Source: an optimization exercise on an open RTL-to-GDS flow (aim: small area). Production flows keep margins and buffers that such runs may drop. Function was checked by simulation only, so behaviour that the tests miss may differ from the original. Some runs may be left out. An edit can pass the tests and still lose a function that they never use. The clock cells of runs 8 to 16 come from the design's own scripts or RTL, not from TritonCTS. The flow treats the clock pin as an ideal source. Dropping or thinning the clock tree relies on that and would not hold on a real chip. Power figures rest on the tool's default switching activity, not on a simulated workload.

### flow/flow/run.sh
#!/bin/bash
# Standard synthesis, then re-choose full-adder / gate output polarities to
# drop inverters (flow/fapol2.py), then the standard layout with the
# smallest buffer on the ports.
set -euo pipefail
NET=orfs/results/sky130hd/matrix_alu_top/base/1_2_yosys.v
bash standard.sh synth > synth.log 2>&1
cp $NET synth_orig.v
python3 flow/fapol2.py synth_orig.v $NET > fapol.log 2>&1
touch $NET
bash standard.sh synth > synth_odb.log 2>&1
export BUFFER_PORTS_ARGS="-buffer_cell sky130_fd_sc_hd__buf_1"
export CTS_ARGS="-sink_clustering_enable -repair_clock_nets -dont_use_dummy_load -sink_clustering_size 24 -sink_clustering_max_diameter 80 -buf_list {sky130_fd_sc_hd__clkbuf_8}"
bash standard.sh finish > finish.log 2>&1
### flow/flow/fapol2.py
#!/usr/bin/env python3
"""Re-choose signal polarities in a mapped sky130hd netlist to need fewer
inverters and smaller gates.

A full adder is self-dual, fa(~a,~b,~c) = (~cout, ~sum), so each one may run
on inverted signals. Two-input AND-type gates absorb inversions on any pin
(and2/nand2/nor2/or2/nor2b/nand2b), xor gates absorb input inversions, and a
few gates have a complementary twin. Half adders are split into an xor and an
AND-type gate (same area as ha_1). Inverters are then placed only where a
signal is still needed in the other polarity. The choice is made by
simulated annealing on area.
usage: fapol2.py IN.v OUT.v"""
import re, sys, random, math

PFX = 'sky130_fd_sc_hd__'
OUTPINS = {'X', 'Y', 'Q', 'Q_N', 'SUM', 'COUT', 'HI', 'LO'}
AREA = {'inv_1': 3.7536, 'nand2_1': 3.7536, 'and2_1': 6.256, 'nor2_1': 3.7536,
        'or2_1': 6.256, 'xor2_1': 8.7584, 'xnor2_1': 8.7584, 'a21oi_1': 5.0048,
        'a21o_1': 7.5072, 'o21ai_0': 5.0048, 'o21a_1': 7.5072, 'a22oi_1': 7.5072,
        'a22o_1': 8.7584, 'nor2b_1': 6.256, 'or2b_1': 7.5072, 'nand2b_1': 6.256,
        'and2b_1': 7.5072, 'nand3_1': 5.0048, 'and3_1': 6.256, 'nor3_1': 5.0048,
        'or3_1': 6.256, 'o22ai_1': 6.256, 'o22a_1': 8.7584, 'xnor3_1': 22.5216,
        'xor3_1': 23.7728}
INV = AREA['inv_1']
TWINS = {}
for a, b in [('a21o_1', 'a21oi_1'), ('o21a_1', 'o21ai_0'), ('a22o_1', 'a22oi_1'),
             ('and3_1', 'nand3_1'), ('or3_1', 'nor3_1'), ('o22a_1', 'o22ai_1')]:
    TWINS[a] = b
    TWINS[b] = a
YOUT = {'nand2_1', 'nor2_1', 'xnor2_1', 'a21oi_1', 'o21ai_0', 'a22oi_1', 'nor2b_1',
        'nand2b_1', 'nand3_1', 'nor3_1', 'o22ai_1', 'inv_1'}
# AND-type gates: type -> (pin a, pin b, la, lb, lo, out pin):
# out = lo ^ ((a ^ la) & (b ^ lb))
ANDT = {'and2_1': ('A', 'B', 0, 0, 0), 'nand2_1': ('A', 'B', 0, 0, 1),
        'nor2_1': ('A', 'B', 1, 1, 0), 'or2_1': ('A', 'B', 1, 1, 1),
        'nor2b_1': ('A', 'B_N', 1, 0, 0), 'or2b_1': ('A', 'B_N', 1, 0, 1),
        'and2b_1': ('A_N', 'B', 1, 0, 0), 'nand2b_1': ('A_N', 'B', 1, 0, 1)}
# realisation of (la, lb, lo): (type, pin for a, pin for b)
REAL = {(0, 0, 0): ('and2_1', 'A', 'B'), (0, 0, 1): ('nand2_1', 'A', 'B'),
        (1, 1, 0): ('nor2_1', 'A', 'B'), (1, 1, 1): ('or2_1', 'A', 'B'),
        (1, 0, 0): ('nor2b_1', 'A', 'B_N'), (1, 0, 1): ('nand2b_1', 'A_N', 'B'),
        (0, 1, 0): ('nor2b_1', 'B_N', 'A'), (0, 1, 1): ('nand2b_1', 'B', 'A_N')}
XORT = {'xor2_1': 0, 'xnor2_1': 1, 'xor3_1': 0, 'xnor3_1': 1}

src = open(sys.argv[1]).read()
cell_re = re.compile(r'^  (' + PFX + r'\w+)\s+(\S+)\s*\((.*?)\n  \);\n', re.S | re.M)
pin_re = re.compile(r'\.(\w+)\(([^()]*)\)')

cells = []
spans = []
for m in cell_re.finditer(src):
    t, n, body = m.group(1)[len(PFX):], m.group(2), m.group(3)
    pins = [(p, v.strip()) for p, v in pin_re.findall(body)]
    spans.append(m.span())
    if t.startswith('ha_'):
        d = dict(pins)
        cells.append({'t': 'xor2_1', 'n': n + '_hx', 'pins': [('A', d['A']), ('B', d['B']), ('X', d.get('SUM', ''))]})
        cells.append({'t': 'and2_1', 'n': n + '_ha', 'pins': [('A', d['A']), ('B', d['B']), ('X', d.get('COUT', ''))]})
    else:
        cells.append({'t': t, 'n': n, 'pins': pins})

drv = {}
for i, c in enumerate(cells):
    for p, v in c['pins']:
        if v and p in OUTPINS:
            drv[v] = (i, p)

def is_inv(c):
    return c['t'].startswith('inv_') or c['t'].startswith('clkinv')

ports = set()
for m in re.finditer(r'^\s*(input|output)\s*(\[[^\]]*\])?\s*([^;]+);', src, re.M):
    for nm in m.group(3).split(','):
        ports.add(nm.strip())
def is_port_net(v):
    return v.split('[')[0].strip() in ports

def root(v):
    pol = 0
    while v in drv and is_inv(cells[drv[v][0]]):
        v = dict(cells[drv[v][0]]['pins'])['A']
        pol ^= 1
    return v, pol

def kind(c):
    t = c['t']
    if t.startswith('fa_'):
        return 'fa'
    if t in ANDT:
        return 'and'
    if t in XORT:
        return 'xor'
    if t in TWINS:
        return 'twin'
    return 'fixed'

K = [kind(c) for c in cells]
flippable = [i for i, c in enumerate(cells) if not is_inv(c) and K[i] != 'fixed'
             and any(p in OUTPINS and v for p, v in c['pins'])]
flipset = set(flippable)

# loads: base signal -> list of (cell, pin, pol)
loads = {}
inpins = {}   # cell -> list of (pin, base, pol)
keep_inv = set()
for i, c in enumerate(cells):
    if is_inv(c):
        if is_port_net(dict(c['pins'])['Y']):
            keep_inv.add(i)
            s, pol = root(dict(c['pins'])['Y'])
            loads.setdefault(s, []).append((i, 'PORT', pol))
        continue
    inpins[i] = []
    for p, v in c['pins']:
        if not v or p in OUTPINS:
            continue
        s, pol = root(v)
        loads.setdefault(s, []).append((i, p, pol))
        inpins[i].append((p, s, pol))

f = [0] * len(cells)

def provided(s):
    if s in drv:
        i = drv[s][0]
        if i in flipset:
            return f[i]
    return 0

def sig_cost(s):
    prov = provided(s)
    for i, p, pol in loads.get(s, []):
        if p == 'PORT':
            w = pol
        elif K[i] in ('and', 'xor'):
            continue
        elif K[i] == 'fa':
            w = pol ^ f[i]
        else:
            w = pol
        if w != prov:
            return INV
    return 0.0

def and_flags(i):
    c = cells[i]
    pa, pb, la, lb, lo = ANDT[c['t']]
    d = {p: (s, pol) for p, s, pol in inpins[i]}
    sa, pola = d[pa]
    sb, polb = d[pb]
    return (la ^ pola ^ provided(sa), lb ^ polb ^ provided(sb), lo ^ f[i])

def cell_area(i):
    k = K[i]
    t = cells[i]['t']
    if k == 'and':
        return AREA[REAL[and_flags(i)][0]]
    if k == 'twin':
        return AREA[TWINS[t]] if f[i] else AREA[t]
    return 0.0

# neighbourhoods
outsig = {i: [v for p, v in cells[i]['pins'] if p in OUTPINS and v] for i in range(len(cells))}
aff_sigs, aff_cells = {}, {}
for i in flippable:
    ss = set(outsig[i])
    if K[i] == 'fa':
        ss |= {s for p, s, pol in inpins[i]}
    aff_sigs[i] = list(ss)
    cs = {i}
    for s in outsig[i]:
        for j, p, pol in loads.get(s, []):
            if p != 'PORT' and K[j] == 'and':
                cs.add(j)
    aff_cells[i] = list(cs)

def local(i):
    return sum(sig_cost(s) for s in aff_sigs[i]) + sum(cell_area(j) for j in aff_cells[i])

def delta(i):
    b = local(i)
    f[i] ^= 1
    a = local(i)
    f[i] ^= 1
    return a - b

allsig = set(loads)
def total():
    return sum(sig_cost(s) for s in allsig) + sum(cell_area(i) for i in range(len(cells)))

start = total()
rnd = random.Random(1)
cur = start
best, bestf = start, f[:]
steps = 400000
for k in range(steps):
    T = 4.0 * (1 - k / steps) + 0.01
    i = flippable[rnd.randrange(len(flippable))]
    d = delta(i)
    if d <= 0 or rnd.random() < math.exp(-d / T):
        f[i] ^= 1
        cur += d
        if cur < best - 1e-9:
            best, bestf = cur, f[:]
f = bestf
print(f'fapol2: cost {start:.1f} -> {total():.1f}, flipped {sum(f)} of {len(flippable)}', file=sys.stderr)

# ---- rewrite ----
def esc(v):
    v = v.strip()
    return v + ' ' if v.startswith('\\') else v

newinv = {}
def inv_net(s):
    if s not in newinv:
        base = s[1:] if s.startswith('\\') else s
        newinv[s] = '\\' + base + '_fpinv'
    return newinv[s]

def net_for(s, want):
    return s if want == provided(s) else inv_net(s)

body = []
def emit(t, n, pins):
    body.append(f'  {PFX}{t} {n} (\n' + ',\n'.join(f'    .{p}({esc(v)})' for p, v in pins) + '\n  );\n')

for i, c in enumerate(cells):
    t = c['t']
    if is_inv(c):
        if i in keep_inv:
            d = dict(c['pins'])
            s, pol = root(d['A'])
            emit(t, c['n'], [('A', net_for(s, pol)), ('Y', d['Y'])])
        continue
    k = K[i]
    if k == 'and':
        la, lb, lo = and_flags(i)
        nt, qa, qb = REAL[(la, lb, lo)]
        pa, pb = ANDT[t][0], ANDT[t][1]
        d = {p: s for p, s, pol in inpins[i]}
        out = outsig[i][0] if outsig[i] else ''
        emit(nt, c['n'], [(qa, d[pa]), (qb, d[pb]), ('Y' if nt in YOUT else 'X', out)])
        continue
    if k == 'xor':
        par = XORT[t] ^ f[i]
        for p, s, pol in inpins[i]:
            par ^= pol ^ provided(s)
        three = t.startswith('x') and t[-3] == '3' or '3_' in t
        nt = ('xnor3_1' if par else 'xor3_1') if '3' in t.split('_')[0] else ('xnor2_1' if par else 'xor2_1')
        pins = []
        for p, v in c['pins']:
            if p in OUTPINS:
                pins.append(('Y' if nt in YOUT else 'X', v))
            else:
                pins.append((p, root(v)[0]))
        emit(nt, c['n'], pins)
        continue
    nt = TWINS[t] if (k == 'twin' and f[i]) else t
    pins = []
    for p, v in c['pins']:
        if p in OUTPINS or not v:
            if k == 'twin' and f[i] and p in ('X', 'Y'):
                p = 'Y' if nt in YOUT else 'X'
            pins.append((p, v))
            continue
        s, pol = root(v)
        w = pol ^ (f[i] if k == 'fa' else 0)
        pins.append((p, net_for(s, w)))
    emit(nt, c['n'], pins)

for k_, (s, nm) in enumerate(sorted(newinv.items())):
    emit('inv_1', f'fpinv_{k_}', [('A', s), ('Y', nm)])

wires = ''.join(f'  wire {esc(nm)};\n' for s, nm in sorted(newinv.items()))
head = src[:spans[0][0]]
tail = src[spans[-1][1]:]
open(sys.argv[2], 'w').write(head + wires + ''.join(body) + tail)
### flow/standard.sh
#!/bin/bash
# synth_recipe.tcl (not shown) runs the flow's synth.tcl, then flattens the netlist and writes it again
# the make line also repeats each setting of config.mk as NAME=value (left out here)
make -C /OpenROAD-flow-scripts/flow DESIGN_CONFIG=/design/flow/config.mk WORK_HOME=/design/flow/orfs CLKGATE_MAP_FILE= SYNTH_SCRIPT=/design/flow/synth_recipe.tcl "${@:-finish}"
### flow/config.mk
export PLATFORM = sky130hd
export DESIGN_NAME = matrix_alu_top
export DESIGN_NICKNAME = matrix_alu_top
export VERILOG_FILES = /design/flow/design.v
export SDC_FILE = /design/flow/constraint.sdc
export NUM_CORES = 4
export LEC_CHECK = 0
export CAP_MARGIN = 20
export CORE_MARGIN = 2
export CORE_UTILIZATION = 40
export GPL_TIMING_DRIVEN = 0
export SLEW_MARGIN = 20
### flow/constraint.sdc
create_clock -name core_clock -period 5.2 [get_ports {clk}]
set_input_delay 1.0400 -clock core_clock [delete_from_list [all_inputs] [get_ports {clk}]]
set_output_delay 1.0400 -clock core_clock [all_outputs]
set_load 0.01 [all_outputs]
### flow/design.v
module matrix_calc_s1(
    input  wire        op,
    input  wire [31:0] A, B,
    output wire [35:0] S
);
    wire [7:0] a11 = A[31:24], a12 = A[23:16], a21 = A[15:8], a22 = A[7:0];
    wire [7:0] b11 = B[31:24], b12 = B[23:16], b21 = B[15:8], b22 = B[7:0];
    wire [7:0] g11 = {b11[7:1] & {7{~op}}, b11[0] | op};
    wire [7:0] g22 = {b22[7:1] & {7{~op}}, b22[0] | op};
    wire [7:0] g21 = b21 & {8{~op}};
    wire [7:0] g12 = b12 & {8{~op}};
    wire p1 = a11[0] & g11[0];
    wire p2 = a11[0] & g11[1];
    wire p3 = a11[0] & g11[2];
    wire p4 = a11[0] & g11[3];
    wire p5 = a11[0] & g11[4];
    wire p6 = a11[0] & g11[5];
    wire p7 = a11[0] & g11[6];
    wire p8 = a11[0] & g11[7];
    wire p9 = a11[1] & g11[0];
    wire p10 = a11[1] & g11[1];
    wire p11 = a11[1] & g11[2];
    wire p12 = a11[1] & g11[3];
    wire p13 = a11[1] & g11[4];
    wire p14 = a11[1] & g11[5];
    wire p15 = a11[1] & g11[6];
    wire p16 = a11[2] & g11[0];
    wire p17 = a11[2] & g11[1];
    wire p18 = a11[2] & g11[2];
    wire p19 = a11[2] & g11[3];
    wire p20 = a11[2] & g11[4];
    wire p21 = a11[2] & g11[5];
    wire p22 = a11[3] & g11[0];
    wire p23 = a11[3] & g11[1];
    wire p24 = a11[3] & g11[2];
    wire p25 = a11[3] & g11[3];
    wire p26 = a11[3] & g11[4];
    wire p27 = a11[4] & g11[0];
    wire p28 = a11[4] & g11[1];
    wire p29 = a11[4] & g11[2];
    wire p30 = a11[4] & g11[3];
    wire p31 = a11[5] & g11[0];
    wire p32 = a11[5] & g11[1];
    wire p33 = a11[5] & g11[2];
    wire p34 = a11[6] & g11[0];
    wire p35 = a11[6] & g11[1];
    wire p36 = a11[7] & g11[0];
    wire p37 = (a12[0] & g21[0]) | (op & b11[0]);
    wire p38 = a12[0] & g21[1];
    wire p39 = a12[0] & g21[2];
    wire p40 = a12[0] & g21[3];
    wire p41 = a12[0] & g21[4];
    wire p42 = a12[0] & g21[5];
    wire p43 = a12[0] & g21[6];
    wire p44 = a12[0] & g21[7];
    wire p45 = (a12[1] & g21[0]) | (op & b11[1]);
    wire p46 = a12[1] & g21[1];
    wire p47 = a12[1] & g21[2];
    wire p48 = a12[1] & g21[3];
    wire p49 = a12[1] & g21[4];
    wire p50 = a12[1] & g21[5];
    wire p51 = a12[1] & g21[6];
    wire p52 = (a12[2] & g21[0]) | (op & b11[2]);
    wire p53 = a12[2] & g21[1];
    wire p54 = a12[2] & g21[2];
    wire p55 = a12[2] & g21[3];
    wire p56 = a12[2] & g21[4];
    wire p57 = a12[2] & g21[5];
    wire p58 = (a12[3] & g21[0]) | (op & b11[3]);
    wire p59 = a12[3] & g21[1];
    wire p60 = a12[3] & g21[2];
    wire p61 = a12[3] & g21[3];
    wire p62 = a12[3] & g21[4];
    wire p63 = (a12[4] & g21[0]) | (op & b11[4]);
    wire p64 = a12[4] & g21[1];
    wire p65 = a12[4] & g21[2];
    wire p66 = a12[4] & g21[3];
    wire p67 = (a12[5] & g21[0]) | (op & b11[5]);
    wire p68 = a12[5] & g21[1];
    wire p69 = a12[5] & g21[2];
    wire p70 = (a12[6] & g21[0]) | (op & b11[6]);
    wire p71 = a12[6] & g21[1];
    wire p72 = (a12[7] & g21[0]) | (op & b11[7]);
    wire s73 = p1 ^ p37;
    wire c74 = p1 & p37;
    wire s75 = p2 ^ p38 ^ p45;
    wire c76 = (p2 & p38) | (p2 & p45) | (p38 & p45);
    wire s77 = p9 ^ c74 ^ s75;
    wire c78 = (p9 & c74) | (p9 & s75) | (c74 & s75);
    wire s79 = p10 ^ p16 ^ p3;
    wire c80 = (p10 & p16) | (p10 & p3) | (p16 & p3);
    wire s81 = p39 ^ p46 ^ p52;
    wire c82 = (p39 & p46) | (p39 & p52) | (p46 & p52);
    wire s83 = c76 ^ s79 ^ s81;
    wire c84 = (c76 & s79) | (c76 & s81) | (s79 & s81);
    wire s85 = c78 ^ s83;
    wire c86 = c78 & s83;
    wire s87 = p11 ^ p17 ^ p22;
    wire c88 = (p11 & p17) | (p11 & p22) | (p17 & p22);
    wire s89 = p4 ^ p40 ^ p47;
    wire c90 = (p4 & p40) | (p4 & p47) | (p40 & p47);
    wire s91 = p53 ^ p58 ^ c80;
    wire c92 = (p53 & p58) | (p53 & c80) | (p58 & c80);
    wire s93 = c82 ^ s87 ^ s89;
    wire c94 = (c82 & s87) | (c82 & s89) | (s87 & s89);
    wire s95 = c84 ^ s91 ^ s93;
    wire c96 = (c84 & s91) | (c84 & s93) | (s91 & s93);
    wire s97 = c86 ^ s95;
    wire c98 = c86 & s95;
    wire s99 = p12 ^ p18 ^ p23;
    wire c100 = (p12 & p18) | (p12 & p23) | (p18 & p23);
    wire s101 = p27 ^ p41 ^ p48;
    wire c102 = (p27 & p41) | (p27 & p48) | (p41 & p48);
    wire s103 = p5 ^ p54 ^ p59;
    wire c104 = (p5 & p54) | (p5 & p59) | (p54 & p59);
    wire s105 = p63 ^ c88 ^ c90;
    wire c106 = (p63 & c88) | (p63 & c90) | (c88 & c90);
    wire s107 = s101 ^ s103 ^ s99;
    wire c108 = (s101 & s103) | (s101 & s99) | (s103 & s99);
    wire s109 = c92 ^ c94 ^ s105;
    wire c110 = (c92 & c94) | (c92 & s105) | (c94 & s105);
    wire s111 = s107 ^ c96 ^ s109;
    wire c112 = (s107 & c96) | (s107 & s109) | (c96 & s109);
    wire s113 = c98 ^ s111;
    wire c114 = c98 & s111;
    wire s115 = p13 ^ p19 ^ p24;
    wire c116 = (p13 & p19) | (p13 & p24) | (p19 & p24);
    wire s117 = p28 ^ p31 ^ p42;
    wire c118 = (p28 & p31) | (p28 & p42) | (p31 & p42);
    wire s119 = p49 ^ p55 ^ p6;
    wire c120 = (p49 & p55) | (p49 & p6) | (p55 & p6);
    wire s121 = p60 ^ p64 ^ p67;
    wire c122 = (p60 & p64) | (p60 & p67) | (p64 & p67);
    wire s123 = c100 ^ c102 ^ c104;
    wire c124 = (c100 & c102) | (c100 & c104) | (c102 & c104);
    wire s125 = s115 ^ s117 ^ s119;
    wire c126 = (s115 & s117) | (s115 & s119) | (s117 & s119);
    wire s127 = s121 ^ c106 ^ c108;
    wire c128 = (s121 & c106) | (s121 & c108) | (c106 & c108);
    wire s129 = s123 ^ s125 ^ c110;
    wire c130 = (s123 & s125) | (s123 & c110) | (s125 & c110);
    wire s131 = s127 ^ c112 ^ s129;
    wire c132 = (s127 & c112) | (s127 & s129) | (c112 & s129);
    wire s133 = c114 ^ s131;
    wire c134 = c114 & s131;
    wire s135 = p14 ^ p20 ^ p25;
    wire c136 = (p14 & p20) | (p14 & p25) | (p20 & p25);
    wire s137 = p29 ^ p32 ^ p34;
    wire c138 = (p29 & p32) | (p29 & p34) | (p32 & p34);
    wire s139 = p43 ^ p50 ^ p56;
    wire c140 = (p43 & p50) | (p43 & p56) | (p50 & p56);
    wire s141 = p61 ^ p65 ^ p68;
    wire c142 = (p61 & p65) | (p61 & p68) | (p65 & p68);
    wire s143 = p7 ^ p70 ^ c116;
    wire c144 = (p7 & p70) | (p7 & c116) | (p70 & c116);
    wire s145 = c118 ^ c120 ^ c122;
    wire c146 = (c118 & c120) | (c118 & c122) | (c120 & c122);
    wire s147 = s135 ^ s137 ^ s139;
    wire c148 = (s135 & s137) | (s135 & s139) | (s137 & s139);
    wire s149 = s141 ^ c124 ^ c126;
    wire c150 = (s141 & c124) | (s141 & c126) | (c124 & c126);
    wire s151 = s143 ^ s145 ^ s147;
    wire c152 = (s143 & s145) | (s143 & s147) | (s145 & s147);
    wire s153 = c128 ^ s149 ^ s151;
    wire c154 = (c128 & s149) | (c128 & s151) | (s149 & s151);
    wire s155 = c130 ^ s153 ^ c132;
    wire c156 = (c130 & s153) | (c130 & c132) | (s153 & c132);
    wire x159 = p15 ^ p21;
    wire x160 = p26 ^ p30;
    wire x161 = p33 ^ p35;
    wire x162 = p36 ^ p44;
    wire x163 = p51 ^ p57;
    wire x164 = p62 ^ p66;
    wire x165 = p69 ^ p71;
    wire x166 = p72 ^ p8;
    wire x167 = x159 ^ x160;
    wire x168 = x161 ^ x162;
    wire x169 = x163 ^ x164;
    wire x170 = x165 ^ x166;
    wire x171 = x167 ^ x168;
    wire x172 = x169 ^ x170;
    wire x173 = c136 ^ c138;
    wire x174 = c140 ^ c142;
    wire x175 = x171 ^ x172;
    wire x176 = x173 ^ x174;
    wire x177 = x175 ^ x176;
    wire x178 = c144 ^ c146;
    wire x179 = c148 ^ x177;
    wire x180 = x178 ^ x179;
    wire x181 = c150 ^ c152;
    wire x182 = x180 ^ x181;
    wire x183 = x182 ^ c154;
    wire x184 = x183 ^ c156;
    wire p186 = a12[0] & g22[0];
    wire p187 = a12[0] & g22[1];
    wire p188 = a12[0] & g22[2];
    wire p189 = a12[0] & g22[3];
    wire p190 = a12[0] & g22[4];
    wire p191 = a12[0] & g22[5];
    wire p192 = a12[0] & g22[6];
    wire p193 = a12[0] & g22[7];
    wire p194 = a12[1] & g22[0];
    wire p195 = a12[1] & g22[1];
    wire p196 = a12[1] & g22[2];
    wire p197 = a12[1] & g22[3];
    wire p198 = a12[1] & g22[4];
    wire p199 = a12[1] & g22[5];
    wire p200 = a12[1] & g22[6];
    wire p201 = a12[2] & g22[0];
    wire p202 = a12[2] & g22[1];
    wire p203 = a12[2] & g22[2];
    wire p204 = a12[2] & g22[3];
    wire p205 = a12[2] & g22[4];
    wire p206 = a12[2] & g22[5];
    wire p207 = a12[3] & g22[0];
    wire p208 = a12[3] & g22[1];
    wire p209 = a12[3] & g22[2];
    wire p210 = a12[3] & g22[3];
    wire p211 = a12[3] & g22[4];
    wire p212 = a12[4] & g22[0];
    wire p213 = a12[4] & g22[1];
    wire p214 = a12[4] & g22[2];
    wire p215 = a12[4] & g22[3];
    wire p216 = a12[5] & g22[0];
    wire p217 = a12[5] & g22[1];
    wire p218 = a12[5] & g22[2];
    wire p219 = a12[6] & g22[0];
    wire p220 = a12[6] & g22[1];
    wire p221 = a12[7] & g22[0];
    wire p222 = (a11[0] & g12[0]) | (op & b12[0]);
    wire p223 = a11[0] & g12[1];
    wire p224 = a11[0] & g12[2];
    wire p225 = a11[0] & g12[3];
    wire p226 = a11[0] & g12[4];
    wire p227 = a11[0] & g12[5];
    wire p228 = a11[0] & g12[6];
    wire p229 = a11[0] & g12[7];
    wire p230 = (a11[1] & g12[0]) | (op & b12[1]);
    wire p231 = a11[1] & g12[1];
    wire p232 = a11[1] & g12[2];
    wire p233 = a11[1] & g12[3];
    wire p234 = a11[1] & g12[4];
    wire p235 = a11[1] & g12[5];
    wire p236 = a11[1] & g12[6];
    wire p237 = (a11[2] & g12[0]) | (op & b12[2]);
    wire p238 = a11[2] & g12[1];
    wire p239 = a11[2] & g12[2];
    wire p240 = a11[2] & g12[3];
    wire p241 = a11[2] & g12[4];
    wire p242 = a11[2] & g12[5];
    wire p243 = (a11[3] & g12[0]) | (op & b12[3]);
    wire p244 = a11[3] & g12[1];
    wire p245 = a11[3] & g12[2];
    wire p246 = a11[3] & g12[3];
    wire p247 = a11[3] & g12[4];
    wire p248 = (a11[4] & g12[0]) | (op & b12[4]);
    wire p249 = a11[4] & g12[1];
    wire p250 = a11[4] & g12[2];
    wire p251 = a11[4] & g12[3];
    wire p252 = (a11[5] & g12[0]) | (op & b12[5]);
    wire p253 = a11[5] & g12[1];
    wire p254 = a11[5] & g12[2];
    wire p255 = (a11[6] & g12[0]) | (op & b12[6]);
    wire p256 = a11[6] & g12[1];
    wire p257 = (a11[7] & g12[0]) | (op & b12[7]);
    wire s258 = p186 ^ p222;
    wire c259 = p186 & p222;
    wire s260 = p187 ^ p194 ^ p223;
    wire c261 = (p187 & p194) | (p187 & p223) | (p194 & p223);
    wire s262 = p230 ^ c259 ^ s260;
    wire c263 = (p230 & c259) | (p230 & s260) | (c259 & s260);
    wire s264 = p188 ^ p195 ^ p201;
    wire c265 = (p188 & p195) | (p188 & p201) | (p195 & p201);
    wire s266 = p224 ^ p231 ^ p237;
    wire c267 = (p224 & p231) | (p224 & p237) | (p231 & p237);
    wire s268 = c261 ^ s264 ^ s266;
    wire c269 = (c261 & s264) | (c261 & s266) | (s264 & s266);
    wire s270 = c263 ^ s268;
    wire c271 = c263 & s268;
    wire s272 = p189 ^ p196 ^ p202;
    wire c273 = (p189 & p196) | (p189 & p202) | (p196 & p202);
    wire s274 = p207 ^ p225 ^ p232;
    wire c275 = (p207 & p225) | (p207 & p232) | (p225 & p232);
    wire s276 = p238 ^ p243 ^ c265;
    wire c277 = (p238 & p243) | (p238 & c265) | (p243 & c265);
    wire s278 = c267 ^ s272 ^ s274;
    wire c279 = (c267 & s272) | (c267 & s274) | (s272 & s274);
    wire s280 = c269 ^ s276 ^ s278;
    wire c281 = (c269 & s276) | (c269 & s278) | (s276 & s278);
    wire s282 = c271 ^ s280;
    wire c283 = c271 & s280;
    wire s284 = p190 ^ p197 ^ p203;
    wire c285 = (p190 & p197) | (p190 & p203) | (p197 & p203);
    wire s286 = p208 ^ p212 ^ p226;
    wire c287 = (p208 & p212) | (p208 & p226) | (p212 & p226);
    wire s288 = p233 ^ p239 ^ p244;
    wire c289 = (p233 & p239) | (p233 & p244) | (p239 & p244);
    wire s290 = p248 ^ c273 ^ c275;
    wire c291 = (p248 & c273) | (p248 & c275) | (c273 & c275);
    wire s292 = s284 ^ s286 ^ s288;
    wire c293 = (s284 & s286) | (s284 & s288) | (s286 & s288);
    wire s294 = c277 ^ c279 ^ s290;
    wire c295 = (c277 & c279) | (c277 & s290) | (c279 & s290);
    wire s296 = s292 ^ c281 ^ s294;
    wire c297 = (s292 & c281) | (s292 & s294) | (c281 & s294);
    wire s298 = c283 ^ s296;
    wire c299 = c283 & s296;
    wire s300 = p191 ^ p198 ^ p204;
    wire c301 = (p191 & p198) | (p191 & p204) | (p198 & p204);
    wire s302 = p209 ^ p213 ^ p216;
    wire c303 = (p209 & p213) | (p209 & p216) | (p213 & p216);
    wire s304 = p227 ^ p234 ^ p240;
    wire c305 = (p227 & p234) | (p227 & p240) | (p234 & p240);
    wire s306 = p245 ^ p249 ^ p252;
    wire c307 = (p245 & p249) | (p245 & p252) | (p249 & p252);
    wire s308 = c285 ^ c287 ^ c289;
    wire c309 = (c285 & c287) | (c285 & c289) | (c287 & c289);
    wire s310 = s300 ^ s302 ^ s304;
    wire c311 = (s300 & s302) | (s300 & s304) | (s302 & s304);
    wire s312 = s306 ^ c291 ^ c293;
    wire c313 = (s306 & c291) | (s306 & c293) | (c291 & c293);
    wire s314 = s308 ^ s310 ^ c295;
    wire c315 = (s308 & s310) | (s308 & c295) | (s310 & c295);
    wire s316 = s312 ^ c297 ^ s314;
    wire c317 = (s312 & c297) | (s312 & s314) | (c297 & s314);
    wire s318 = c299 ^ s316;
    wire c319 = c299 & s316;
    wire s320 = p192 ^ p199 ^ p205;
    wire c321 = (p192 & p199) | (p192 & p205) | (p199 & p205);
    wire s322 = p210 ^ p214 ^ p217;
    wire c323 = (p210 & p214) | (p210 & p217) | (p214 & p217);
    wire s324 = p219 ^ p228 ^ p235;
    wire c325 = (p219 & p228) | (p219 & p235) | (p228 & p235);
    wire s326 = p241 ^ p246 ^ p250;
    wire c327 = (p241 & p246) | (p241 & p250) | (p246 & p250);
    wire s328 = p253 ^ p255 ^ c301;
    wire c329 = (p253 & p255) | (p253 & c301) | (p255 & c301);
    wire s330 = c303 ^ c305 ^ c307;
    wire c331 = (c303 & c305) | (c303 & c307) | (c305 & c307);
    wire s332 = s320 ^ s322 ^ s324;
    wire c333 = (s320 & s322) | (s320 & s324) | (s322 & s324);
    wire s334 = s326 ^ c309 ^ c311;
    wire c335 = (s326 & c309) | (s326 & c311) | (c309 & c311);
    wire s336 = s328 ^ s330 ^ s332;
    wire c337 = (s328 & s330) | (s328 & s332) | (s330 & s332);
    wire s338 = c313 ^ s334 ^ s336;
    wire c339 = (c313 & s334) | (c313 & s336) | (s334 & s336);
    wire s340 = c315 ^ s338 ^ c317;
    wire c341 = (c315 & s338) | (c315 & c317) | (s338 & c317);
    wire x344 = p193 ^ p200;
    wire x345 = p206 ^ p211;
    wire x346 = p215 ^ p218;
    wire x347 = p220 ^ p221;
    wire x348 = p229 ^ p236;
    wire x349 = p242 ^ p247;
    wire x350 = p251 ^ p254;
    wire x351 = p256 ^ p257;
    wire x352 = x344 ^ x345;
    wire x353 = x346 ^ x347;
    wire x354 = x348 ^ x349;
    wire x355 = x350 ^ x351;
    wire x356 = x352 ^ x353;
    wire x357 = x354 ^ x355;
    wire x358 = c321 ^ c323;
    wire x359 = c325 ^ c327;
    wire x360 = x356 ^ x357;
    wire x361 = x358 ^ x359;
    wire x362 = x360 ^ x361;
    wire x363 = c329 ^ c331;
    wire x364 = c333 ^ x362;
    wire x365 = x363 ^ x364;
    wire x366 = c335 ^ c337;
    wire x367 = x365 ^ x366;
    wire x368 = x367 ^ c339;
    wire x369 = x368 ^ c341;
    wire p371 = a21[0] & g11[0];
    wire p372 = a21[0] & g11[1];
    wire p373 = a21[0] & g11[2];
    wire p374 = a21[0] & g11[3];
    wire p375 = a21[0] & g11[4];
    wire p376 = a21[0] & g11[5];
    wire p377 = a21[0] & g11[6];
    wire p378 = a21[0] & g11[7];
    wire p379 = a21[1] & g11[0];
    wire p380 = a21[1] & g11[1];
    wire p381 = a21[1] & g11[2];
    wire p382 = a21[1] & g11[3];
    wire p383 = a21[1] & g11[4];
    wire p384 = a21[1] & g11[5];
    wire p385 = a21[1] & g11[6];
    wire p386 = a21[2] & g11[0];
    wire p387 = a21[2] & g11[1];
    wire p388 = a21[2] & g11[2];
    wire p389 = a21[2] & g11[3];
    wire p390 = a21[2] & g11[4];
    wire p391 = a21[2] & g11[5];
    wire p392 = a21[3] & g11[0];
    wire p393 = a21[3] & g11[1];
    wire p394 = a21[3] & g11[2];
    wire p395 = a21[3] & g11[3];
    wire p396 = a21[3] & g11[4];
    wire p397 = a21[4] & g11[0];
    wire p398 = a21[4] & g11[1];
    wire p399 = a21[4] & g11[2];
    wire p400 = a21[4] & g11[3];
    wire p401 = a21[5] & g11[0];
    wire p402 = a21[5] & g11[1];
    wire p403 = a21[5] & g11[2];
    wire p404 = a21[6] & g11[0];
    wire p405 = a21[6] & g11[1];
    wire p406 = a21[7] & g11[0];
    wire p407 = (a22[0] & g21[0]) | (op & b21[0]);
    wire p408 = a22[0] & g21[1];
    wire p409 = a22[0] & g21[2];
    wire p410 = a22[0] & g21[3];
    wire p411 = a22[0] & g21[4];
    wire p412 = a22[0] & g21[5];
    wire p413 = a22[0] & g21[6];
    wire p414 = a22[0] & g21[7];
    wire p415 = (a22[1] & g21[0]) | (op & b21[1]);
    wire p416 = a22[1] & g21[1];
    wire p417 = a22[1] & g21[2];
    wire p418 = a22[1] & g21[3];
    wire p419 = a22[1] & g21[4];
    wire p420 = a22[1] & g21[5];
    wire p421 = a22[1] & g21[6];
    wire p422 = (a22[2] & g21[0]) | (op & b21[2]);
    wire p423 = a22[2] & g21[1];
    wire p424 = a22[2] & g21[2];
    wire p425 = a22[2] & g21[3];
    wire p426 = a22[2] & g21[4];
    wire p427 = a22[2] & g21[5];
    wire p428 = (a22[3] & g21[0]) | (op & b21[3]);
    wire p429 = a22[3] & g21[1];
    wire p430 = a22[3] & g21[2];
    wire p431 = a22[3] & g21[3];
    wire p432 = a22[3] & g21[4];
    wire p433 = (a22[4] & g21[0]) | (op & b21[4]);
    wire p434 = a22[4] & g21[1];
    wire p435 = a22[4] & g21[2];
    wire p436 = a22[4] & g21[3];
    wire p437 = (a22[5] & g21[0]) | (op & b21[5]);
    wire p438 = a22[5] & g21[1];
    wire p439 = a22[5] & g21[2];
    wire p440 = (a22[6] & g21[0]) | (op & b21[6]);
    wire p441 = a22[6] & g21[1];
    wire p442 = (a22[7] & g21[0]) | (op & b21[7]);
    wire s443 = p371 ^ p407;
    wire c444 = p371 & p407;
    wire s445 = p372 ^ p379 ^ p408;
    wire c446 = (p372 & p379) | (p372 & p408) | (p379 & p408);
    wire s447 = p415 ^ c444 ^ s445;
    wire c448 = (p415 & c444) | (p415 & s445) | (c444 & s445);
    wire s449 = p373 ^ p380 ^ p386;
    wire c450 = (p373 & p380) | (p373 & p386) | (p380 & p386);
    wire s451 = p409 ^ p416 ^ p422;
    wire c452 = (p409 & p416) | (p409 & p422) | (p416 & p422);
    wire s453 = c446 ^ s449 ^ s451;
    wire c454 = (c446 & s449) | (c446 & s451) | (s449 & s451);
    wire s455 = c448 ^ s453;
    wire c456 = c448 & s453;
    wire s457 = p374 ^ p381 ^ p387;
    wire c458 = (p374 & p381) | (p374 & p387) | (p381 & p387);
    wire s459 = p392 ^ p410 ^ p417;
    wire c460 = (p392 & p410) | (p392 & p417) | (p410 & p417);
    wire s461 = p423 ^ p428 ^ c450;
    wire c462 = (p423 & p428) | (p423 & c450) | (p428 & c450);
    wire s463 = c452 ^ s457 ^ s459;
    wire c464 = (c452 & s457) | (c452 & s459) | (s457 & s459);
    wire s465 = c454 ^ s461 ^ s463;
    wire c466 = (c454 & s461) | (c454 & s463) | (s461 & s463);
    wire s467 = c456 ^ s465;
    wire c468 = c456 & s465;
    wire s469 = p375 ^ p382 ^ p388;
    wire c470 = (p375 & p382) | (p375 & p388) | (p382 & p388);
    wire s471 = p393 ^ p397 ^ p411;
    wire c472 = (p393 & p397) | (p393 & p411) | (p397 & p411);
    wire s473 = p418 ^ p424 ^ p429;
    wire c474 = (p418 & p424) | (p418 & p429) | (p424 & p429);
    wire s475 = p433 ^ c458 ^ c460;
    wire c476 = (p433 & c458) | (p433 & c460) | (c458 & c460);
    wire s477 = s469 ^ s471 ^ s473;
    wire c478 = (s469 & s471) | (s469 & s473) | (s471 & s473);
    wire s479 = c462 ^ c464 ^ s475;
    wire c480 = (c462 & c464) | (c462 & s475) | (c464 & s475);
    wire s481 = s477 ^ c466 ^ s479;
    wire c482 = (s477 & c466) | (s477 & s479) | (c466 & s479);
    wire s483 = c468 ^ s481;
    wire c484 = c468 & s481;
    wire s485 = p376 ^ p383 ^ p389;
    wire c486 = (p376 & p383) | (p376 & p389) | (p383 & p389);
    wire s487 = p394 ^ p398 ^ p401;
    wire c488 = (p394 & p398) | (p394 & p401) | (p398 & p401);
    wire s489 = p412 ^ p419 ^ p425;
    wire c490 = (p412 & p419) | (p412 & p425) | (p419 & p425);
    wire s491 = p430 ^ p434 ^ p437;
    wire c492 = (p430 & p434) | (p430 & p437) | (p434 & p437);
    wire s493 = c470 ^ c472 ^ c474;
    wire c494 = (c470 & c472) | (c470 & c474) | (c472 & c474);
    wire s495 = s485 ^ s487 ^ s489;
    wire c496 = (s485 & s487) | (s485 & s489) | (s487 & s489);
    wire s497 = s491 ^ c476 ^ c478;
    wire c498 = (s491 & c476) | (s491 & c478) | (c476 & c478);
    wire s499 = s493 ^ s495 ^ c480;
    wire c500 = (s493 & s495) | (s493 & c480) | (s495 & c480);
    wire s501 = s497 ^ c482 ^ s499;
    wire c502 = (s497 & c482) | (s497 & s499) | (c482 & s499);
    wire s503 = c484 ^ s501;
    wire c504 = c484 & s501;
    wire s505 = p377 ^ p384 ^ p390;
    wire c506 = (p377 & p384) | (p377 & p390) | (p384 & p390);
    wire s507 = p395 ^ p399 ^ p402;
    wire c508 = (p395 & p399) | (p395 & p402) | (p399 & p402);
    wire s509 = p404 ^ p413 ^ p420;
    wire c510 = (p404 & p413) | (p404 & p420) | (p413 & p420);
    wire s511 = p426 ^ p431 ^ p435;
    wire c512 = (p426 & p431) | (p426 & p435) | (p431 & p435);
    wire s513 = p438 ^ p440 ^ c486;
    wire c514 = (p438 & p440) | (p438 & c486) | (p440 & c486);
    wire s515 = c488 ^ c490 ^ c492;
    wire c516 = (c488 & c490) | (c488 & c492) | (c490 & c492);
    wire s517 = s505 ^ s507 ^ s509;
    wire c518 = (s505 & s507) | (s505 & s509) | (s507 & s509);
    wire s519 = s511 ^ c494 ^ c496;
    wire c520 = (s511 & c494) | (s511 & c496) | (c494 & c496);
    wire s521 = s513 ^ s515 ^ s517;
    wire c522 = (s513 & s515) | (s513 & s517) | (s515 & s517);
    wire s523 = c498 ^ s519 ^ s521;
    wire c524 = (c498 & s519) | (c498 & s521) | (s519 & s521);
    wire s525 = c500 ^ s523 ^ c502;
    wire c526 = (c500 & s523) | (c500 & c502) | (s523 & c502);
    wire x529 = p378 ^ p385;
    wire x530 = p391 ^ p396;
    wire x531 = p400 ^ p403;
    wire x532 = p405 ^ p406;
    wire x533 = p414 ^ p421;
    wire x534 = p427 ^ p432;
    wire x535 = p436 ^ p439;
    wire x536 = p441 ^ p442;
    wire x537 = x529 ^ x530;
    wire x538 = x531 ^ x532;
    wire x539 = x533 ^ x534;
    wire x540 = x535 ^ x536;
    wire x541 = x537 ^ x538;
    wire x542 = x539 ^ x540;
    wire x543 = c506 ^ c508;
    wire x544 = c510 ^ c512;
    wire x545 = x541 ^ x542;
    wire x546 = x543 ^ x544;
    wire x547 = x545 ^ x546;
    wire x548 = c514 ^ c516;
    wire x549 = c518 ^ x547;
    wire x550 = x548 ^ x549;
    wire x551 = c520 ^ c522;
    wire x552 = x550 ^ x551;
    wire x553 = x552 ^ c524;
    wire x554 = x553 ^ c526;
    wire p556 = a22[0] & g22[0];
    wire p557 = a22[0] & g22[1];
    wire p558 = a22[0] & g22[2];
    wire p559 = a22[0] & g22[3];
    wire p560 = a22[0] & g22[4];
    wire p561 = a22[0] & g22[5];
    wire p562 = a22[0] & g22[6];
    wire p563 = a22[0] & g22[7];
    wire p564 = a22[1] & g22[0];
    wire p565 = a22[1] & g22[1];
    wire p566 = a22[1] & g22[2];
    wire p567 = a22[1] & g22[3];
    wire p568 = a22[1] & g22[4];
    wire p569 = a22[1] & g22[5];
    wire p570 = a22[1] & g22[6];
    wire p571 = a22[2] & g22[0];
    wire p572 = a22[2] & g22[1];
    wire p573 = a22[2] & g22[2];
    wire p574 = a22[2] & g22[3];
    wire p575 = a22[2] & g22[4];
    wire p576 = a22[2] & g22[5];
    wire p577 = a22[3] & g22[0];
    wire p578 = a22[3] & g22[1];
    wire p579 = a22[3] & g22[2];
    wire p580 = a22[3] & g22[3];
    wire p581 = a22[3] & g22[4];
    wire p582 = a22[4] & g22[0];
    wire p583 = a22[4] & g22[1];
    wire p584 = a22[4] & g22[2];
    wire p585 = a22[4] & g22[3];
    wire p586 = a22[5] & g22[0];
    wire p587 = a22[5] & g22[1];
    wire p588 = a22[5] & g22[2];
    wire p589 = a22[6] & g22[0];
    wire p590 = a22[6] & g22[1];
    wire p591 = a22[7] & g22[0];
    wire p592 = (a21[0] & g12[0]) | (op & b22[0]);
    wire p593 = a21[0] & g12[1];
    wire p594 = a21[0] & g12[2];
    wire p595 = a21[0] & g12[3];
    wire p596 = a21[0] & g12[4];
    wire p597 = a21[0] & g12[5];
    wire p598 = a21[0] & g12[6];
    wire p599 = a21[0] & g12[7];
    wire p600 = (a21[1] & g12[0]) | (op & b22[1]);
    wire p601 = a21[1] & g12[1];
    wire p602 = a21[1] & g12[2];
    wire p603 = a21[1] & g12[3];
    wire p604 = a21[1] & g12[4];
    wire p605 = a21[1] & g12[5];
    wire p606 = a21[1] & g12[6];
    wire p607 = (a21[2] & g12[0]) | (op & b22[2]);
    wire p608 = a21[2] & g12[1];
    wire p609 = a21[2] & g12[2];
    wire p610 = a21[2] & g12[3];
    wire p611 = a21[2] & g12[4];
    wire p612 = a21[2] & g12[5];
    wire p613 = (a21[3] & g12[0]) | (op & b22[3]);
    wire p614 = a21[3] & g12[1];
    wire p615 = a21[3] & g12[2];
    wire p616 = a21[3] & g12[3];
    wire p617 = a21[3] & g12[4];
    wire p618 = (a21[4] & g12[0]) | (op & b22[4]);
    wire p619 = a21[4] & g12[1];
    wire p620 = a21[4] & g12[2];
    wire p621 = a21[4] & g12[3];
    wire p622 = (a21[5] & g12[0]) | (op & b22[5]);
    wire p623 = a21[5] & g12[1];
    wire p624 = a21[5] & g12[2];
    wire p625 = (a21[6] & g12[0]) | (op & b22[6]);
    wire p626 = a21[6] & g12[1];
    wire p627 = (a21[7] & g12[0]) | (op & b22[7]);
    wire s628 = p556 ^ p592;
    wire c629 = p556 & p592;
    wire s630 = p557 ^ p564 ^ p593;
    wire c631 = (p557 & p564) | (p557 & p593) | (p564 & p593);
    wire s632 = p600 ^ c629 ^ s630;
    wire c633 = (p600 & c629) | (p600 & s630) | (c629 & s630);
    wire s634 = p558 ^ p565 ^ p571;
    wire c635 = (p558 & p565) | (p558 & p571) | (p565 & p571);
    wire s636 = p594 ^ p601 ^ p607;
    wire c637 = (p594 & p601) | (p594 & p607) | (p601 & p607);
    wire s638 = c631 ^ s634 ^ s636;
    wire c639 = (c631 & s634) | (c631 & s636) | (s634 & s636);
    wire s640 = c633 ^ s638;
    wire c641 = c633 & s638;
    wire s642 = p559 ^ p566 ^ p572;
    wire c643 = (p559 & p566) | (p559 & p572) | (p566 & p572);
    wire s644 = p577 ^ p595 ^ p602;
    wire c645 = (p577 & p595) | (p577 & p602) | (p595 & p602);
    wire s646 = p608 ^ p613 ^ c635;
    wire c647 = (p608 & p613) | (p608 & c635) | (p613 & c635);
    wire s648 = c637 ^ s642 ^ s644;
    wire c649 = (c637 & s642) | (c637 & s644) | (s642 & s644);
    wire s650 = c639 ^ s646 ^ s648;
    wire c651 = (c639 & s646) | (c639 & s648) | (s646 & s648);
    wire s652 = c641 ^ s650;
    wire c653 = c641 & s650;
    wire s654 = p560 ^ p567 ^ p573;
    wire c655 = (p560 & p567) | (p560 & p573) | (p567 & p573);
    wire s656 = p578 ^ p582 ^ p596;
    wire c657 = (p578 & p582) | (p578 & p596) | (p582 & p596);
    wire s658 = p603 ^ p609 ^ p614;
    wire c659 = (p603 & p609) | (p603 & p614) | (p609 & p614);
    wire s660 = p618 ^ c643 ^ c645;
    wire c661 = (p618 & c643) | (p618 & c645) | (c643 & c645);
    wire s662 = s654 ^ s656 ^ s658;
    wire c663 = (s654 & s656) | (s654 & s658) | (s656 & s658);
    wire s664 = c647 ^ c649 ^ s660;
    wire c665 = (c647 & c649) | (c647 & s660) | (c649 & s660);
    wire s666 = s662 ^ c651 ^ s664;
    wire c667 = (s662 & c651) | (s662 & s664) | (c651 & s664);
    wire s668 = c653 ^ s666;
    wire c669 = c653 & s666;
    wire s670 = p561 ^ p568 ^ p574;
    wire c671 = (p561 & p568) | (p561 & p574) | (p568 & p574);
    wire s672 = p579 ^ p583 ^ p586;
    wire c673 = (p579 & p583) | (p579 & p586) | (p583 & p586);
    wire s674 = p597 ^ p604 ^ p610;
    wire c675 = (p597 & p604) | (p597 & p610) | (p604 & p610);
    wire s676 = p615 ^ p619 ^ p622;
    wire c677 = (p615 & p619) | (p615 & p622) | (p619 & p622);
    wire s678 = c655 ^ c657 ^ c659;
    wire c679 = (c655 & c657) | (c655 & c659) | (c657 & c659);
    wire s680 = s670 ^ s672 ^ s674;
    wire c681 = (s670 & s672) | (s670 & s674) | (s672 & s674);
    wire s682 = s676 ^ c661 ^ c663;
    wire c683 = (s676 & c661) | (s676 & c663) | (c661 & c663);
    wire s684 = s678 ^ s680 ^ c665;
    wire c685 = (s678 & s680) | (s678 & c665) | (s680 & c665);
    wire s686 = s682 ^ c667 ^ s684;
    wire c687 = (s682 & c667) | (s682 & s684) | (c667 & s684);
    wire s688 = c669 ^ s686;
    wire c689 = c669 & s686;
    wire s690 = p562 ^ p569 ^ p575;
    wire c691 = (p562 & p569) | (p562 & p575) | (p569 & p575);
    wire s692 = p580 ^ p584 ^ p587;
    wire c693 = (p580 & p584) | (p580 & p587) | (p584 & p587);
    wire s694 = p589 ^ p598 ^ p605;
    wire c695 = (p589 & p598) | (p589 & p605) | (p598 & p605);
    wire s696 = p611 ^ p616 ^ p620;
    wire c697 = (p611 & p616) | (p611 & p620) | (p616 & p620);
    wire s698 = p623 ^ p625 ^ c671;
    wire c699 = (p623 & p625) | (p623 & c671) | (p625 & c671);
    wire s700 = c673 ^ c675 ^ c677;
    wire c701 = (c673 & c675) | (c673 & c677) | (c675 & c677);
    wire s702 = s690 ^ s692 ^ s694;
    wire c703 = (s690 & s692) | (s690 & s694) | (s692 & s694);
    wire s704 = s696 ^ c679 ^ c681;
    wire c705 = (s696 & c679) | (s696 & c681) | (c679 & c681);
    wire s706 = s698 ^ s700 ^ s702;
    wire c707 = (s698 & s700) | (s698 & s702) | (s700 & s702);
    wire s708 = c683 ^ s704 ^ s706;
    wire c709 = (c683 & s704) | (c683 & s706) | (s704 & s706);
    wire s710 = c685 ^ s708 ^ c687;
    wire c711 = (c685 & s708) | (c685 & c687) | (s708 & c687);
    wire x714 = p563 ^ p570;
    wire x715 = p576 ^ p581;
    wire x716 = p585 ^ p588;
    wire x717 = p590 ^ p591;
    wire x718 = p599 ^ p606;
    wire x719 = p612 ^ p617;
    wire x720 = p621 ^ p624;
    wire x721 = p626 ^ p627;
    wire x722 = x714 ^ x715;
    wire x723 = x716 ^ x717;
    wire x724 = x718 ^ x719;
    wire x725 = x720 ^ x721;
    wire x726 = x722 ^ x723;
    wire x727 = x724 ^ x725;
    wire x728 = c691 ^ c693;
    wire x729 = c695 ^ c697;
    wire x730 = x726 ^ x727;
    wire x731 = x728 ^ x729;
    wire x732 = x730 ^ x731;
    wire x733 = c699 ^ c701;
    wire x734 = c703 ^ x732;
    wire x735 = x733 ^ x734;
    wire x736 = c705 ^ c707;
    wire x737 = x735 ^ x736;
    wire x738 = x737 ^ c709;
    wire x739 = x738 ^ c711;
    assign S = {x739, s710, c689, x554, s525, c504, x369, s340, c319, x184, s155, c134, s628, s632, s640, s652, s668, s688, s443, s447, s455, s467, s483, s503, s258, s262, s270, s282, s298, s318, s73, s77, s85, s97, s113, s133};
endmodule
module matrix_calc_s2(
    input  wire [35:0] S,
    output wire [31:0] C
);
    wire s133, s113, s97, s85, s77, s73, s318, s298, s282, s270, s262, s258, s503, s483, s467, s455, s447, s443, s688, s668, s652, s640, s632, s628, c134, s155, x184, c319, s340, x369, c504, s525, x554, c689, s710, x739;
    assign {x739, s710, c689, x554, s525, c504, x369, s340, c319, x184, s155, c134, s628, s632, s640, s652, s668, s688, s443, s447, s455, s467, s483, s503, s258, s262, s270, s282, s298, s318, s73, s77, s85, s97, s113, s133} = S;
    wire s157 = c134 ^ s155;
    wire c158 = c134 & s155;
    wire x185 = x184 ^ c158;
    wire s342 = c319 ^ s340;
    wire c343 = c319 & s340;
    wire x370 = x369 ^ c343;
    wire s527 = c504 ^ s525;
    wire c528 = c504 & s525;
    wire x555 = x554 ^ c528;
    wire s712 = c689 ^ s710;
    wire c713 = c689 & s710;
    wire x740 = x739 ^ c713;
    assign C = {x185, s157, s133, s113, s97, s85, s77, s73, x370, s342, s318, s298, s282, s270, s262, s258, x555, s527, s503, s483, s467, s455, s447, s443, x740, s712, s688, s668, s652, s640, s632, s628};
endmodule
module matrix_alu_top (
    input  wire        clk,
    input  wire        op,
    input  wire [31:0] A,
    input  wire [31:0] B,
    output reg  [31:0] C
);
wire [35:0] s_w;
reg  [35:0] s_r;
wire [31:0] c_w;
always @(posedge clk) begin
    s_r <= s_w;
    C   <= c_w;
end
matrix_calc_s1 st1 (.op(op), .A(A), .B(B), .S(s_w));
matrix_calc_s2 st2 (.S(s_r), .C(c_w));
endmodule
==> impl_metrics.py, run 1 <==
metrics = {
    "status": {
        "outcome": "finished clean",
    },
    "placement": {
        "place_congestion": 0.8902,
    },
    "setup_path": {
        "crit_top_cell": "fa_1",
        "cp_max_fo": 11,
        "arrival_ns": 5.37,
        "cp-start-kind": "primary input",
        "required_ns": 5.47,
        "endpoint_kind": "flop",
        "r2r_slack_ns": 4.55,
        "cp_cell_sequence": "buf_6, clkbuf_16, buf_8, nor2b_4, buf_4, nand2_1, fa_1, fa_1, fa_1, fa_1, fa_1, fa_2, xnor2_2, xnor2_2, xnor2_1, xnor2_1, xor2_1",
        "critPathMaxStageDelay_ns": 0.53,
        "r2r_start": "s_r[33]",
        "cp_slowest_cell": "fa_1",
    },
    "yosys": {
        "syn_nets": 999,
        "yosys_warnings": 1,
    },
    "grt": {
        "grt_max_degree": 15,
        "grt_pass1_vias": 6395,
        "busiest_layer": "met2",
        "gr-usage-met3": 0.04581,
        "grt_util_met2": 0.3756,
        "overflow": 0,
        "track_usage": 0.2308,
    },
    "drt": {
        "drtIter0Drc": 553,
        "firstDrtPassIters": 5,
        "drc": 0,
        "via_per_inst": 5.221,
    },
    "finish": {
        "drive_above_1_share": 0.1485,
        "areaGrowthSynthToFinish_pct": 18.11,
        "fin_util": 0.4845,
        "finalNetCount": 1125,
    },
    "floorplan": {
        "die_area_um2": 19650,
        "pin_count": 98,
    },
    "timing": {
        "fin_crit_sh": 0.9815,
        "slew_violations": 0,
        "whs_ns": 0.3163,
        "tightestPinTransition_ns": 0.6306,
        "hold_viol_final": 0,
        "slew_headroom": 0.5796,
        "final_critical_path_setup_slack_ns": 0.09630,
    },
    "job": {
        "cap_violations": 0,
    },
    "clock_network": {
        "h-tree-depth": 3,
        "cts_made_buffers": 9,
        "clk_pin_slew_worst_paths_ns": 0.07,
        "cts_tree": "done",
        "insertion_delay_ns": 0.36,
    },
    "worst_hold_path": {
        "min_to": "C[5]",
        "min-delay-start": "s_r[18]",
        "holdCritPathClass": "flop to flop",
    },
    "power_and_ir_drop": {
        "finalPower_mw": 2.823,
    },
}
run 1: final cells by class:
cell class,instances,area (um2)
plain buffers,41,337.8
repair buffers,116,570.5
well taps,229,286.5
flip-flops and latches,68,1361
inverters,8,30.03
multi-input cells,667,6053
clock buffers,9,123.9
fillers,1730,9323
run 1: what timing repair did:
item,CTS,global route
pin swaps,2,12
gates cloned,0,1
hold buffers,0,0
resized for setup,48,57
endpoints found under the setup margin,4,4
setup buffers,11,21
run 1: metal layers:
| metal | share of wire | up-vias | routed length [um] |
|---|---|---|---|
| li1 | - | 2632 | - |
| met1 | 0.41 | 2974 | 8978 |
| met2 | 0.48 | 296 | 10380 |
| met3 | 0.088 | 39 | 1917 |
| met4 | 0.022 | 0 | 484 |
| met5 | 0 | - | 0 |
run 1: how the worst max path moves through the flow:
stage / to / depth (start not counted) / startpoint
global route: s_r[32] / 17 / op
finish: s_r[29] / 17 / op
global placement: s_r[35] / 16 / B[1]
CTS: s_r[26] / 15 / B[26]
detailed placement: s_r[35] / 16 / op
floorplan: s_r[32] / 16 / op
run 1: critical path: cells and delay by family:
kind,cells,cell delay [ns]
XOR/XNOR,5,0.89
adder cells (fa/ha/maj),6,2.60
buffers and inverters,4,0.59
AND/OR/NAND/NOR,2,0.24
run 1: flip-flops by register name, summed over array words and instances, names as in the netlist:
| signal | cells |
|---|---|
| C | 32 |
| s_r | 36 |
run 1: per-stage QoR:
stage | instances | setup TNS, ns | instance area [um2]
detailed placement | 1097 | -2.734 | 8127
finish | 1138 | 0 | 8763
CTS | 1116 | 0 | 8456
global route | 1138 | -0.002767 | 8763
global placement | 1097 | -2.659 | 8127
floorplan | 785 | 0 | 7528
run 1: where the power goes:
| group | switching, mW | total, mW | internal [mW] |
|---|---|---|---|
| sequential | 0.0549 | 0.819 | 0.764 |
| clock | 0.174 | 0.327 | 0.154 |
| combinational | 0.879 | 1.68 | 0.798 |
| total | 1.11 | 2.82 | 1.72 |
Run 1, wires after detailed routing:
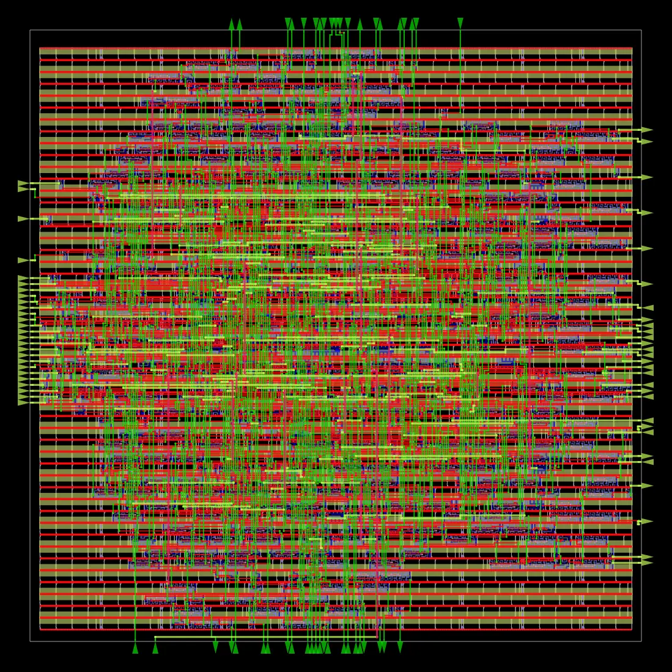
WL/cell: 19.12 um
DR vias: 5941
Routed WL: 21760 um
metal3 WL: 1917 um
max layer used: met4

Run 1, PDN straps and rails:
The bar under the picture is 50 um long. Pins as bars on the die edge. Tap cells in grey.
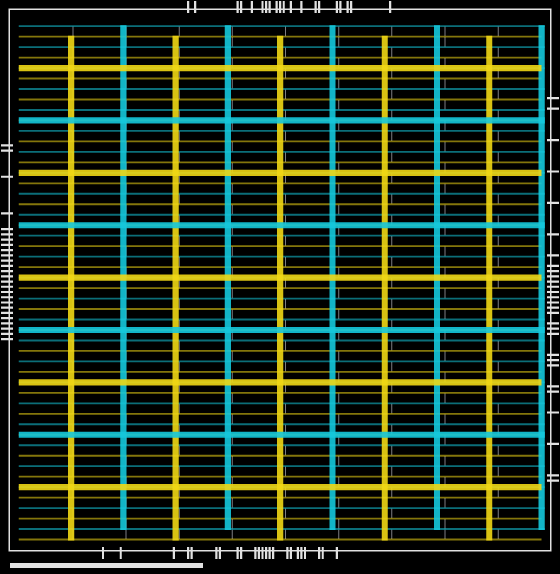
VSS: marked yellow. VDD: marked cyan.
The core has 49 rows. 10 straps on met4. 50 met1 rails follow the rows. 98 signal pins sit on the boundary.
core area: 18090 um2
VDD IR max: 0.1415 mV
Die Span Y: 140.2 um
Die Width: 140.2 um

Run 1, register map, names as in the netlist:
Other cells in grey.
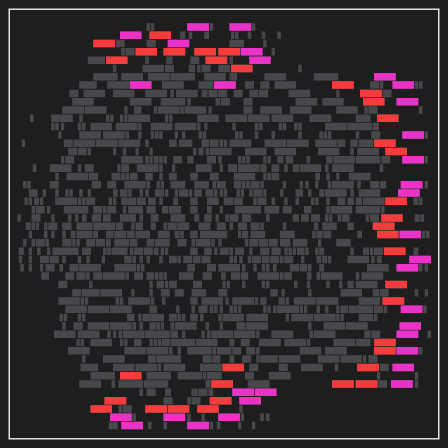
`C`: marked magenta, placed flops 32, where all over the die. `s_r`: marked red, placed flops 36, where all over the die.
Seq area share: 0.1553
Seq. pwr: 0.819 mW

Run 1, wires at chosen ports, followed through buffers:
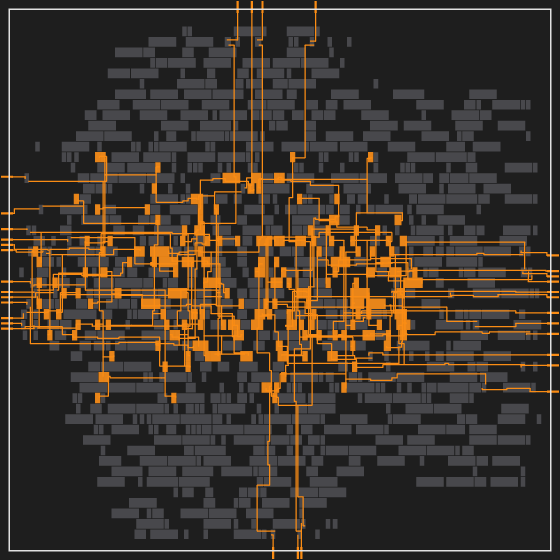

--- run 2 (diff from run 1) ---
--- a/flow/design.v
+++ b/flow/design.v
@@ -2,5 +2,5 @@
     input  wire        op,
     input  wire [31:0] A, B,
-    output wire [35:0] S
+    output wire [39:0] S
 );
     wire [7:0] a11 = A[31:24], a12 = A[23:16], a21 = A[15:8], a22 = A[7:0];
@@ -191,5 +191,4 @@
     wire x182 = x180 ^ x181;
     wire x183 = x182 ^ c154;
-    wire x184 = x183 ^ c156;
     wire p186 = a12[0] & g22[0];
     wire p187 = a12[0] & g22[1];
@@ -373,5 +372,4 @@
     wire x367 = x365 ^ x366;
     wire x368 = x367 ^ c339;
-    wire x369 = x368 ^ c341;
     wire p371 = a21[0] & g11[0];
     wire p372 = a21[0] & g11[1];
@@ -555,5 +553,4 @@
     wire x552 = x550 ^ x551;
     wire x553 = x552 ^ c524;
-    wire x554 = x553 ^ c526;
     wire p556 = a22[0] & g22[0];
     wire p557 = a22[0] & g22[1];
@@ -737,24 +734,27 @@
     wire x737 = x735 ^ x736;
     wire x738 = x737 ^ c709;
-    wire x739 = x738 ^ c711;
-    assign S = {x739, s710, c689, x554, s525, c504, x369, s340, c319, x184, s155, c134, s628, s632, s640, s652, s668, s688, s443, s447, s455, s467, s483, s503, s258, s262, s270, s282, s298, s318, s73, s77, s85, s97, s113, s133};
+    assign S = {c711, x738, s710, c689, c526, x553, s525, c504, c341, x368, s340, c319, c156, x183, s155, c134, s628, s632, s640, s652, s668, s688, s443, s447, s455, s467, s483, s503, s258, s262, s270, s282, s298, s318, s73, s77, s85, s97, s113, s133};
 endmodule
 module matrix_calc_s2(
-    input  wire [35:0] S,
+    input  wire [39:0] S,
     output wire [31:0] C
 );
-    wire s133, s113, s97, s85, s77, s73, s318, s298, s282, s270, s262, s258, s503, s483, s467, s455, s447, s443, s688, s668, s652, s640, s632, s628, c134, s155, x184, c319, s340, x369, c504, s525, x554, c689, s710, x739;
-    assign {x739, s710, c689, x554, s525, c504, x369, s340, c319, x184, s155, c134, s628, s632, s640, s652, s668, s688, s443, s447, s455, s467, s483, s503, s258, s262, s270, s282, s298, s318, s73, s77, s85, s97, s113, s133} = S;
+    wire s133, s113, s97, s85, s77, s73, s318, s298, s282, s270, s262, s258, s503, s483, s467, s455, s447, s443, s688, s668, s652, s640, s632, s628, c134, s155, x183, c156, c319, s340, x368, c341, c504, s525, x553, c526, c689, s710, x738, c711;
+    assign {c711, x738, s710, c689, c526, x553, s525, c504, c341, x368, s340, c319, c156, x183, s155, c134, s628, s632, s640, s652, s668, s688, s443, s447, s455, s467, s483, s503, s258, s262, s270, s282, s298, s318, s73, s77, s85, s97, s113, s133} = S;
     wire s157 = c134 ^ s155;
     wire c158 = c134 & s155;
+    wire x184 = x183 ^ c156;
     wire x185 = x184 ^ c158;
     wire s342 = c319 ^ s340;
     wire c343 = c319 & s340;
+    wire x369 = x368 ^ c341;
     wire x370 = x369 ^ c343;
     wire s527 = c504 ^ s525;
     wire c528 = c504 & s525;
+    wire x554 = x553 ^ c526;
     wire x555 = x554 ^ c528;
     wire s712 = c689 ^ s710;
     wire c713 = c689 & s710;
+    wire x739 = x738 ^ c711;
     wire x740 = x739 ^ c713;
     assign C = {x185, s157, s133, s113, s97, s85, s77, s73, x370, s342, s318, s298, s282, s270, s262, s258, x555, s527, s503, s483, s467, s455, s447, s443, x740, s712, s688, s668, s652, s640, s632, s628};
@@ -767,6 +767,6 @@
     output reg  [31:0] C
 );
-wire [35:0] s_w;
-reg  [35:0] s_r;
+wire [39:0] s_w;
+reg  [39:0] s_r;
 wire [31:0] c_w;
 always @(posedge clk) begin
Run 2, wires at chosen ports, followed through buffers:
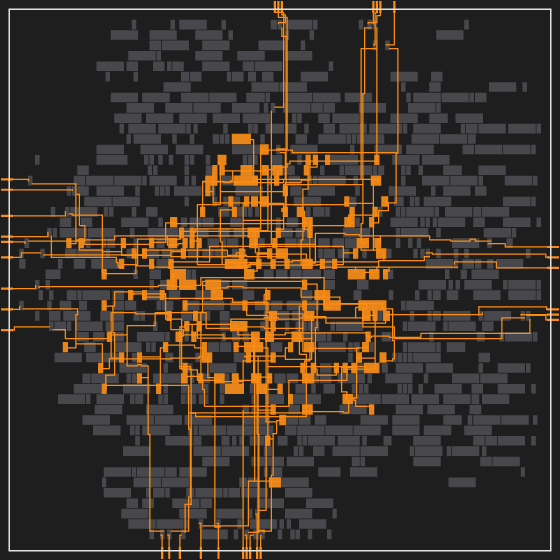
`B`: marked orange, bits 32, direction input, end cells 177, buffers 34, wire 3870 um.
PortBufs: 87
Ports: 98

Run 2, register map, names as in the netlist:
Other cells in grey.
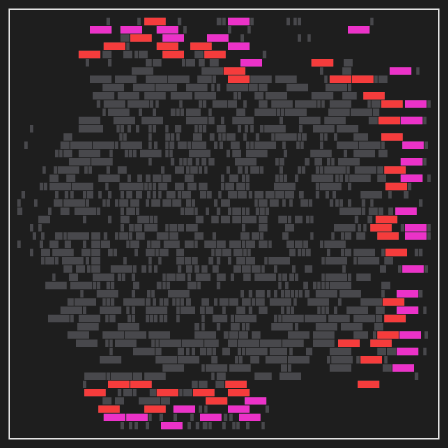
`C`: marked magenta, placed flops 32, where all over the die. `s_r`: marked red, placed flops 40, where all over the die.
Core Util, Final: 0.4531
Seq area share: 0.1712
Sequential Area: 1441 um2
Seq. pwr: 0.865 mW

Run 2, placement density heat map:
The bar under the picture is 50 um long. 14 x 14 tiles, from dark blue (low) to red (high), 0 to 100% covered.
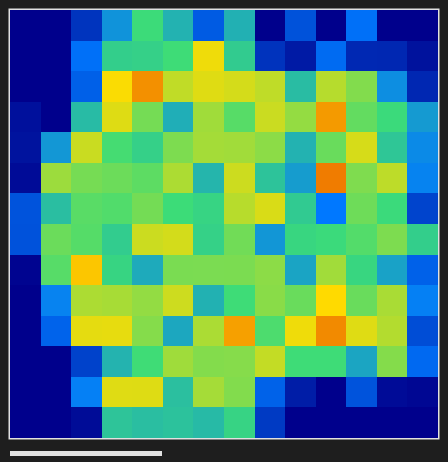
The mean over all tiles is 41%. The fullest tile reaches 86%. 14% of the tiles are nearly empty. The densest ninth of the die: centre. 3.6% of the tiles are over 75% full.
Starting Density: 0.4051
core area: 18580 um2

==> run 2 against run 1 <==
Still clean on timing, DRC and antenna; first-iteration DRC count is 11% higher; critical path depth is 3 lower; non-clock buffer count is 28 lower; clock-buffer cell count stayed put; die area is 1.4% higher; cell count is 0.18% lower; utilization is 3.1 points lower; sequential cell count is 4 higher; maximum frequency is 3.1% higher; area after synthesis is 1.5% higher; routed wire length is 2.2% lower; worst hold slack better by 0.00075 ns; critical path type unchanged; critical endpoint is now s_r[30]; largest cell class unchanged.
==> impl_metrics.py, run 2 <==
metrics = {
    "worst_hold_path": {
        "min-delay-start": "s_r[0]",
    },
    "drt": {
        "drtIter0Drc": 614,
        "firstDrtPassIters": 7,
        "via_per_inst": 5.246,
        "drc": 0,
        "wl_per_cell_um": 18.74,
        "wl_um": 21290,
        "num_vias": 5960,
    },
    "clock_network": {
        "cts_tree": "done",
        "hold_buffers": 0,
        "h-tree-depth": 3,
        "clk_pin_slew_worst_paths_ns": 0.08,
        "cts_buffer_depth": 2,
        "insertion_delay_ns": 0.37,
        "cts_made_buffers": 9,
    },
    "placement": {
        "placed_area_um2": 8147,
        "place_congestion": 0.8920,
    },
    "power_and_ir_drop": {
        "leakagePower_nw": 2.856,
        "peakVddDrop_mv": 0.1009,
        "powerDensity_nw_per_um2": 315.2,
        "finalPower_mw": 2.653,
    },
    "grt": {
        "track_usage": 0.2255,
        "antenna_found_initial": 0,
        "grt_pass1_vias": 6185,
        "overflow": 0,
        "grt_max_degree": 11,
    },
    "yosys": {
        "syn_nets": 1019,
        "yosys_warnings": 1,
    },
    "setup_path": {
        "path_buf_inv": 2,
        "cp-start-kind": "primary input",
        "cp_slowest_cell": "fa_1",
        "endpoint_kind": "flop",
        "cp_cell_sequence": "buf_1, clkbuf_1, nor2b_2, nand2_1, fa_1, fa_1, fa_1, fa_2, xnor2_1, xor2_1, xnor2_1, xor2_1, xnor2_1, xor2_1",
        "arrival_ns": 5.22,
        "critPathMaxStageDelay_ns": 0.57,
        "cp_max_fo": 10,
        "required_ns": 5.47,
        "r2r_start": "s_r[28]",
        "startpoint": "A[17]",
        "cp_top_family": "adder cells",
    },
    "timing": {
        "slew_violations": 0,
        "slew_headroom": 0.5816,
        "fin_crit_sh": 0.9522,
        "tightestPinTransition_ns": 0.6276,
        "hold_viol_final": 0,
    },
    "finish": {
        "drive_above_1_share": 0.06874,
        "reg.largest.list": "s_r: 40 flops, C: 32 flops",
        "final_area_um2": 8418,
        "largest_register_ffs": 40,
        "areaGrowthSynthToFinish_pct": 11.84,
        "finalNetCount": 1118,
        "regMostFlops": "s_r",
    },
    "job": {
        "cap_violations": 0,
    },
    "floorplan": {
        "die_y_um": 141.2,
        "die_area_um2": 19930,
    },
    "status": {
        "outcome": "finished clean",
    },
}
==> run 2: final timing paths <==
kind	cells after the start	end	slack, ns
worst max-delay path	14	s_r[30]	0.25
worst min-delay path	0	C[29]	0.32
worst max register to register	3	C[23]	4.37
worst min register to register	0	C[29]	0.32
==> run 2: final cells by class <==
class / instances / area, um2
Buffer: 39 / 235.2
Sequential cell: 72 / 1441
Tap cell: 234 / 292.8
Timing Repair Buffer: 90 / 362.8
Multi-Input combinational cell: 670 / 5879
Fill cell: 1831 / 10160
Clock buffer: 9 / 123.9
Inverter: 22 / 82.58
==> run 2: repair_timing <==
action                                 CTS  global route
pin swaps                                0             7
endpoints found under the hold margin    0             0
gates resized for setup                 21            32
setup endpoints to repair               13             5
buffers inserted                         0             3
cloned                                   0             0
==> run 2: report_power, final <==
group / switching (mW) / leakage [nW] / internal [mW]
combinational: 0.796 / 2.19 / 0.651
sequential: 0.0580 / 0.606 / 0.807
clock: 0.186 / 0.0647 / 0.154
total: 1.04 / 2.86 / 1.61
==> run 2: routing by layer <==
layer	global-route usage	part of all wire	vias to the layer above	wire length, um
li1	-	-	2622	-
met5	0	0	-	0
met1	0.3095	0.41	3000	8641
met3	0.03397	0.097	44	2066
met2	0.3572	0.46	294	9873
met4	0.09737	0.033	0	708
==> run 2: per-stage QoR <==
stage	TNS, ns	setup slack, ns	hold slack, ns	instances	util
after floorplan	0	0.2029	0.3096	805	-
after global placement	-10.12	-0.9470	0.3097	1126	0.4385
after detailed placement	-10.12	-0.9251	0.3121	1126	0.4385
after CTS	0	0.005119	0.3217	1135	0.4479
after global routing	0	0.06789	0.3218	1136	0.4531
final	0	0.2485	0.3170	1136	0.4531
Run 2, PDN straps and rails:
The bar under the picture is 50 um long. Pins as bars on the die edge. Tap cells in grey.
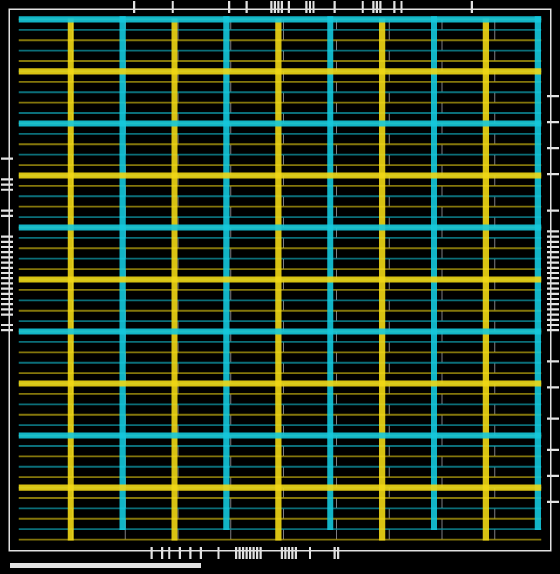

--- run 3 (diff from run 2) ---
--- a/flow/config.mk
+++ b/flow/config.mk
@@ -8,5 +8,5 @@
 export CAP_MARGIN = 20
 export CORE_MARGIN = 2
-export CORE_UTILIZATION = 40
+export CORE_UTILIZATION = 60
 export GPL_TIMING_DRIVEN = 0
 export SLEW_MARGIN = 20
Run 3, PDN straps and rails:
The bar under the picture is 20 um long. Pins as bars on the die edge. Tap cells in grey.
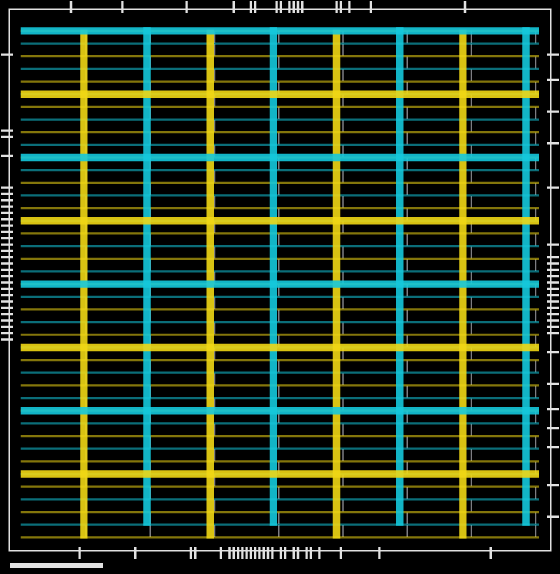
Die Width: 116.0 um
core area: 12110 um2
VDD IR max: 0.2983 mV

Run 3, placement density heat map:
The bar under the picture is 20 um long. 12 x 12 tiles, from dark blue (low) to red (high), 0 to 100% covered.
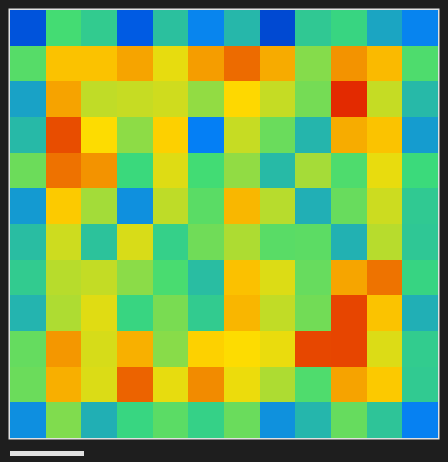
The mean over all tiles is 60%. 24% of the tiles are over 75% full. The fullest tile reaches 95%.
Starting Density: 0.6215
Core Util, Final: 0.6827

==> run 3 against run 2 <==
Area after synthesis stayed put; cell count is 5.9% lower; highest routed layer unchanged; critical path depth stayed put; largest power group unchanged; critical endpoint unchanged; still clean on timing, DRC and antenna; global-route usage is 11 points higher; clock power is 1% lower.
==> impl_metrics.py, run 3 <==
metrics = {
    "finish": {
        "drive_above_1_share": 0.06104,
        "regMostFlops": "s_r",
        "final_area_um2": 8269,
        "reg.largest.list": "s_r: 40 flops, C: 32 flops",
        "finalNetCount": 1117,
    },
    "setup_path": {
        "arrival_ns": 5.28,
        "path_buf_inv": 2,
        "cp_cell_sequence": "buf_1, clkbuf_1, nor2b_2, nand2_1, fa_1, fa_1, fa_1, fa_1, xnor2_1, xor2_1, xnor2_1, xor2_1, xnor2_1, xor2_1",
        "cp_top_family": "adder cells",
        "startpoint": "A[17]",
        "r2r_start": "s_r[33]",
        "endpoint_kind": "flop",
        "cp-start-kind": "primary input",
        "cp_max_fo": 10,
    },
    "floorplan": {
        "die_area_um2": 13460,
        "pin_count": 98,
    },
    "drt": {
        "firstDrtPassIters": 8,
        "wl_per_cell_um": 19.37,
        "num_vias": 6010,
        "via_per_inst": 5.622,
        "wl_um": 20710,
    },
    "grt": {
        "grt_max_degree": 12,
        "track_usage": 0.3388,
    },
    "power_and_ir_drop": {
        "clkPwrFrac": 0.127,
        "switching_share": 0.3928,
        "finalPower_mw": 2.640,
        "pwr-share-comb": 0.543,
    },
    "timing": {
        "tightestPinTransition_ns": 0.6782,
        "slew_headroom": 0.5478,
        "slew_violations": 0,
        "fin_crit_sh": 0.9624,
        "whs_ns": 0.3098,
    },
    "job": {
        "cap_violations": 0,
    },
    "clock_network": {
        "cts_buffer_depth": 2,
        "cts_made_buffers": 9,
        "insertion_delay_ns": 0.37,
        "h-tree-depth": 3,
        "hold_buffers": 0,
    },
    "placement": {
        "placed_area_um2": 8064,
    },
    "worst_hold_path": {
        "min-delay-start": "s_r[16]",
    },
    "yosys": {
        "yosys_warnings": 1,
        "syn_nets": 1019,
    },
    "status": {
        "outcome": "finished clean",
    },
}
Run 3, register map, names as in the netlist:
Other cells in grey.
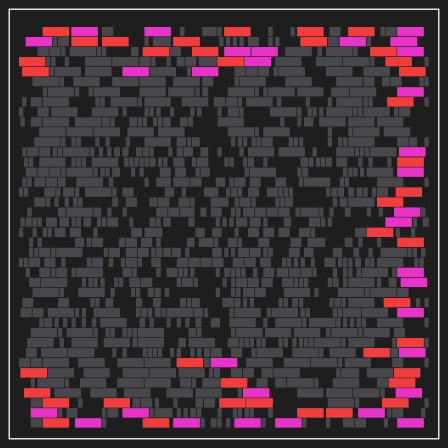
Seq area share: 0.1743
Seq. pwr: 0.871 mW

## run 3: changes by cell type in the layout (fill, tap and decap cells not counted), sizes merged
cell | before | now
buf | 111 | 109
clkbuf | 27 | 28
## run 3: layout make-up
| cell class | instances | area [um2] |
|---|---|---|
| fillers | 1012 | 3842 |
| inverters | 22 | 82.58 |
| flip-flops and latches | 72 | 1441 |
| well taps | 168 | 210.2 |
| clock buffers | 9 | 123.9 |
| repair buffers | 89 | 342.8 |
| multi-input cells | 670 | 5854 |
| plain buffers | 39 | 214.0 |
## run 3: path summary, 6_finish.rpt
kind	endpoint	slack, ns	cells past startpoint
setup / recovery	s_r[30]	0.20	14
hold / removal	C[9]	0.31	0
setup reg to reg	C[15]	4.38	3
hold reg to reg	C[9]	0.31	0
## run 3: worst register-to-register path, delay by kind of cell, from the launching register on
kind                      cells  cell delay, ns
DFF                           1            0.35
xor gates and xnor gates      2            0.28
and+or+nand+nor               1            0.08
## run 3: per-layer routing
metal	vias to the layer above	global-route usage	wire length [um]
met2	345	0.5532	10050
met4	0	0.1230	626
met5	-	0	0
met1	2986	0.4404	7859
met3	59	0.08787	2171
li1	2620	-	-
## run 3: what timing repair did
action                                 CTS  global route
setup endpoints to repair               10             4
endpoints found under the hold margin    0             0
gates resized for setup                 18            18
buffers inserted                         0             2
pin swaps                                0             2
## run 3: power by group through the flow
stage               logic (mW)  clock network (mW)  registers [mW]
finish                    1.43               0.336           0.871
global placement          1.40                   0           0.876
detailed placement        1.43                   0           0.889
floorplan                 1.02                   0           0.936
global route              1.62               0.367           0.896
CTS                       1.45               0.343           0.876
## run 3: through the flow
step                      instances  TNS, ns    util
final                          1069        0  0.6827
after global routing           1069        0  0.6827
after CTS                      1069        0  0.6794
after detailed placement       1060   -8.449  0.6658
after global placement         1060   -7.883  0.6658
after floorplan                 805        0       -
Run 3, wires after detailed routing:
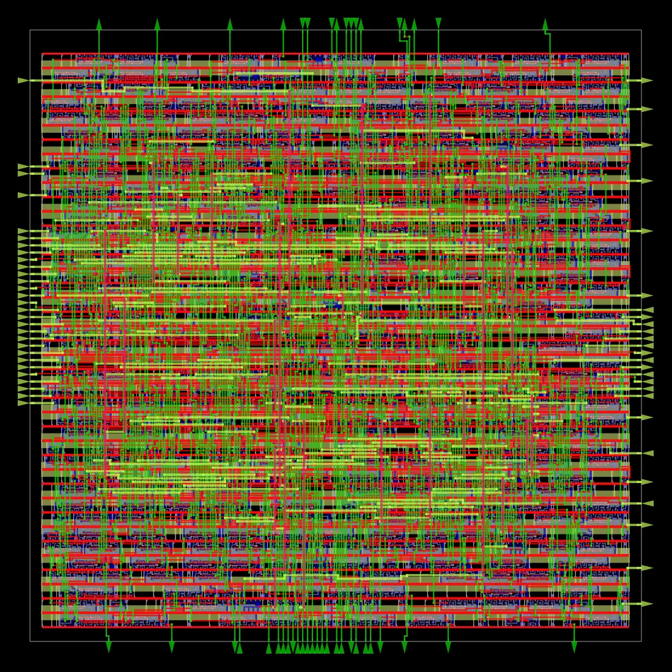

--- run 4 (diff from run 3) ---
--- a/flow/design.v
+++ b/flow/design.v
@@ -2,5 +2,5 @@
     input  wire        op,
     input  wire [31:0] A, B,
-    output wire [39:0] S
+    output wire [43:0] S
 );
     wire [7:0] a11 = A[31:24], a12 = A[23:16], a21 = A[15:8], a22 = A[7:0];
@@ -142,6 +142,4 @@
     wire s131 = s127 ^ c112 ^ s129;
     wire c132 = (s127 & c112) | (s127 & s129) | (c112 & s129);
-    wire s133 = c114 ^ s131;
-    wire c134 = c114 & s131;
     wire s135 = p14 ^ p20 ^ p25;
     wire c136 = (p14 & p20) | (p14 & p25) | (p20 & p25);
@@ -164,6 +162,4 @@
     wire s153 = c128 ^ s149 ^ s151;
     wire c154 = (c128 & s149) | (c128 & s151) | (s149 & s151);
-    wire s155 = c130 ^ s153 ^ c132;
-    wire c156 = (c130 & s153) | (c130 & c132) | (s153 & c132);
     wire x159 = p15 ^ p21;
     wire x160 = p26 ^ p30;
@@ -323,6 +319,4 @@
     wire s316 = s312 ^ c297 ^ s314;
     wire c317 = (s312 & c297) | (s312 & s314) | (c297 & s314);
-    wire s318 = c299 ^ s316;
-    wire c319 = c299 & s316;
     wire s320 = p192 ^ p199 ^ p205;
     wire c321 = (p192 & p199) | (p192 & p205) | (p199 & p205);
@@ -345,6 +339,4 @@
     wire s338 = c313 ^ s334 ^ s336;
     wire c339 = (c313 & s334) | (c313 & s336) | (s334 & s336);
-    wire s340 = c315 ^ s338 ^ c317;
-    wire c341 = (c315 & s338) | (c315 & c317) | (s338 & c317);
     wire x344 = p193 ^ p200;
     wire x345 = p206 ^ p211;
@@ -504,6 +496,4 @@
     wire s501 = s497 ^ c482 ^ s499;
     wire c502 = (s497 & c482) | (s497 & s499) | (c482 & s499);
-    wire s503 = c484 ^ s501;
-    wire c504 = c484 & s501;
     wire s505 = p377 ^ p384 ^ p390;
     wire c506 = (p377 & p384) | (p377 & p390) | (p384 & p390);
@@ -526,6 +516,4 @@
     wire s523 = c498 ^ s519 ^ s521;
     wire c524 = (c498 & s519) | (c498 & s521) | (s519 & s521);
-    wire s525 = c500 ^ s523 ^ c502;
-    wire c526 = (c500 & s523) | (c500 & c502) | (s523 & c502);
     wire x529 = p378 ^ p385;
     wire x530 = p391 ^ p396;
@@ -685,6 +673,4 @@
     wire s686 = s682 ^ c667 ^ s684;
     wire c687 = (s682 & c667) | (s682 & s684) | (c667 & s684);
-    wire s688 = c669 ^ s686;
-    wire c689 = c669 & s686;
     wire s690 = p562 ^ p569 ^ p575;
     wire c691 = (p562 & p569) | (p562 & p575) | (p569 & p575);
@@ -707,6 +693,4 @@
     wire s708 = c683 ^ s704 ^ s706;
     wire c709 = (c683 & s704) | (c683 & s706) | (s704 & s706);
-    wire s710 = c685 ^ s708 ^ c687;
-    wire c711 = (c685 & s708) | (c685 & c687) | (s708 & c687);
     wire x714 = p563 ^ p570;
     wire x715 = p576 ^ p581;
@@ -734,24 +718,40 @@
     wire x737 = x735 ^ x736;
     wire x738 = x737 ^ c709;
-    assign S = {c711, x738, s710, c689, c526, x553, s525, c504, c341, x368, s340, c319, c156, x183, s155, c134, s628, s632, s640, s652, s668, s688, s443, s447, s455, s467, s483, s503, s258, s262, s270, s282, s298, s318, s73, s77, s85, s97, s113, s133};
+    assign S = {x738, c687, s708, c685, s686, c669, x553, c502, s523, c500, s501, c484, x368, c317, s338, c315, s316, c299, x183, c132, s153, c130, s131, c114, s628, s632, s640, s652, s668, s443, s447, s455, s467, s483, s258, s262, s270, s282, s298, s73, s77, s85, s97, s113};
 endmodule
 module matrix_calc_s2(
-    input  wire [39:0] S,
+    input  wire [43:0] S,
     output wire [31:0] C
 );
-    wire s133, s113, s97, s85, s77, s73, s318, s298, s282, s270, s262, s258, s503, s483, s467, s455, s447, s443, s688, s668, s652, s640, s632, s628, c134, s155, x183, c156, c319, s340, x368, c341, c504, s525, x553, c526, c689, s710, x738, c711;
-    assign {c711, x738, s710, c689, c526, x553, s525, c504, c341, x368, s340, c319, c156, x183, s155, c134, s628, s632, s640, s652, s668, s688, s443, s447, s455, s467, s483, s503, s258, s262, s270, s282, s298, s318, s73, s77, s85, s97, s113, s133} = S;
+    wire s113, s97, s85, s77, s73, s298, s282, s270, s262, s258, s483, s467, s455, s447, s443, s668, s652, s640, s632, s628, c114, s131, c130, s153, c132, x183, c299, s316, c315, s338, c317, x368, c484, s501, c500, s523, c502, x553, c669, s686, c685, s708, c687, x738;
+    assign {x738, c687, s708, c685, s686, c669, x553, c502, s523, c500, s501, c484, x368, c317, s338, c315, s316, c299, x183, c132, s153, c130, s131, c114, s628, s632, s640, s652, s668, s443, s447, s455, s467, s483, s258, s262, s270, s282, s298, s73, s77, s85, s97, s113} = S;
+    wire s133 = c114 ^ s131;
+    wire c134 = c114 & s131;
+    wire s155 = c130 ^ s153 ^ c132;
+    wire c156 = (c130 & s153) | (c130 & c132) | (s153 & c132);
     wire s157 = c134 ^ s155;
     wire c158 = c134 & s155;
     wire x184 = x183 ^ c156;
     wire x185 = x184 ^ c158;
+    wire s318 = c299 ^ s316;
+    wire c319 = c299 & s316;
+    wire s340 = c315 ^ s338 ^ c317;
+    wire c341 = (c315 & s338) | (c315 & c317) | (s338 & c317);
     wire s342 = c319 ^ s340;
     wire c343 = c319 & s340;
     wire x369 = x368 ^ c341;
     wire x370 = x369 ^ c343;
+    wire s503 = c484 ^ s501;
+    wire c504 = c484 & s501;
+    wire s525 = c500 ^ s523 ^ c502;
+    wire c526 = (c500 & s523) | (c500 & c502) | (s523 & c502);
     wire s527 = c504 ^ s525;
     wire c528 = c504 & s525;
     wire x554 = x553 ^ c526;
     wire x555 = x554 ^ c528;
+    wire s688 = c669 ^ s686;
+    wire c689 = c669 & s686;
+    wire s710 = c685 ^ s708 ^ c687;
+    wire c711 = (c685 & s708) | (c685 & c687) | (s708 & c687);
     wire s712 = c689 ^ s710;
     wire c713 = c689 & s710;
@@ -767,6 +767,6 @@
     output reg  [31:0] C
 );
-wire [39:0] s_w;
-reg  [39:0] s_r;
+wire [43:0] s_w;
+reg  [43:0] s_r;
 wire [31:0] c_w;
 always @(posedge clk) begin
--- a/flow/config.mk
+++ b/flow/config.mk
@@ -8,5 +8,5 @@
 export CAP_MARGIN = 20
 export CORE_MARGIN = 2
-export CORE_UTILIZATION = 60
+export CORE_UTILIZATION = 40
 export GPL_TIMING_DRIVEN = 0
 export SLEW_MARGIN = 20
Run 4, wires after detailed routing:
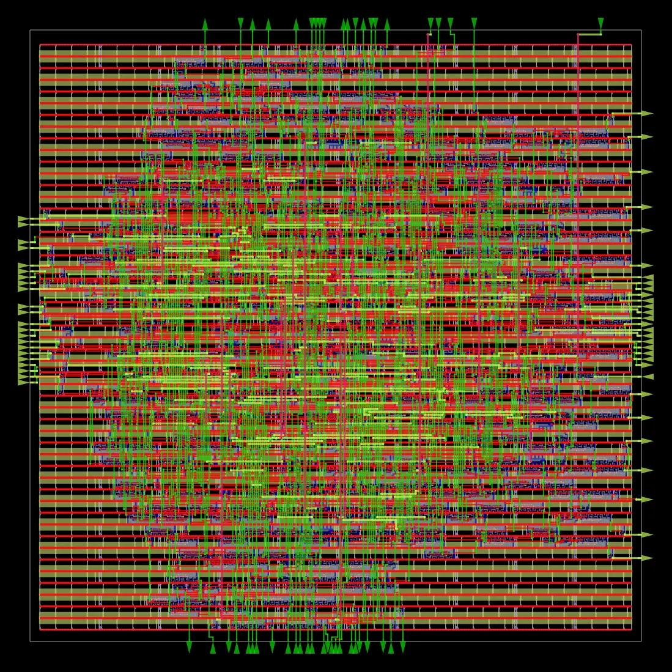
DRT met1 WL: 8620 um
Routed WL: 21460 um

Run 4, register map, names as in the netlist:
Other cells in grey.
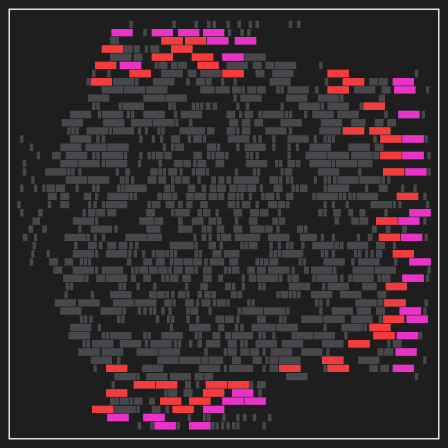
Core Util, Final: 0.4551
Sequential Area: 1521 um2

==> run 4 against run 3 <==
Still clean on timing, DRC and antenna; sequential cell count rose by 4; maximum frequency fell by 1.3%; worst hold slack better by 0.0051 ns.
==> impl_metrics.py, run 4 <==
metrics = {
    "finish": {
        "multi_input_area_um2": 5917,
        "finalNetCount": 1110,
        "n_fill_cell": 1872,
        "reg.largest.list": "s_r: 44 flops, C: 32 flops",
        "drive_above_1_share": 0.08054,
        "regMostFlops": "s_r",
        "final_area_um2": 8513,
    },
    "status": {
        "outcome": "finished clean",
    },
    "power_and_ir_drop": {
        "finalPower_mw": 2.675,
        "peakVddDrop_mv": 0.1102,
    },
    "timing": {
        "fin_crit_sh": 0.9750,
        "slew_headroom": 0.5305,
    },
    "floorplan": {
        "die_area_um2": 20210,
        "pin_count": 98,
        "start_util": 0.4081,
        "core_um2": 18710,
        "chipWidth_um": 142.1,
    },
    "drt": {
        "top_layer_used": "met4",
        "dr_wl_met2_um": 10100,
        "firstDrtPassIters": 6,
        "via_per_inst": 5.199,
        "wl_per_cell_um": 19.02,
    },
    "job": {
        "cap_violations": 0,
    },
    "setup_path": {
        "cp_max_fo": 10,
        "arrival_ns": 5.33,
    },
    "clock_network": {
        "cts_made_buffers": 9,
        "hold_buffers": 0,
        "cts_buffer_depth": 2,
        "insertion_delay_ns": 0.37,
    },
    "placement": {
        "placed_area_um2": 8230,
    },
    "grt": {
        "track_usage": 0.2246,
    },
    "yosys": {
        "syn_nets": 1014,
    },
}
Run 4, wires at chosen ports, followed through buffers:
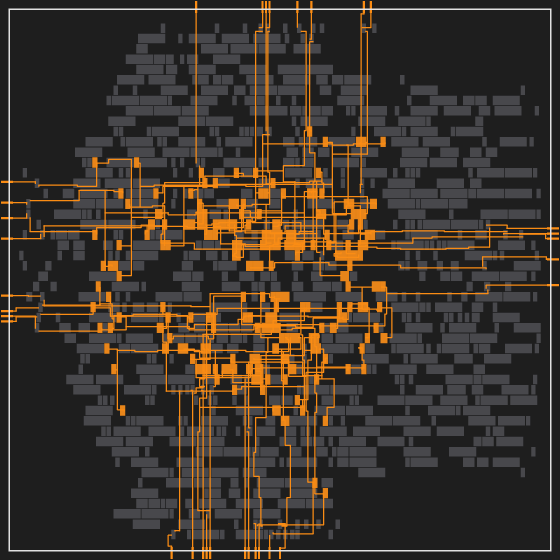
`B`: marked orange, bits 32, direction input, end cells 170, buffers 34, wire 3620 um.
PortBufs: 81

==> run 4: cell type report <==
cell class,instances,area share
multi-input combinational,660,0.6950
sequential,76,0.1787
timing repair buffer,86,0.04012
tap,234,0.03439
buffer,42,0.02792
clock buffer,9,0.01455
inverter,21,0.009259
==> run 4: critical path, cell delays in order <==
cell and delay [ns]:
buf_1 0.12, clkbuf_1 0.52, nor2b_4 0.33, nand2_1 0.10, fa_1 0.54, fa_1 0.59
fa_1 0.44, fa_1 0.42, xnor2_2 0.16, xnor2_1 0.19, xor2_1 0.24, xor2_1 0.20
xor2_1 0.20, xor2_1 0.24
==> run 4: worst paths after layout <==
check | start | end | slack [ns] | cells past startpoint
max | A[25] | s_r[25] | 0.13 | 14
min | s_r[7] | C[18] | 0.31 | 0
max reg2reg | s_r[22] | C[31] | 3.84 | 4
min reg2reg | s_r[7] | C[18] | 0.31 | 0
==> run 4: report_power, final <==
group / leakage [nW] / switching, mW / internal, mW
Combinational: 2.28 / 0.754 / 0.659
Sequential: 0.639 / 0.0723 / 0.847
Clock: 0.0647 / 0.187 / 0.154
Total: 2.99 / 1.01 / 1.66
==> run 4: repair_timing <==
action                     4_1_cts  5_1_grt
setup endpoints to repair        4        4
setup buffers                    0        5
resized for setup               22       40
pin swaps                        0        4
==> run 4: per-layer routing <==
layer | track usage | vias up
li1 | - | 2606
met1 | 0.3018 | 2908
met4 | 0.09789 | 0
met2 | 0.3557 | 307
met5 | 0 | -
met3 | 0.04307 | 44
==> run 4: through the flow <==
| stage | util | hold slack, ns | instances | TNS (ns) |
|---|---|---|---|---|
| floorplan | - | 0.3096 | 800 | 0 |
| global placement | 0.4400 | 0.3097 | 1115 | -2.496 |
| detailed placement | 0.4400 | 0.3121 | 1115 | -2.529 |
| CTS | 0.4494 | 0.3098 | 1123 | 0 |
| global route | 0.4551 | 0.3204 | 1128 | -0.04503 |
| finish | 0.4551 | 0.3149 | 1128 | 0 |
Run 4, PDN straps and rails:
The bar under the picture is 50 um long. Pins as bars on the die edge. Tap cells in grey.
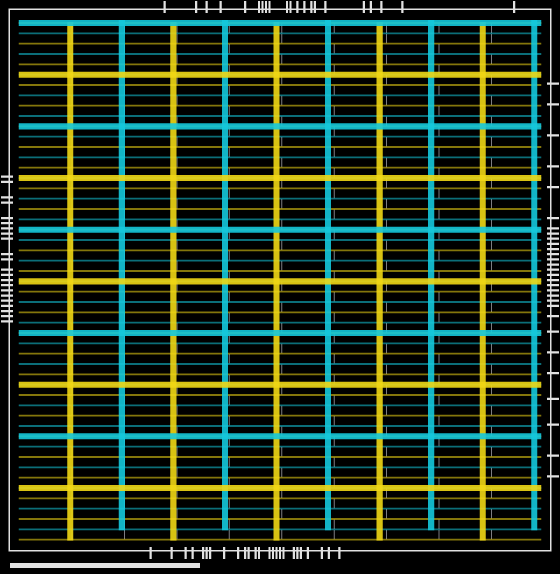

--- run 5 (diff from run 4) ---
--- a/flow/design.v
+++ b/flow/design.v
@@ -2,5 +2,5 @@
     input  wire        op,
     input  wire [31:0] A, B,
-    output wire [43:0] S
+    output wire [31:0] S
 );
     wire [7:0] a11 = A[31:24], a12 = A[23:16], a21 = A[15:8], a22 = A[7:0];
@@ -142,4 +142,6 @@
     wire s131 = s127 ^ c112 ^ s129;
     wire c132 = (s127 & c112) | (s127 & s129) | (c112 & s129);
+    wire s133 = c114 ^ s131;
+    wire c134 = c114 & s131;
     wire s135 = p14 ^ p20 ^ p25;
     wire c136 = (p14 & p20) | (p14 & p25) | (p20 & p25);
@@ -162,4 +164,8 @@
     wire s153 = c128 ^ s149 ^ s151;
     wire c154 = (c128 & s149) | (c128 & s151) | (s149 & s151);
+    wire s155 = c130 ^ s153 ^ c132;
+    wire c156 = (c130 & s153) | (c130 & c132) | (s153 & c132);
+    wire s157 = c134 ^ s155;
+    wire c158 = c134 & s155;
     wire x159 = p15 ^ p21;
     wire x160 = p26 ^ p30;
@@ -187,4 +193,6 @@
     wire x182 = x180 ^ x181;
     wire x183 = x182 ^ c154;
+    wire x184 = x183 ^ c156;
+    wire x185 = x184 ^ c158;
     wire p186 = a12[0] & g22[0];
     wire p187 = a12[0] & g22[1];
@@ -319,4 +327,6 @@
     wire s316 = s312 ^ c297 ^ s314;
     wire c317 = (s312 & c297) | (s312 & s314) | (c297 & s314);
+    wire s318 = c299 ^ s316;
+    wire c319 = c299 & s316;
     wire s320 = p192 ^ p199 ^ p205;
     wire c321 = (p192 & p199) | (p192 & p205) | (p199 & p205);
@@ -339,4 +349,8 @@
     wire s338 = c313 ^ s334 ^ s336;
     wire c339 = (c313 & s334) | (c313 & s336) | (s334 & s336);
+    wire s340 = c315 ^ s338 ^ c317;
+    wire c341 = (c315 & s338) | (c315 & c317) | (s338 & c317);
+    wire s342 = c319 ^ s340;
+    wire c343 = c319 & s340;
     wire x344 = p193 ^ p200;
     wire x345 = p206 ^ p211;
@@ -364,4 +378,6 @@
     wire x367 = x365 ^ x366;
     wire x368 = x367 ^ c339;
+    wire x369 = x368 ^ c341;
+    wire x370 = x369 ^ c343;
     wire p371 = a21[0] & g11[0];
     wire p372 = a21[0] & g11[1];
@@ -496,4 +512,6 @@
     wire s501 = s497 ^ c482 ^ s499;
     wire c502 = (s497 & c482) | (s497 & s499) | (c482 & s499);
+    wire s503 = c484 ^ s501;
+    wire c504 = c484 & s501;
     wire s505 = p377 ^ p384 ^ p390;
     wire c506 = (p377 & p384) | (p377 & p390) | (p384 & p390);
@@ -516,4 +534,8 @@
     wire s523 = c498 ^ s519 ^ s521;
     wire c524 = (c498 & s519) | (c498 & s521) | (s519 & s521);
+    wire s525 = c500 ^ s523 ^ c502;
+    wire c526 = (c500 & s523) | (c500 & c502) | (s523 & c502);
+    wire s527 = c504 ^ s525;
+    wire c528 = c504 & s525;
     wire x529 = p378 ^ p385;
     wire x530 = p391 ^ p396;
@@ -541,4 +563,6 @@
     wire x552 = x550 ^ x551;
     wire x553 = x552 ^ c524;
+    wire x554 = x553 ^ c526;
+    wire x555 = x554 ^ c528;
     wire p556 = a22[0] & g22[0];
     wire p557 = a22[0] & g22[1];
@@ -673,4 +697,6 @@
     wire s686 = s682 ^ c667 ^ s684;
     wire c687 = (s682 & c667) | (s682 & s684) | (c667 & s684);
+    wire s688 = c669 ^ s686;
+    wire c689 = c669 & s686;
     wire s690 = p562 ^ p569 ^ p575;
     wire c691 = (p562 & p569) | (p562 & p575) | (p569 & p575);
@@ -693,4 +719,8 @@
     wire s708 = c683 ^ s704 ^ s706;
     wire c709 = (c683 & s704) | (c683 & s706) | (s704 & s706);
+    wire s710 = c685 ^ s708 ^ c687;
+    wire c711 = (c685 & s708) | (c685 & c687) | (s708 & c687);
+    wire s712 = c689 ^ s710;
+    wire c713 = c689 & s710;
     wire x714 = p563 ^ p570;
     wire x715 = p576 ^ p581;
@@ -718,44 +748,14 @@
     wire x737 = x735 ^ x736;
     wire x738 = x737 ^ c709;
-    assign S = {x738, c687, s708, c685, s686, c669, x553, c502, s523, c500, s501, c484, x368, c317, s338, c315, s316, c299, x183, c132, s153, c130, s131, c114, s628, s632, s640, s652, s668, s443, s447, s455, s467, s483, s258, s262, s270, s282, s298, s73, s77, s85, s97, s113};
+    wire x739 = x738 ^ c711;
+    wire x740 = x739 ^ c713;
+    assign S = {s628, s632, s640, s652, s668, s688, s712, x740, s443, s447, s455, s467, s483, s503, s527, x555, s258, s262, s270, s282, s298, s318, s342, x370, s73, s77, s85, s97, s113, s133, s157, x185};
 endmodule
 module matrix_calc_s2(
-    input  wire [43:0] S,
+    input  wire [31:0] S,
     output wire [31:0] C
 );
-    wire s113, s97, s85, s77, s73, s298, s282, s270, s262, s258, s483, s467, s455, s447, s443, s668, s652, s640, s632, s628, c114, s131, c130, s153, c132, x183, c299, s316, c315, s338, c317, x368, c484, s501, c500, s523, c502, x553, c669, s686, c685, s708, c687, x738;
-    assign {x738, c687, s708, c685, s686, c669, x553, c502, s523, c500, s501, c484, x368, c317, s338, c315, s316, c299, x183, c132, s153, c130, s131, c114, s628, s632, s640, s652, s668, s443, s447, s455, s467, s483, s258, s262, s270, s282, s298, s73, s77, s85, s97, s113} = S;
-    wire s133 = c114 ^ s131;
-    wire c134 = c114 & s131;
-    wire s155 = c130 ^ s153 ^ c132;
-    wire c156 = (c130 & s153) | (c130 & c132) | (s153 & c132);
-    wire s157 = c134 ^ s155;
-    wire c158 = c134 & s155;
-    wire x184 = x183 ^ c156;
-    wire x185 = x184 ^ c158;
-    wire s318 = c299 ^ s316;
-    wire c319 = c299 & s316;
-    wire s340 = c315 ^ s338 ^ c317;
-    wire c341 = (c315 & s338) | (c315 & c317) | (s338 & c317);
-    wire s342 = c319 ^ s340;
-    wire c343 = c319 & s340;
-    wire x369 = x368 ^ c341;
-    wire x370 = x369 ^ c343;
-    wire s503 = c484 ^ s501;
-    wire c504 = c484 & s501;
-    wire s525 = c500 ^ s523 ^ c502;
-    wire c526 = (c500 & s523) | (c500 & c502) | (s523 & c502);
-    wire s527 = c504 ^ s525;
-    wire c528 = c504 & s525;
-    wire x554 = x553 ^ c526;
-    wire x555 = x554 ^ c528;
-    wire s688 = c669 ^ s686;
-    wire c689 = c669 & s686;
-    wire s710 = c685 ^ s708 ^ c687;
-    wire c711 = (c685 & s708) | (c685 & c687) | (s708 & c687);
-    wire s712 = c689 ^ s710;
-    wire c713 = c689 & s710;
-    wire x739 = x738 ^ c711;
-    wire x740 = x739 ^ c713;
+    wire x185, s157, s133, s113, s97, s85, s77, s73, x370, s342, s318, s298, s282, s270, s262, s258, x555, s527, s503, s483, s467, s455, s447, s443, x740, s712, s688, s668, s652, s640, s632, s628;
+    assign {s628, s632, s640, s652, s668, s688, s712, x740, s443, s447, s455, s467, s483, s503, s527, x555, s258, s262, s270, s282, s298, s318, s342, x370, s73, s77, s85, s97, s113, s133, s157, x185} = S;
     assign C = {x185, s157, s133, s113, s97, s85, s77, s73, x370, s342, s318, s298, s282, s270, s262, s258, x555, s527, s503, s483, s467, s455, s447, s443, x740, s712, s688, s668, s652, s640, s632, s628};
 endmodule
@@ -767,6 +767,6 @@
     output reg  [31:0] C
 );
-wire [43:0] s_w;
-reg  [43:0] s_r;
+wire [31:0] s_w;
+reg  [31:0] s_r;
 wire [31:0] c_w;
 always @(posedge clk) begin
--- a/flow/flow/run.sh
+++ b/flow/flow/run.sh
@@ -1,5 +1,6 @@
 #!/bin/bash
 # Standard synthesis, then re-choose full-adder / gate output polarities to
-# drop inverters (flow/fapol2.py), then the standard layout with the
+# drop inverters (flow/fapol2.py), rebalance xor trees by estimated
+# arrival (flow/xorbal.py), then the standard layout with the
 # smallest buffer on the ports.
 set -euo pipefail
@@ -7,5 +8,6 @@
 bash standard.sh synth > synth.log 2>&1
 cp $NET synth_orig.v
-python3 flow/fapol2.py synth_orig.v $NET > fapol.log 2>&1
+python3 flow/fapol2.py synth_orig.v synth_fapol.v > fapol.log 2>&1
+python3 flow/xorbal.py synth_fapol.v $NET > xorbal.log 2>&1
 touch $NET
 bash standard.sh synth > synth_odb.log 2>&1
==> flow/flow/xorbal.py (new file) <==
#!/usr/bin/env python3
"""Rebuild chains/trees of 2-input xor gates in a mapped sky130hd netlist so
that late-arriving inputs pass through fewer gates (Huffman order on a rough
arrival-time estimate). Same function, same number of gates.
usage: xorbal.py IN.v OUT.v"""
import re, sys, heapq

PFX = 'sky130_fd_sc_hd__'
OUTPINS = {'X', 'Y', 'Q', 'Q_N', 'SUM', 'COUT', 'HI', 'LO'}
DEL = {'fa': {'SUM': 0.48, 'COUT': 0.40}, 'ha': {'SUM': 0.25, 'COUT': 0.2},
       'xor2': 0.20, 'xnor2': 0.20, 'nand2': 0.10, 'nor2': 0.12, 'inv': 0.06,
       'buf': 0.15, 'clkbuf': 0.3}
DX = 0.20

src = open(sys.argv[1]).read()
cell_re = re.compile(r'^  (' + PFX + r'\w+)\s+(\S+)\s*\((.*?)\n  \);\n', re.S | re.M)
pin_re = re.compile(r'\.(\w+)\(([^()]*)\)')
cells, spans = [], []
for m in cell_re.finditer(src):
    t, n, body = m.group(1)[len(PFX):], m.group(2), m.group(3)
    cells.append({'t': t, 'n': n, 'pins': [(p, v.strip()) for p, v in pin_re.findall(body)]})
    spans.append(m.span())

drv, loads = {}, {}
for i, c in enumerate(cells):
    for p, v in c['pins']:
        if not v:
            continue
        if p in OUTPINS:
            drv[v] = (i, p)
        else:
            loads.setdefault(v, []).append((i, p))

def fam(t):
    return t.rsplit('_', 1)[0]

def is_x2(i):
    return fam(cells[i]['t']) in ('xor2', 'xnor2')

# arrival estimate (seq outputs / ports at 0)
arr = {}
def arrival(v, depth=0):
    if v in arr:
        return arr[v]
    if v not in drv or depth > 500:
        arr[v] = 0.0
        return 0.0
    i, p = drv[v]
    c = cells[i]
    f = fam(c['t'])
    if f.startswith('df'):
        a = 0.35
    else:
        ins = [arrival(w, depth + 1) for q, w in c['pins'] if q not in OUTPINS and w]
        d = DEL.get(f, 0.2)
        if isinstance(d, dict):
            d = d.get(p, 0.4)
        a = (max(ins) if ins else 0.0) + d
    arr[v] = a
    return a

sys.setrecursionlimit(10000)
for v in list(drv):
    arrival(v)

def outnet(i):
    return [v for p, v in cells[i]['pins'] if p in OUTPINS][0]

# a tree root: an xor2 whose output is not consumed solely by one xor2
internal = set()
for i, c in enumerate(cells):
    if not is_x2(i):
        continue
    o = outnet(i)
    ls = loads.get(o, [])
    if len(ls) == 1 and is_x2(ls[0][0]) and not re.match(r'^(C|A|B)\[', o):
        internal.add(i)

removed = set()
newcells = {}
cnt = 0
changed = 0
for r, c in enumerate(cells):
    if not is_x2(r) or r in internal:
        continue
    # collect leaves
    nodes, leaves, par = [], [], 0
    stack = [r]
    while stack:
        i = stack.pop()
        nodes.append(i)
        if fam(cells[i]['t']) == 'xnor2':
            par ^= 1
        for p, v in cells[i]['pins']:
            if p in OUTPINS:
                continue
            if v in drv and drv[v][0] in internal and drv[v][0] not in nodes:
                stack.append(drv[v][0])
            else:
                leaves.append(v)
    if len(nodes) < 3:
        continue
    old_depth = arr[outnet(r)]
    h = [(arrival(v), k, v) for k, v in enumerate(leaves)]
    heapq.heapify(h)
    names = [cells[i]['n'] for i in nodes if i != r]
    build = []
    k = len(leaves)
    while len(h) > 2:
        a1, _, v1 = heapq.heappop(h)
        a2, _, v2 = heapq.heappop(h)
        cnt += 1
        nn = f'\\xb_{cnt}'
        build.append(('xor2_1', names.pop(), [('A', v1), ('B', v2), ('X', nn)]))
        k += 1
        heapq.heappush(h, (max(a1, a2) + DX, k, nn))
    a1, _, v1 = heapq.heappop(h)
    a2, _, v2 = heapq.heappop(h)
    new_depth = max(a1, a2) + DX
    build.append(('xnor2_1' if par else 'xor2_1', cells[r]['n'],
                  [('A', v1), ('B', v2), ('Y' if par else 'X', outnet(r))]))
    for i in nodes:
        removed.add(i)
    newcells[r] = build
    if new_depth < old_depth - 1e-6:
        changed += 1

print(f'xorbal: rebuilt {len(newcells)} xor trees, {changed} faster', file=sys.stderr)

def esc(v):
    return v + ' ' if v.startswith('\\') else v

body, wires = [], []
for i, c in enumerate(cells):
    if i in newcells:
        for t, n, pins in newcells[i]:
            body.append(f'  {PFX}{t} {n} (\n' + ',\n'.join(f'    .{p}({esc(v)})' for p, v in pins) + '\n  );\n')
            for p, v in pins:
                if v.startswith('\\xb_'):
                    wires.append(f'  wire {esc(v)};\n')
        continue
    if i in removed:
        continue
    body.append(f'  {PFX}{c["t"]} {c["n"]} (\n' + ',\n'.join(f'    .{p}({esc(v)})' for p, v in c['pins']) + '\n  );\n')
wires = sorted(set(wires))
open(sys.argv[2], 'w').write(src[:spans[0][0]] + ''.join(wires) + ''.join(body) + src[spans[-1][1]:])
Run 5, PDN straps and rails:
The bar under the picture is 50 um long. Pins as bars on the die edge. Tap cells in grey.
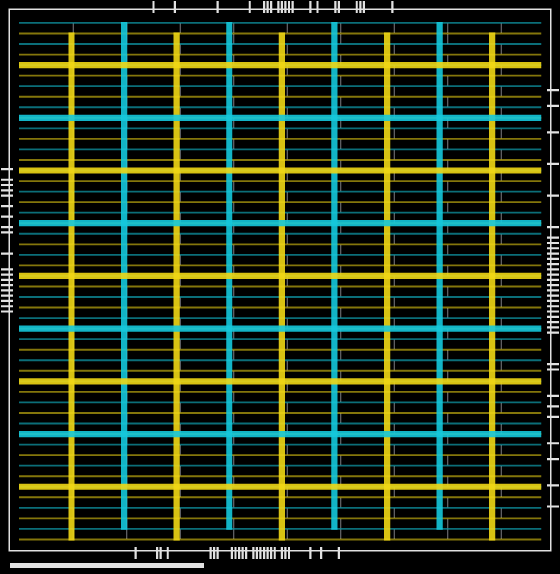
VDD: marked cyan. VSS: marked yellow.
229 tap cells. 9 straps on met5. The core has 49 rows. 50 met1 rails follow the rows.
Die Width: 139.3 um
VDD IR max: 0.2122 mV

Run 5, wires after detailed routing:
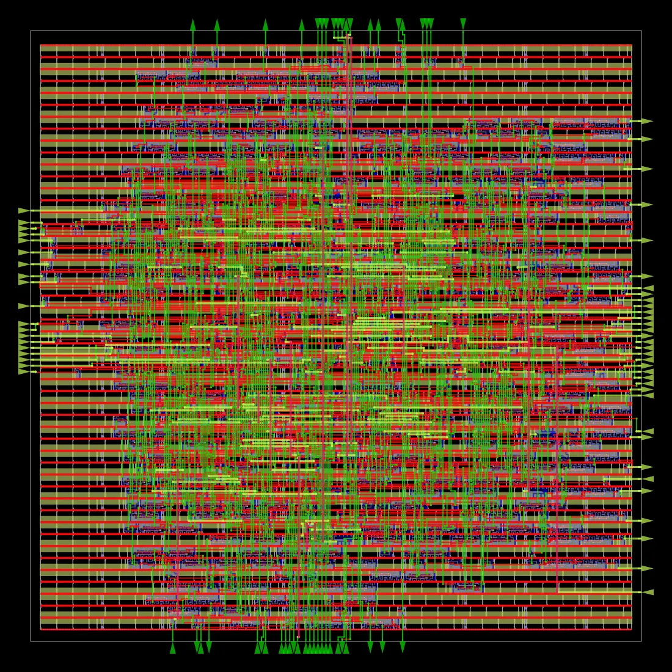
DR vias: 5625
metal3 WL: 1580 um

Run 5, placement density heat map:
The bar under the picture is 50 um long. 14 x 14 tiles, from dark blue (low) to red (high), 0 to 100% covered.
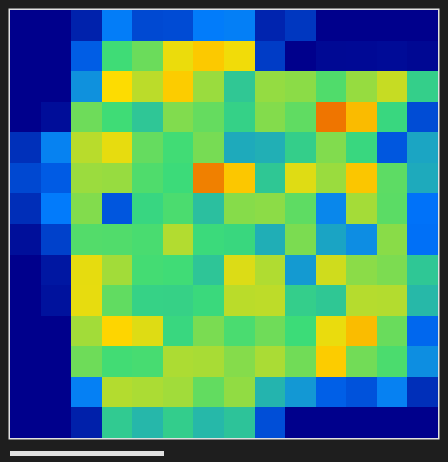
The fullest tile reaches 87%. 5.1% of the tiles are over 75% full. The emptiest ninth of the die: upper left. 15% of the tiles are nearly empty. The mean over all tiles is 40%.
core area: 17960 um2
Core Util, Final: 0.4523
Starting Density: 0.4079

==> run 5 against run 4 <==
Critical endpoint is now s_r[0]; worst hold slack improved by 0.0090 ns; setup slack got worse by 0.0099 ns; cell count decreased by 3.2%; clock skew decreased by 0.0053 ns; area after synthesis decreased by 4.0%; utilization decreased by 0.29 points.
==> impl_metrics.py, run 5 <==
metrics = {
    "yosys": {
        "yosys_warnings": 1,
        "synthCells": 771,
        "syn_nets": 985,
        "syn_area_per_cell_um2": 9.503,
    },
    "clock_network": {
        "insertion_delay_ns": 0.36,
        "hold_buffers": 0,
        "cts_made_buffers": 9,
        "cts_buffer_depth": 2,
    },
    "grt": {
        "grt_max_degree": 11,
        "grt_util_met2": 0.3581,
        "grt_first_pass_wirelength_um": 32240,
        "grtUsageMet1": 0.2993,
        "track_usage": 0.2209,
        "busiest_layer": "met2",
        "gr-usage-met3": 0.03304,
    },
    "drt": {
        "firstDrtPassIters": 6,
        "drc": 0,
        "via_per_inst": 5.151,
        "wl_per_cell_um": 19.10,
        "wl_um": 20850,
    },
    "setup_path": {
        "required_ns": 5.45,
        "cp_max_fo": 10,
        "arrival_ns": 5.33,
    },
    "floorplan": {
        "die_area_um2": 19420,
        "pin_count": 98,
    },
    "timing": {
        "fin_crit_sh": 0.9769,
        "slew_headroom": 0.4935,
        "final_critical_path_setup_slack_ns": 0.1204,
        "clock_skew_ns": 0.007167,
        "setup_viol": 0,
    },
    "finish": {
        "drive_above_1_share": 0.05800,
        "final_area_um2": 8124,
        "finalNetCount": 1078,
        "reg.largest.list": "C: 32 flops, s_r: 32 flops",
        "n_fill_cell": 1791,
    },
    "placement": {
        "placed_area_um2": 7921,
        "port_buffers": 82,
        "hpwl_um": 16600,
    },
    "job": {
        "cap_violations": 0,
    },
    "status": {
        "outcome": "finished clean",
    },
}
run 5: metal layers:
| layer | routed length, um | vias up |
|---|---|---|
| met5 | 0 | - |
| met4 | 564 | 0 |
| met3 | 1580 | 39 |
| met2 | 9964 | 256 |
| met1 | 8744 | 2797 |
| li1 | - | 2533 |
run 5: area by class of cell:
class                           count  area, um2  area share
Tap cell                          229      286.5     0.03527
Inverter                           10      37.54    0.004620
Multi-Input combinational cell    655       5873      0.7229
Clock buffer                        9      123.9     0.01525
Timing Repair Buffer               83      316.6     0.03897
Sequential cell                    64       1281      0.1577
Buffer                             41      202.7     0.02495
Antenna cell                        1      2.502   0.0003080
run 5: worst max-delay path, stage by stage:
cell,delay [ns]
buf_2,0.18
clkbuf_4,0.25
clkbuf_4,0.23
buf_4,0.22
buf_4,0.25
a22oi_1,0.15
fa_1,0.44
fa_1,0.47
fa_1,0.46
fa_1,0.44
fa_1,0.41
fa_1,0.47
nand2b_1,0.17
xor2_1,0.14
run 5: per-stage QoR:
stage / std cells / hold WS [ns] / total power, mW / TNS, ns
finish: 1092 / 0.3239 / 2.607 / 0
floorplan: 771 / 0.3096 / 1.971 / 0
global placement: 1082 / 0.3098 / 2.282 / -9.232
detailed placement: 1082 / 0.3121 / 2.309 / -10.93
global route: 1091 / 0.3290 / 2.844 / 0
CTS: 1091 / 0.3217 / 2.641 / 0
run 5: worst paths after layout:
| kind | from | end | slack, ns | cells past startpoint |
|---|---|---|---|---|
| worst min register to register | s_r[13] | C[18] | 0.32 | 0 |
| worst max-delay path | op | s_r[0] | 0.12 | 14 |
| worst max register to register | s_r[26] | C[5] | 4.79 | 0 |
| worst min-delay path | s_r[13] | C[18] | 0.32 | 0 |
run 5: repair_timing:
item                       4_1_cts  5_1_grt
setup buffers                    0        1
setup endpoints to repair       12        6
gates resized for setup         17       19
run 5: report_power, final:
part	switching, mW	internal (mW)
clock network	0.172	0.154
registers	0.0406	0.729
logic	0.812	0.700
total	1.02	1.58
Run 5, wires at chosen ports, followed through buffers:
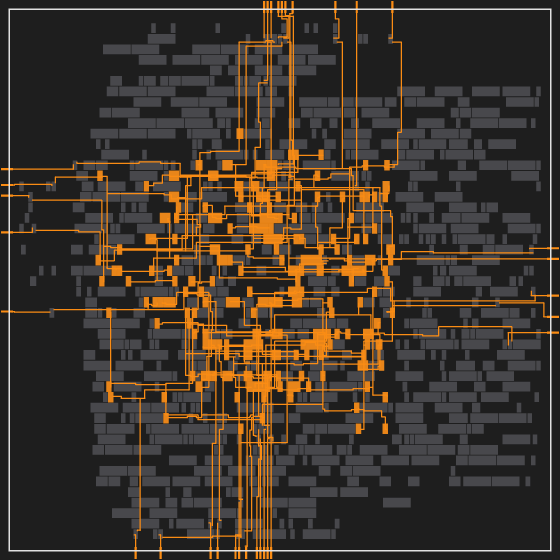

--- run 6 (diff from run 5) ---
--- a/flow/design.v
+++ b/flow/design.v
@@ -2,5 +2,5 @@
     input  wire        op,
     input  wire [31:0] A, B,
-    output wire [31:0] S
+    output wire [35:0] S
 );
     wire [7:0] a11 = A[31:24], a12 = A[23:16], a21 = A[15:8], a22 = A[7:0];
@@ -194,5 +194,4 @@
     wire x183 = x182 ^ c154;
     wire x184 = x183 ^ c156;
-    wire x185 = x184 ^ c158;
     wire p186 = a12[0] & g22[0];
     wire p187 = a12[0] & g22[1];
@@ -379,5 +378,4 @@
     wire x368 = x367 ^ c339;
     wire x369 = x368 ^ c341;
-    wire x370 = x369 ^ c343;
     wire p371 = a21[0] & g11[0];
     wire p372 = a21[0] & g11[1];
@@ -564,5 +562,4 @@
     wire x553 = x552 ^ c524;
     wire x554 = x553 ^ c526;
-    wire x555 = x554 ^ c528;
     wire p556 = a22[0] & g22[0];
     wire p557 = a22[0] & g22[1];
@@ -749,13 +746,16 @@
     wire x738 = x737 ^ c709;
     wire x739 = x738 ^ c711;
-    wire x740 = x739 ^ c713;
-    assign S = {s628, s632, s640, s652, s668, s688, s712, x740, s443, s447, s455, s467, s483, s503, s527, x555, s258, s262, s270, s282, s298, s318, s342, x370, s73, s77, s85, s97, s113, s133, s157, x185};
+    assign S = {c713, x739, c528, x554, c343, x369, c158, x184, s628, s632, s640, s652, s668, s688, s712, s443, s447, s455, s467, s483, s503, s527, s258, s262, s270, s282, s298, s318, s342, s73, s77, s85, s97, s113, s133, s157};
 endmodule
 module matrix_calc_s2(
-    input  wire [31:0] S,
+    input  wire [35:0] S,
     output wire [31:0] C
 );
-    wire x185, s157, s133, s113, s97, s85, s77, s73, x370, s342, s318, s298, s282, s270, s262, s258, x555, s527, s503, s483, s467, s455, s447, s443, x740, s712, s688, s668, s652, s640, s632, s628;
-    assign {s628, s632, s640, s652, s668, s688, s712, x740, s443, s447, s455, s467, s483, s503, s527, x555, s258, s262, s270, s282, s298, s318, s342, x370, s73, s77, s85, s97, s113, s133, s157, x185} = S;
+    wire s157, s133, s113, s97, s85, s77, s73, s342, s318, s298, s282, s270, s262, s258, s527, s503, s483, s467, s455, s447, s443, s712, s688, s668, s652, s640, s632, s628, x184, c158, x369, c343, x554, c528, x739, c713;
+    assign {c713, x739, c528, x554, c343, x369, c158, x184, s628, s632, s640, s652, s668, s688, s712, s443, s447, s455, s467, s483, s503, s527, s258, s262, s270, s282, s298, s318, s342, s73, s77, s85, s97, s113, s133, s157} = S;
+    wire x185 = x184 ^ c158;
+    wire x370 = x369 ^ c343;
+    wire x555 = x554 ^ c528;
+    wire x740 = x739 ^ c713;
     assign C = {x185, s157, s133, s113, s97, s85, s77, s73, x370, s342, s318, s298, s282, s270, s262, s258, x555, s527, s503, s483, s467, s455, s447, s443, x740, s712, s688, s668, s652, s640, s632, s628};
 endmodule
@@ -767,6 +767,6 @@
     output reg  [31:0] C
 );
-wire [31:0] s_w;
-reg  [31:0] s_r;
+wire [35:0] s_w;
+reg  [35:0] s_r;
 wire [31:0] c_w;
 always @(posedge clk) begin
--- a/flow/config.mk
+++ b/flow/config.mk
@@ -8,5 +8,5 @@
 export CAP_MARGIN = 20
 export CORE_MARGIN = 2
-export CORE_UTILIZATION = 40
+export CORE_UTILIZATION = 60
 export GPL_TIMING_DRIVEN = 0
 export SLEW_MARGIN = 20
Run 6, wires at chosen ports, followed through buffers:
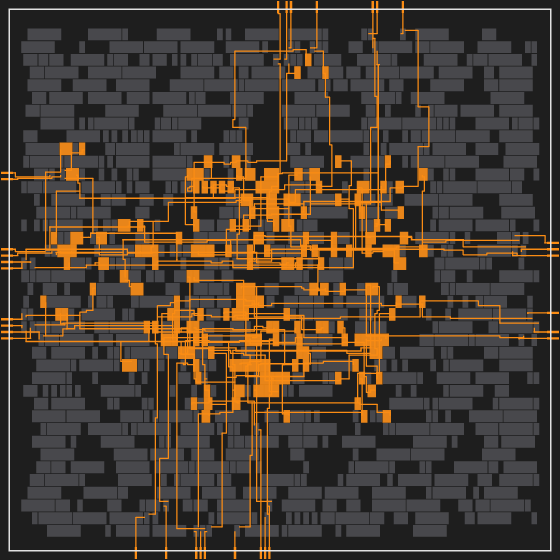
`B`: marked orange, bits 32, direction input, end cells 169, buffers 34, wire 3200 um.
PortBufs: 90

Run 6, wires after detailed routing:
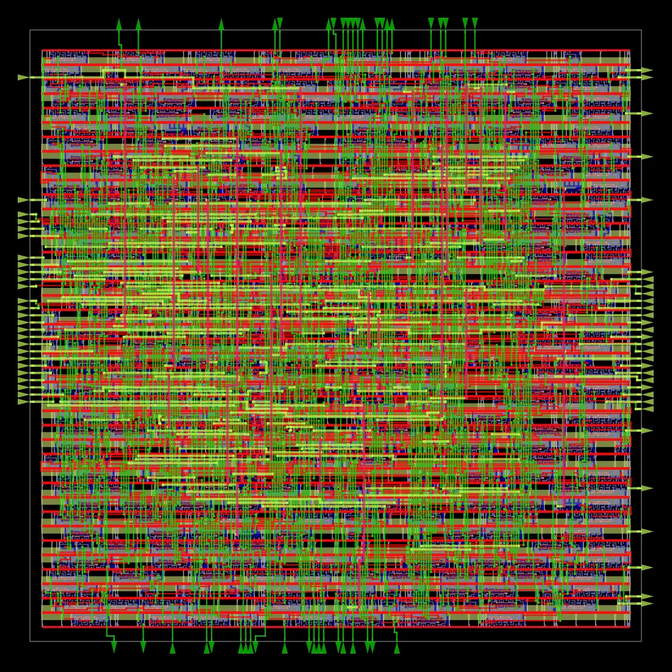
Routed WL: 20470 um
met2 WL: 9910 um
DR vias: 5896
WL/cell: 19.42 um

==> run 6 against run 5 <==
Die area is 31% lower; sequential share of layout area is 0.93 points higher; largest power group unchanged; still clean; register-to-register slack worse by 0.16 ns; clock-buffer cell count stayed put; worst hold slack worse by 0.0024 ns.
==> impl_metrics.py, run 6 <==
metrics = {
    "timing": {
        "setup_viol": 0,
        "clock_skew_ns": 0.01079,
        "whs_ns": 0.3215,
    },
    "finish": {
        "stdcell_count": 1054,
        "finalNetCount": 1102,
        "n_fill_cell": 1011,
        "reg.largest.list": "s_r: 36 flops, C: 32 flops",
    },
    "clock_network": {
        "cts_buffer_depth": 2,
        "cts_made_buffers": 9,
        "insertion_delay_ns": 0.37,
        "post-cts-setup-buffers": 0,
        "cts_resized": 10,
        "hold_buffers": 0,
    },
    "yosys": {
        "syn_area_per_cell_um2": 9.444,
        "syn_nets": 1002,
        "yosys_warnings": 1,
        "synthCells": 788,
    },
    "placement": {
        "hpwl_um": 16530,
        "dpl.cell_count": 1046,
    },
    "setup_path": {
        "arrival_ns": 5.18,
        "required_ns": 5.45,
        "cp_max_fo": 10,
        "r2r_start": "s_r[31]",
        "r2r_slack_ns": 4.63,
        "rr_worst_depth": 1,
        "r2r_end": "C[23]",
    },
    "drt": {
        "firstDrtPassIters": 5,
    },
    "grt": {
        "grt_first_pass_wirelength_um": 33270,
        "gr-usage-met3": 0.08434,
        "track_usage": 0.3407,
        "grtUsageMet1": 0.4320,
        "grt_max_degree": 15,
        "grt_util_met2": 0.5614,
    },
    "worst_hold_path": {
        "min-delay-start": "s_r[25]",
        "hold-path-cell-count": 0,
        "min_to": "C[2]",
    },
    "floorplan": {
        "die_area_um2": 13310,
        "pin_count": 98,
    },
    "status": {
        "outcome": "finished clean",
    },
    "power_and_ir_drop": {
        "peakVddDrop_mv": 0.3226,
    },
    "job": {
        "cap_violations": 0,
    },
}
Run 6, placement density heat map:
The bar under the picture is 20 um long. 12 x 12 tiles, from dark blue (low) to red (high), 0 to 100% covered.
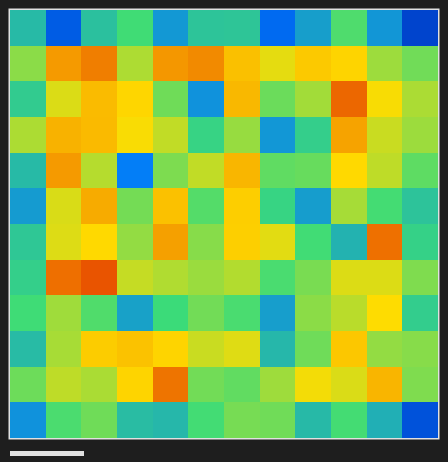
The mean over all tiles is 60%. 23% of the tiles are over 75% full. The fullest tile reaches 90%.
Core Util, Final: 0.6757
Starting Density: 0.6170
core area: 12060 um2

## run 6: where the power goes
group	internal (mW)	switching, mW	leakage, nW
combinational	0.679	0.804	2.11
clock	0.154	0.175	0.0647
sequential	0.763	0.0517	0.572
## run 6: worst max-delay path by stage
stage,start,to,slack [ns],cells after the start
6_report,op,s_r[14],0.27,12
5_1_grt,op,s_r[7],0.05,12
4_1_cts,op,s_r[14],0.004,12
3_5_place_dp,op,s_r[14],-0.83,12
3_3_place_gp,op,s_r[14],-0.79,12
2_1_floorplan,op,s_r[14],0.02,12
## run 6: layer usage
metal  share of wire  vias up
met1            0.37     2895
met4           0.033        0
met2            0.48      360
li1                -     2586
met5               0        -
met3            0.12       55
## run 6: worst max-delay path: cells and delay by family
| kind | cells | cell delay [ns] |
|---|---|---|
| xor gates and xnor gates | 1 | 0.15 |
| and+or+nand+nor | 2 | 0.37 |
| adders and majority gates | 6 | 2.75 |
| buffers and inverters | 3 | 0.87 |
## run 6: metrics by stage
stage	instance area [um2]	setup TNS [ns]
floorplan	7442	0
global placement	7990	-9.016
detailed placement	7990	-10.05
CTS	8127	0
global route	8150	0
finish	8150	0
## run 6: cell type report
class	count	area [um2]	area share
Tap cell	168	210.2	0.02579
Inverter	12	45.04	0.005527
Sequential cell	68	1361	0.1670
Multi-Input combinational cell	667	5892	0.7229
Timing Repair Buffer	90	337.8	0.04145
Clock buffer	9	123.9	0.01520
Buffer	40	180.2	0.02211
Run 6, PDN straps and rails:
The bar under the picture is 20 um long. Pins as bars on the die edge. Tap cells in grey.
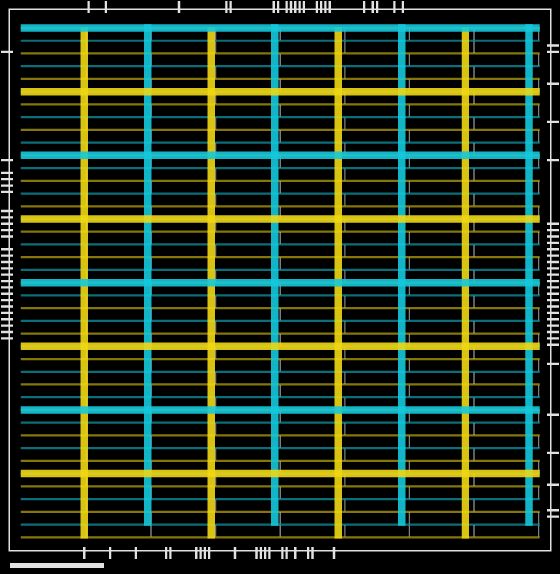

--- run 7 (diff from run 6) ---
--- a/flow/design.v
+++ b/flow/design.v
@@ -2,5 +2,5 @@
     input  wire        op,
     input  wire [31:0] A, B,
-    output wire [35:0] S
+    output wire [31:0] S
 );
     wire [7:0] a11 = A[31:24], a12 = A[23:16], a21 = A[15:8], a22 = A[7:0];
@@ -194,4 +194,5 @@
     wire x183 = x182 ^ c154;
     wire x184 = x183 ^ c156;
+    wire x185 = x184 ^ c158;
     wire p186 = a12[0] & g22[0];
     wire p187 = a12[0] & g22[1];
@@ -378,4 +379,5 @@
     wire x368 = x367 ^ c339;
     wire x369 = x368 ^ c341;
+    wire x370 = x369 ^ c343;
     wire p371 = a21[0] & g11[0];
     wire p372 = a21[0] & g11[1];
@@ -562,4 +564,5 @@
     wire x553 = x552 ^ c524;
     wire x554 = x553 ^ c526;
+    wire x555 = x554 ^ c528;
     wire p556 = a22[0] & g22[0];
     wire p557 = a22[0] & g22[1];
@@ -746,16 +749,13 @@
     wire x738 = x737 ^ c709;
     wire x739 = x738 ^ c711;
-    assign S = {c713, x739, c528, x554, c343, x369, c158, x184, s628, s632, s640, s652, s668, s688, s712, s443, s447, s455, s467, s483, s503, s527, s258, s262, s270, s282, s298, s318, s342, s73, s77, s85, s97, s113, s133, s157};
+    wire x740 = x739 ^ c713;
+    assign S = {s628, s632, s640, s652, s668, s688, s712, x740, s443, s447, s455, s467, s483, s503, s527, x555, s258, s262, s270, s282, s298, s318, s342, x370, s73, s77, s85, s97, s113, s133, s157, x185};
 endmodule
 module matrix_calc_s2(
-    input  wire [35:0] S,
+    input  wire [31:0] S,
     output wire [31:0] C
 );
-    wire s157, s133, s113, s97, s85, s77, s73, s342, s318, s298, s282, s270, s262, s258, s527, s503, s483, s467, s455, s447, s443, s712, s688, s668, s652, s640, s632, s628, x184, c158, x369, c343, x554, c528, x739, c713;
-    assign {c713, x739, c528, x554, c343, x369, c158, x184, s628, s632, s640, s652, s668, s688, s712, s443, s447, s455, s467, s483, s503, s527, s258, s262, s270, s282, s298, s318, s342, s73, s77, s85, s97, s113, s133, s157} = S;
-    wire x185 = x184 ^ c158;
-    wire x370 = x369 ^ c343;
-    wire x555 = x554 ^ c528;
-    wire x740 = x739 ^ c713;
+    wire x185, s157, s133, s113, s97, s85, s77, s73, x370, s342, s318, s298, s282, s270, s262, s258, x555, s527, s503, s483, s467, s455, s447, s443, x740, s712, s688, s668, s652, s640, s632, s628;
+    assign {s628, s632, s640, s652, s668, s688, s712, x740, s443, s447, s455, s467, s483, s503, s527, x555, s258, s262, s270, s282, s298, s318, s342, x370, s73, s77, s85, s97, s113, s133, s157, x185} = S;
     assign C = {x185, s157, s133, s113, s97, s85, s77, s73, x370, s342, s318, s298, s282, s270, s262, s258, x555, s527, s503, s483, s467, s455, s447, s443, x740, s712, s688, s668, s652, s640, s632, s628};
 endmodule
@@ -767,6 +767,6 @@
     output reg  [31:0] C
 );
-wire [35:0] s_w;
-reg  [35:0] s_r;
+wire [31:0] s_w;
+reg  [31:0] s_r;
 wire [31:0] c_w;
 always @(posedge clk) begin
--- a/flow/flow/run.sh
+++ b/flow/flow/run.sh
@@ -1,5 +1,5 @@
 #!/bin/bash
 # Standard synthesis, then re-choose full-adder / gate output polarities to
-# drop inverters (flow/fapol2.py), rebalance xor trees by estimated
+# drop inverters (flow/fapol3.py), rebalance xor trees by estimated
 # arrival (flow/xorbal.py), then the standard layout with the
 # smallest buffer on the ports.
@@ -8,5 +8,5 @@
 bash standard.sh synth > synth.log 2>&1
 cp $NET synth_orig.v
-python3 flow/fapol2.py synth_orig.v synth_fapol.v > fapol.log 2>&1
+python3 flow/fapol3.py synth_orig.v synth_fapol.v > fapol.log 2>&1
 python3 flow/xorbal.py synth_fapol.v $NET > xorbal.log 2>&1
 touch $NET
==> flow/flow/fapol3.py (new file) <==
#!/usr/bin/env python3
"""Re-choose signal polarities in a mapped sky130hd netlist to need fewer
inverters and smaller gates.

A full adder is self-dual, fa(~a,~b,~c) = (~cout, ~sum), so each one may run
on inverted signals. Two-input AND-type gates absorb inversions on any pin
(and2/nand2/nor2/or2/nor2b/nand2b), xor gates absorb input inversions, and a
few gates have a complementary twin. Half adders are split into an xor and an
AND-type gate (same area as ha_1). Inverters are then placed only where a
signal is still needed in the other polarity. Synthesis buffers are dropped
(the layout's repair step re-buffers what needs it). The choice is made by
simulated annealing on area.
usage: fapol2.py IN.v OUT.v"""
import re, sys, random, math

PFX = 'sky130_fd_sc_hd__'
OUTPINS = {'X', 'Y', 'Q', 'Q_N', 'SUM', 'COUT', 'HI', 'LO'}
AREA = {'inv_1': 3.7536, 'nand2_1': 3.7536, 'and2_1': 6.256, 'nor2_1': 3.7536,
        'or2_1': 6.256, 'xor2_1': 8.7584, 'xnor2_1': 8.7584, 'a21oi_1': 5.0048,
        'a21o_1': 7.5072, 'o21ai_0': 5.0048, 'o21a_1': 7.5072, 'a22oi_1': 7.5072,
        'a22o_1': 8.7584, 'nor2b_1': 6.256, 'or2b_1': 7.5072, 'nand2b_1': 6.256,
        'and2b_1': 7.5072, 'nand3_1': 5.0048, 'and3_1': 6.256, 'nor3_1': 5.0048,
        'or3_1': 6.256, 'o22ai_1': 6.256, 'o22a_1': 8.7584, 'xnor3_1': 22.5216,
        'xor3_1': 23.7728}
INV = AREA['inv_1']
TWINS = {}
for a, b in [('a21o_1', 'a21oi_1'), ('o21a_1', 'o21ai_0'), ('a22o_1', 'a22oi_1'),
             ('and3_1', 'nand3_1'), ('or3_1', 'nor3_1'), ('o22a_1', 'o22ai_1')]:
    TWINS[a] = b
    TWINS[b] = a
YOUT = {'nand2_1', 'nor2_1', 'xnor2_1', 'a21oi_1', 'o21ai_0', 'a22oi_1', 'nor2b_1',
        'nand2b_1', 'nand3_1', 'nor3_1', 'o22ai_1', 'inv_1'}
# AND-type gates: type -> (pin a, pin b, la, lb, lo, out pin):
# out = lo ^ ((a ^ la) & (b ^ lb))
ANDT = {'and2_1': ('A', 'B', 0, 0, 0), 'nand2_1': ('A', 'B', 0, 0, 1),
        'nor2_1': ('A', 'B', 1, 1, 0), 'or2_1': ('A', 'B', 1, 1, 1),
        'nor2b_1': ('A', 'B_N', 1, 0, 0), 'or2b_1': ('A', 'B_N', 1, 0, 1),
        'and2b_1': ('A_N', 'B', 1, 0, 0), 'nand2b_1': ('A_N', 'B', 1, 0, 1)}
# realisation of (la, lb, lo): (type, pin for a, pin for b)
REAL = {(0, 0, 0): ('and2_1', 'A', 'B'), (0, 0, 1): ('nand2_1', 'A', 'B'),
        (1, 1, 0): ('nor2_1', 'A', 'B'), (1, 1, 1): ('or2_1', 'A', 'B'),
        (1, 0, 0): ('nor2b_1', 'A', 'B_N'), (1, 0, 1): ('nand2b_1', 'A_N', 'B'),
        (0, 1, 0): ('nor2b_1', 'B_N', 'A'), (0, 1, 1): ('nand2b_1', 'B', 'A_N')}
XORT = {'xor2_1': 0, 'xnor2_1': 1, 'xor3_1': 0, 'xnor3_1': 1}

src = open(sys.argv[1]).read()
cell_re = re.compile(r'^  (' + PFX + r'\w+)\s+(\S+)\s*\((.*?)\n  \);\n', re.S | re.M)
pin_re = re.compile(r'\.(\w+)\(([^()]*)\)')

cells = []
spans = []
for m in cell_re.finditer(src):
    t, n, body = m.group(1)[len(PFX):], m.group(2), m.group(3)
    pins = [(p, v.strip()) for p, v in pin_re.findall(body)]
    spans.append(m.span())
    if t.startswith('ha_'):
        d = dict(pins)
        cells.append({'t': 'xor2_1', 'n': n + '_hx', 'pins': [('A', d['A']), ('B', d['B']), ('X', d.get('SUM', ''))]})
        cells.append({'t': 'and2_1', 'n': n + '_ha', 'pins': [('A', d['A']), ('B', d['B']), ('X', d.get('COUT', ''))]})
    else:
        cells.append({'t': t, 'n': n, 'pins': pins})

drv = {}
for i, c in enumerate(cells):
    for p, v in c['pins']:
        if v and p in OUTPINS:
            drv[v] = (i, p)

def is_inv(c):
    return c['t'].startswith('inv_') or c['t'].startswith('clkinv')

def is_buf(c):
    return c['t'].startswith('buf_') or c['t'].startswith('clkbuf_')

ports = set()
for m in re.finditer(r'^\s*(input|output)\s*(\[[^\]]*\])?\s*([^;]+);', src, re.M):
    for nm in m.group(3).split(','):
        ports.add(nm.strip())
def is_port_net(v):
    return v.split('[')[0].strip() in ports

def root(v):
    pol = 0
    while v in drv and (is_inv(cells[drv[v][0]]) or is_buf(cells[drv[v][0]])):
        c = cells[drv[v][0]]
        v = dict(c['pins'])['A']
        pol ^= 1 if is_inv(c) else 0
    return v, pol

def kind(c):
    t = c['t']
    if t.startswith('fa_'):
        return 'fa'
    if t in ANDT:
        return 'and'
    if t in XORT:
        return 'xor'
    if t in TWINS:
        return 'twin'
    return 'fixed'

K = [kind(c) for c in cells]
flippable = [i for i, c in enumerate(cells) if not is_inv(c) and not is_buf(c) and K[i] != 'fixed'
             and any(p in OUTPINS and v for p, v in c['pins'])]
flipset = set(flippable)

# loads: base signal -> list of (cell, pin, pol)
loads = {}
inpins = {}   # cell -> list of (pin, base, pol)
keep_inv = set()
def outn(c):
    d = dict(c['pins'])
    return d.get('Y', d.get('X'))

for i, c in enumerate(cells):
    if is_inv(c) or is_buf(c):
        if is_port_net(outn(c)):
            keep_inv.add(i)
            s, pol = root(outn(c))
            loads.setdefault(s, []).append((i, 'PORT', pol))
        continue
    inpins[i] = []
    for p, v in c['pins']:
        if not v or p in OUTPINS:
            continue
        s, pol = root(v)
        loads.setdefault(s, []).append((i, p, pol))
        inpins[i].append((p, s, pol))

f = [0] * len(cells)

def provided(s):
    if s in drv:
        i = drv[s][0]
        if i in flipset:
            return f[i]
    return 0

def sig_cost(s):
    prov = provided(s)
    for i, p, pol in loads.get(s, []):
        if p == 'PORT':
            w = pol
        elif K[i] in ('and', 'xor'):
            continue
        elif K[i] == 'fa':
            w = pol ^ f[i]
        else:
            w = pol
        if w != prov:
            return INV
    return 0.0

def and_flags(i):
    c = cells[i]
    pa, pb, la, lb, lo = ANDT[c['t']]
    d = {p: (s, pol) for p, s, pol in inpins[i]}
    sa, pola = d[pa]
    sb, polb = d[pb]
    return (la ^ pola ^ provided(sa), lb ^ polb ^ provided(sb), lo ^ f[i])

def cell_area(i):
    k = K[i]
    t = cells[i]['t']
    if k == 'and':
        return AREA[REAL[and_flags(i)][0]]
    if k == 'twin':
        return AREA[TWINS[t]] if f[i] else AREA[t]
    return 0.0

# neighbourhoods
outsig = {i: [v for p, v in cells[i]['pins'] if p in OUTPINS and v] for i in range(len(cells))}
aff_sigs, aff_cells = {}, {}
for i in flippable:
    ss = set(outsig[i])
    if K[i] == 'fa':
        ss |= {s for p, s, pol in inpins[i]}
    aff_sigs[i] = list(ss)
    cs = {i}
    for s in outsig[i]:
        for j, p, pol in loads.get(s, []):
            if p != 'PORT' and K[j] == 'and':
                cs.add(j)
    aff_cells[i] = list(cs)

def local(i):
    return sum(sig_cost(s) for s in aff_sigs[i]) + sum(cell_area(j) for j in aff_cells[i])

def delta(i):
    b = local(i)
    f[i] ^= 1
    a = local(i)
    f[i] ^= 1
    return a - b

allsig = set(loads)
def total():
    return sum(sig_cost(s) for s in allsig) + sum(cell_area(i) for i in range(len(cells)))

start = total()
rnd = random.Random(1)
cur = start
best, bestf = start, f[:]
steps = 400000
for k in range(steps):
    T = 4.0 * (1 - k / steps) + 0.01
    i = flippable[rnd.randrange(len(flippable))]
    d = delta(i)
    if d <= 0 or rnd.random() < math.exp(-d / T):
        f[i] ^= 1
        cur += d
        if cur < best - 1e-9:
            best, bestf = cur, f[:]
f = bestf
print(f'fapol2: cost {start:.1f} -> {total():.1f}, flipped {sum(f)} of {len(flippable)}', file=sys.stderr)

# ---- rewrite ----
def esc(v):
    v = v.strip()
    return v + ' ' if v.startswith('\\') else v

newinv = {}
def inv_net(s):
    if s not in newinv:
        base = s[1:] if s.startswith('\\') else s
        newinv[s] = '\\' + base + '_fpinv'
    return newinv[s]

def net_for(s, want):
    return s if want == provided(s) else inv_net(s)

body = []
def emit(t, n, pins):
    body.append(f'  {PFX}{t} {n} (\n' + ',\n'.join(f'    .{p}({esc(v)})' for p, v in pins) + '\n  );\n')

for i, c in enumerate(cells):
    t = c['t']
    if is_inv(c) or is_buf(c):
        if i in keep_inv:
            d = dict(c['pins'])
            s, pol = root(d['A'])
            o = 'Y' if is_inv(c) else 'X'
            emit(t, c['n'], [('A', net_for(s, pol)), (o, d[o])])
        continue
    k = K[i]
    if k == 'and':
        la, lb, lo = and_flags(i)
        nt, qa, qb = REAL[(la, lb, lo)]
        pa, pb = ANDT[t][0], ANDT[t][1]
        d = {p: s for p, s, pol in inpins[i]}
        out = outsig[i][0] if outsig[i] else ''
        emit(nt, c['n'], [(qa, d[pa]), (qb, d[pb]), ('Y' if nt in YOUT else 'X', out)])
        continue
    if k == 'xor':
        par = XORT[t] ^ f[i]
        for p, s, pol in inpins[i]:
            par ^= pol ^ provided(s)
        three = t.startswith('x') and t[-3] == '3' or '3_' in t
        nt = ('xnor3_1' if par else 'xor3_1') if '3' in t.split('_')[0] else ('xnor2_1' if par else 'xor2_1')
        pins = []
        for p, v in c['pins']:
            if p in OUTPINS:
                pins.append(('Y' if nt in YOUT else 'X', v))
            else:
                pins.append((p, root(v)[0]))
        emit(nt, c['n'], pins)
        continue
    nt = TWINS[t] if (k == 'twin' and f[i]) else t
    pins = []
    for p, v in c['pins']:
        if p in OUTPINS or not v:
            if k == 'twin' and f[i] and p in ('X', 'Y'):
                p = 'Y' if nt in YOUT else 'X'
            pins.append((p, v))
            continue
        s, pol = root(v)
        w = pol ^ (f[i] if k == 'fa' else 0)
        pins.append((p, net_for(s, w)))
    emit(nt, c['n'], pins)

for k_, (s, nm) in enumerate(sorted(newinv.items())):
    emit('inv_1', f'fpinv_{k_}', [('A', s), ('Y', nm)])

wires = ''.join(f'  wire {esc(nm)};\n' for s, nm in sorted(newinv.items()))
head = src[:spans[0][0]]
tail = src[spans[-1][1]:]
open(sys.argv[2], 'w').write(head + wires + ''.join(body) + tail)
removed: flow/flow/fapol2.py
Run 7, PDN straps and rails:
The bar under the picture is 20 um long. Pins as bars on the die edge. Tap cells in grey.
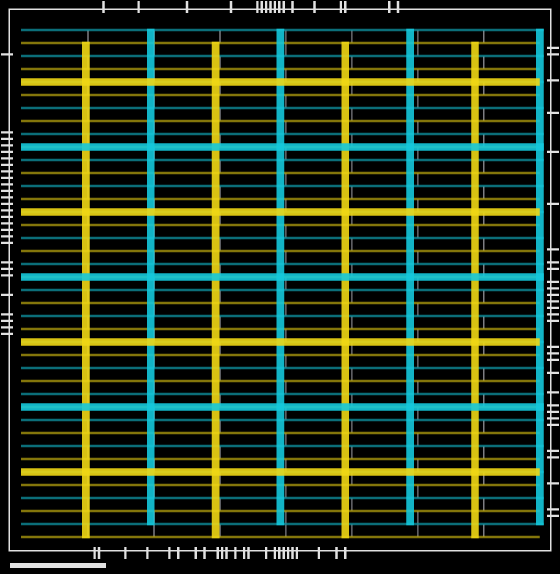
core area: 11520 um2
VDD IR max: 0.3881 mV
Die Width: 113.0 um

Run 7, wires after detailed routing:
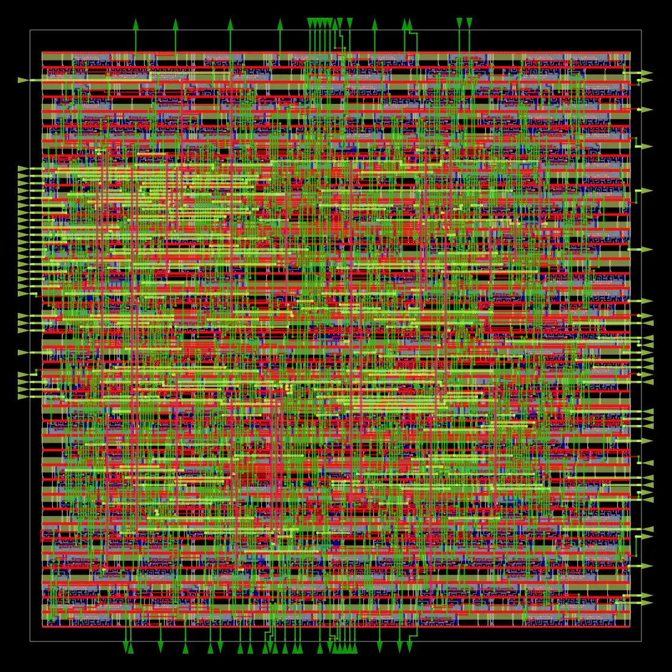
DRT met1 WL: 6757 um
metal3 WL: 2184 um

==> run 7 against run 6 <==
Die area down 4.1%; via count down 2.6%; maximum frequency down 1.0%; first-iteration DRC count down 11%; clock-buffer cell count unchanged; area after synthesis down 4.2%; sequential cell count down 4; cell count down 7.1%; critical endpoint is now s_r[24]; highest routed layer unchanged.
==> impl_metrics.py, run 7 <==
metrics = {
    "status": {
        "outcome": "finished clean",
    },
    "timing": {
        "setup_viol": 0,
    },
    "power_and_ir_drop": {
        "p_int_mw": 1.567,
        "switching_share": 0.3929,
    },
    "placement": {
        "placed_area_um2": 7691,
        "hpwl_um": 14710,
    },
    "setup_path": {
        "arrival_ns": 5.23,
        "path_buf_inv": 2,
        "cp_top_family": "adder cells",
        "cp_max_fo": 48,
        "required_ns": 5.45,
    },
    "yosys": {
        "syn_nets": 943,
        "syn_area_per_cell_um2": 9.776,
        "yosys_warnings": 1,
    },
    "drt": {
        "wl_per_cell_um": 19.16,
        "firstDrtPassIters": 21,
    },
    "floorplan": {
        "die_area_um2": 12770,
    },
    "finish": {
        "fin_util": 0.6811,
        "reg.largest.list": "C: 32 flops, s_r: 32 flops",
        "finalNetCount": 1052,
        "final_area_um2": 7844,
    },
    "clock_network": {
        "cts_buffer_depth": 2,
        "cts_resized": 6,
        "cts_made_buffers": 9,
    },
    "grt": {
        "grt_max_degree": 49,
        "grt_first_pass_wirelength_um": 30460,
    },
}
Run 7, met2 routing:
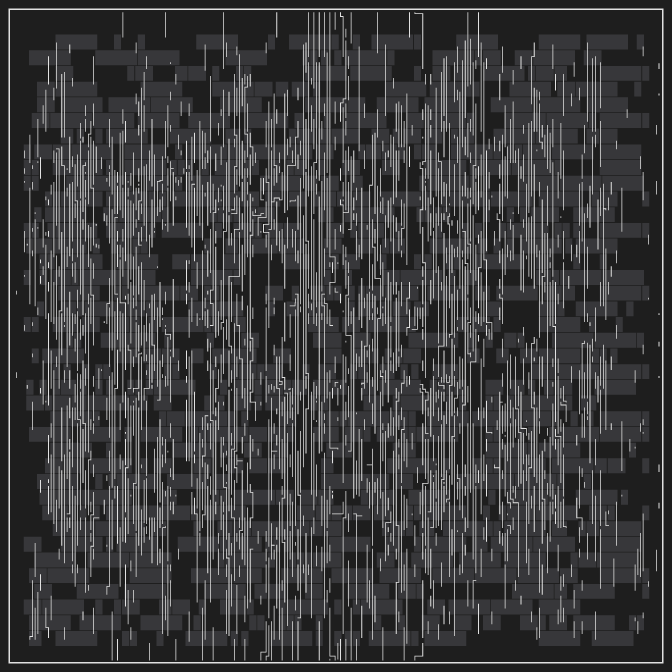
The longest straight run is 44.4 um. The layer carries 9040 um of wire. The wires run mostly vertical.
Routed WL: 18750 um
DR vias: 5742
GR Layer Usage met2: 0.5237

## run 7: power groups by stage
stage	Combinational (mW)	Sequential, mW	Clock (mW)
3_3_place_gp	1.45	0.778	0
3_5_place_dp	1.50	0.792	0
6_report	1.49	0.778	0.315
5_1_grt	1.69	0.796	0.341
4_1_cts	1.51	0.781	0.327
2_1_floorplan	1.08	0.839	0
## run 7: metrics by stage
step	cells	hold WS [ns]	setup TNS, ns	power, mW	worst slack, ns
global route	979	0.3280	0	2.827	0.05163
global placement	969	0.3095	-47.01	2.232	-2.664
detailed placement	970	0.3135	-4.327	2.289	-0.6710
floorplan	729	0.3096	0	1.917	0.5066
CTS	979	0.3174	0	2.616	0.06568
finish	979	0.3172	0	2.580	0.2218
## run 7: final timing paths
path,end,slack (ns),startpoint
min,C[16],0.32,s_r[15]
max,s_r[24],0.22,op
min reg2reg,C[16],0.32,s_r[15]
max reg2reg,C[11],4.77,s_r[20]
## run 7: layout make-up
cell class / count / area (um2)
clock buffer: 9 / 123.9
fill: 972 / 3672
inverter: 10 / 37.54
multi-input combinational: 655 / 5831
sequential: 64 / 1281
tap: 143 / 178.9
timing repair buffer: 98 / 391.6
## run 7: metal layers
layer	routed length, um	track usage	up-vias
li1	-	-	2473
met1	6757	0.4067	2818
met4	776	0.1350	0
met3	2184	0.07124	79
met5	0	0	-
met2	9036	0.5237	372
Run 7, placement density heat map:
The bar under the picture is 20 um long. 11 x 11 tiles, from dark blue (low) to red (high), 0 to 100% covered.
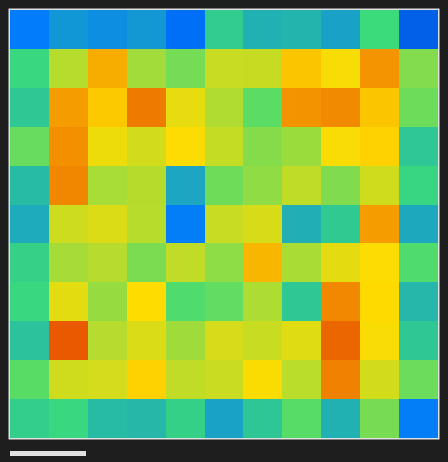

--- run 8 (diff from run 7) ---
==> flow/flow/run.sh (replaced) <==
#!/bin/bash
# Standard synthesis, then re-choose full-adder / gate output polarities to
# drop inverters (flow/fapol3.py), rebalance xor trees by estimated
# arrival (flow/xorbal.py), then the standard layout with the
# smallest buffer on the ports and a hand-built clock tree (flow/my_cts.tcl).
set -euo pipefail
NET=orfs/results/sky130hd/matrix_alu_top/base/1_2_yosys.v
bash standard.sh synth > synth.log 2>&1
cp $NET synth_orig.v
python3 flow/fapol3.py synth_orig.v synth_fapol.v > fapol.log 2>&1
python3 flow/xorbal.py synth_fapol.v $NET > xorbal.log 2>&1
touch $NET
bash standard.sh synth > synth_odb.log 2>&1
export BUFFER_PORTS_ARGS="-buffer_cell sky130_fd_sc_hd__buf_1"
export PRE_CTS_TCL=$PWD/flow/my_cts.tcl
bash standard.sh finish > finish.log 2>&1
==> flow/flow/my_cts.tcl (new file) <==
# Clock tree built by hand (sourced as PRE_CTS_TCL): the flip-flops are split
# into MCTS_K clusters by position (k-means), each cluster gets one leaf
# clock buffer at its centroid, and one root buffer next to the clock pin
# drives the leaves. TritonCTS is then skipped (it would build an H-tree with
# eight leaves for this small design).
set mcts_k [expr { [info exists ::env(MCTS_K)] ? $::env(MCTS_K) : 4 }]
set mcts_leaf [expr { [info exists ::env(MCTS_LEAF)] ? $::env(MCTS_LEAF) : "sky130_fd_sc_hd__clkbuf_8" }]
set mcts_root [expr { [info exists ::env(MCTS_ROOT)] ? $::env(MCTS_ROOT) : "sky130_fd_sc_hd__clkbuf_8" }]

set db [ord::get_db]
set block [ord::get_db_block]
set clknet [$block findNet clk]
set sinks {}
foreach it [$clknet getITerms] {
  lappend sinks $it
}
set n [llength $sinks]
set xs {}
set ys {}
foreach it $sinks {
  set inst [$it getInst]
  set bb [$inst getBBox]
  lappend xs [expr { ([$bb xMin] + [$bb xMax]) / 2.0 }]
  lappend ys [expr { ([$bb yMin] + [$bb yMax]) / 2.0 }]
}
# k-means, seeded with points spread along x+y
set order [lsort -real -indices [lmap x $xs y $ys { expr { $x + $y } }]]
set cx {}
set cy {}
for { set k 0 } { $k < $mcts_k } { incr k } {
  set i [lindex $order [expr { int(($k + 0.5) * $n / $mcts_k) }]]
  lappend cx [lindex $xs $i]
  lappend cy [lindex $ys $i]
}
set asg [lrepeat $n 0]
for { set iter 0 } { $iter < 50 } { incr iter } {
  for { set i 0 } { $i < $n } { incr i } {
    set best 0
    set bd 1e30
    for { set k 0 } { $k < $mcts_k } { incr k } {
      set d [expr { abs([lindex $xs $i] - [lindex $cx $k]) + abs([lindex $ys $i] - [lindex $cy $k]) }]
      if { $d < $bd } {
        set bd $d
        set best $k
      }
    }
    lset asg $i $best
  }
  for { set k 0 } { $k < $mcts_k } { incr k } {
    set sx 0.0
    set sy 0.0
    set c 0
    for { set i 0 } { $i < $n } { incr i } {
      if { [lindex $asg $i] == $k } {
        set sx [expr { $sx + [lindex $xs $i] }]
        set sy [expr { $sy + [lindex $ys $i] }]
        incr c
      }
    }
    if { $c > 0 } {
      lset cx $k [expr { $sx / $c }]
      lset cy $k [expr { $sy / $c }]
    }
  }
}
# clock pin position
set bt [$block findBTerm clk]
set pbb [$bt getBBox]
set px [expr { ([$pbb xMin] + [$pbb xMax]) / 2 }]
set py [expr { ([$pbb yMin] + [$pbb yMax]) / 2 }]
# root buffer between the pin and the centre of the leaves
set mx 0.0
set my 0.0
foreach x $cx y $cy {
  set mx [expr { $mx + $x / $mcts_k }]
  set my [expr { $my + $y / $mcts_k }]
}
set root [odb::dbInst_create $block [$db findMaster $mcts_root] mcts_root]
$root setLocation [expr { int(($px + $mx) / 2) }] [expr { int(($py + $my) / 2) }]
$root setPlacementStatus PLACED
set rootnet [odb::dbNet_create $block mcts_root_net]
$rootnet setSigType CLOCK
[$root findITerm A] connect $clknet
[$root findITerm X] connect $rootnet
for { set k 0 } { $k < $mcts_k } { incr k } {
  set leaf [odb::dbInst_create $block [$db findMaster $mcts_leaf] mcts_leaf_$k]
  $leaf setLocation [expr { int([lindex $cx $k]) }] [expr { int([lindex $cy $k]) }]
  $leaf setPlacementStatus PLACED
  set lnet [odb::dbNet_create $block mcts_leaf_net_$k]
  $lnet setSigType CLOCK
  [$leaf findITerm A] connect $rootnet
  [$leaf findITerm X] connect $lnet
  set c 0
  for { set i 0 } { $i < $n } { incr i } {
    if { [lindex $asg $i] == $k } {
      set it [lindex $sinks $i]
      $it disconnect
      $it connect $lnet
      incr c
    }
  }
  puts "mcts: leaf $k at ([lindex $cx $k], [lindex $cy $k]) drives $c sinks"
}
set_propagated_clock [all_clocks]
# the tree is built; skip TritonCTS
rename clock_tree_synthesis mcts_unused_clock_tree_synthesis
proc clock_tree_synthesis { args } {
  puts "mcts: clock tree built by hand, clock_tree_synthesis skipped"
}
--- a/flow/config.mk
+++ b/flow/config.mk
@@ -8,5 +8,5 @@
 export CAP_MARGIN = 20
 export CORE_MARGIN = 2
-export CORE_UTILIZATION = 60
+export CORE_UTILIZATION = 40
 export GPL_TIMING_DRIVEN = 0
 export SLEW_MARGIN = 20
Run 8, placement density heat map:
The bar under the picture is 50 um long. 14 x 14 tiles, from dark blue (low) to red (high), 0 to 100% covered.
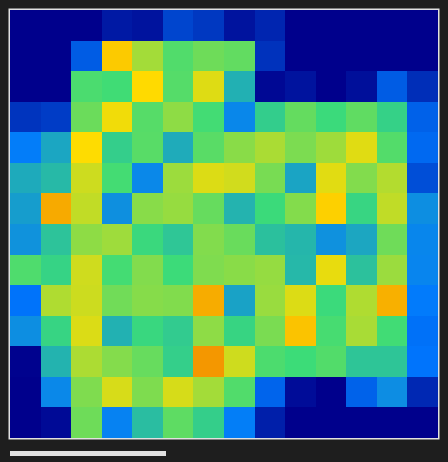
Starting Density: 0.4106
core area: 17360 um2
Core Util, Final: 0.4573

Run 8, wires after detailed routing:
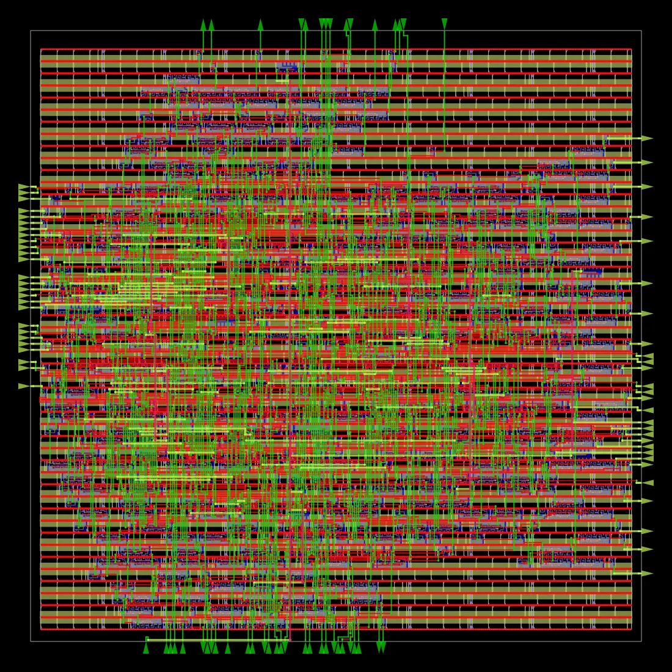
met2 WL: 8981 um
Routed WL: 18730 um
WL/cell: 17.70 um
metal3 WL: 1362 um
DR vias: 5434

Run 8, wires at chosen ports, followed through buffers:
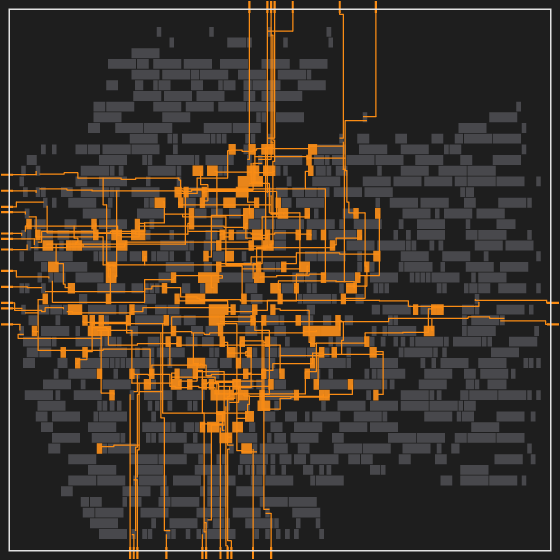
`B`: marked orange, bits 32, direction input, end cells 177, buffers 32, wire 3440 um.
PortBufs: 97

==> run 8 against run 7 <==
Still clean; cell count rose by 8.1%; critical path depth increased by 1; via count down 5.4%; first-iteration DRC count decreased by 20%.
==> impl_metrics.py, run 8 <==
metrics = {
    "grt": {
        "grt_first_pass_wirelength_um": 30410,
        "grtUsageMet1": 0.3015,
        "busiest_layer": "met2",
        "grt_util_met2": 0.3521,
        "gr-usage-met3": 0.01729,
        "grt_max_degree": 37,
    },
    "floorplan": {
        "chipWidth_um": 137.5,
        "die_area_um2": 18900,
        "die_y_um": 137.5,
    },
    "setup_path": {
        "cp_top_family": "adder cells",
        "r2r_end": "C[3]",
        "required_ns": 5.45,
        "r2r_start": "s_r[28]",
        "arrival_ns": 5.17,
        "path_buf_inv": 3,
        "cp_max_fo": 36,
        "r2r_slack_ns": 4.80,
    },
    "finish": {
        "n_fill_cell": 1742,
        "reg.largest.list": "C: 32 flops, s_r: 32 flops",
        "multi_input_area_um2": 5853,
        "seqCellArea_um2": 1281,
        "finalNetCount": 1049,
    },
    "timing": {
        "max_freq_ghz": 0.2031,
        "setup_viol": 0,
        "fin_crit_sh": 0.9470,
        "setup_tns_ns": 0,
        "slew_headroom": 0.4678,
        "tightestPinTransition_ns": 0.7983,
        "hold_viol_final": 0,
    },
    "drt": {
        "firstDrtPassIters": 5,
    },
    "worst_hold_path": {
        "min_to": "C[27]",
        "min-delay-start": "s_r[4]",
    },
    "placement": {
        "hpwl_um": 15050,
    },
    "clock_network": {
        "insertion_delay_ns": 0.35,
        "post-cts-setup-buffers": 0,
    },
    "power_and_ir_drop": {
        "peakVddDrop_mv": 0.1850,
    },
    "yosys": {
        "syn_area_per_cell_um2": 9.776,
        "yosys_warnings": 1,
    },
    "status": {
        "outcome": "finished clean",
    },
}
## run 8: through the flow
step	power (mW)	setup slack, ns	cells	hold WS [ns]	cell area [um2]
after floorplan	1.917	0.5066	729	0.3096	7127
after global placement	2.252	-2.852	1051	0.3098	7772
after detailed placement	2.286	-0.7245	1053	0.3121	7821
after CTS	2.524	0.004077	1058	0.3337	7903
after global routing	2.741	0.05618	1058	0.3375	7938
final	2.474	0.2754	1058	0.3314	7938
## run 8: worst max path at each step
| stage | endpoint | start |
|---|---|---|
| after floorplan | s_r[24] | B[1] |
| after global placement | s_r[24] | op |
| after detailed placement | s_r[0] | op |
| after CTS | s_r[24] | op |
| after global routing | s_r[0] | op |
| final | s_r[24] | op |
## run 8: area by class of cell
type,count,area share
tap,225,0.03547
inverter,10,0.004729
multi-input combinational,655,0.7374
timing repair buffer,99,0.05233
sequential,64,0.1614
buffer,5,0.008670
## run 8: per-layer routing
layer	vias to the layer above	part of all wire
met5	-	0
met4	0	0.018
met3	23	0.073
met2	222	0.48
met1	2725	0.43
li1	2464	-
## run 8: power groups by stage
stage | Sequential [mW] | Combinational (mW) | Clock, mW
6_report | 0.769 | 1.48 | 0.230
5_1_grt | 0.796 | 1.69 | 0.259
4_1_cts | 0.773 | 1.51 | 0.245
3_5_place_dp | 0.785 | 1.50 | 0
3_3_place_gp | 0.779 | 1.47 | 0
2_1_floorplan | 0.839 | 1.08 | 0
## run 8: what timing repair did
item                       4_1_cts  5_1_grt
pin swaps                        0        0
resized for setup                5       11
setup endpoints to repair        8        8
Run 8, met2 routing:
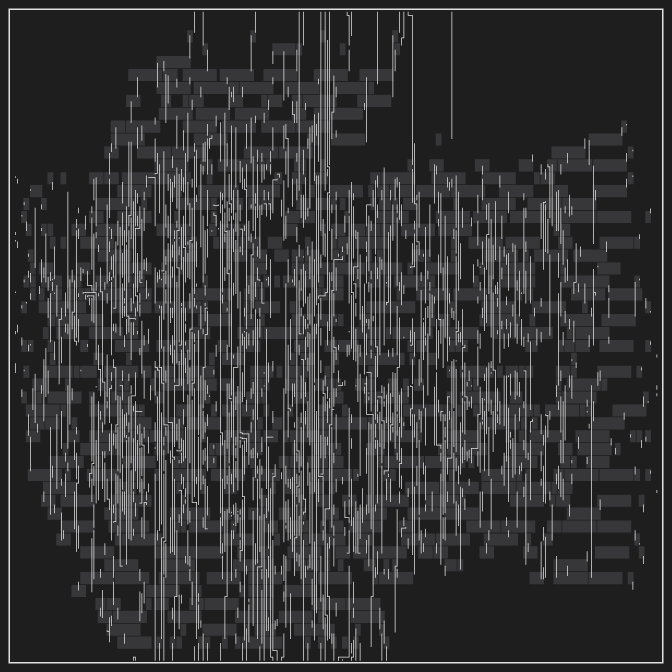

--- run 9 (diff from run 8) ---
--- a/flow/config.mk
+++ b/flow/config.mk
@@ -8,5 +8,5 @@
 export CAP_MARGIN = 20
 export CORE_MARGIN = 2
-export CORE_UTILIZATION = 40
+export CORE_UTILIZATION = 60
 export GPL_TIMING_DRIVEN = 0
 export SLEW_MARGIN = 20
Run 9, met2 routing:
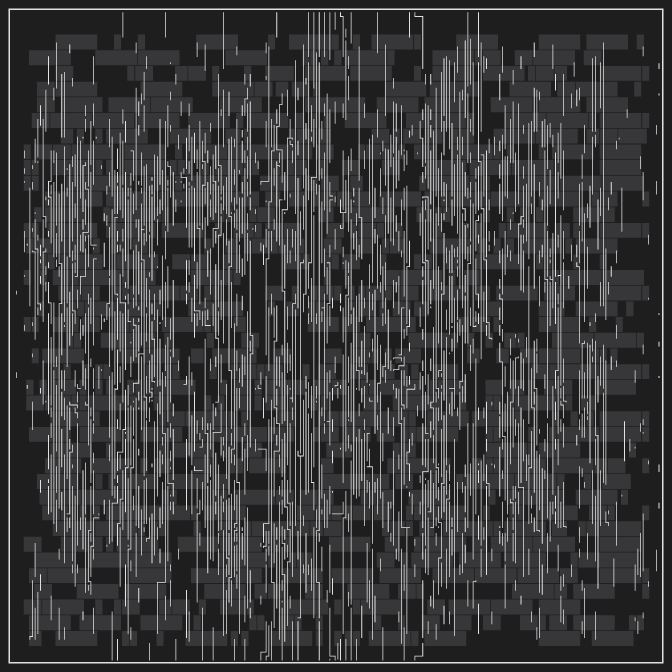
The layer holds 50% of the routed length. The longest straight run is 59.8 um.
GR Layer Usage met2: 0.5249
DR vias: 5671
Routed WL: 18670 um

Run 9, wires after detailed routing:
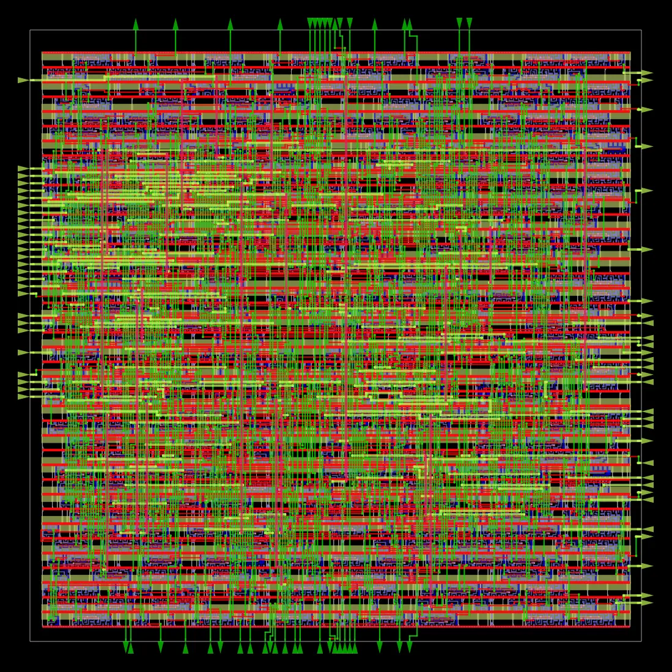
Total GRT Usage: 0.3060
WL/cell: 19.15 um

==> run 9 against run 8 <==
Sequential cell count is the same; critical path depth shrank 1; total power grew 1.1%; sequential share of layout area grew 0.31 points; register-to-register slack lost 0.03 ns; combinational power is essentially flat; utilization grew 22 points; highest routed layer unchanged; critical path type unchanged; cell count shrank 7.8%; sequential power grew 0.9%; clock skew is essentially flat; area after synthesis is the same; maximum frequency shrank 0.83%.
==> impl_metrics.py, run 9 <==
metrics = {
    "floorplan": {
        "die_area_um2": 12770,
        "chipWidth_um": 113.0,
        "die_y_um": 113.0,
    },
    "drt": {
        "wl_met3_um": 1876,
        "firstDrtPassIters": 21,
        "dr_wl_met2_um": 9296,
    },
    "timing": {
        "setup_viol": 0,
        "hold_viol_final": 0,
        "max_freq_ghz": 0.2014,
        "whs_ns": 0.3335,
        "fin_crit_sh": 0.9549,
        "tightestPinTransition_ns": 0.9027,
    },
    "status": {
        "outcome": "finished clean",
    },
    "placement": {
        "port_buffers": 97,
        "hpwl_um": 14710,
    },
    "finish": {
        "stdcell_count": 975,
        "finalNetCount": 1048,
        "reg.largest.list": "C: 32 flops, s_r: 32 flops",
        "n_fill_cell": 988,
    },
    "clock_network": {
        "insertion_delay_ns": 0.35,
        "hold_buffers": 0,
    },
    "setup_path": {
        "arrival_ns": 5.22,
        "cp_max_fo": 48,
        "r2r_start": "s_r[18]",
    },
    "worst_hold_path": {
        "min-delay-start": "s_r[2]",
    },
    "power_and_ir_drop": {
        "powerDensity_nw_per_um2": 321.1,
        "peakVddDrop_mv": 0.3923,
    },
    "grt": {
        "grt_max_degree": 49,
    },
    "yosys": {
        "syn_area_per_cell_um2": 9.776,
    },
}
Run 9, placement density heat map:
The bar under the picture is 20 um long. 11 x 11 tiles, from dark blue (low) to red (high), 0 to 100% covered.
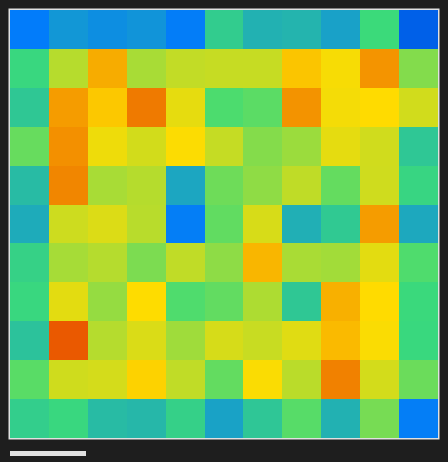
The fullest tile reaches 90%. The mean over all tiles is 60%. 15% of the tiles are over 75% full.
Core Util, Final: 0.6763
Starting Density: 0.6189
core area: 11520 um2

## run 9: routing by layer
| layer | vias to the layer above | track usage |
|---|---|---|
| met5 | - | 0 |
| li1 | 2465 | - |
| met1 | 2814 | 0.4096 |
| met3 | 49 | 0.04124 |
| met4 | 0 | 0.09512 |
| met2 | 343 | 0.5249 |
## run 9: cell type report
type | instances | area [um2] | share of cell area
Buffer | 5 | 68.82 | 0.008835
Inverter | 10 | 37.54 | 0.004819
Multi-Input combinational cell | 655 | 5831 | 0.7486
Sequential cell | 64 | 1281 | 0.1645
Tap cell | 143 | 178.9 | 0.02297
Timing Repair Buffer | 98 | 391.6 | 0.05028
## run 9: power breakdown
part | leakage [nW] | internal, mW | total (mW) | switching, mW
Combinational | 2.00 | 0.683 | 1.49 | 0.805
Clock | 0.0359 | 0.0875 | 0.237 | 0.150
Sequential | 0.540 | 0.728 | 0.776 | 0.0477
## run 9: final timing paths
path | endpoint | slack [ns] | cells after the start
min reg2reg | C[29] | 0.33 | 0
max reg2reg | C[13] | 4.77 | 0
min | C[29] | 0.33 | 0
max | s_r[24] | 0.23 | 12
## run 9: worst max-delay path, stage by stage
cell and delay [ns]:
buf_6 0.19, buf_12 0.23, nor2b_2 0.53, nand2_1 0.17, fa_1 0.52, fa_1 0.43, fa_1 0.45, fa_1 0.42
fa_1 0.41, fa_1 0.48, nand2b_1 0.18, xor2_1 0.14
## run 9: timing repair
action                                  in CTS  in global routing
endpoints found under the setup margin       7                  4
resized for setup                            7                  5
buffers inserted                             0                  0
## run 9: through the flow
stage,worst slack [ns],total power [mW],instance area (um2),setup TNS (ns),utilization
after floorplan,0.5066,1.917,7127,0,-
after global placement,-2.664,2.232,7670,-47.01,0.6660
after detailed placement,-0.6710,2.289,7691,-4.327,0.6679
after CTS,0.1057,2.536,7777,0,0.6754
after global routing,0.03302,2.749,7789,0,0.6763
final,0.2344,2.501,7789,0,0.6763
Run 9, wires at chosen ports, followed through buffers:
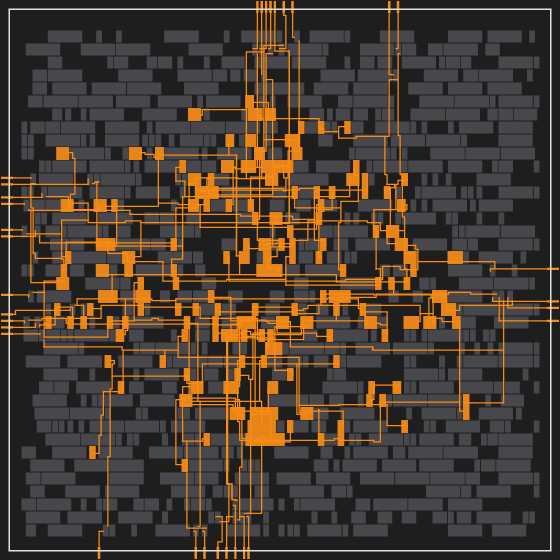

--- run 10 (diff from run 9) ---
--- a/flow/flow/run.sh
+++ b/flow/flow/run.sh
@@ -2,5 +2,5 @@
 # Standard synthesis, then re-choose full-adder / gate output polarities to
 # drop inverters (flow/fapol3.py), rebalance xor trees by estimated
-# arrival (flow/xorbal.py), then the standard layout with the
+# arrival and put late full-adder inputs on fast pins (flow/xorbal.py), then the standard layout with the
 # smallest buffer on the ports and a hand-built clock tree (flow/my_cts.tcl).
 set -euo pipefail
--- a/flow/flow/xorbal.py
+++ b/flow/flow/xorbal.py
@@ -2,5 +2,7 @@
 """Rebuild chains/trees of 2-input xor gates in a mapped sky130hd netlist so
 that late-arriving inputs pass through fewer gates (Huffman order on a rough
-arrival-time estimate). Same function, same number of gates.
+arrival-time estimate), and connect each full adder's latest input to its
+fastest pin (CIN, then B, then A; the three are interchangeable). Same
+function, same gates.
 usage: xorbal.py IN.v OUT.v"""
 import re, sys, heapq
@@ -51,4 +53,14 @@
     if f.startswith('df'):
         a = 0.35
+    elif f == 'fa':
+        d = dict(c['pins'])
+        ins = sorted((arrival(d[q], depth + 1), d[q]) for q in ('A', 'B', 'CIN'))
+        # earliest on A (slowest pin), latest on CIN (fastest pin)
+        newpins = [('A', ins[0][1]), ('B', ins[1][1]), ('CIN', ins[2][1])]
+        c['pins'] = newpins + [(q, v) for q, v in c['pins'] if q in OUTPINS]
+        if p == 'SUM':
+            a = max(ins[0][0] + 0.56, ins[1][0] + 0.53, ins[2][0] + 0.51)
+        else:
+            a = max(ins[0][0] + 0.44, ins[1][0] + 0.42, ins[2][0] + 0.39)
     else:
         ins = [arrival(w, depth + 1) for q, w in c['pins'] if q not in OUTPINS and w]
--- a/flow/config.mk
+++ b/flow/config.mk
@@ -8,5 +8,5 @@
 export CAP_MARGIN = 20
 export CORE_MARGIN = 2
-export CORE_UTILIZATION = 60
+export CORE_UTILIZATION = 40
 export GPL_TIMING_DRIVEN = 0
 export SLEW_MARGIN = 20
Run 10, wires at chosen ports, followed through buffers:
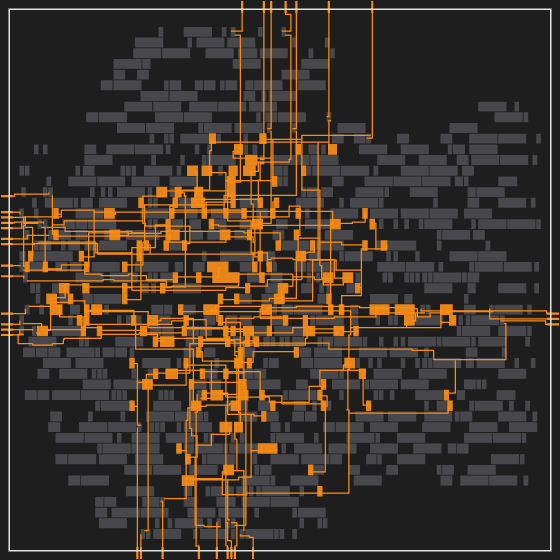

Run 10, placement density heat map:
The bar under the picture is 50 um long. 14 x 14 tiles, from dark blue (low) to red (high), 0 to 100% covered.
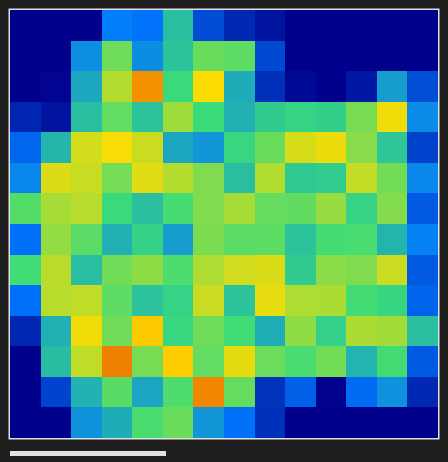
The mean over all tiles is 41%. 2.6% of the tiles are over 75% full. 15% of the tiles are nearly empty. The emptiest ninth of the die: upper right. The fullest tile reaches 85%.
Starting Density: 0.4106
core area: 17360 um2

==> run 10 against run 9 <==
Still clean on timing, DRC and antenna; register-to-register slack improved by 0.03 ns; critical path depth increased by 1; via count decreased by 2.9%; combinational power about the same; sequential cell count unchanged; critical endpoint unchanged; largest power group unchanged.
==> impl_metrics.py, run 10 <==
metrics = {
    "status": {
        "outcome": "finished clean",
    },
    "finish": {
        "seqCellArea_um2": 1281,
        "insertedDiodeCount": 0,
        "fin_util": 0.4570,
        "reg.largest.list": "C: 32 flops, s_r: 32 flops",
        "final_area_um2": 7933,
        "multi_input_area_um2": 5851,
        "final_cell_mix": "nand2_1 (270), fa_1 (148), xor2_1 (103), buf_1 (96), dfxtp_1 (64)",
        "n_fill_cell": 1706,
        "finalNetCount": 1049,
    },
    "grt": {
        "grtUsageMet1": 0.3000,
        "track_usage": 0.2046,
        "grt_first_pass_wirelength_um": 29530,
        "gr-usage-met3": 0.01987,
        "busiest_layer": "met2",
        "grt_pass1_vias": 5506,
        "grt_max_degree": 38,
    },
    "clock_network": {
        "hold_buffers": 0,
        "post-cts-setup-buffers": 0,
        "insertion_delay_ns": 0.35,
    },
    "power_and_ir_drop": {
        "peakVddDrop_mv": 0.2161,
        "powerDensity_nw_per_um2": 312.7,
        "leakagePower_nw": 2.600,
    },
    "setup_path": {
        "cp_max_fo": 37,
        "cp-start-kind": "primary input",
        "arrival_ns": 5.24,
        "rr_worst_depth": 0,
        "r2r_start": "s_r[30]",
        "crit_end": "s_r[24]",
        "r2r_end": "C[1]",
        "r2r_slack_ns": 4.80,
    },
    "floorplan": {
        "die_y_um": 137.5,
        "chipWidth_um": 137.5,
        "pin_count": 98,
        "die_area_um2": 18900,
    },
    "timing": {
        "slew_headroom": 0.3501,
        "clock_skew_ns": 0.0009536,
        "max_freq_ghz": 0.2004,
        "setup_tns_ns": 0,
        "fin_crit_sh": 0.9596,
        "hold_viol_final": 0,
        "setup_viol": 0,
        "tightestPinTransition_ns": 0.9749,
    },
    "yosys": {
        "syn_area_per_cell_um2": 9.776,
        "netlist_area_um2": 7127,
    },
    "drt": {
        "wl_per_cell_um": 17.65,
        "drc": 0,
        "firstDrtPassIters": 7,
        "via_per_inst": 5.205,
        "ant_nets": 0,
    },
    "placement": {
        "placed_area_um2": 7821,
        "hpwl_um": 14990,
        "port_buffers": 97,
    },
}
Run 10, met2 routing:
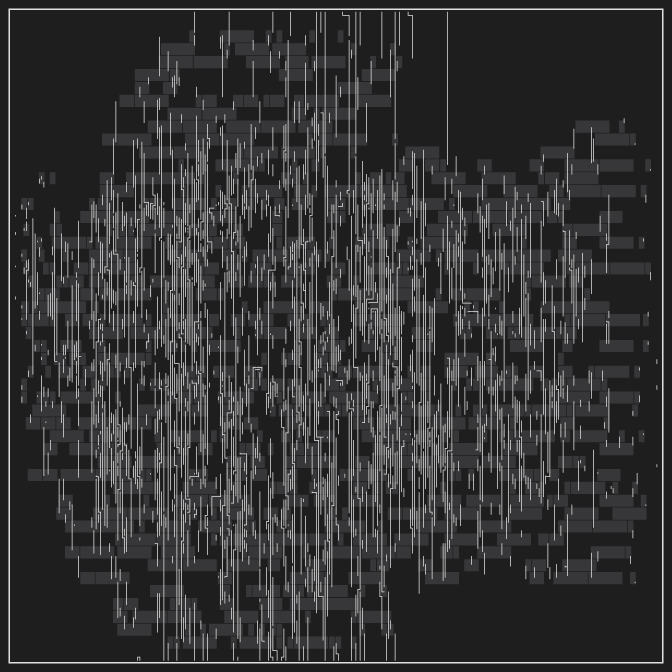
The layer carries 8820 um of wire. The longest straight run is 46.6 um. The layer holds 47% of the routed length.
DR vias: 5507
Routed WL: 18670 um
GR Layer Usage met2: 0.3344

run 10: per-layer routing:
layer	part of all wire	vias up
met1	0.43	2771
met5	0	-
li1	-	2466
met4	0.020	0
met3	0.082	25
met2	0.47	245
run 10: critical path, cell delays in order:
cell,delay (ns)
buf_2,0.25
buf_16,0.25
buf_12,0.19
nor2b_4,0.36
nand2_1,0.14
fa_1,0.45
fa_1,0.51
fa_1,0.40
fa_1,0.42
fa_1,0.42
fa_1,0.47
nand2b_1,0.17
xor2_1,0.14
run 10: worst min path at each step:
stage	slack, ns	endpoint	cells past startpoint	from
3_3_place_gp	0.31	C[16]	0	s_r[15]
4_1_cts	0.33	C[21]	0	s_r[10]
3_5_place_dp	0.31	C[14]	0	s_r[17]
2_1_floorplan	0.31	C[0]	0	s_r[31]
6_report	0.33	C[18]	0	s_r[13]
5_1_grt	0.34	C[23]	0	s_r[8]
run 10: power by group:
part	internal, mW	switching [mW]
clock network	0.0873	0.147
logic	0.687	0.792
registers	0.727	0.0397
run 10: area by class of cell:
type,count,area share
buffer,5,0.008675
inverter,10,0.004732
multi-input combinational,655,0.7375
sequential,64,0.1615
tap,225,0.03549
timing repair buffer,99,0.05205
run 10: repair_timing:
| item | CTS | global route |
|---|---|---|
| gates resized for setup | 4 | 9 |
| pin swaps | 0 | 0 |
| setup endpoints to repair | 8 | 8 |
run 10: stage by stage:
stage	setup WS, ns	power [mW]	hold slack (ns)	std cells
2_1_floorplan	0.5376	1.925	0.3096	729
3_3_place_gp	-2.846	2.258	0.3099	1051
3_5_place_dp	-0.7734	2.292	0.3121	1053
4_1_cts	0.001500	2.532	0.3341	1058
5_1_grt	-0.004588	2.760	0.3398	1058
6_report	0.2102	2.480	0.3319	1058
Run 10, wires after detailed routing:
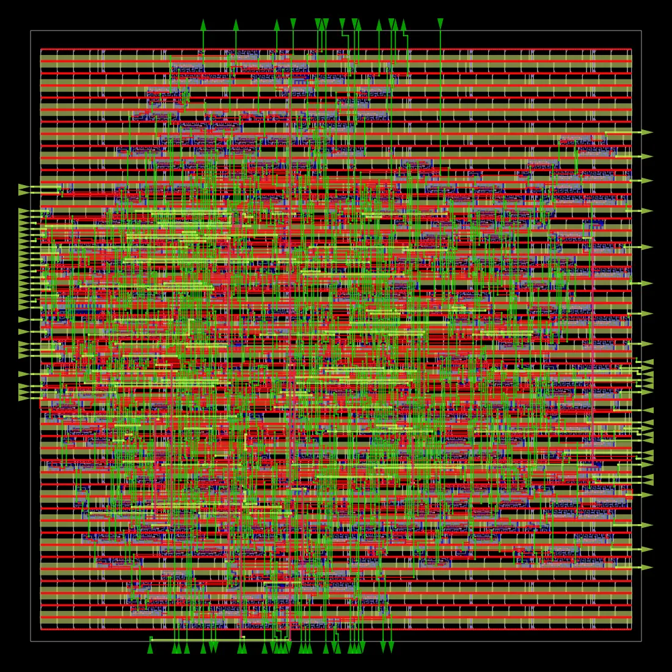

--- run 11 (diff from run 10) ---
--- a/flow/flow/run.sh
+++ b/flow/flow/run.sh
@@ -1,5 +1,5 @@
 #!/bin/bash
 # Standard synthesis, then re-choose full-adder / gate output polarities to
-# drop inverters (flow/fapol3.py), rebalance xor trees by estimated
+# drop inverters (flow/fapol4.py), rebalance xor trees by estimated
 # arrival and put late full-adder inputs on fast pins (flow/xorbal.py), then the standard layout with the
 # smallest buffer on the ports and a hand-built clock tree (flow/my_cts.tcl).
@@ -8,5 +8,5 @@
 bash standard.sh synth > synth.log 2>&1
 cp $NET synth_orig.v
-python3 flow/fapol3.py synth_orig.v synth_fapol.v > fapol.log 2>&1
+python3 flow/fapol4.py synth_orig.v synth_fapol.v > fapol.log 2>&1
 python3 flow/xorbal.py synth_fapol.v $NET > xorbal.log 2>&1
 touch $NET
==> flow/flow/fapol4.py (new file) <==
#!/usr/bin/env python3
"""Re-choose signal polarities in a mapped sky130hd netlist to need fewer
inverters and smaller gates.

A full adder is self-dual, fa(~a,~b,~c) = (~cout, ~sum), so each one may run
on inverted signals. Two-input AND-type gates absorb inversions on any pin
(and2/nand2/nor2/or2/nor2b/nand2b), xor gates absorb input inversions, and a
few gates have a complementary twin. Half adders are split into an xor and an
AND-type gate (same area as ha_1). Inverters are then placed only where a
signal is still needed in the other polarity. Synthesis buffers are dropped,
xor3 cells are split into two xor2 and every other gate is set to its
smallest drive (the layout's repair step re-buffers and upsizes what needs it). The choice is made by
simulated annealing on area.
usage: fapol2.py IN.v OUT.v"""
import re, sys, random, math

PFX = 'sky130_fd_sc_hd__'
LIBFILE = '/OpenROAD-flow-scripts/flow/platforms/sky130hd/lib/sky130_fd_sc_hd__tt_025C_1v80.lib'
import os
if os.environ.get('FLOW_HOME'):
    LIBFILE = os.environ['FLOW_HOME'] + '/platforms/sky130hd/lib/sky130_fd_sc_hd__tt_025C_1v80.lib'
OUTPINS = {'X', 'Y', 'Q', 'Q_N', 'SUM', 'COUT', 'HI', 'LO'}
AREA = {'inv_1': 3.7536, 'nand2_1': 3.7536, 'and2_1': 6.256, 'nor2_1': 3.7536,
        'or2_1': 6.256, 'xor2_1': 8.7584, 'xnor2_1': 8.7584, 'a21oi_1': 5.0048,
        'a21o_1': 7.5072, 'o21ai_0': 5.0048, 'o21ai_1': 5.0048, 'o21a_1': 7.5072, 'a22oi_1': 7.5072,
        'a22o_1': 8.7584, 'nor2b_1': 6.256, 'or2b_1': 7.5072, 'nand2b_1': 6.256,
        'and2b_1': 7.5072, 'nand3_1': 5.0048, 'and3_1': 6.256, 'nor3_1': 5.0048,
        'or3_1': 6.256, 'o22ai_1': 6.256, 'o22a_1': 8.7584, 'xnor3_1': 22.5216,
        'xor3_1': 23.7728}
INV = AREA['inv_1']
TWINS = {}
TWINS['o21ai_0'] = 'o21a_1'
for a, b in [('a21o_1', 'a21oi_1'), ('o21a_1', 'o21ai_1'), ('a22o_1', 'a22oi_1'),
             ('and3_1', 'nand3_1'), ('or3_1', 'nor3_1'), ('o22a_1', 'o22ai_1')]:
    TWINS[a] = b
    TWINS[b] = a
YOUT = {'nand2_1', 'nor2_1', 'xnor2_1', 'a21oi_1', 'o21ai_0', 'o21ai_1', 'a22oi_1', 'nor2b_1',
        'nand2b_1', 'nand3_1', 'nor3_1', 'o22ai_1', 'inv_1'}
# AND-type gates: type -> (pin a, pin b, la, lb, lo, out pin):
# out = lo ^ ((a ^ la) & (b ^ lb))
ANDT = {'and2_1': ('A', 'B', 0, 0, 0), 'nand2_1': ('A', 'B', 0, 0, 1),
        'nor2_1': ('A', 'B', 1, 1, 0), 'or2_1': ('A', 'B', 1, 1, 1),
        'nor2b_1': ('A', 'B_N', 1, 0, 0), 'or2b_1': ('A', 'B_N', 1, 0, 1),
        'and2b_1': ('A_N', 'B', 1, 0, 0), 'nand2b_1': ('A_N', 'B', 1, 0, 1)}
# realisation of (la, lb, lo): (type, pin for a, pin for b)
REAL = {(0, 0, 0): ('and2_1', 'A', 'B'), (0, 0, 1): ('nand2_1', 'A', 'B'),
        (1, 1, 0): ('nor2_1', 'A', 'B'), (1, 1, 1): ('or2_1', 'A', 'B'),
        (1, 0, 0): ('nor2b_1', 'A', 'B_N'), (1, 0, 1): ('nand2b_1', 'A_N', 'B'),
        (0, 1, 0): ('nor2b_1', 'B_N', 'A'), (0, 1, 1): ('nand2b_1', 'B', 'A_N')}
XORT = {'xor2_1': 0, 'xnor2_1': 1, 'xor3_1': 0, 'xnor3_1': 1}

src = open(sys.argv[1]).read()
cell_re = re.compile(r'^  (' + PFX + r'\w+)\s+(\S+)\s*\((.*?)\n  \);\n', re.S | re.M)
pin_re = re.compile(r'\.(\w+)\(([^()]*)\)')

# smallest drive of each combinational cell (the layout's repair upsizes
# what needs it)
lib = open(LIBFILE).read()
LIBAREA = {}
for m in re.finditer(r'cell\s*\(\s*"?' + PFX + r'(\w+?)"?\s*\)\s*\{.*?area\s*:\s*([\d.]+)', lib, re.S):
    LIBAREA[m.group(1)] = float(m.group(2))
SMALLEST = {}
for c in LIBAREA:
    base = c.rsplit('_', 1)[0]
    key = (LIBAREA[c], not c.endswith('_1'), c)
    if base not in SMALLEST or key < (LIBAREA[SMALLEST[base]], not SMALLEST[base].endswith('_1'), SMALLEST[base]):
        SMALLEST[base] = c
def smallest(t):
    base = t.rsplit('_', 1)[0]
    if base.startswith(('df', 'sdf', 'dl', 'fa', 'ha', 'conb', 'clkbuf', 'buf', 'clkinv', 'tap', 'fill', 'decap')):
        return t
    return SMALLEST.get(base, t)

cells = []
spans = []
x3 = 0
for m in cell_re.finditer(src):
    t, n, body = m.group(1)[len(PFX):], m.group(2), m.group(3)
    pins = [(p, v.strip()) for p, v in pin_re.findall(body)]
    spans.append(m.span())
    t = smallest(t)
    if t in ('xor3_1', 'xnor3_1'):
        # two xor2 are smaller than one xor3
        d = dict(pins)
        x3 += 1
        mid = '\\' + (n[1:] if n.startswith('\\') else n).strip() + '_x3'
        cells.append({'t': 'xor2_1', 'n': n + '_xa', 'pins': [('A', d['A']), ('B', d['B']), ('X', mid)]})
        cells.append({'t': t.replace('3_1', '2_1'), 'n': n + '_xb', 'pins': [('A', mid), ('B', d['C']), ('Y' if t == 'xnor3_1' else 'X', d.get('X', ''))]})
        continue
    if t.startswith('ha_'):
        d = dict(pins)
        cells.append({'t': 'xor2_1', 'n': n + '_hx', 'pins': [('A', d['A']), ('B', d['B']), ('X', d.get('SUM', ''))]})
        cells.append({'t': 'and2_1', 'n': n + '_ha', 'pins': [('A', d['A']), ('B', d['B']), ('X', d.get('COUT', ''))]})
    else:
        cells.append({'t': t, 'n': n, 'pins': pins})

drv = {}
for i, c in enumerate(cells):
    for p, v in c['pins']:
        if v and p in OUTPINS:
            drv[v] = (i, p)

def is_inv(c):
    return c['t'].startswith('inv_') or c['t'].startswith('clkinv')

def is_buf(c):
    return c['t'].startswith('buf_') or c['t'].startswith('clkbuf_')

ports = set()
for m in re.finditer(r'^\s*(input|output)\s*(\[[^\]]*\])?\s*([^;]+);', src, re.M):
    for nm in m.group(3).split(','):
        ports.add(nm.strip())
def is_port_net(v):
    return v.split('[')[0].strip() in ports

def root(v):
    pol = 0
    while v in drv and (is_inv(cells[drv[v][0]]) or is_buf(cells[drv[v][0]])):
        c = cells[drv[v][0]]
        v = dict(c['pins'])['A']
        pol ^= 1 if is_inv(c) else 0
    return v, pol

def kind(c):
    t = c['t']
    if t.startswith('fa_'):
        return 'fa'
    if t in ANDT:
        return 'and'
    if t in XORT:
        return 'xor'
    if t in TWINS:
        return 'twin'
    return 'fixed'

K = [kind(c) for c in cells]
flippable = [i for i, c in enumerate(cells) if not is_inv(c) and not is_buf(c) and K[i] != 'fixed'
             and any(p in OUTPINS and v for p, v in c['pins'])]
flipset = set(flippable)

# loads: base signal -> list of (cell, pin, pol)
loads = {}
inpins = {}   # cell -> list of (pin, base, pol)
keep_inv = set()
def outn(c):
    d = dict(c['pins'])
    return d.get('Y', d.get('X'))

for i, c in enumerate(cells):
    if is_inv(c) or is_buf(c):
        if is_port_net(outn(c)):
            keep_inv.add(i)
            s, pol = root(outn(c))
            loads.setdefault(s, []).append((i, 'PORT', pol))
        continue
    inpins[i] = []
    for p, v in c['pins']:
        if not v or p in OUTPINS:
            continue
        s, pol = root(v)
        loads.setdefault(s, []).append((i, p, pol))
        inpins[i].append((p, s, pol))

f = [0] * len(cells)

def provided(s):
    if s in drv:
        i = drv[s][0]
        if i in flipset:
            return f[i]
    return 0

def sig_cost(s):
    prov = provided(s)
    for i, p, pol in loads.get(s, []):
        if p == 'PORT':
            w = pol
        elif K[i] in ('and', 'xor'):
            continue
        elif K[i] == 'fa':
            w = pol ^ f[i]
        else:
            w = pol
        if w != prov:
            return INV
    return 0.0

def and_flags(i):
    c = cells[i]
    pa, pb, la, lb, lo = ANDT[c['t']]
    d = {p: (s, pol) for p, s, pol in inpins[i]}
    sa, pola = d[pa]
    sb, polb = d[pb]
    return (la ^ pola ^ provided(sa), lb ^ polb ^ provided(sb), lo ^ f[i])

def cell_area(i):
    k = K[i]
    t = cells[i]['t']
    if k == 'and':
        return AREA[REAL[and_flags(i)][0]]
    if k == 'twin':
        return AREA[TWINS[t]] if f[i] else AREA[t]
    return 0.0

# neighbourhoods
outsig = {i: [v for p, v in cells[i]['pins'] if p in OUTPINS and v] for i in range(len(cells))}
aff_sigs, aff_cells = {}, {}
for i in flippable:
    ss = set(outsig[i])
    if K[i] == 'fa':
        ss |= {s for p, s, pol in inpins[i]}
    aff_sigs[i] = list(ss)
    cs = {i}
    for s in outsig[i]:
        for j, p, pol in loads.get(s, []):
            if p != 'PORT' and K[j] == 'and':
                cs.add(j)
    aff_cells[i] = list(cs)

def local(i):
    return sum(sig_cost(s) for s in aff_sigs[i]) + sum(cell_area(j) for j in aff_cells[i])

def delta(i):
    b = local(i)
    f[i] ^= 1
    a = local(i)
    f[i] ^= 1
    return a - b

allsig = set(loads)
def total():
    return sum(sig_cost(s) for s in allsig) + sum(cell_area(i) for i in range(len(cells)))

start = total()
rnd = random.Random(1)
cur = start
best, bestf = start, f[:]
steps = 400000
for k in range(steps):
    T = 4.0 * (1 - k / steps) + 0.01
    i = flippable[rnd.randrange(len(flippable))]
    d = delta(i)
    if d <= 0 or rnd.random() < math.exp(-d / T):
        f[i] ^= 1
        cur += d
        if cur < best - 1e-9:
            best, bestf = cur, f[:]
f = bestf
print(f'fapol2: cost {start:.1f} -> {total():.1f}, flipped {sum(f)} of {len(flippable)}', file=sys.stderr)

# ---- rewrite ----
def esc(v):
    v = v.strip()
    return v + ' ' if v.startswith('\\') else v

newinv = {}
def inv_net(s):
    if s not in newinv:
        base = s[1:] if s.startswith('\\') else s
        newinv[s] = '\\' + base + '_fpinv'
    return newinv[s]

def net_for(s, want):
    return s if want == provided(s) else inv_net(s)

body = []
def emit(t, n, pins):
    body.append(f'  {PFX}{t} {n} (\n' + ',\n'.join(f'    .{p}({esc(v)})' for p, v in pins) + '\n  );\n')

for i, c in enumerate(cells):
    t = c['t']
    if is_inv(c) or is_buf(c):
        if i in keep_inv:
            d = dict(c['pins'])
            s, pol = root(d['A'])
            o = 'Y' if is_inv(c) else 'X'
            emit(t, c['n'], [('A', net_for(s, pol)), (o, d[o])])
        continue
    k = K[i]
    if k == 'and':
        la, lb, lo = and_flags(i)
        nt, qa, qb = REAL[(la, lb, lo)]
        pa, pb = ANDT[t][0], ANDT[t][1]
        d = {p: s for p, s, pol in inpins[i]}
        out = outsig[i][0] if outsig[i] else ''
        emit(nt, c['n'], [(qa, d[pa]), (qb, d[pb]), ('Y' if nt in YOUT else 'X', out)])
        continue
    if k == 'xor':
        par = XORT[t] ^ f[i]
        for p, s, pol in inpins[i]:
            par ^= pol ^ provided(s)
        three = t.startswith('x') and t[-3] == '3' or '3_' in t
        nt = ('xnor3_1' if par else 'xor3_1') if '3' in t.split('_')[0] else ('xnor2_1' if par else 'xor2_1')
        pins = []
        for p, v in c['pins']:
            if p in OUTPINS:
                pins.append(('Y' if nt in YOUT else 'X', v))
            else:
                pins.append((p, root(v)[0]))
        emit(nt, c['n'], pins)
        continue
    nt = TWINS[t] if (k == 'twin' and f[i]) else t
    pins = []
    for p, v in c['pins']:
        if p in OUTPINS or not v:
            if k == 'twin' and f[i] and p in ('X', 'Y'):
                p = 'Y' if nt in YOUT else 'X'
            pins.append((p, v))
            continue
        s, pol = root(v)
        w = pol ^ (f[i] if k == 'fa' else 0)
        pins.append((p, net_for(s, w)))
    emit(nt, c['n'], pins)

for k_, (s, nm) in enumerate(sorted(newinv.items())):
    emit('inv_1', f'fpinv_{k_}', [('A', s), ('Y', nm)])

wires = ''.join(f'  wire {esc(nm)};\n' for s, nm in sorted(newinv.items()))
head = src[:spans[0][0]]
tail = src[spans[-1][1]:]
open(sys.argv[2], 'w').write(head + wires + ''.join(body) + tail)
--- a/flow/config.mk
+++ b/flow/config.mk
@@ -8,5 +8,5 @@
 export CAP_MARGIN = 20
 export CORE_MARGIN = 2
-export CORE_UTILIZATION = 40
+export CORE_UTILIZATION = 60
 export GPL_TIMING_DRIVEN = 0
 export SLEW_MARGIN = 20
removed: flow/flow/fapol3.py
Run 11, wires after detailed routing:
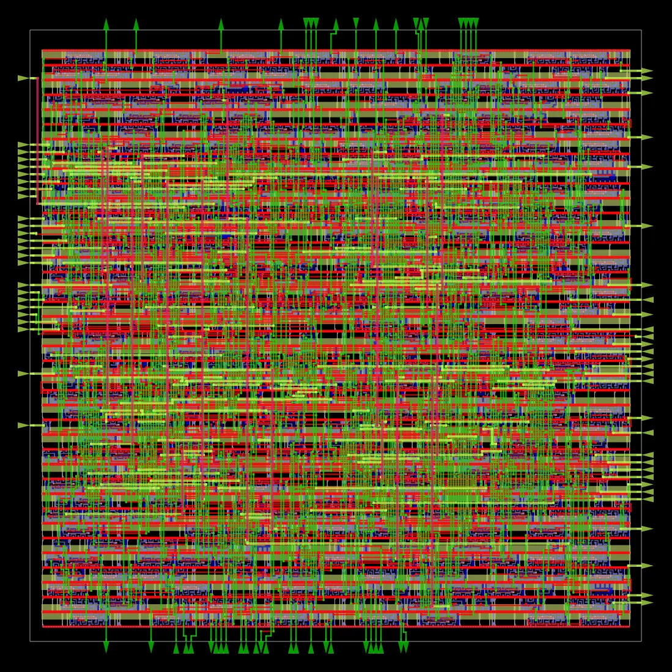
metal3 WL: 1659 um
DRT met1 WL: 7219 um
met2 WL: 8992 um
DR vias: 5581
Routed WL: 18510 um

Run 11, met2 routing:
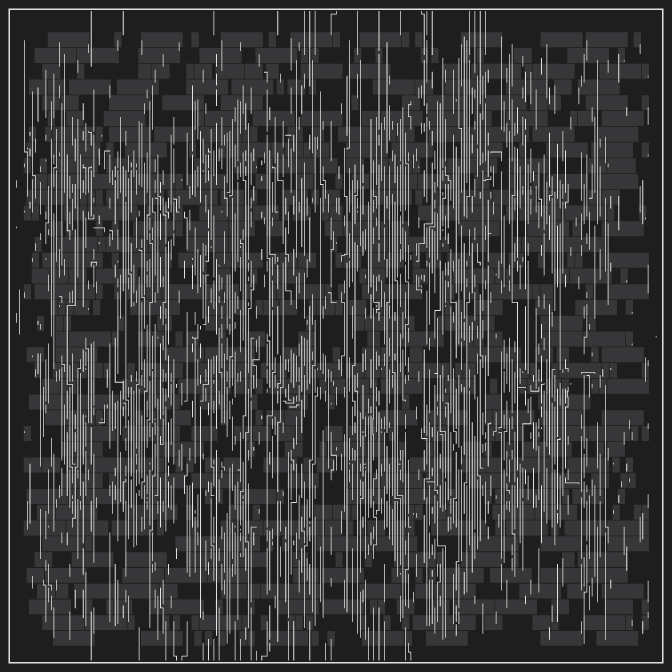
908 nets have wire on it. The longest straight run is 60.2 um. The layer holds 49% of the routed length.
GR Layer Usage met2: 0.5134

==> run 11 against run 10 <==
Final area decreased by 2.3%; synthesized cell count decreased by 0.27%; setup slack improved by 0.016 ns; first-iteration DRC count is 2.5% higher; clock power up 3%; combinational power about the same; sequential cell count unchanged.
==> impl_metrics.py, run 11 <==
metrics = {
    "floorplan": {
        "die_y_um": 112.6,
        "chipWidth_um": 112.6,
        "die_area_um2": 12670,
        "pin_count": 98,
    },
    "setup_path": {
        "r2r_start": "s_r[0]",
        "cp_slowest_cell": "fa_1",
        "rr_worst_depth": 0,
        "r2r_slack_ns": 4.78,
        "crit_top_cell": "fa_1",
        "cp_cell_sequence": "buf_4, buf_12, or2_4, nand2_1, fa_1, fa_1, fa_1, fa_1, fa_1, fa_1, nand2b_1, xnor2_1",
        "critPathMaxStageDelay_ns": 0.59,
        "arrival_ns": 5.23,
        "crit_end": "s_r[8]",
        "cp-start-kind": "primary input",
        "r2r_end": "C[31]",
        "cp_max_fo": 47,
    },
    "job": {
        "cap_violations": 0,
    },
    "clock_network": {
        "insertion_delay_ns": 0.36,
        "hold_buffers": 0,
    },
    "placement": {
        "port_buffers": 97,
        "dp_slack_ns": -0.7444,
        "placed_area_um2": 7640,
    },
    "grt": {
        "grt_max_degree": 48,
        "grt_first_pass_wirelength_um": 30170,
        "track_usage": 0.3045,
        "grt_pass1_vias": 6024,
    },
    "finish": {
        "reg.largest.list": "C: 32 flops, s_r: 32 flops",
        "finalNetCount": 1046,
        "final_area_um2": 7749,
        "multi_input_area_um2": 5809,
        "drive_above_1_share": 0.02410,
        "final_cell_mix": "nand2_1 (275), fa_1 (148), xor2_1 (108), buf_1 (96), dfxtp_1 (64)",
        "seqCellArea_um2": 1281,
        "n_fill_cell": 973,
    },
    "timing": {
        "fin_crit_sh": 0.9564,
        "slew_headroom": 0.4249,
        "clock_skew_ns": 0.01637,
        "tightestPinTransition_ns": 0.8627,
        "setup_viol": 0,
        "max_freq_ghz": 0.2011,
        "rsz0062_at_grt": "no",
        "final_critical_path_setup_slack_ns": 0.2266,
        "hold_viol_final": 0,
        "setup_tns_ns": 0,
    },
    "power_and_ir_drop": {
        "peakVddDrop_mv": 0.4751,
        "leakagePower_nw": 2.538,
        "powerDensity_nw_per_um2": 324.9,
    },
    "yosys": {
        "syn_area_per_cell_um2": 9.729,
        "netlist_area_um2": 7073,
    },
    "drt": {
        "firstDrtPassIters": 5,
        "drc": 0,
        "wl_per_cell_um": 19.02,
        "via_per_inst": 5.736,
    },
    "worst_hold_path": {
        "min-delay-start": "s_r[30]",
    },
    "status": {
        "outcome": "finished clean",
    },
}
Run 11, placement density heat map:
The bar under the picture is 20 um long. 11 x 11 tiles, from dark blue (low) to red (high), 0 to 100% covered.
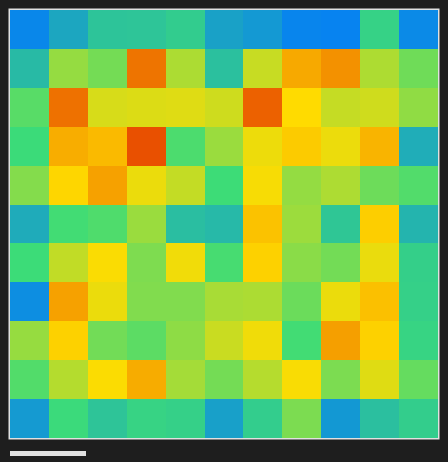
The fullest tile reaches 91%. 18% of the tiles are over 75% full. The mean over all tiles is 60%.
Core Util, Final: 0.6757
Starting Density: 0.6168
core area: 11470 um2

-- run 11: cell count changes in the layout (fill, tap and decap cells not counted), sizes merged --
cell	previous run	this run
nand2	271	275
nor2b	26	25
xor3	2	0
buf	99	98
and2	4	0
a22oi	11	13
xnor2	20	19
xor2	103	108
a22o	3	1
inv	10	6
or2	4	5
-- run 11: area by class of cell --
cell class | instances | area share
Tap cell | 143 | 0.02309
Buffer | 5 | 0.008881
Timing Repair Buffer | 98 | 0.05006
Inverter | 6 | 0.002907
Multi-Input combinational cell | 657 | 0.7497
Sequential cell | 64 | 0.1653
-- run 11: worst min path at each step --
stage | cells after the start | slack [ns] | endpoint
2_1_floorplan | 0 | 0.31 | C[0]
3_3_place_gp | 0 | 0.31 | C[6]
3_5_place_dp | 0 | 0.31 | C[0]
4_1_cts | 0 | 0.32 | C[1]
5_1_grt | 0 | 0.32 | C[1]
6_report | 0 | 0.32 | C[1]
-- run 11: power by group --
part	switching, mW	leakage, nW	total, mW	internal, mW
combinational	0.817	1.96	1.50	0.687
clock	0.152	0.0359	0.240	0.0875
sequential	0.0459	0.540	0.774	0.728
total	1.01	2.54	2.52	1.50
-- run 11: metrics by stage --
stage	total power [mW]	hold WS, ns	cells
3_3_place_gp	2.240	0.3096	967
4_1_cts	2.553	0.3233	973
5_1_grt	2.769	0.3250	973
6_report	2.517	0.3208	973
2_1_floorplan	1.923	0.3096	727
3_5_place_dp	2.304	0.3121	968
-- run 11: critical path, delay by kind of cell --
| kind | cells | cell delay (ns) |
|---|---|---|
| fa+ha+maj | 6 | 2.74 |
| xor+xnor | 1 | 0.12 |
| simple gates | 3 | 0.60 |
| buf+inv | 2 | 0.69 |
-- run 11: metal layers --
layer | vias to the layer above | global-route usage | wire [um] | part of all wire
met4 | 0 | 0.09593 | 635 | 0.034
met1 | 2794 | 0.4108 | 7219 | 0.39
li1 | 2461 | - | - | -
met3 | 50 | 0.04428 | 1659 | 0.090
met5 | - | 0 | 0 | 0
met2 | 276 | 0.5134 | 8992 | 0.49
-- run 11: what timing repair did --
| action | 4_1_cts | 5_1_grt |
|---|---|---|
| hold endpoints to repair | 0 | 0 |
| resized for setup | 4 | 12 |
| setup endpoints to repair | 8 | 7 |
| buffers inserted | 0 | 0 |
Run 11, wires at chosen ports, followed through buffers:
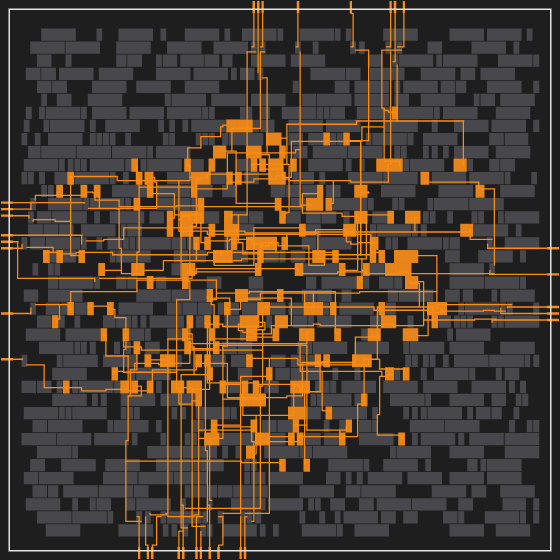

--- run 12 (diff from run 11) ---
--- a/flow/config.mk
+++ b/flow/config.mk
@@ -8,5 +8,5 @@
 export CAP_MARGIN = 20
 export CORE_MARGIN = 2
-export CORE_UTILIZATION = 60
+export CORE_UTILIZATION = 50
 export GPL_TIMING_DRIVEN = 0
 export SLEW_MARGIN = 20
Run 12, wires at chosen ports, followed through buffers:
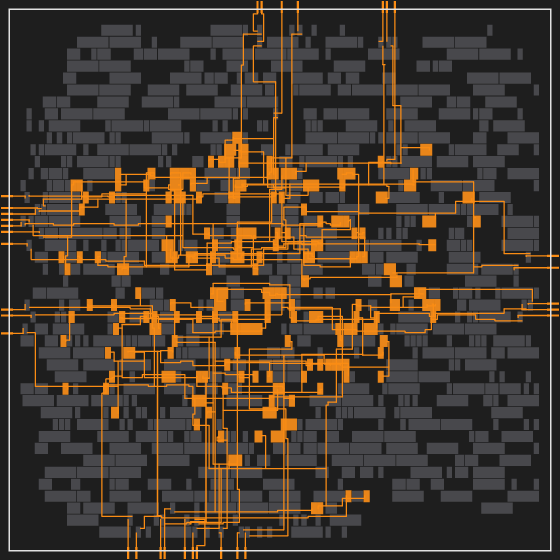
`B`: marked orange, bits 32, direction input, end cells 177, buffers 32, wire 3510 um.

Run 12, PDN straps and rails:
The bar under the picture is 20 um long. Pins as bars on the die edge. Tap cells in grey.
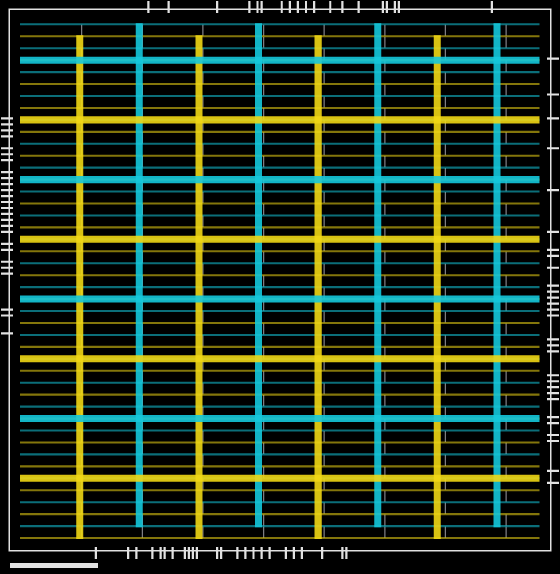
core area: 13830 um2
VDD IR max: 0.3134 mV
Die Width: 122.9 um

Run 12, placement density heat map:
The bar under the picture is 20 um long. 12 x 12 tiles, from dark blue (low) to red (high), 0 to 100% covered.
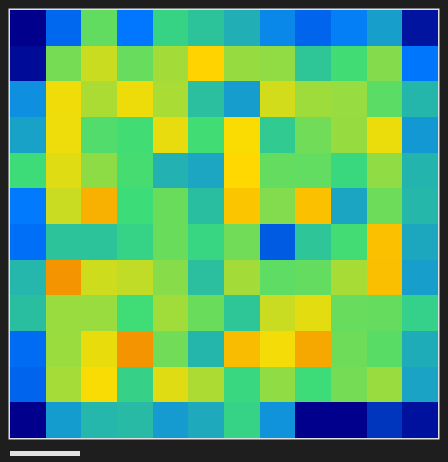
2.8% of the tiles are nearly empty. The mean over all tiles is 50%. 7.6% of the tiles are over 75% full. The fullest tile reaches 83%.
Starting Density: 0.5115
Core Util, Final: 0.5645

==> run 12 against run 11 <==
Clock skew fell by 0.0088 ns; sequential power fell by 0.5%; synthesized cell count did not move; sequential cell count did not move; critical endpoint is now s_r[0]; routed wire length rose by 2.4%; sequential share of layout area fell by 0.12 points; highest routed layer unchanged; clock power fell by 4%; via count rose by 0.18%; largest cell class unchanged; final area rose by 0.73%; die area rose by 19%; register-to-register slack barely moved; worst hold slack improved by 0.011 ns.
==> impl_metrics.py, run 12 <==
metrics = {
    "status": {
        "outcome": "finished clean",
    },
    "setup_path": {
        "rr_worst_depth": 0,
        "cp_cell_sequence": "buf_2, nor2b_1, nand2_1, fa_1, fa_1, fa_1, fa_1, fa_1, fa_1, nor2_1, xnor2_1",
        "cp_max_fo": 19,
        "arrival_ns": 5.26,
        "r2r_start": "s_r[23]",
    },
    "drt": {
        "via_per_inst": 5.530,
        "num_vias": 5591,
    },
    "finish": {
        "finalNetCount": 1047,
        "final_area_um2": 7805,
        "n_fill_cell": 1290,
    },
    "grt": {
        "grt_first_pass_wirelength_um": 30100,
        "grt_pass1_vias": 5895,
        "grt_max_degree": 42,
    },
    "power_and_ir_drop": {
        "power_frac_seq": 0.311,
        "powerDensity_nw_per_um2": 317.8,
        "finalPower_mw": 2.481,
        "switching_share": 0.3957,
        "clkPwrFrac": 0.093,
        "power.switching_mw": 0.9817,
    },
    "floorplan": {
        "pin_count": 98,
        "die_area_um2": 15110,
    },
    "yosys": {
        "netlist_area_um2": 7073,
    },
    "job": {
        "cap_violations": 0,
    },
    "timing": {
        "setup_viol": 0,
    },
    "worst_hold_path": {
        "min_to": "C[14]",
    },
    "placement": {
        "placed_area_um2": 7714,
    },
}
run 12: stage by stage:
step | setup slack, ns | TNS [ns]
2_1_floorplan | 0.5376 | 0
3_3_place_gp | -2.805 | -50.77
3_5_place_dp | -0.5055 | -2.973
4_1_cts | 0.04022 | 0
5_1_grt | 0.003548 | 0
6_report | 0.1832 | 0
run 12: timing repair:
item / 4_1_cts / 5_1_grt
hold buffers: 0 / 0
pin swaps: 0 / 0
endpoints found under the hold margin: 0 / 0
gates resized for setup: 3 / 6
endpoints found under the setup margin: 3 / 8
buffers inserted: 0 / 0
run 12: cell type report:
| cell class | instances | area, um2 | area share |
|---|---|---|---|
| Sequential cell | 64 | 1281 | 0.1642 |
| Buffer | 5 | 68.82 | 0.008817 |
| Tap cell | 180 | 225.2 | 0.02886 |
| Timing Repair Buffer | 99 | 412.9 | 0.05290 |
| Inverter | 6 | 22.52 | 0.002886 |
| Multi-Input combinational cell | 657 | 5794 | 0.7424 |
run 12: worst max path at each step:
| stage | cells past startpoint | slack (ns) | to | startpoint |
|---|---|---|---|---|
| floorplan | 10 | 0.54 | s_r[0] | B[25] |
| global placement | 11 | -2.81 | s_r[0] | op |
| global route | 12 | 0.004 | s_r[0] | op |
| finish | 11 | 0.18 | s_r[0] | op |
| CTS | 12 | 0.04 | s_r[16] | op |
| detailed placement | 12 | -0.51 | s_r[8] | op |
run 12: metal layers:
layer / track usage / up-vias / part of all wire
met2: 0.4489 / 284 / 0.48
met5: 0 / - / 0
met1: 0.3514 / 2812 / 0.40
li1: - / 2456 / -
met4: 0.06466 / 0 / 0.030
met3: 0.03275 / 39 / 0.088
run 12: power by group through the flow:
stage	clock (mW)	sequential, mW	combinational, mW
floorplan	0	0.839	1.08
global placement	0	0.779	1.47
detailed placement	0	0.786	1.50
CTS	0.245	0.774	1.50
global route	0.260	0.792	1.68
finish	0.231	0.770	1.48
Run 12, met2 routing:
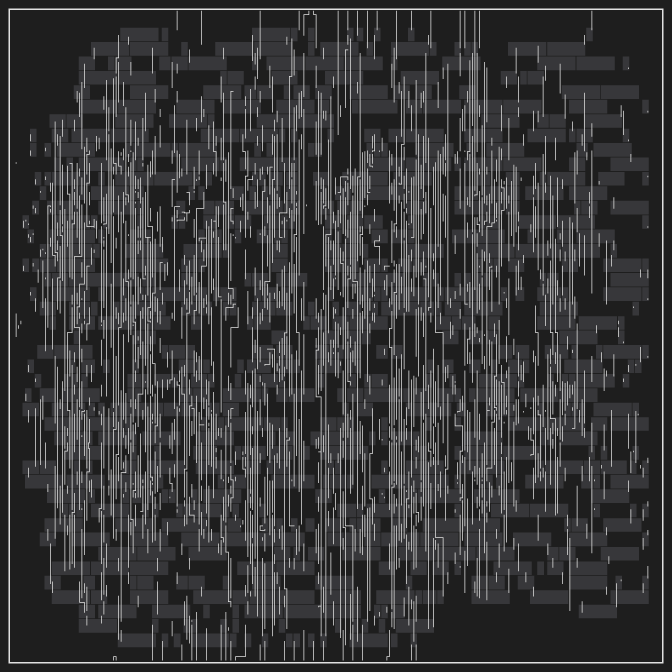

--- run 13 (diff from run 12) ---
--- a/flow/config.mk
+++ b/flow/config.mk
@@ -8,5 +8,6 @@
 export CAP_MARGIN = 20
 export CORE_MARGIN = 2
-export CORE_UTILIZATION = 50
+export CORE_UTILIZATION = 40
 export GPL_TIMING_DRIVEN = 0
+export PLACE_DENSITY = 0.8
 export SLEW_MARGIN = 20
Run 13, met2 routing:
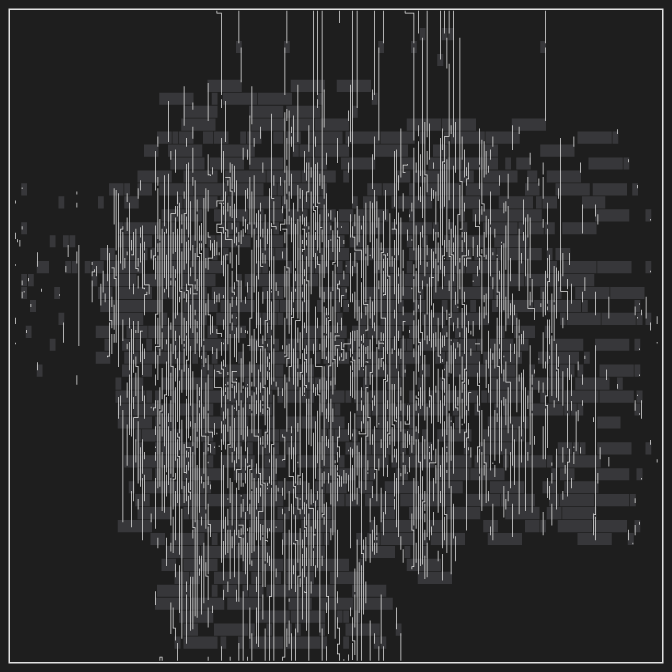
The longest straight run is 49.8 um. The layer carries 9210 um of wire. The wires run mostly vertical. The layer holds 48% of the routed length.
DR vias: 5699
GR Layer Usage met2: 0.3566

Run 13, wires at chosen ports, followed through buffers:
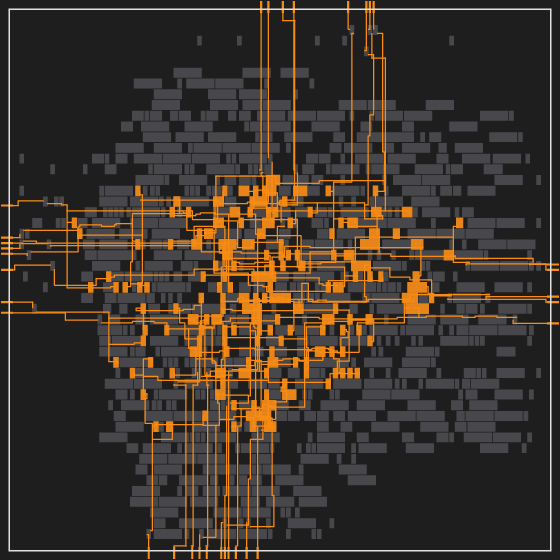
`B`: marked orange, bits 32, direction input, end cells 177, buffers 32, wire 3490 um.

==> run 13 against run 12 <==
Still clean on timing, DRC and antenna; critical path depth rose by 2; clock skew rose by 0.0052 ns; setup slack got worse by 0.047 ns; first-iteration DRC count rose by 35%; sequential power barely moved; total power rose by 1.1%; final area rose by 1.1%; global-route usage fell by 4.7 points; clock power rose by 2%; area after synthesis did not move; largest power group unchanged; highest routed layer is now met5.
==> impl_metrics.py, run 13 <==
metrics = {
    "timing": {
        "hold_viol_final": 0,
        "setup_viol": 0,
        "period_needed_ns": 5.064,
        "max_freq_ghz": 0.1975,
        "tightestPinTransition_ns": 0.8548,
    },
    "setup_path": {
        "arrival_ns": 5.31,
        "endpoint_kind": "flop",
        "critPathKind": "primary input to flop",
        "rr_worst_depth": 0,
        "r2r_start": "s_r[31]",
        "critPathMaxStageDelay_ns": 0.59,
        "cp_cell_sequence": "buf_4, buf_16, buf_12, or2_4, nand2_1, fa_1, fa_1, fa_1, fa_1, fa_1, fa_1, nand2b_1, xnor2_1",
        "cp_max_fo": 40,
    },
    "clock_network": {
        "post-cts-setup-buffers": 0,
        "hold_buffers": 0,
        "clk_pin_slew_worst_paths_ns": 0.09,
    },
    "finish": {
        "finalNetCount": 1047,
        "final_cell_mix": "nand2_1 (275), fa_1 (148), xor2_1 (108), buf_1 (96), dfxtp_1 (64)",
        "n_fill_cell": 1690,
        "final_area_um2": 7889,
        "areaGrowthSynthToFinish_pct": 11.53,
    },
    "floorplan": {
        "pin_count": 98,
        "start_util": 0.4089,
        "die_area_um2": 18760,
        "chipWidth_um": 137.0,
        "die_y_um": 137.0,
    },
    "placement": {
        "port_buffers": 97,
        "placed_area_um2": 7770,
        "hpwl_um": 15320,
    },
    "worst_hold_path": {
        "min_to": "C[5]",
        "hold-path-cell-count": 0,
    },
    "grt": {
        "grt_first_pass_wirelength_um": 31040,
        "overflow": 0,
        "grtUsageMet1": 0.2663,
        "gr-usage-met3": 0.04963,
        "busiest_layer": "met2",
        "grt_pass1_vias": 6076,
        "grt_max_degree": 41,
    },
    "yosys": {
        "netlist_area_um2": 7073,
    },
    "power_and_ir_drop": {
        "leakagePower_nw": 2.558,
        "peakVddDrop_mv": 0.2560,
        "powerDensity_nw_per_um2": 318.1,
        "finalPower_mw": 2.509,
    },
    "status": {
        "outcome": "finished clean",
    },
    "drt": {
        "ant_nets": 0,
        "via_per_inst": 5.392,
    },
    "job": {
        "cap_violations": 0,
    },
}
Run 13, placement density heat map:
The bar under the picture is 50 um long. 14 x 14 tiles, from dark blue (low) to red (high), 0 to 100% covered.
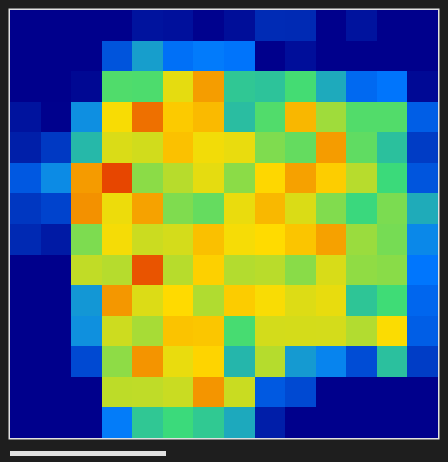
The fullest tile reaches 92%. 15% of the tiles are over 75% full. 22% of the tiles are nearly empty.
Core Util, Final: 0.4561
core area: 17300 um2

## run 13: layer usage
layer / part of all wire / up-vias
met2: 0.48 / 359
met1: 0.36 / 2796
met5: 0.00068 / -
met4: 0.046 / 2
met3: 0.11 / 71
li1: - / 2471
## run 13: how the worst max path moves through the flow
stage | startpoint | to | slack (ns) | cells after the start
global route | op | s_r[0] | 0.002 | 12
floorplan | B[25] | s_r[0] | 0.54 | 10
detailed placement | op | s_r[8] | -0.84 | 13
global placement | op | s_r[0] | -2.68 | 11
finish | op | s_r[8] | 0.14 | 13
CTS | op | s_r[0] | 0.08 | 13
## run 13: power by group
part,switching [mW],total (mW),internal (mW)
clock network,0.147,0.235,0.0874
registers,0.0431,0.771,0.728
logic,0.812,1.50,0.692
## run 13: repair_timing
| action | CTS | global route |
|---|---|---|
| endpoints found under the hold margin | 0 | 0 |
| endpoints found under the setup margin | 8 | 4 |
| gates resized for setup | 6 | 11 |
| cloned | 0 | 0 |
## run 13: metrics by stage
stage,setup TNS (ns),utilization,setup slack (ns)
floorplan,0,-,0.5376
global placement,-47.48,0.4463,-2.680
detailed placement,-5.614,0.4492,-0.8423
CTS,0,0.4541,0.08281
global route,0,0.4559,0.002073
finish,0,0.4561,0.1365
## run 13: cell type report
cell class | count | area [um2] | share of cell area
well taps | 225 | 281.5 | 0.03569
flip-flops and latches | 64 | 1281 | 0.1624
multi-input cells | 657 | 5817 | 0.7374
plain buffers | 5 | 68.82 | 0.008723
inverters | 6 | 22.52 | 0.002855
diodes | 1 | 2.502 | 0.0003172
repair buffers | 99 | 415.4 | 0.05266
Run 13, wires after detailed routing:
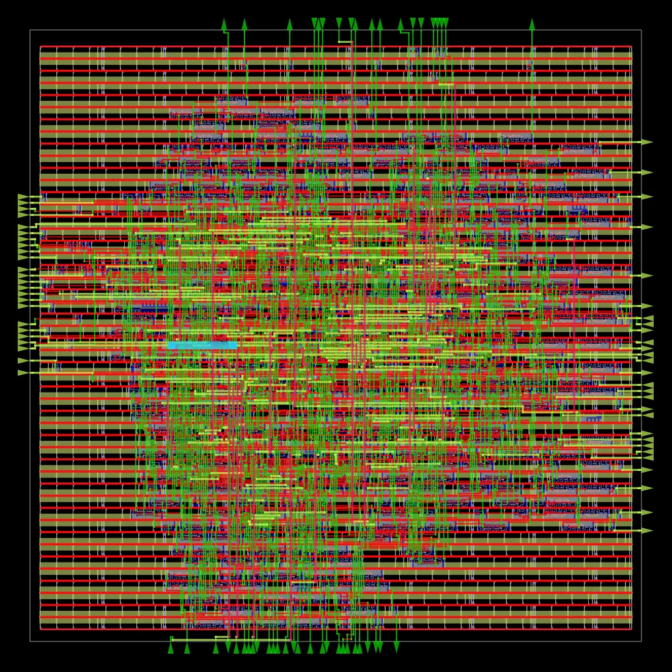

--- run 14 (diff from run 13) ---
--- a/flow/config.mk
+++ b/flow/config.mk
@@ -8,5 +8,5 @@
 export CAP_MARGIN = 20
 export CORE_MARGIN = 2
-export CORE_UTILIZATION = 40
+export CORE_UTILIZATION = 60
 export GPL_TIMING_DRIVEN = 0
 export PLACE_DENSITY = 0.8
Run 14, wires after detailed routing:
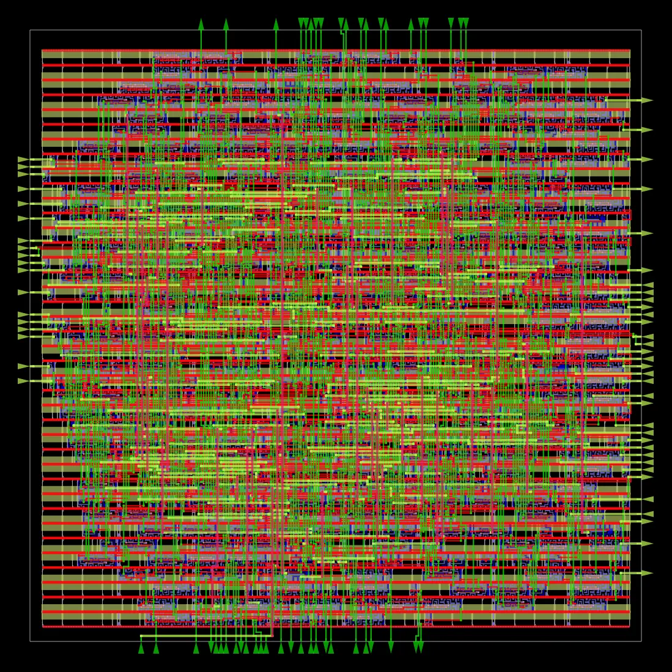
met2 WL: 9146 um
DRT met1 WL: 6555 um
WL/cell: 19.22 um

Run 14, PDN straps and rails:
The bar under the picture is 20 um long. Pins as bars on the die edge. Tap cells in grey.
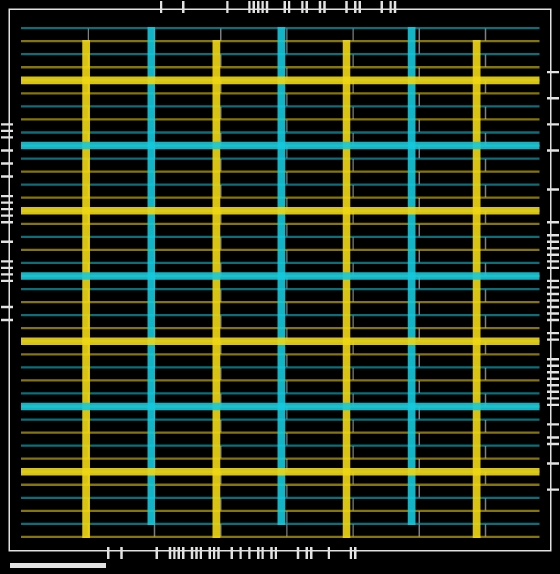
VDD: marked cyan. VSS: marked yellow.
The core has 39 rows. 40 met1 rails follow the rows. 7 straps on met4. 143 tap cells.
Die Width: 112.6 um
core area: 11470 um2
Die Span Y: 112.6 um

Run 14, wires at chosen ports, followed through buffers:
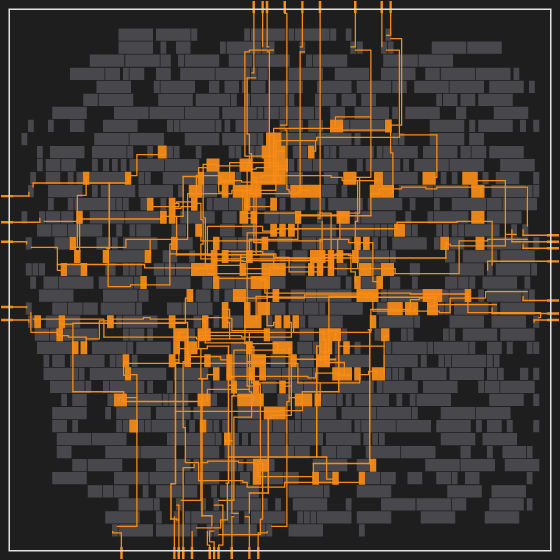
`B`: marked orange, bits 32, direction input, end cells 177, buffers 32, wire 3190 um.

==> run 14 against run 13 <==
Sequential share of layout area is 0.27 points higher; final area shrank 1.6%; synthesized cell count is the same; global-route usage up 9.1 points; utilization is 22 points higher; area after synthesis did not move; critical endpoint is now s_r[24].
==> impl_metrics.py, run 14 <==
metrics = {
    "status": {
        "outcome": "finished clean",
    },
    "finish": {
        "finalNetCount": 1047,
        "multi_input_area_um2": 5804,
        "n_fill_cell": 928,
        "areaGrowthSynthToFinish_pct": 9.729,
    },
    "power_and_ir_drop": {
        "power.switching_mw": 1.009,
        "power_frac_seq": 0.308,
        "leakagePower_nw": 2.545,
        "pwr-share-comb": 0.599,
        "finalPower_mw": 2.514,
        "powerDensity_nw_per_um2": 323.9,
        "p_int_mw": 1.505,
        "switching_share": 0.4013,
        "clkPwrFrac": 0.093,
    },
    "drt": {
        "via_per_inst": 5.937,
        "ant_nets": 0,
    },
    "timing": {
        "max_freq_ghz": 0.1996,
        "hold_viol_final": 0,
        "final_critical_path_setup_slack_ns": 0.1904,
        "tightestPinTransition_ns": 0.9670,
    },
    "setup_path": {
        "endpoint_kind": "flop",
        "critPathKind": "primary input to flop",
        "r2r_start": "s_r[2]",
        "startpoint": "op",
        "critPathMaxStageDelay_ns": 0.61,
    },
    "placement": {
        "dp_slack_ns": -0.5745,
    },
    "grt": {
        "overflow": 0,
        "grt_first_pass_wirelength_um": 30550,
    },
    "floorplan": {
        "die_area_um2": 12670,
        "start_util": 0.6168,
        "pin_count": 98,
    },
    "clock_network": {
        "clk_pin_slew_worst_paths_ns": 0.08,
    },
    "job": {
        "cap_violations": 0,
    },
    "yosys": {
        "netlist_area_um2": 7073,
    },
}
-- run 14: cell count changes in the layout (fill, tap and decap cells not counted) --
cell,previous run,this run
buf_2,0,1
or2_4,1,0
buf_12,1,2
nor2b_2,6,8
buf_4,1,0
nor2b_4,4,2
or2_2,1,2
buf_16,1,0
diode_2,1,0
-- run 14: what timing repair did --
item                                    4_1_cts  5_1_grt
endpoints found under the setup margin        4        8
cloned                                        0        0
buffers inserted                              0        0
hold buffers                                  0        0
gates resized for setup                       2       12
-- run 14: power by group through the flow --
stage / combinational, mW / clock, mW / sequential (mW)
finish: 1.51 / 0.233 / 0.774
global route: 1.69 / 0.255 / 0.792
CTS: 1.52 / 0.243 / 0.779
detailed placement: 1.51 / 0 / 0.792
global placement: 1.44 / 0 / 0.779
floorplan: 1.08 / 0 / 0.839
-- run 14: final timing paths --
check,endpoint,slack (ns),depth (start not counted)
setup / recovery,s_r[24],0.19,12
setup reg to reg,C[29],4.79,0
hold / removal,C[1],0.33,0
hold reg to reg,C[1],0.33,0
-- run 14: area by class of cell --
cell class | instances | share of cell area
Timing Repair Buffer | 99 | 0.05223
Tap cell | 143 | 0.02305
Buffer | 5 | 0.008867
Inverter | 6 | 0.002902
Multi-Input combinational cell | 657 | 0.7479
Sequential cell | 64 | 0.1651
-- run 14: metal layers --
| metal | wire length (um) | vias to the layer above | track usage | part of all wire |
|---|---|---|---|---|
| met5 | 0 | - | 0 | 0 |
| met4 | 943 | 0 | 0.1260 | 0.050 |
| met3 | 2073 | 96 | 0.07451 | 0.11 |
| met2 | 9146 | 385 | 0.5206 | 0.49 |
| met1 | 6555 | 2837 | 0.3734 | 0.35 |
| li1 | - | 2465 | - | - |
-- run 14: through the flow --
| stage | cell area (um2) | hold slack (ns) | TNS (ns) |
|---|---|---|---|
| after floorplan | 7073 | 0.3096 | 0 |
| after global placement | 7616 | 0.3102 | -46.28 |
| after detailed placement | 7657 | 0.3121 | -3.291 |
| after CTS | 7731 | 0.3355 | 0 |
| after global routing | 7761 | 0.3389 | 0 |
| final | 7761 | 0.3325 | 0 |
Run 14, met2 routing:
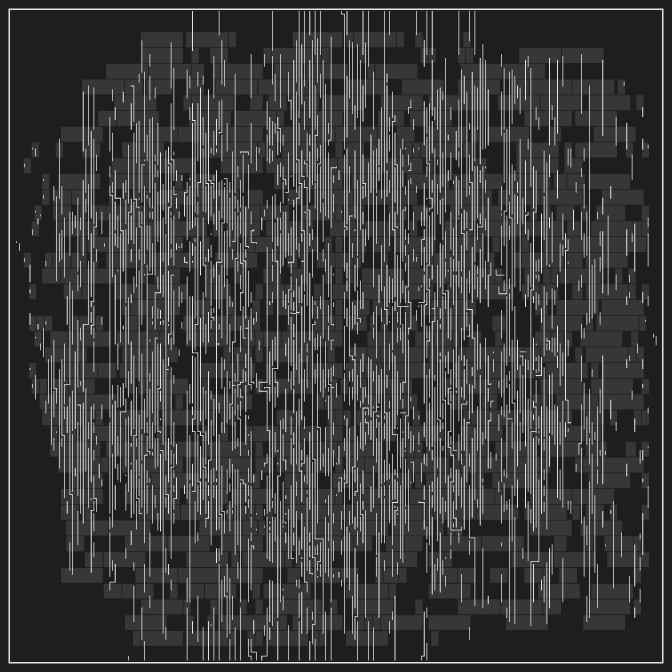

--- run 15 (diff from run 14) ---
--- a/flow/config.mk
+++ b/flow/config.mk
@@ -10,4 +10,4 @@
 export CORE_UTILIZATION = 60
 export GPL_TIMING_DRIVEN = 0
-export PLACE_DENSITY = 0.8
+export PLACE_DENSITY = 0.7
 export SLEW_MARGIN = 20
Run 15, met2 routing:
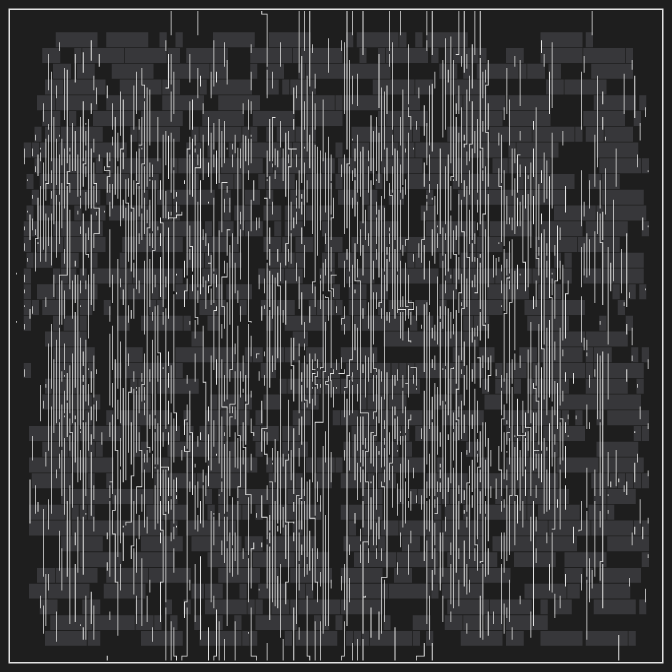
The layer carries 9000 um of wire. The layer holds 49% of the routed length. The wires run mostly vertical. 889 nets have wire on it.
Routed WL: 18530 um
DR vias: 5568
GR Layer Usage met2: 0.5070

Run 15, PDN straps and rails:
The bar under the picture is 20 um long. Pins as bars on the die edge. Tap cells in grey.
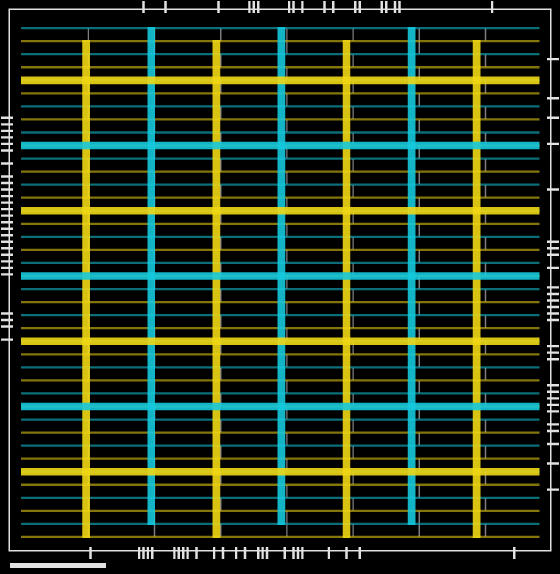
VSS: marked yellow. VDD: marked cyan.
7 straps on met4. The core has 39 rows. 98 signal pins sit on the boundary.
VDD IR max: 0.4207 mV

Run 15, wires at chosen ports, followed through buffers:
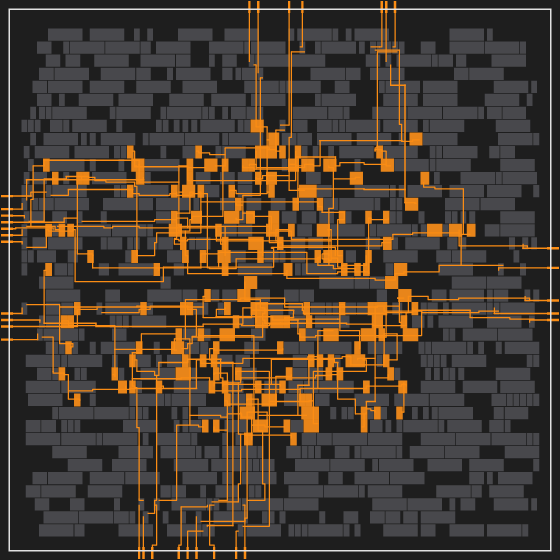
`B`: marked orange, bits 32, direction input, end cells 177, buffers 32, wire 3070 um.

==> run 15 against run 14 <==
Critical endpoint is now s_r[8]; total power shrank 0.66%; final area fell by 0.37%; global-route usage is 0.21 points lower; first-iteration DRC count down 26%; synthesized cell count did not move; still clean.
==> impl_metrics.py, run 15 <==
metrics = {
    "setup_path": {
        "critPathKind": "primary input to flop",
        "worst-path-stages": 12,
        "endpoint_kind": "flop",
        "critPathMaxStageDelay_ns": 0.58,
        "cp_cell_sequence": "buf_6, buf_12, or2_2, nand2_1, fa_1, fa_1, fa_1, fa_1, fa_1, fa_1, nand2b_1, xnor2_1",
        "r2r_slack_ns": 4.78,
        "arrival_ns": 5.22,
        "path_buf_inv": 2,
        "crit_top_cell": "fa_1",
        "required_ns": 5.45,
        "rr_worst_depth": 0,
    },
    "floorplan": {
        "core_um2": 11470,
        "start_util": 0.6168,
        "pin_count": 98,
        "die_y_um": 112.6,
        "chipWidth_um": 112.6,
        "die_area_um2": 12670,
    },
    "timing": {
        "max_freq_ghz": 0.2012,
        "final_critical_path_setup_slack_ns": 0.2288,
        "fin_crit_sh": 0.9560,
        "clock_skew_ns": 0.001110,
        "hold_viol_final": 0,
        "tightestPinTransition_ns": 0.9099,
    },
    "clock_network": {
        "clk_pin_slew_worst_paths_ns": 0.10,
        "post-cts-setup-buffers": 0,
    },
    "drt": {
        "via_per_inst": 5.723,
        "ant_nets": 0,
        "drtIter0Drc": 361,
        "wl_per_cell_um": 19.04,
        "firstDrtPassIters": 5,
    },
    "job": {
        "cap_violations": 0,
    },
    "placement": {
        "place_congestion": 0.9203,
        "dp_slack_ns": -0.6897,
        "hpwl_um": 14610,
    },
    "yosys": {
        "syn_nets": 941,
        "syn_area_per_cell_um2": 9.729,
        "netlist_area_um2": 7073,
    },
    "finish": {
        "finalNetCount": 1046,
        "reg.largest.list": "C: 32 flops, s_r: 32 flops",
        "insertedDiodeCount": 0,
        "areaGrowthSynthToFinish_pct": 9.323,
    },
    "worst_hold_path": {
        "hold-path-cell-count": 0,
    },
    "power_and_ir_drop": {
        "powerDensity_nw_per_um2": 323.0,
        "leakagePower_nw": 2.527,
    },
    "status": {
        "outcome": "finished clean",
    },
    "grt": {
        "overflow": 0,
        "track_usage": 0.3032,
        "grt_first_pass_wirelength_um": 30370,
    },
}
## run 15: where the power goes
part	total (mW)	switching [mW]	internal (mW)
combinational	1.49	0.803	0.684
sequential	0.773	0.0453	0.728
clock	0.237	0.150	0.0875
total	2.50	0.998	1.50
## run 15: metal layers
metal / GRT usage / part of all wire / vias to the layer above
met5: 0 / 0 / -
met4: 0.08862 / 0.031 / 0
met3: 0.04320 / 0.099 / 44
met2: 0.5070 / 0.49 / 329
met1: 0.4170 / 0.38 / 2734
li1: - / - / 2461
## run 15: path summary, 6_finish.rpt
| check | end | startpoint |
|---|---|---|
| worst max register to register | C[23] | s_r[8] |
| worst max-delay path | s_r[8] | op |
| worst min-delay path | C[14] | s_r[17] |
| worst min register to register | C[14] | s_r[17] |
## run 15: area by class of cell
cell class | count | area, um2
Buffer | 5 | 68.82
Fill cell | 962 | 3735
Inverter | 6 | 22.52
Multi-Input combinational cell | 657 | 5789
Sequential cell | 64 | 1281
Tap cell | 143 | 178.9
Timing Repair Buffer | 98 | 391.6
## run 15: through the flow
stage                     hold slack, ns  cell area [um2]  instances  power, mW  TNS [ns]
after floorplan                   0.3096             7073        727      1.923         0
after global placement            0.3100             7616        967      2.232    -48.45
after detailed placement          0.3121             7640        968      2.288    -4.908
after CTS                         0.3339             7726        973      2.529         0
after global routing              0.3367             7732        973      2.740         0
final                             0.3326             7732        973      2.498         0
## run 15: what timing repair did
| item | 4_1_cts | 5_1_grt |
|---|---|---|
| hold buffers | 0 | 0 |
| resized for setup | 8 | 2 |
| endpoints found under the setup margin | 8 | 2 |
Run 15, placement density heat map:
The bar under the picture is 20 um long. 11 x 11 tiles, from dark blue (low) to red (high), 0 to 100% covered.
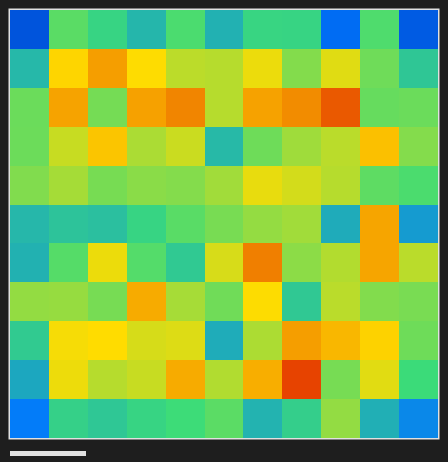

--- run 16 (diff from run 15) ---
--- a/flow/config.mk
+++ b/flow/config.mk
@@ -8,6 +8,6 @@
 export CAP_MARGIN = 20
 export CORE_MARGIN = 2
-export CORE_UTILIZATION = 60
+export CORE_UTILIZATION = 65
 export GPL_TIMING_DRIVEN = 0
-export PLACE_DENSITY = 0.7
+export PLACE_DENSITY = 0.75
 export SLEW_MARGIN = 20
Run 16, placement density heat map:
The bar under the picture is 20 um long. 11 x 11 tiles, from dark blue (low) to red (high), 0 to 100% covered.
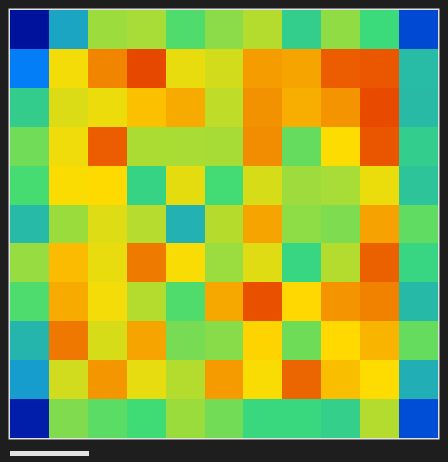
The fullest tile reaches 92%. The mean over all tiles is 64%. 30% of the tiles are over 75% full.
core area: 10750 um2
Core Util, Final: 0.7191
Starting Density: 0.6582

Run 16, met2 routing:
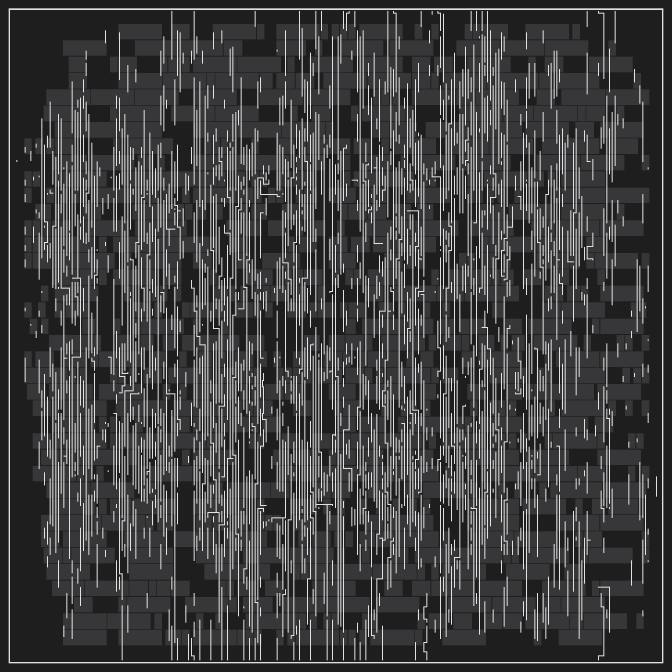
GR Layer Usage met2: 0.5737
Routed WL: 18470 um
DR vias: 5690

Run 16, PDN straps and rails:
The bar under the picture is 20 um long. Pins as bars on the die edge. Tap cells in grey.
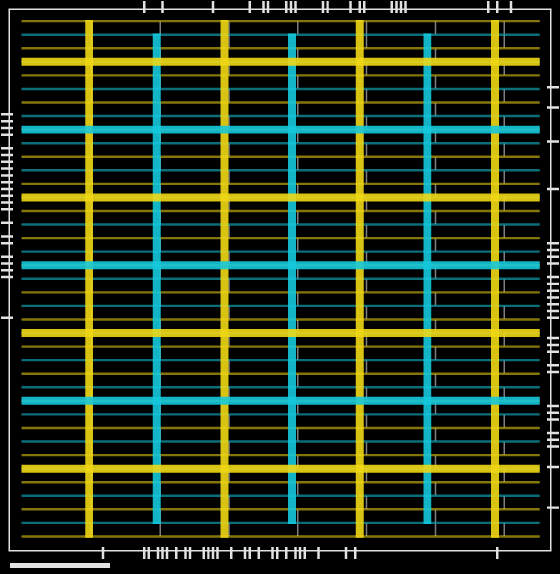
VDD: marked cyan. VSS: marked yellow.
39 met1 rails follow the rows. 98 signal pins sit on the boundary. The core has 38 rows. 140 tap cells. 7 straps on met4.
Die Span Y: 108.3 um
Die Width: 108.3 um
VDD IR max: 0.3501 mV

==> run 16 against run 15 <==
Global-route usage rose by 3.4 points; sequential share of layout area barely moved; synthesized cell count did not move; die area fell by 7.4%; clock skew rose by 0.026 ns; maximum frequency fell by 1.9%; routed wire length fell by 0.33%; cell count fell by 0.31%; critical path depth did not move; via count rose by 2.2%; critical path type unchanged; critical endpoint unchanged; largest cell class unchanged.
==> impl_metrics.py, run 16 <==
metrics = {
    "placement": {
        "hpwl_um": 14630,
        "place_congestion": 0.9406,
        "dp_slack_ns": -0.6928,
        "dpl.cell_count": 965,
    },
    "finish": {
        "reg.largest.list": "C: 32 flops, s_r: 32 flops",
        "finalNetCount": 1046,
        "areaGrowthSynthToFinish_pct": 9.252,
        "n_fill_cell": 881,
        "seqCellArea_um2": 1281,
        "insertedDiodeCount": 0,
    },
    "job": {
        "cap_violations": 0,
    },
    "grt": {
        "track_usage": 0.3371,
    },
    "clock_network": {
        "clk_pin_slew_worst_paths_ns": 0.09,
        "cts_resized": 6,
    },
    "timing": {
        "clock_skew_ns": 0.02692,
        "max_freq_ghz": 0.1973,
        "fin_crit_sh": 0.9748,
        "final_critical_path_setup_slack_ns": 0.1309,
    },
    "setup_path": {
        "critPathKind": "primary input to flop",
        "endpoint_kind": "flop",
    },
    "status": {
        "outcome": "finished clean",
    },
    "power_and_ir_drop": {
        "leakagePower_nw": 2.527,
    },
    "drt": {
        "ant_nets": 0,
        "drtIter0Drc": 449,
    },
    "floorplan": {
        "die_area_um2": 11730,
    },
}
==> run 16: path summary, 6_finish.rpt <==
| kind | slack [ns] | depth (start not counted) | start | end |
|---|---|---|---|---|
| max | 0.13 | 12 | op | s_r[8] |
| max reg2reg | 4.76 | 0 | s_r[23] | C[8] |
| min | 0.33 | 0 | s_r[18] | C[13] |
| min reg2reg | 0.33 | 0 | s_r[18] | C[13] |
==> run 16: report_power, final <==
part	total [mW]	internal, mW	switching, mW
Combinational	1.50	0.685	0.811
Clock	0.232	0.0874	0.144
Sequential	0.776	0.728	0.0477
Total	2.50	1.50	1.00
==> run 16: worst max-delay path, stage by stage <==
cell      delay (ns)
buf_4           0.26
buf_12          0.25
nor2b_2         0.54
nand2_1         0.16
fa_1            0.56
fa_1            0.46
fa_1            0.41
fa_1            0.43
fa_1            0.41
fa_1            0.47
nand2b_1        0.17
xnor2_1         0.12
==> run 16: cell type report <==
type	count	share of cell area
tap	140	0.02267
timing repair buffer	98	0.05019
sequential	64	0.1658
buffer	5	0.008905
multi-input combinational	657	0.7495
inverter	6	0.002915
==> run 16: metrics by stage <==
stage / hold WS, ns / power (mW) / util / setup TNS (ns)
final: 0.3297 / 2.504 / 0.7191 / 0
after global routing: 0.3394 / 2.756 / 0.7191 / 0
after CTS: 0.3328 / 2.535 / 0.7180 / 0
after detailed placement: 0.3121 / 2.294 / 0.7104 / -4.258
after global placement: 0.3098 / 2.225 / 0.7084 / -48.15
after floorplan: 0.3096 / 1.923 / - / 0
==> run 16: layer usage <==
| metal | track usage | share of wire | vias to the layer above |
|---|---|---|---|
| met5 | 0 | 0 | - |
| met4 | 0.1273 | 0.043 | 0 |
| met3 | 0.05907 | 0.10 | 80 |
| met2 | 0.5737 | 0.49 | 353 |
| met1 | 0.4345 | 0.36 | 2793 |
| li1 | - | - | 2464 |

-- separate check: timing with driven ports --
No port has a modelled driver above. Below, the same layouts with a new extraction and two added sets of constraints. Step 1 (the two cells are an assumption about what drives the block):
set clk [get_ports {clk}]
set_driving_cell -lib_cell sky130_fd_sc_hd__clkbuf_16 $clk
set_driving_cell -lib_cell sky130_fd_sc_hd__buf_2 [delete_from_list [all_inputs] $clk]
Step 2 times the ports against the registers' clock, not the clock port: input delays grow and output delays shrink by t, the midpoint of the rising clock arrivals with the driver on. Slacks: no drivers / after step 1 / after step 2; pairs: no drivers / after step 1.
run	t (ns)	setup WS [ns]	worst setup path after step 2	latest minus earliest clock arrival (ns)	worst slew at a driven data input, ns
run 1	0.389	0.096 / 0.071 / -0.318	input to register	0.023 / 0.023	0.08
run 2	0.402	0.248 / 0.257 / -0.145	input to register	0.019 / 0.020	0.06
run 3	0.397	0.196 / 0.197 / -0.200	input to register	0.021 / 0.021	0.04
run 4	0.397	0.130 / 0.146 / -0.252	input to register	0.022 / 0.021	0.06
run 5	0.398	0.120 / 0.114 / -0.284	input to register	0.014 / 0.014	0.08
run 6	0.400	0.273 / 0.262 / -0.138	input to register	0.011 / 0.012	0.06
run 7	0.388	0.222 / 0.225 / -0.163	input to register	0.023 / 0.024	0.06
run 8	0.373	0.275 / 0.280 / -0.093	input to register	0.006 / 0.006	0.07
run 9	0.372	0.234 / 0.227 / -0.145	input to register	0.011 / 0.010	0.07
run 10	0.381	0.210 / 0.219 / -0.161	input to register	0.003 / 0.003	0.06
run 11	0.378	0.227 / 0.232 / -0.146	input to register	0.020 / 0.020	0.05
run 12	0.368	0.183 / 0.189 / -0.179	input to register	0.009 / 0.010	0.05
run 13	0.376	0.136 / 0.140 / -0.236	input to register	0.013 / 0.013	0.08
run 14	0.369	0.190 / 0.195 / -0.174	input to register	0.013 / 0.013	0.06
run 15	0.371	0.229 / 0.215 / -0.156	input to register	0.012 / 0.011	0.04
run 16	0.358	0.131 / 0.131 / -0.227	input to register	0.027 / 0.027	0.04
With both steps, setup timing fails in every run listed, where it was met with ideal ports. The setup slack of run 1, which loses most, moves by -0.025 ns with the drivers and by -0.414 ns with both steps.
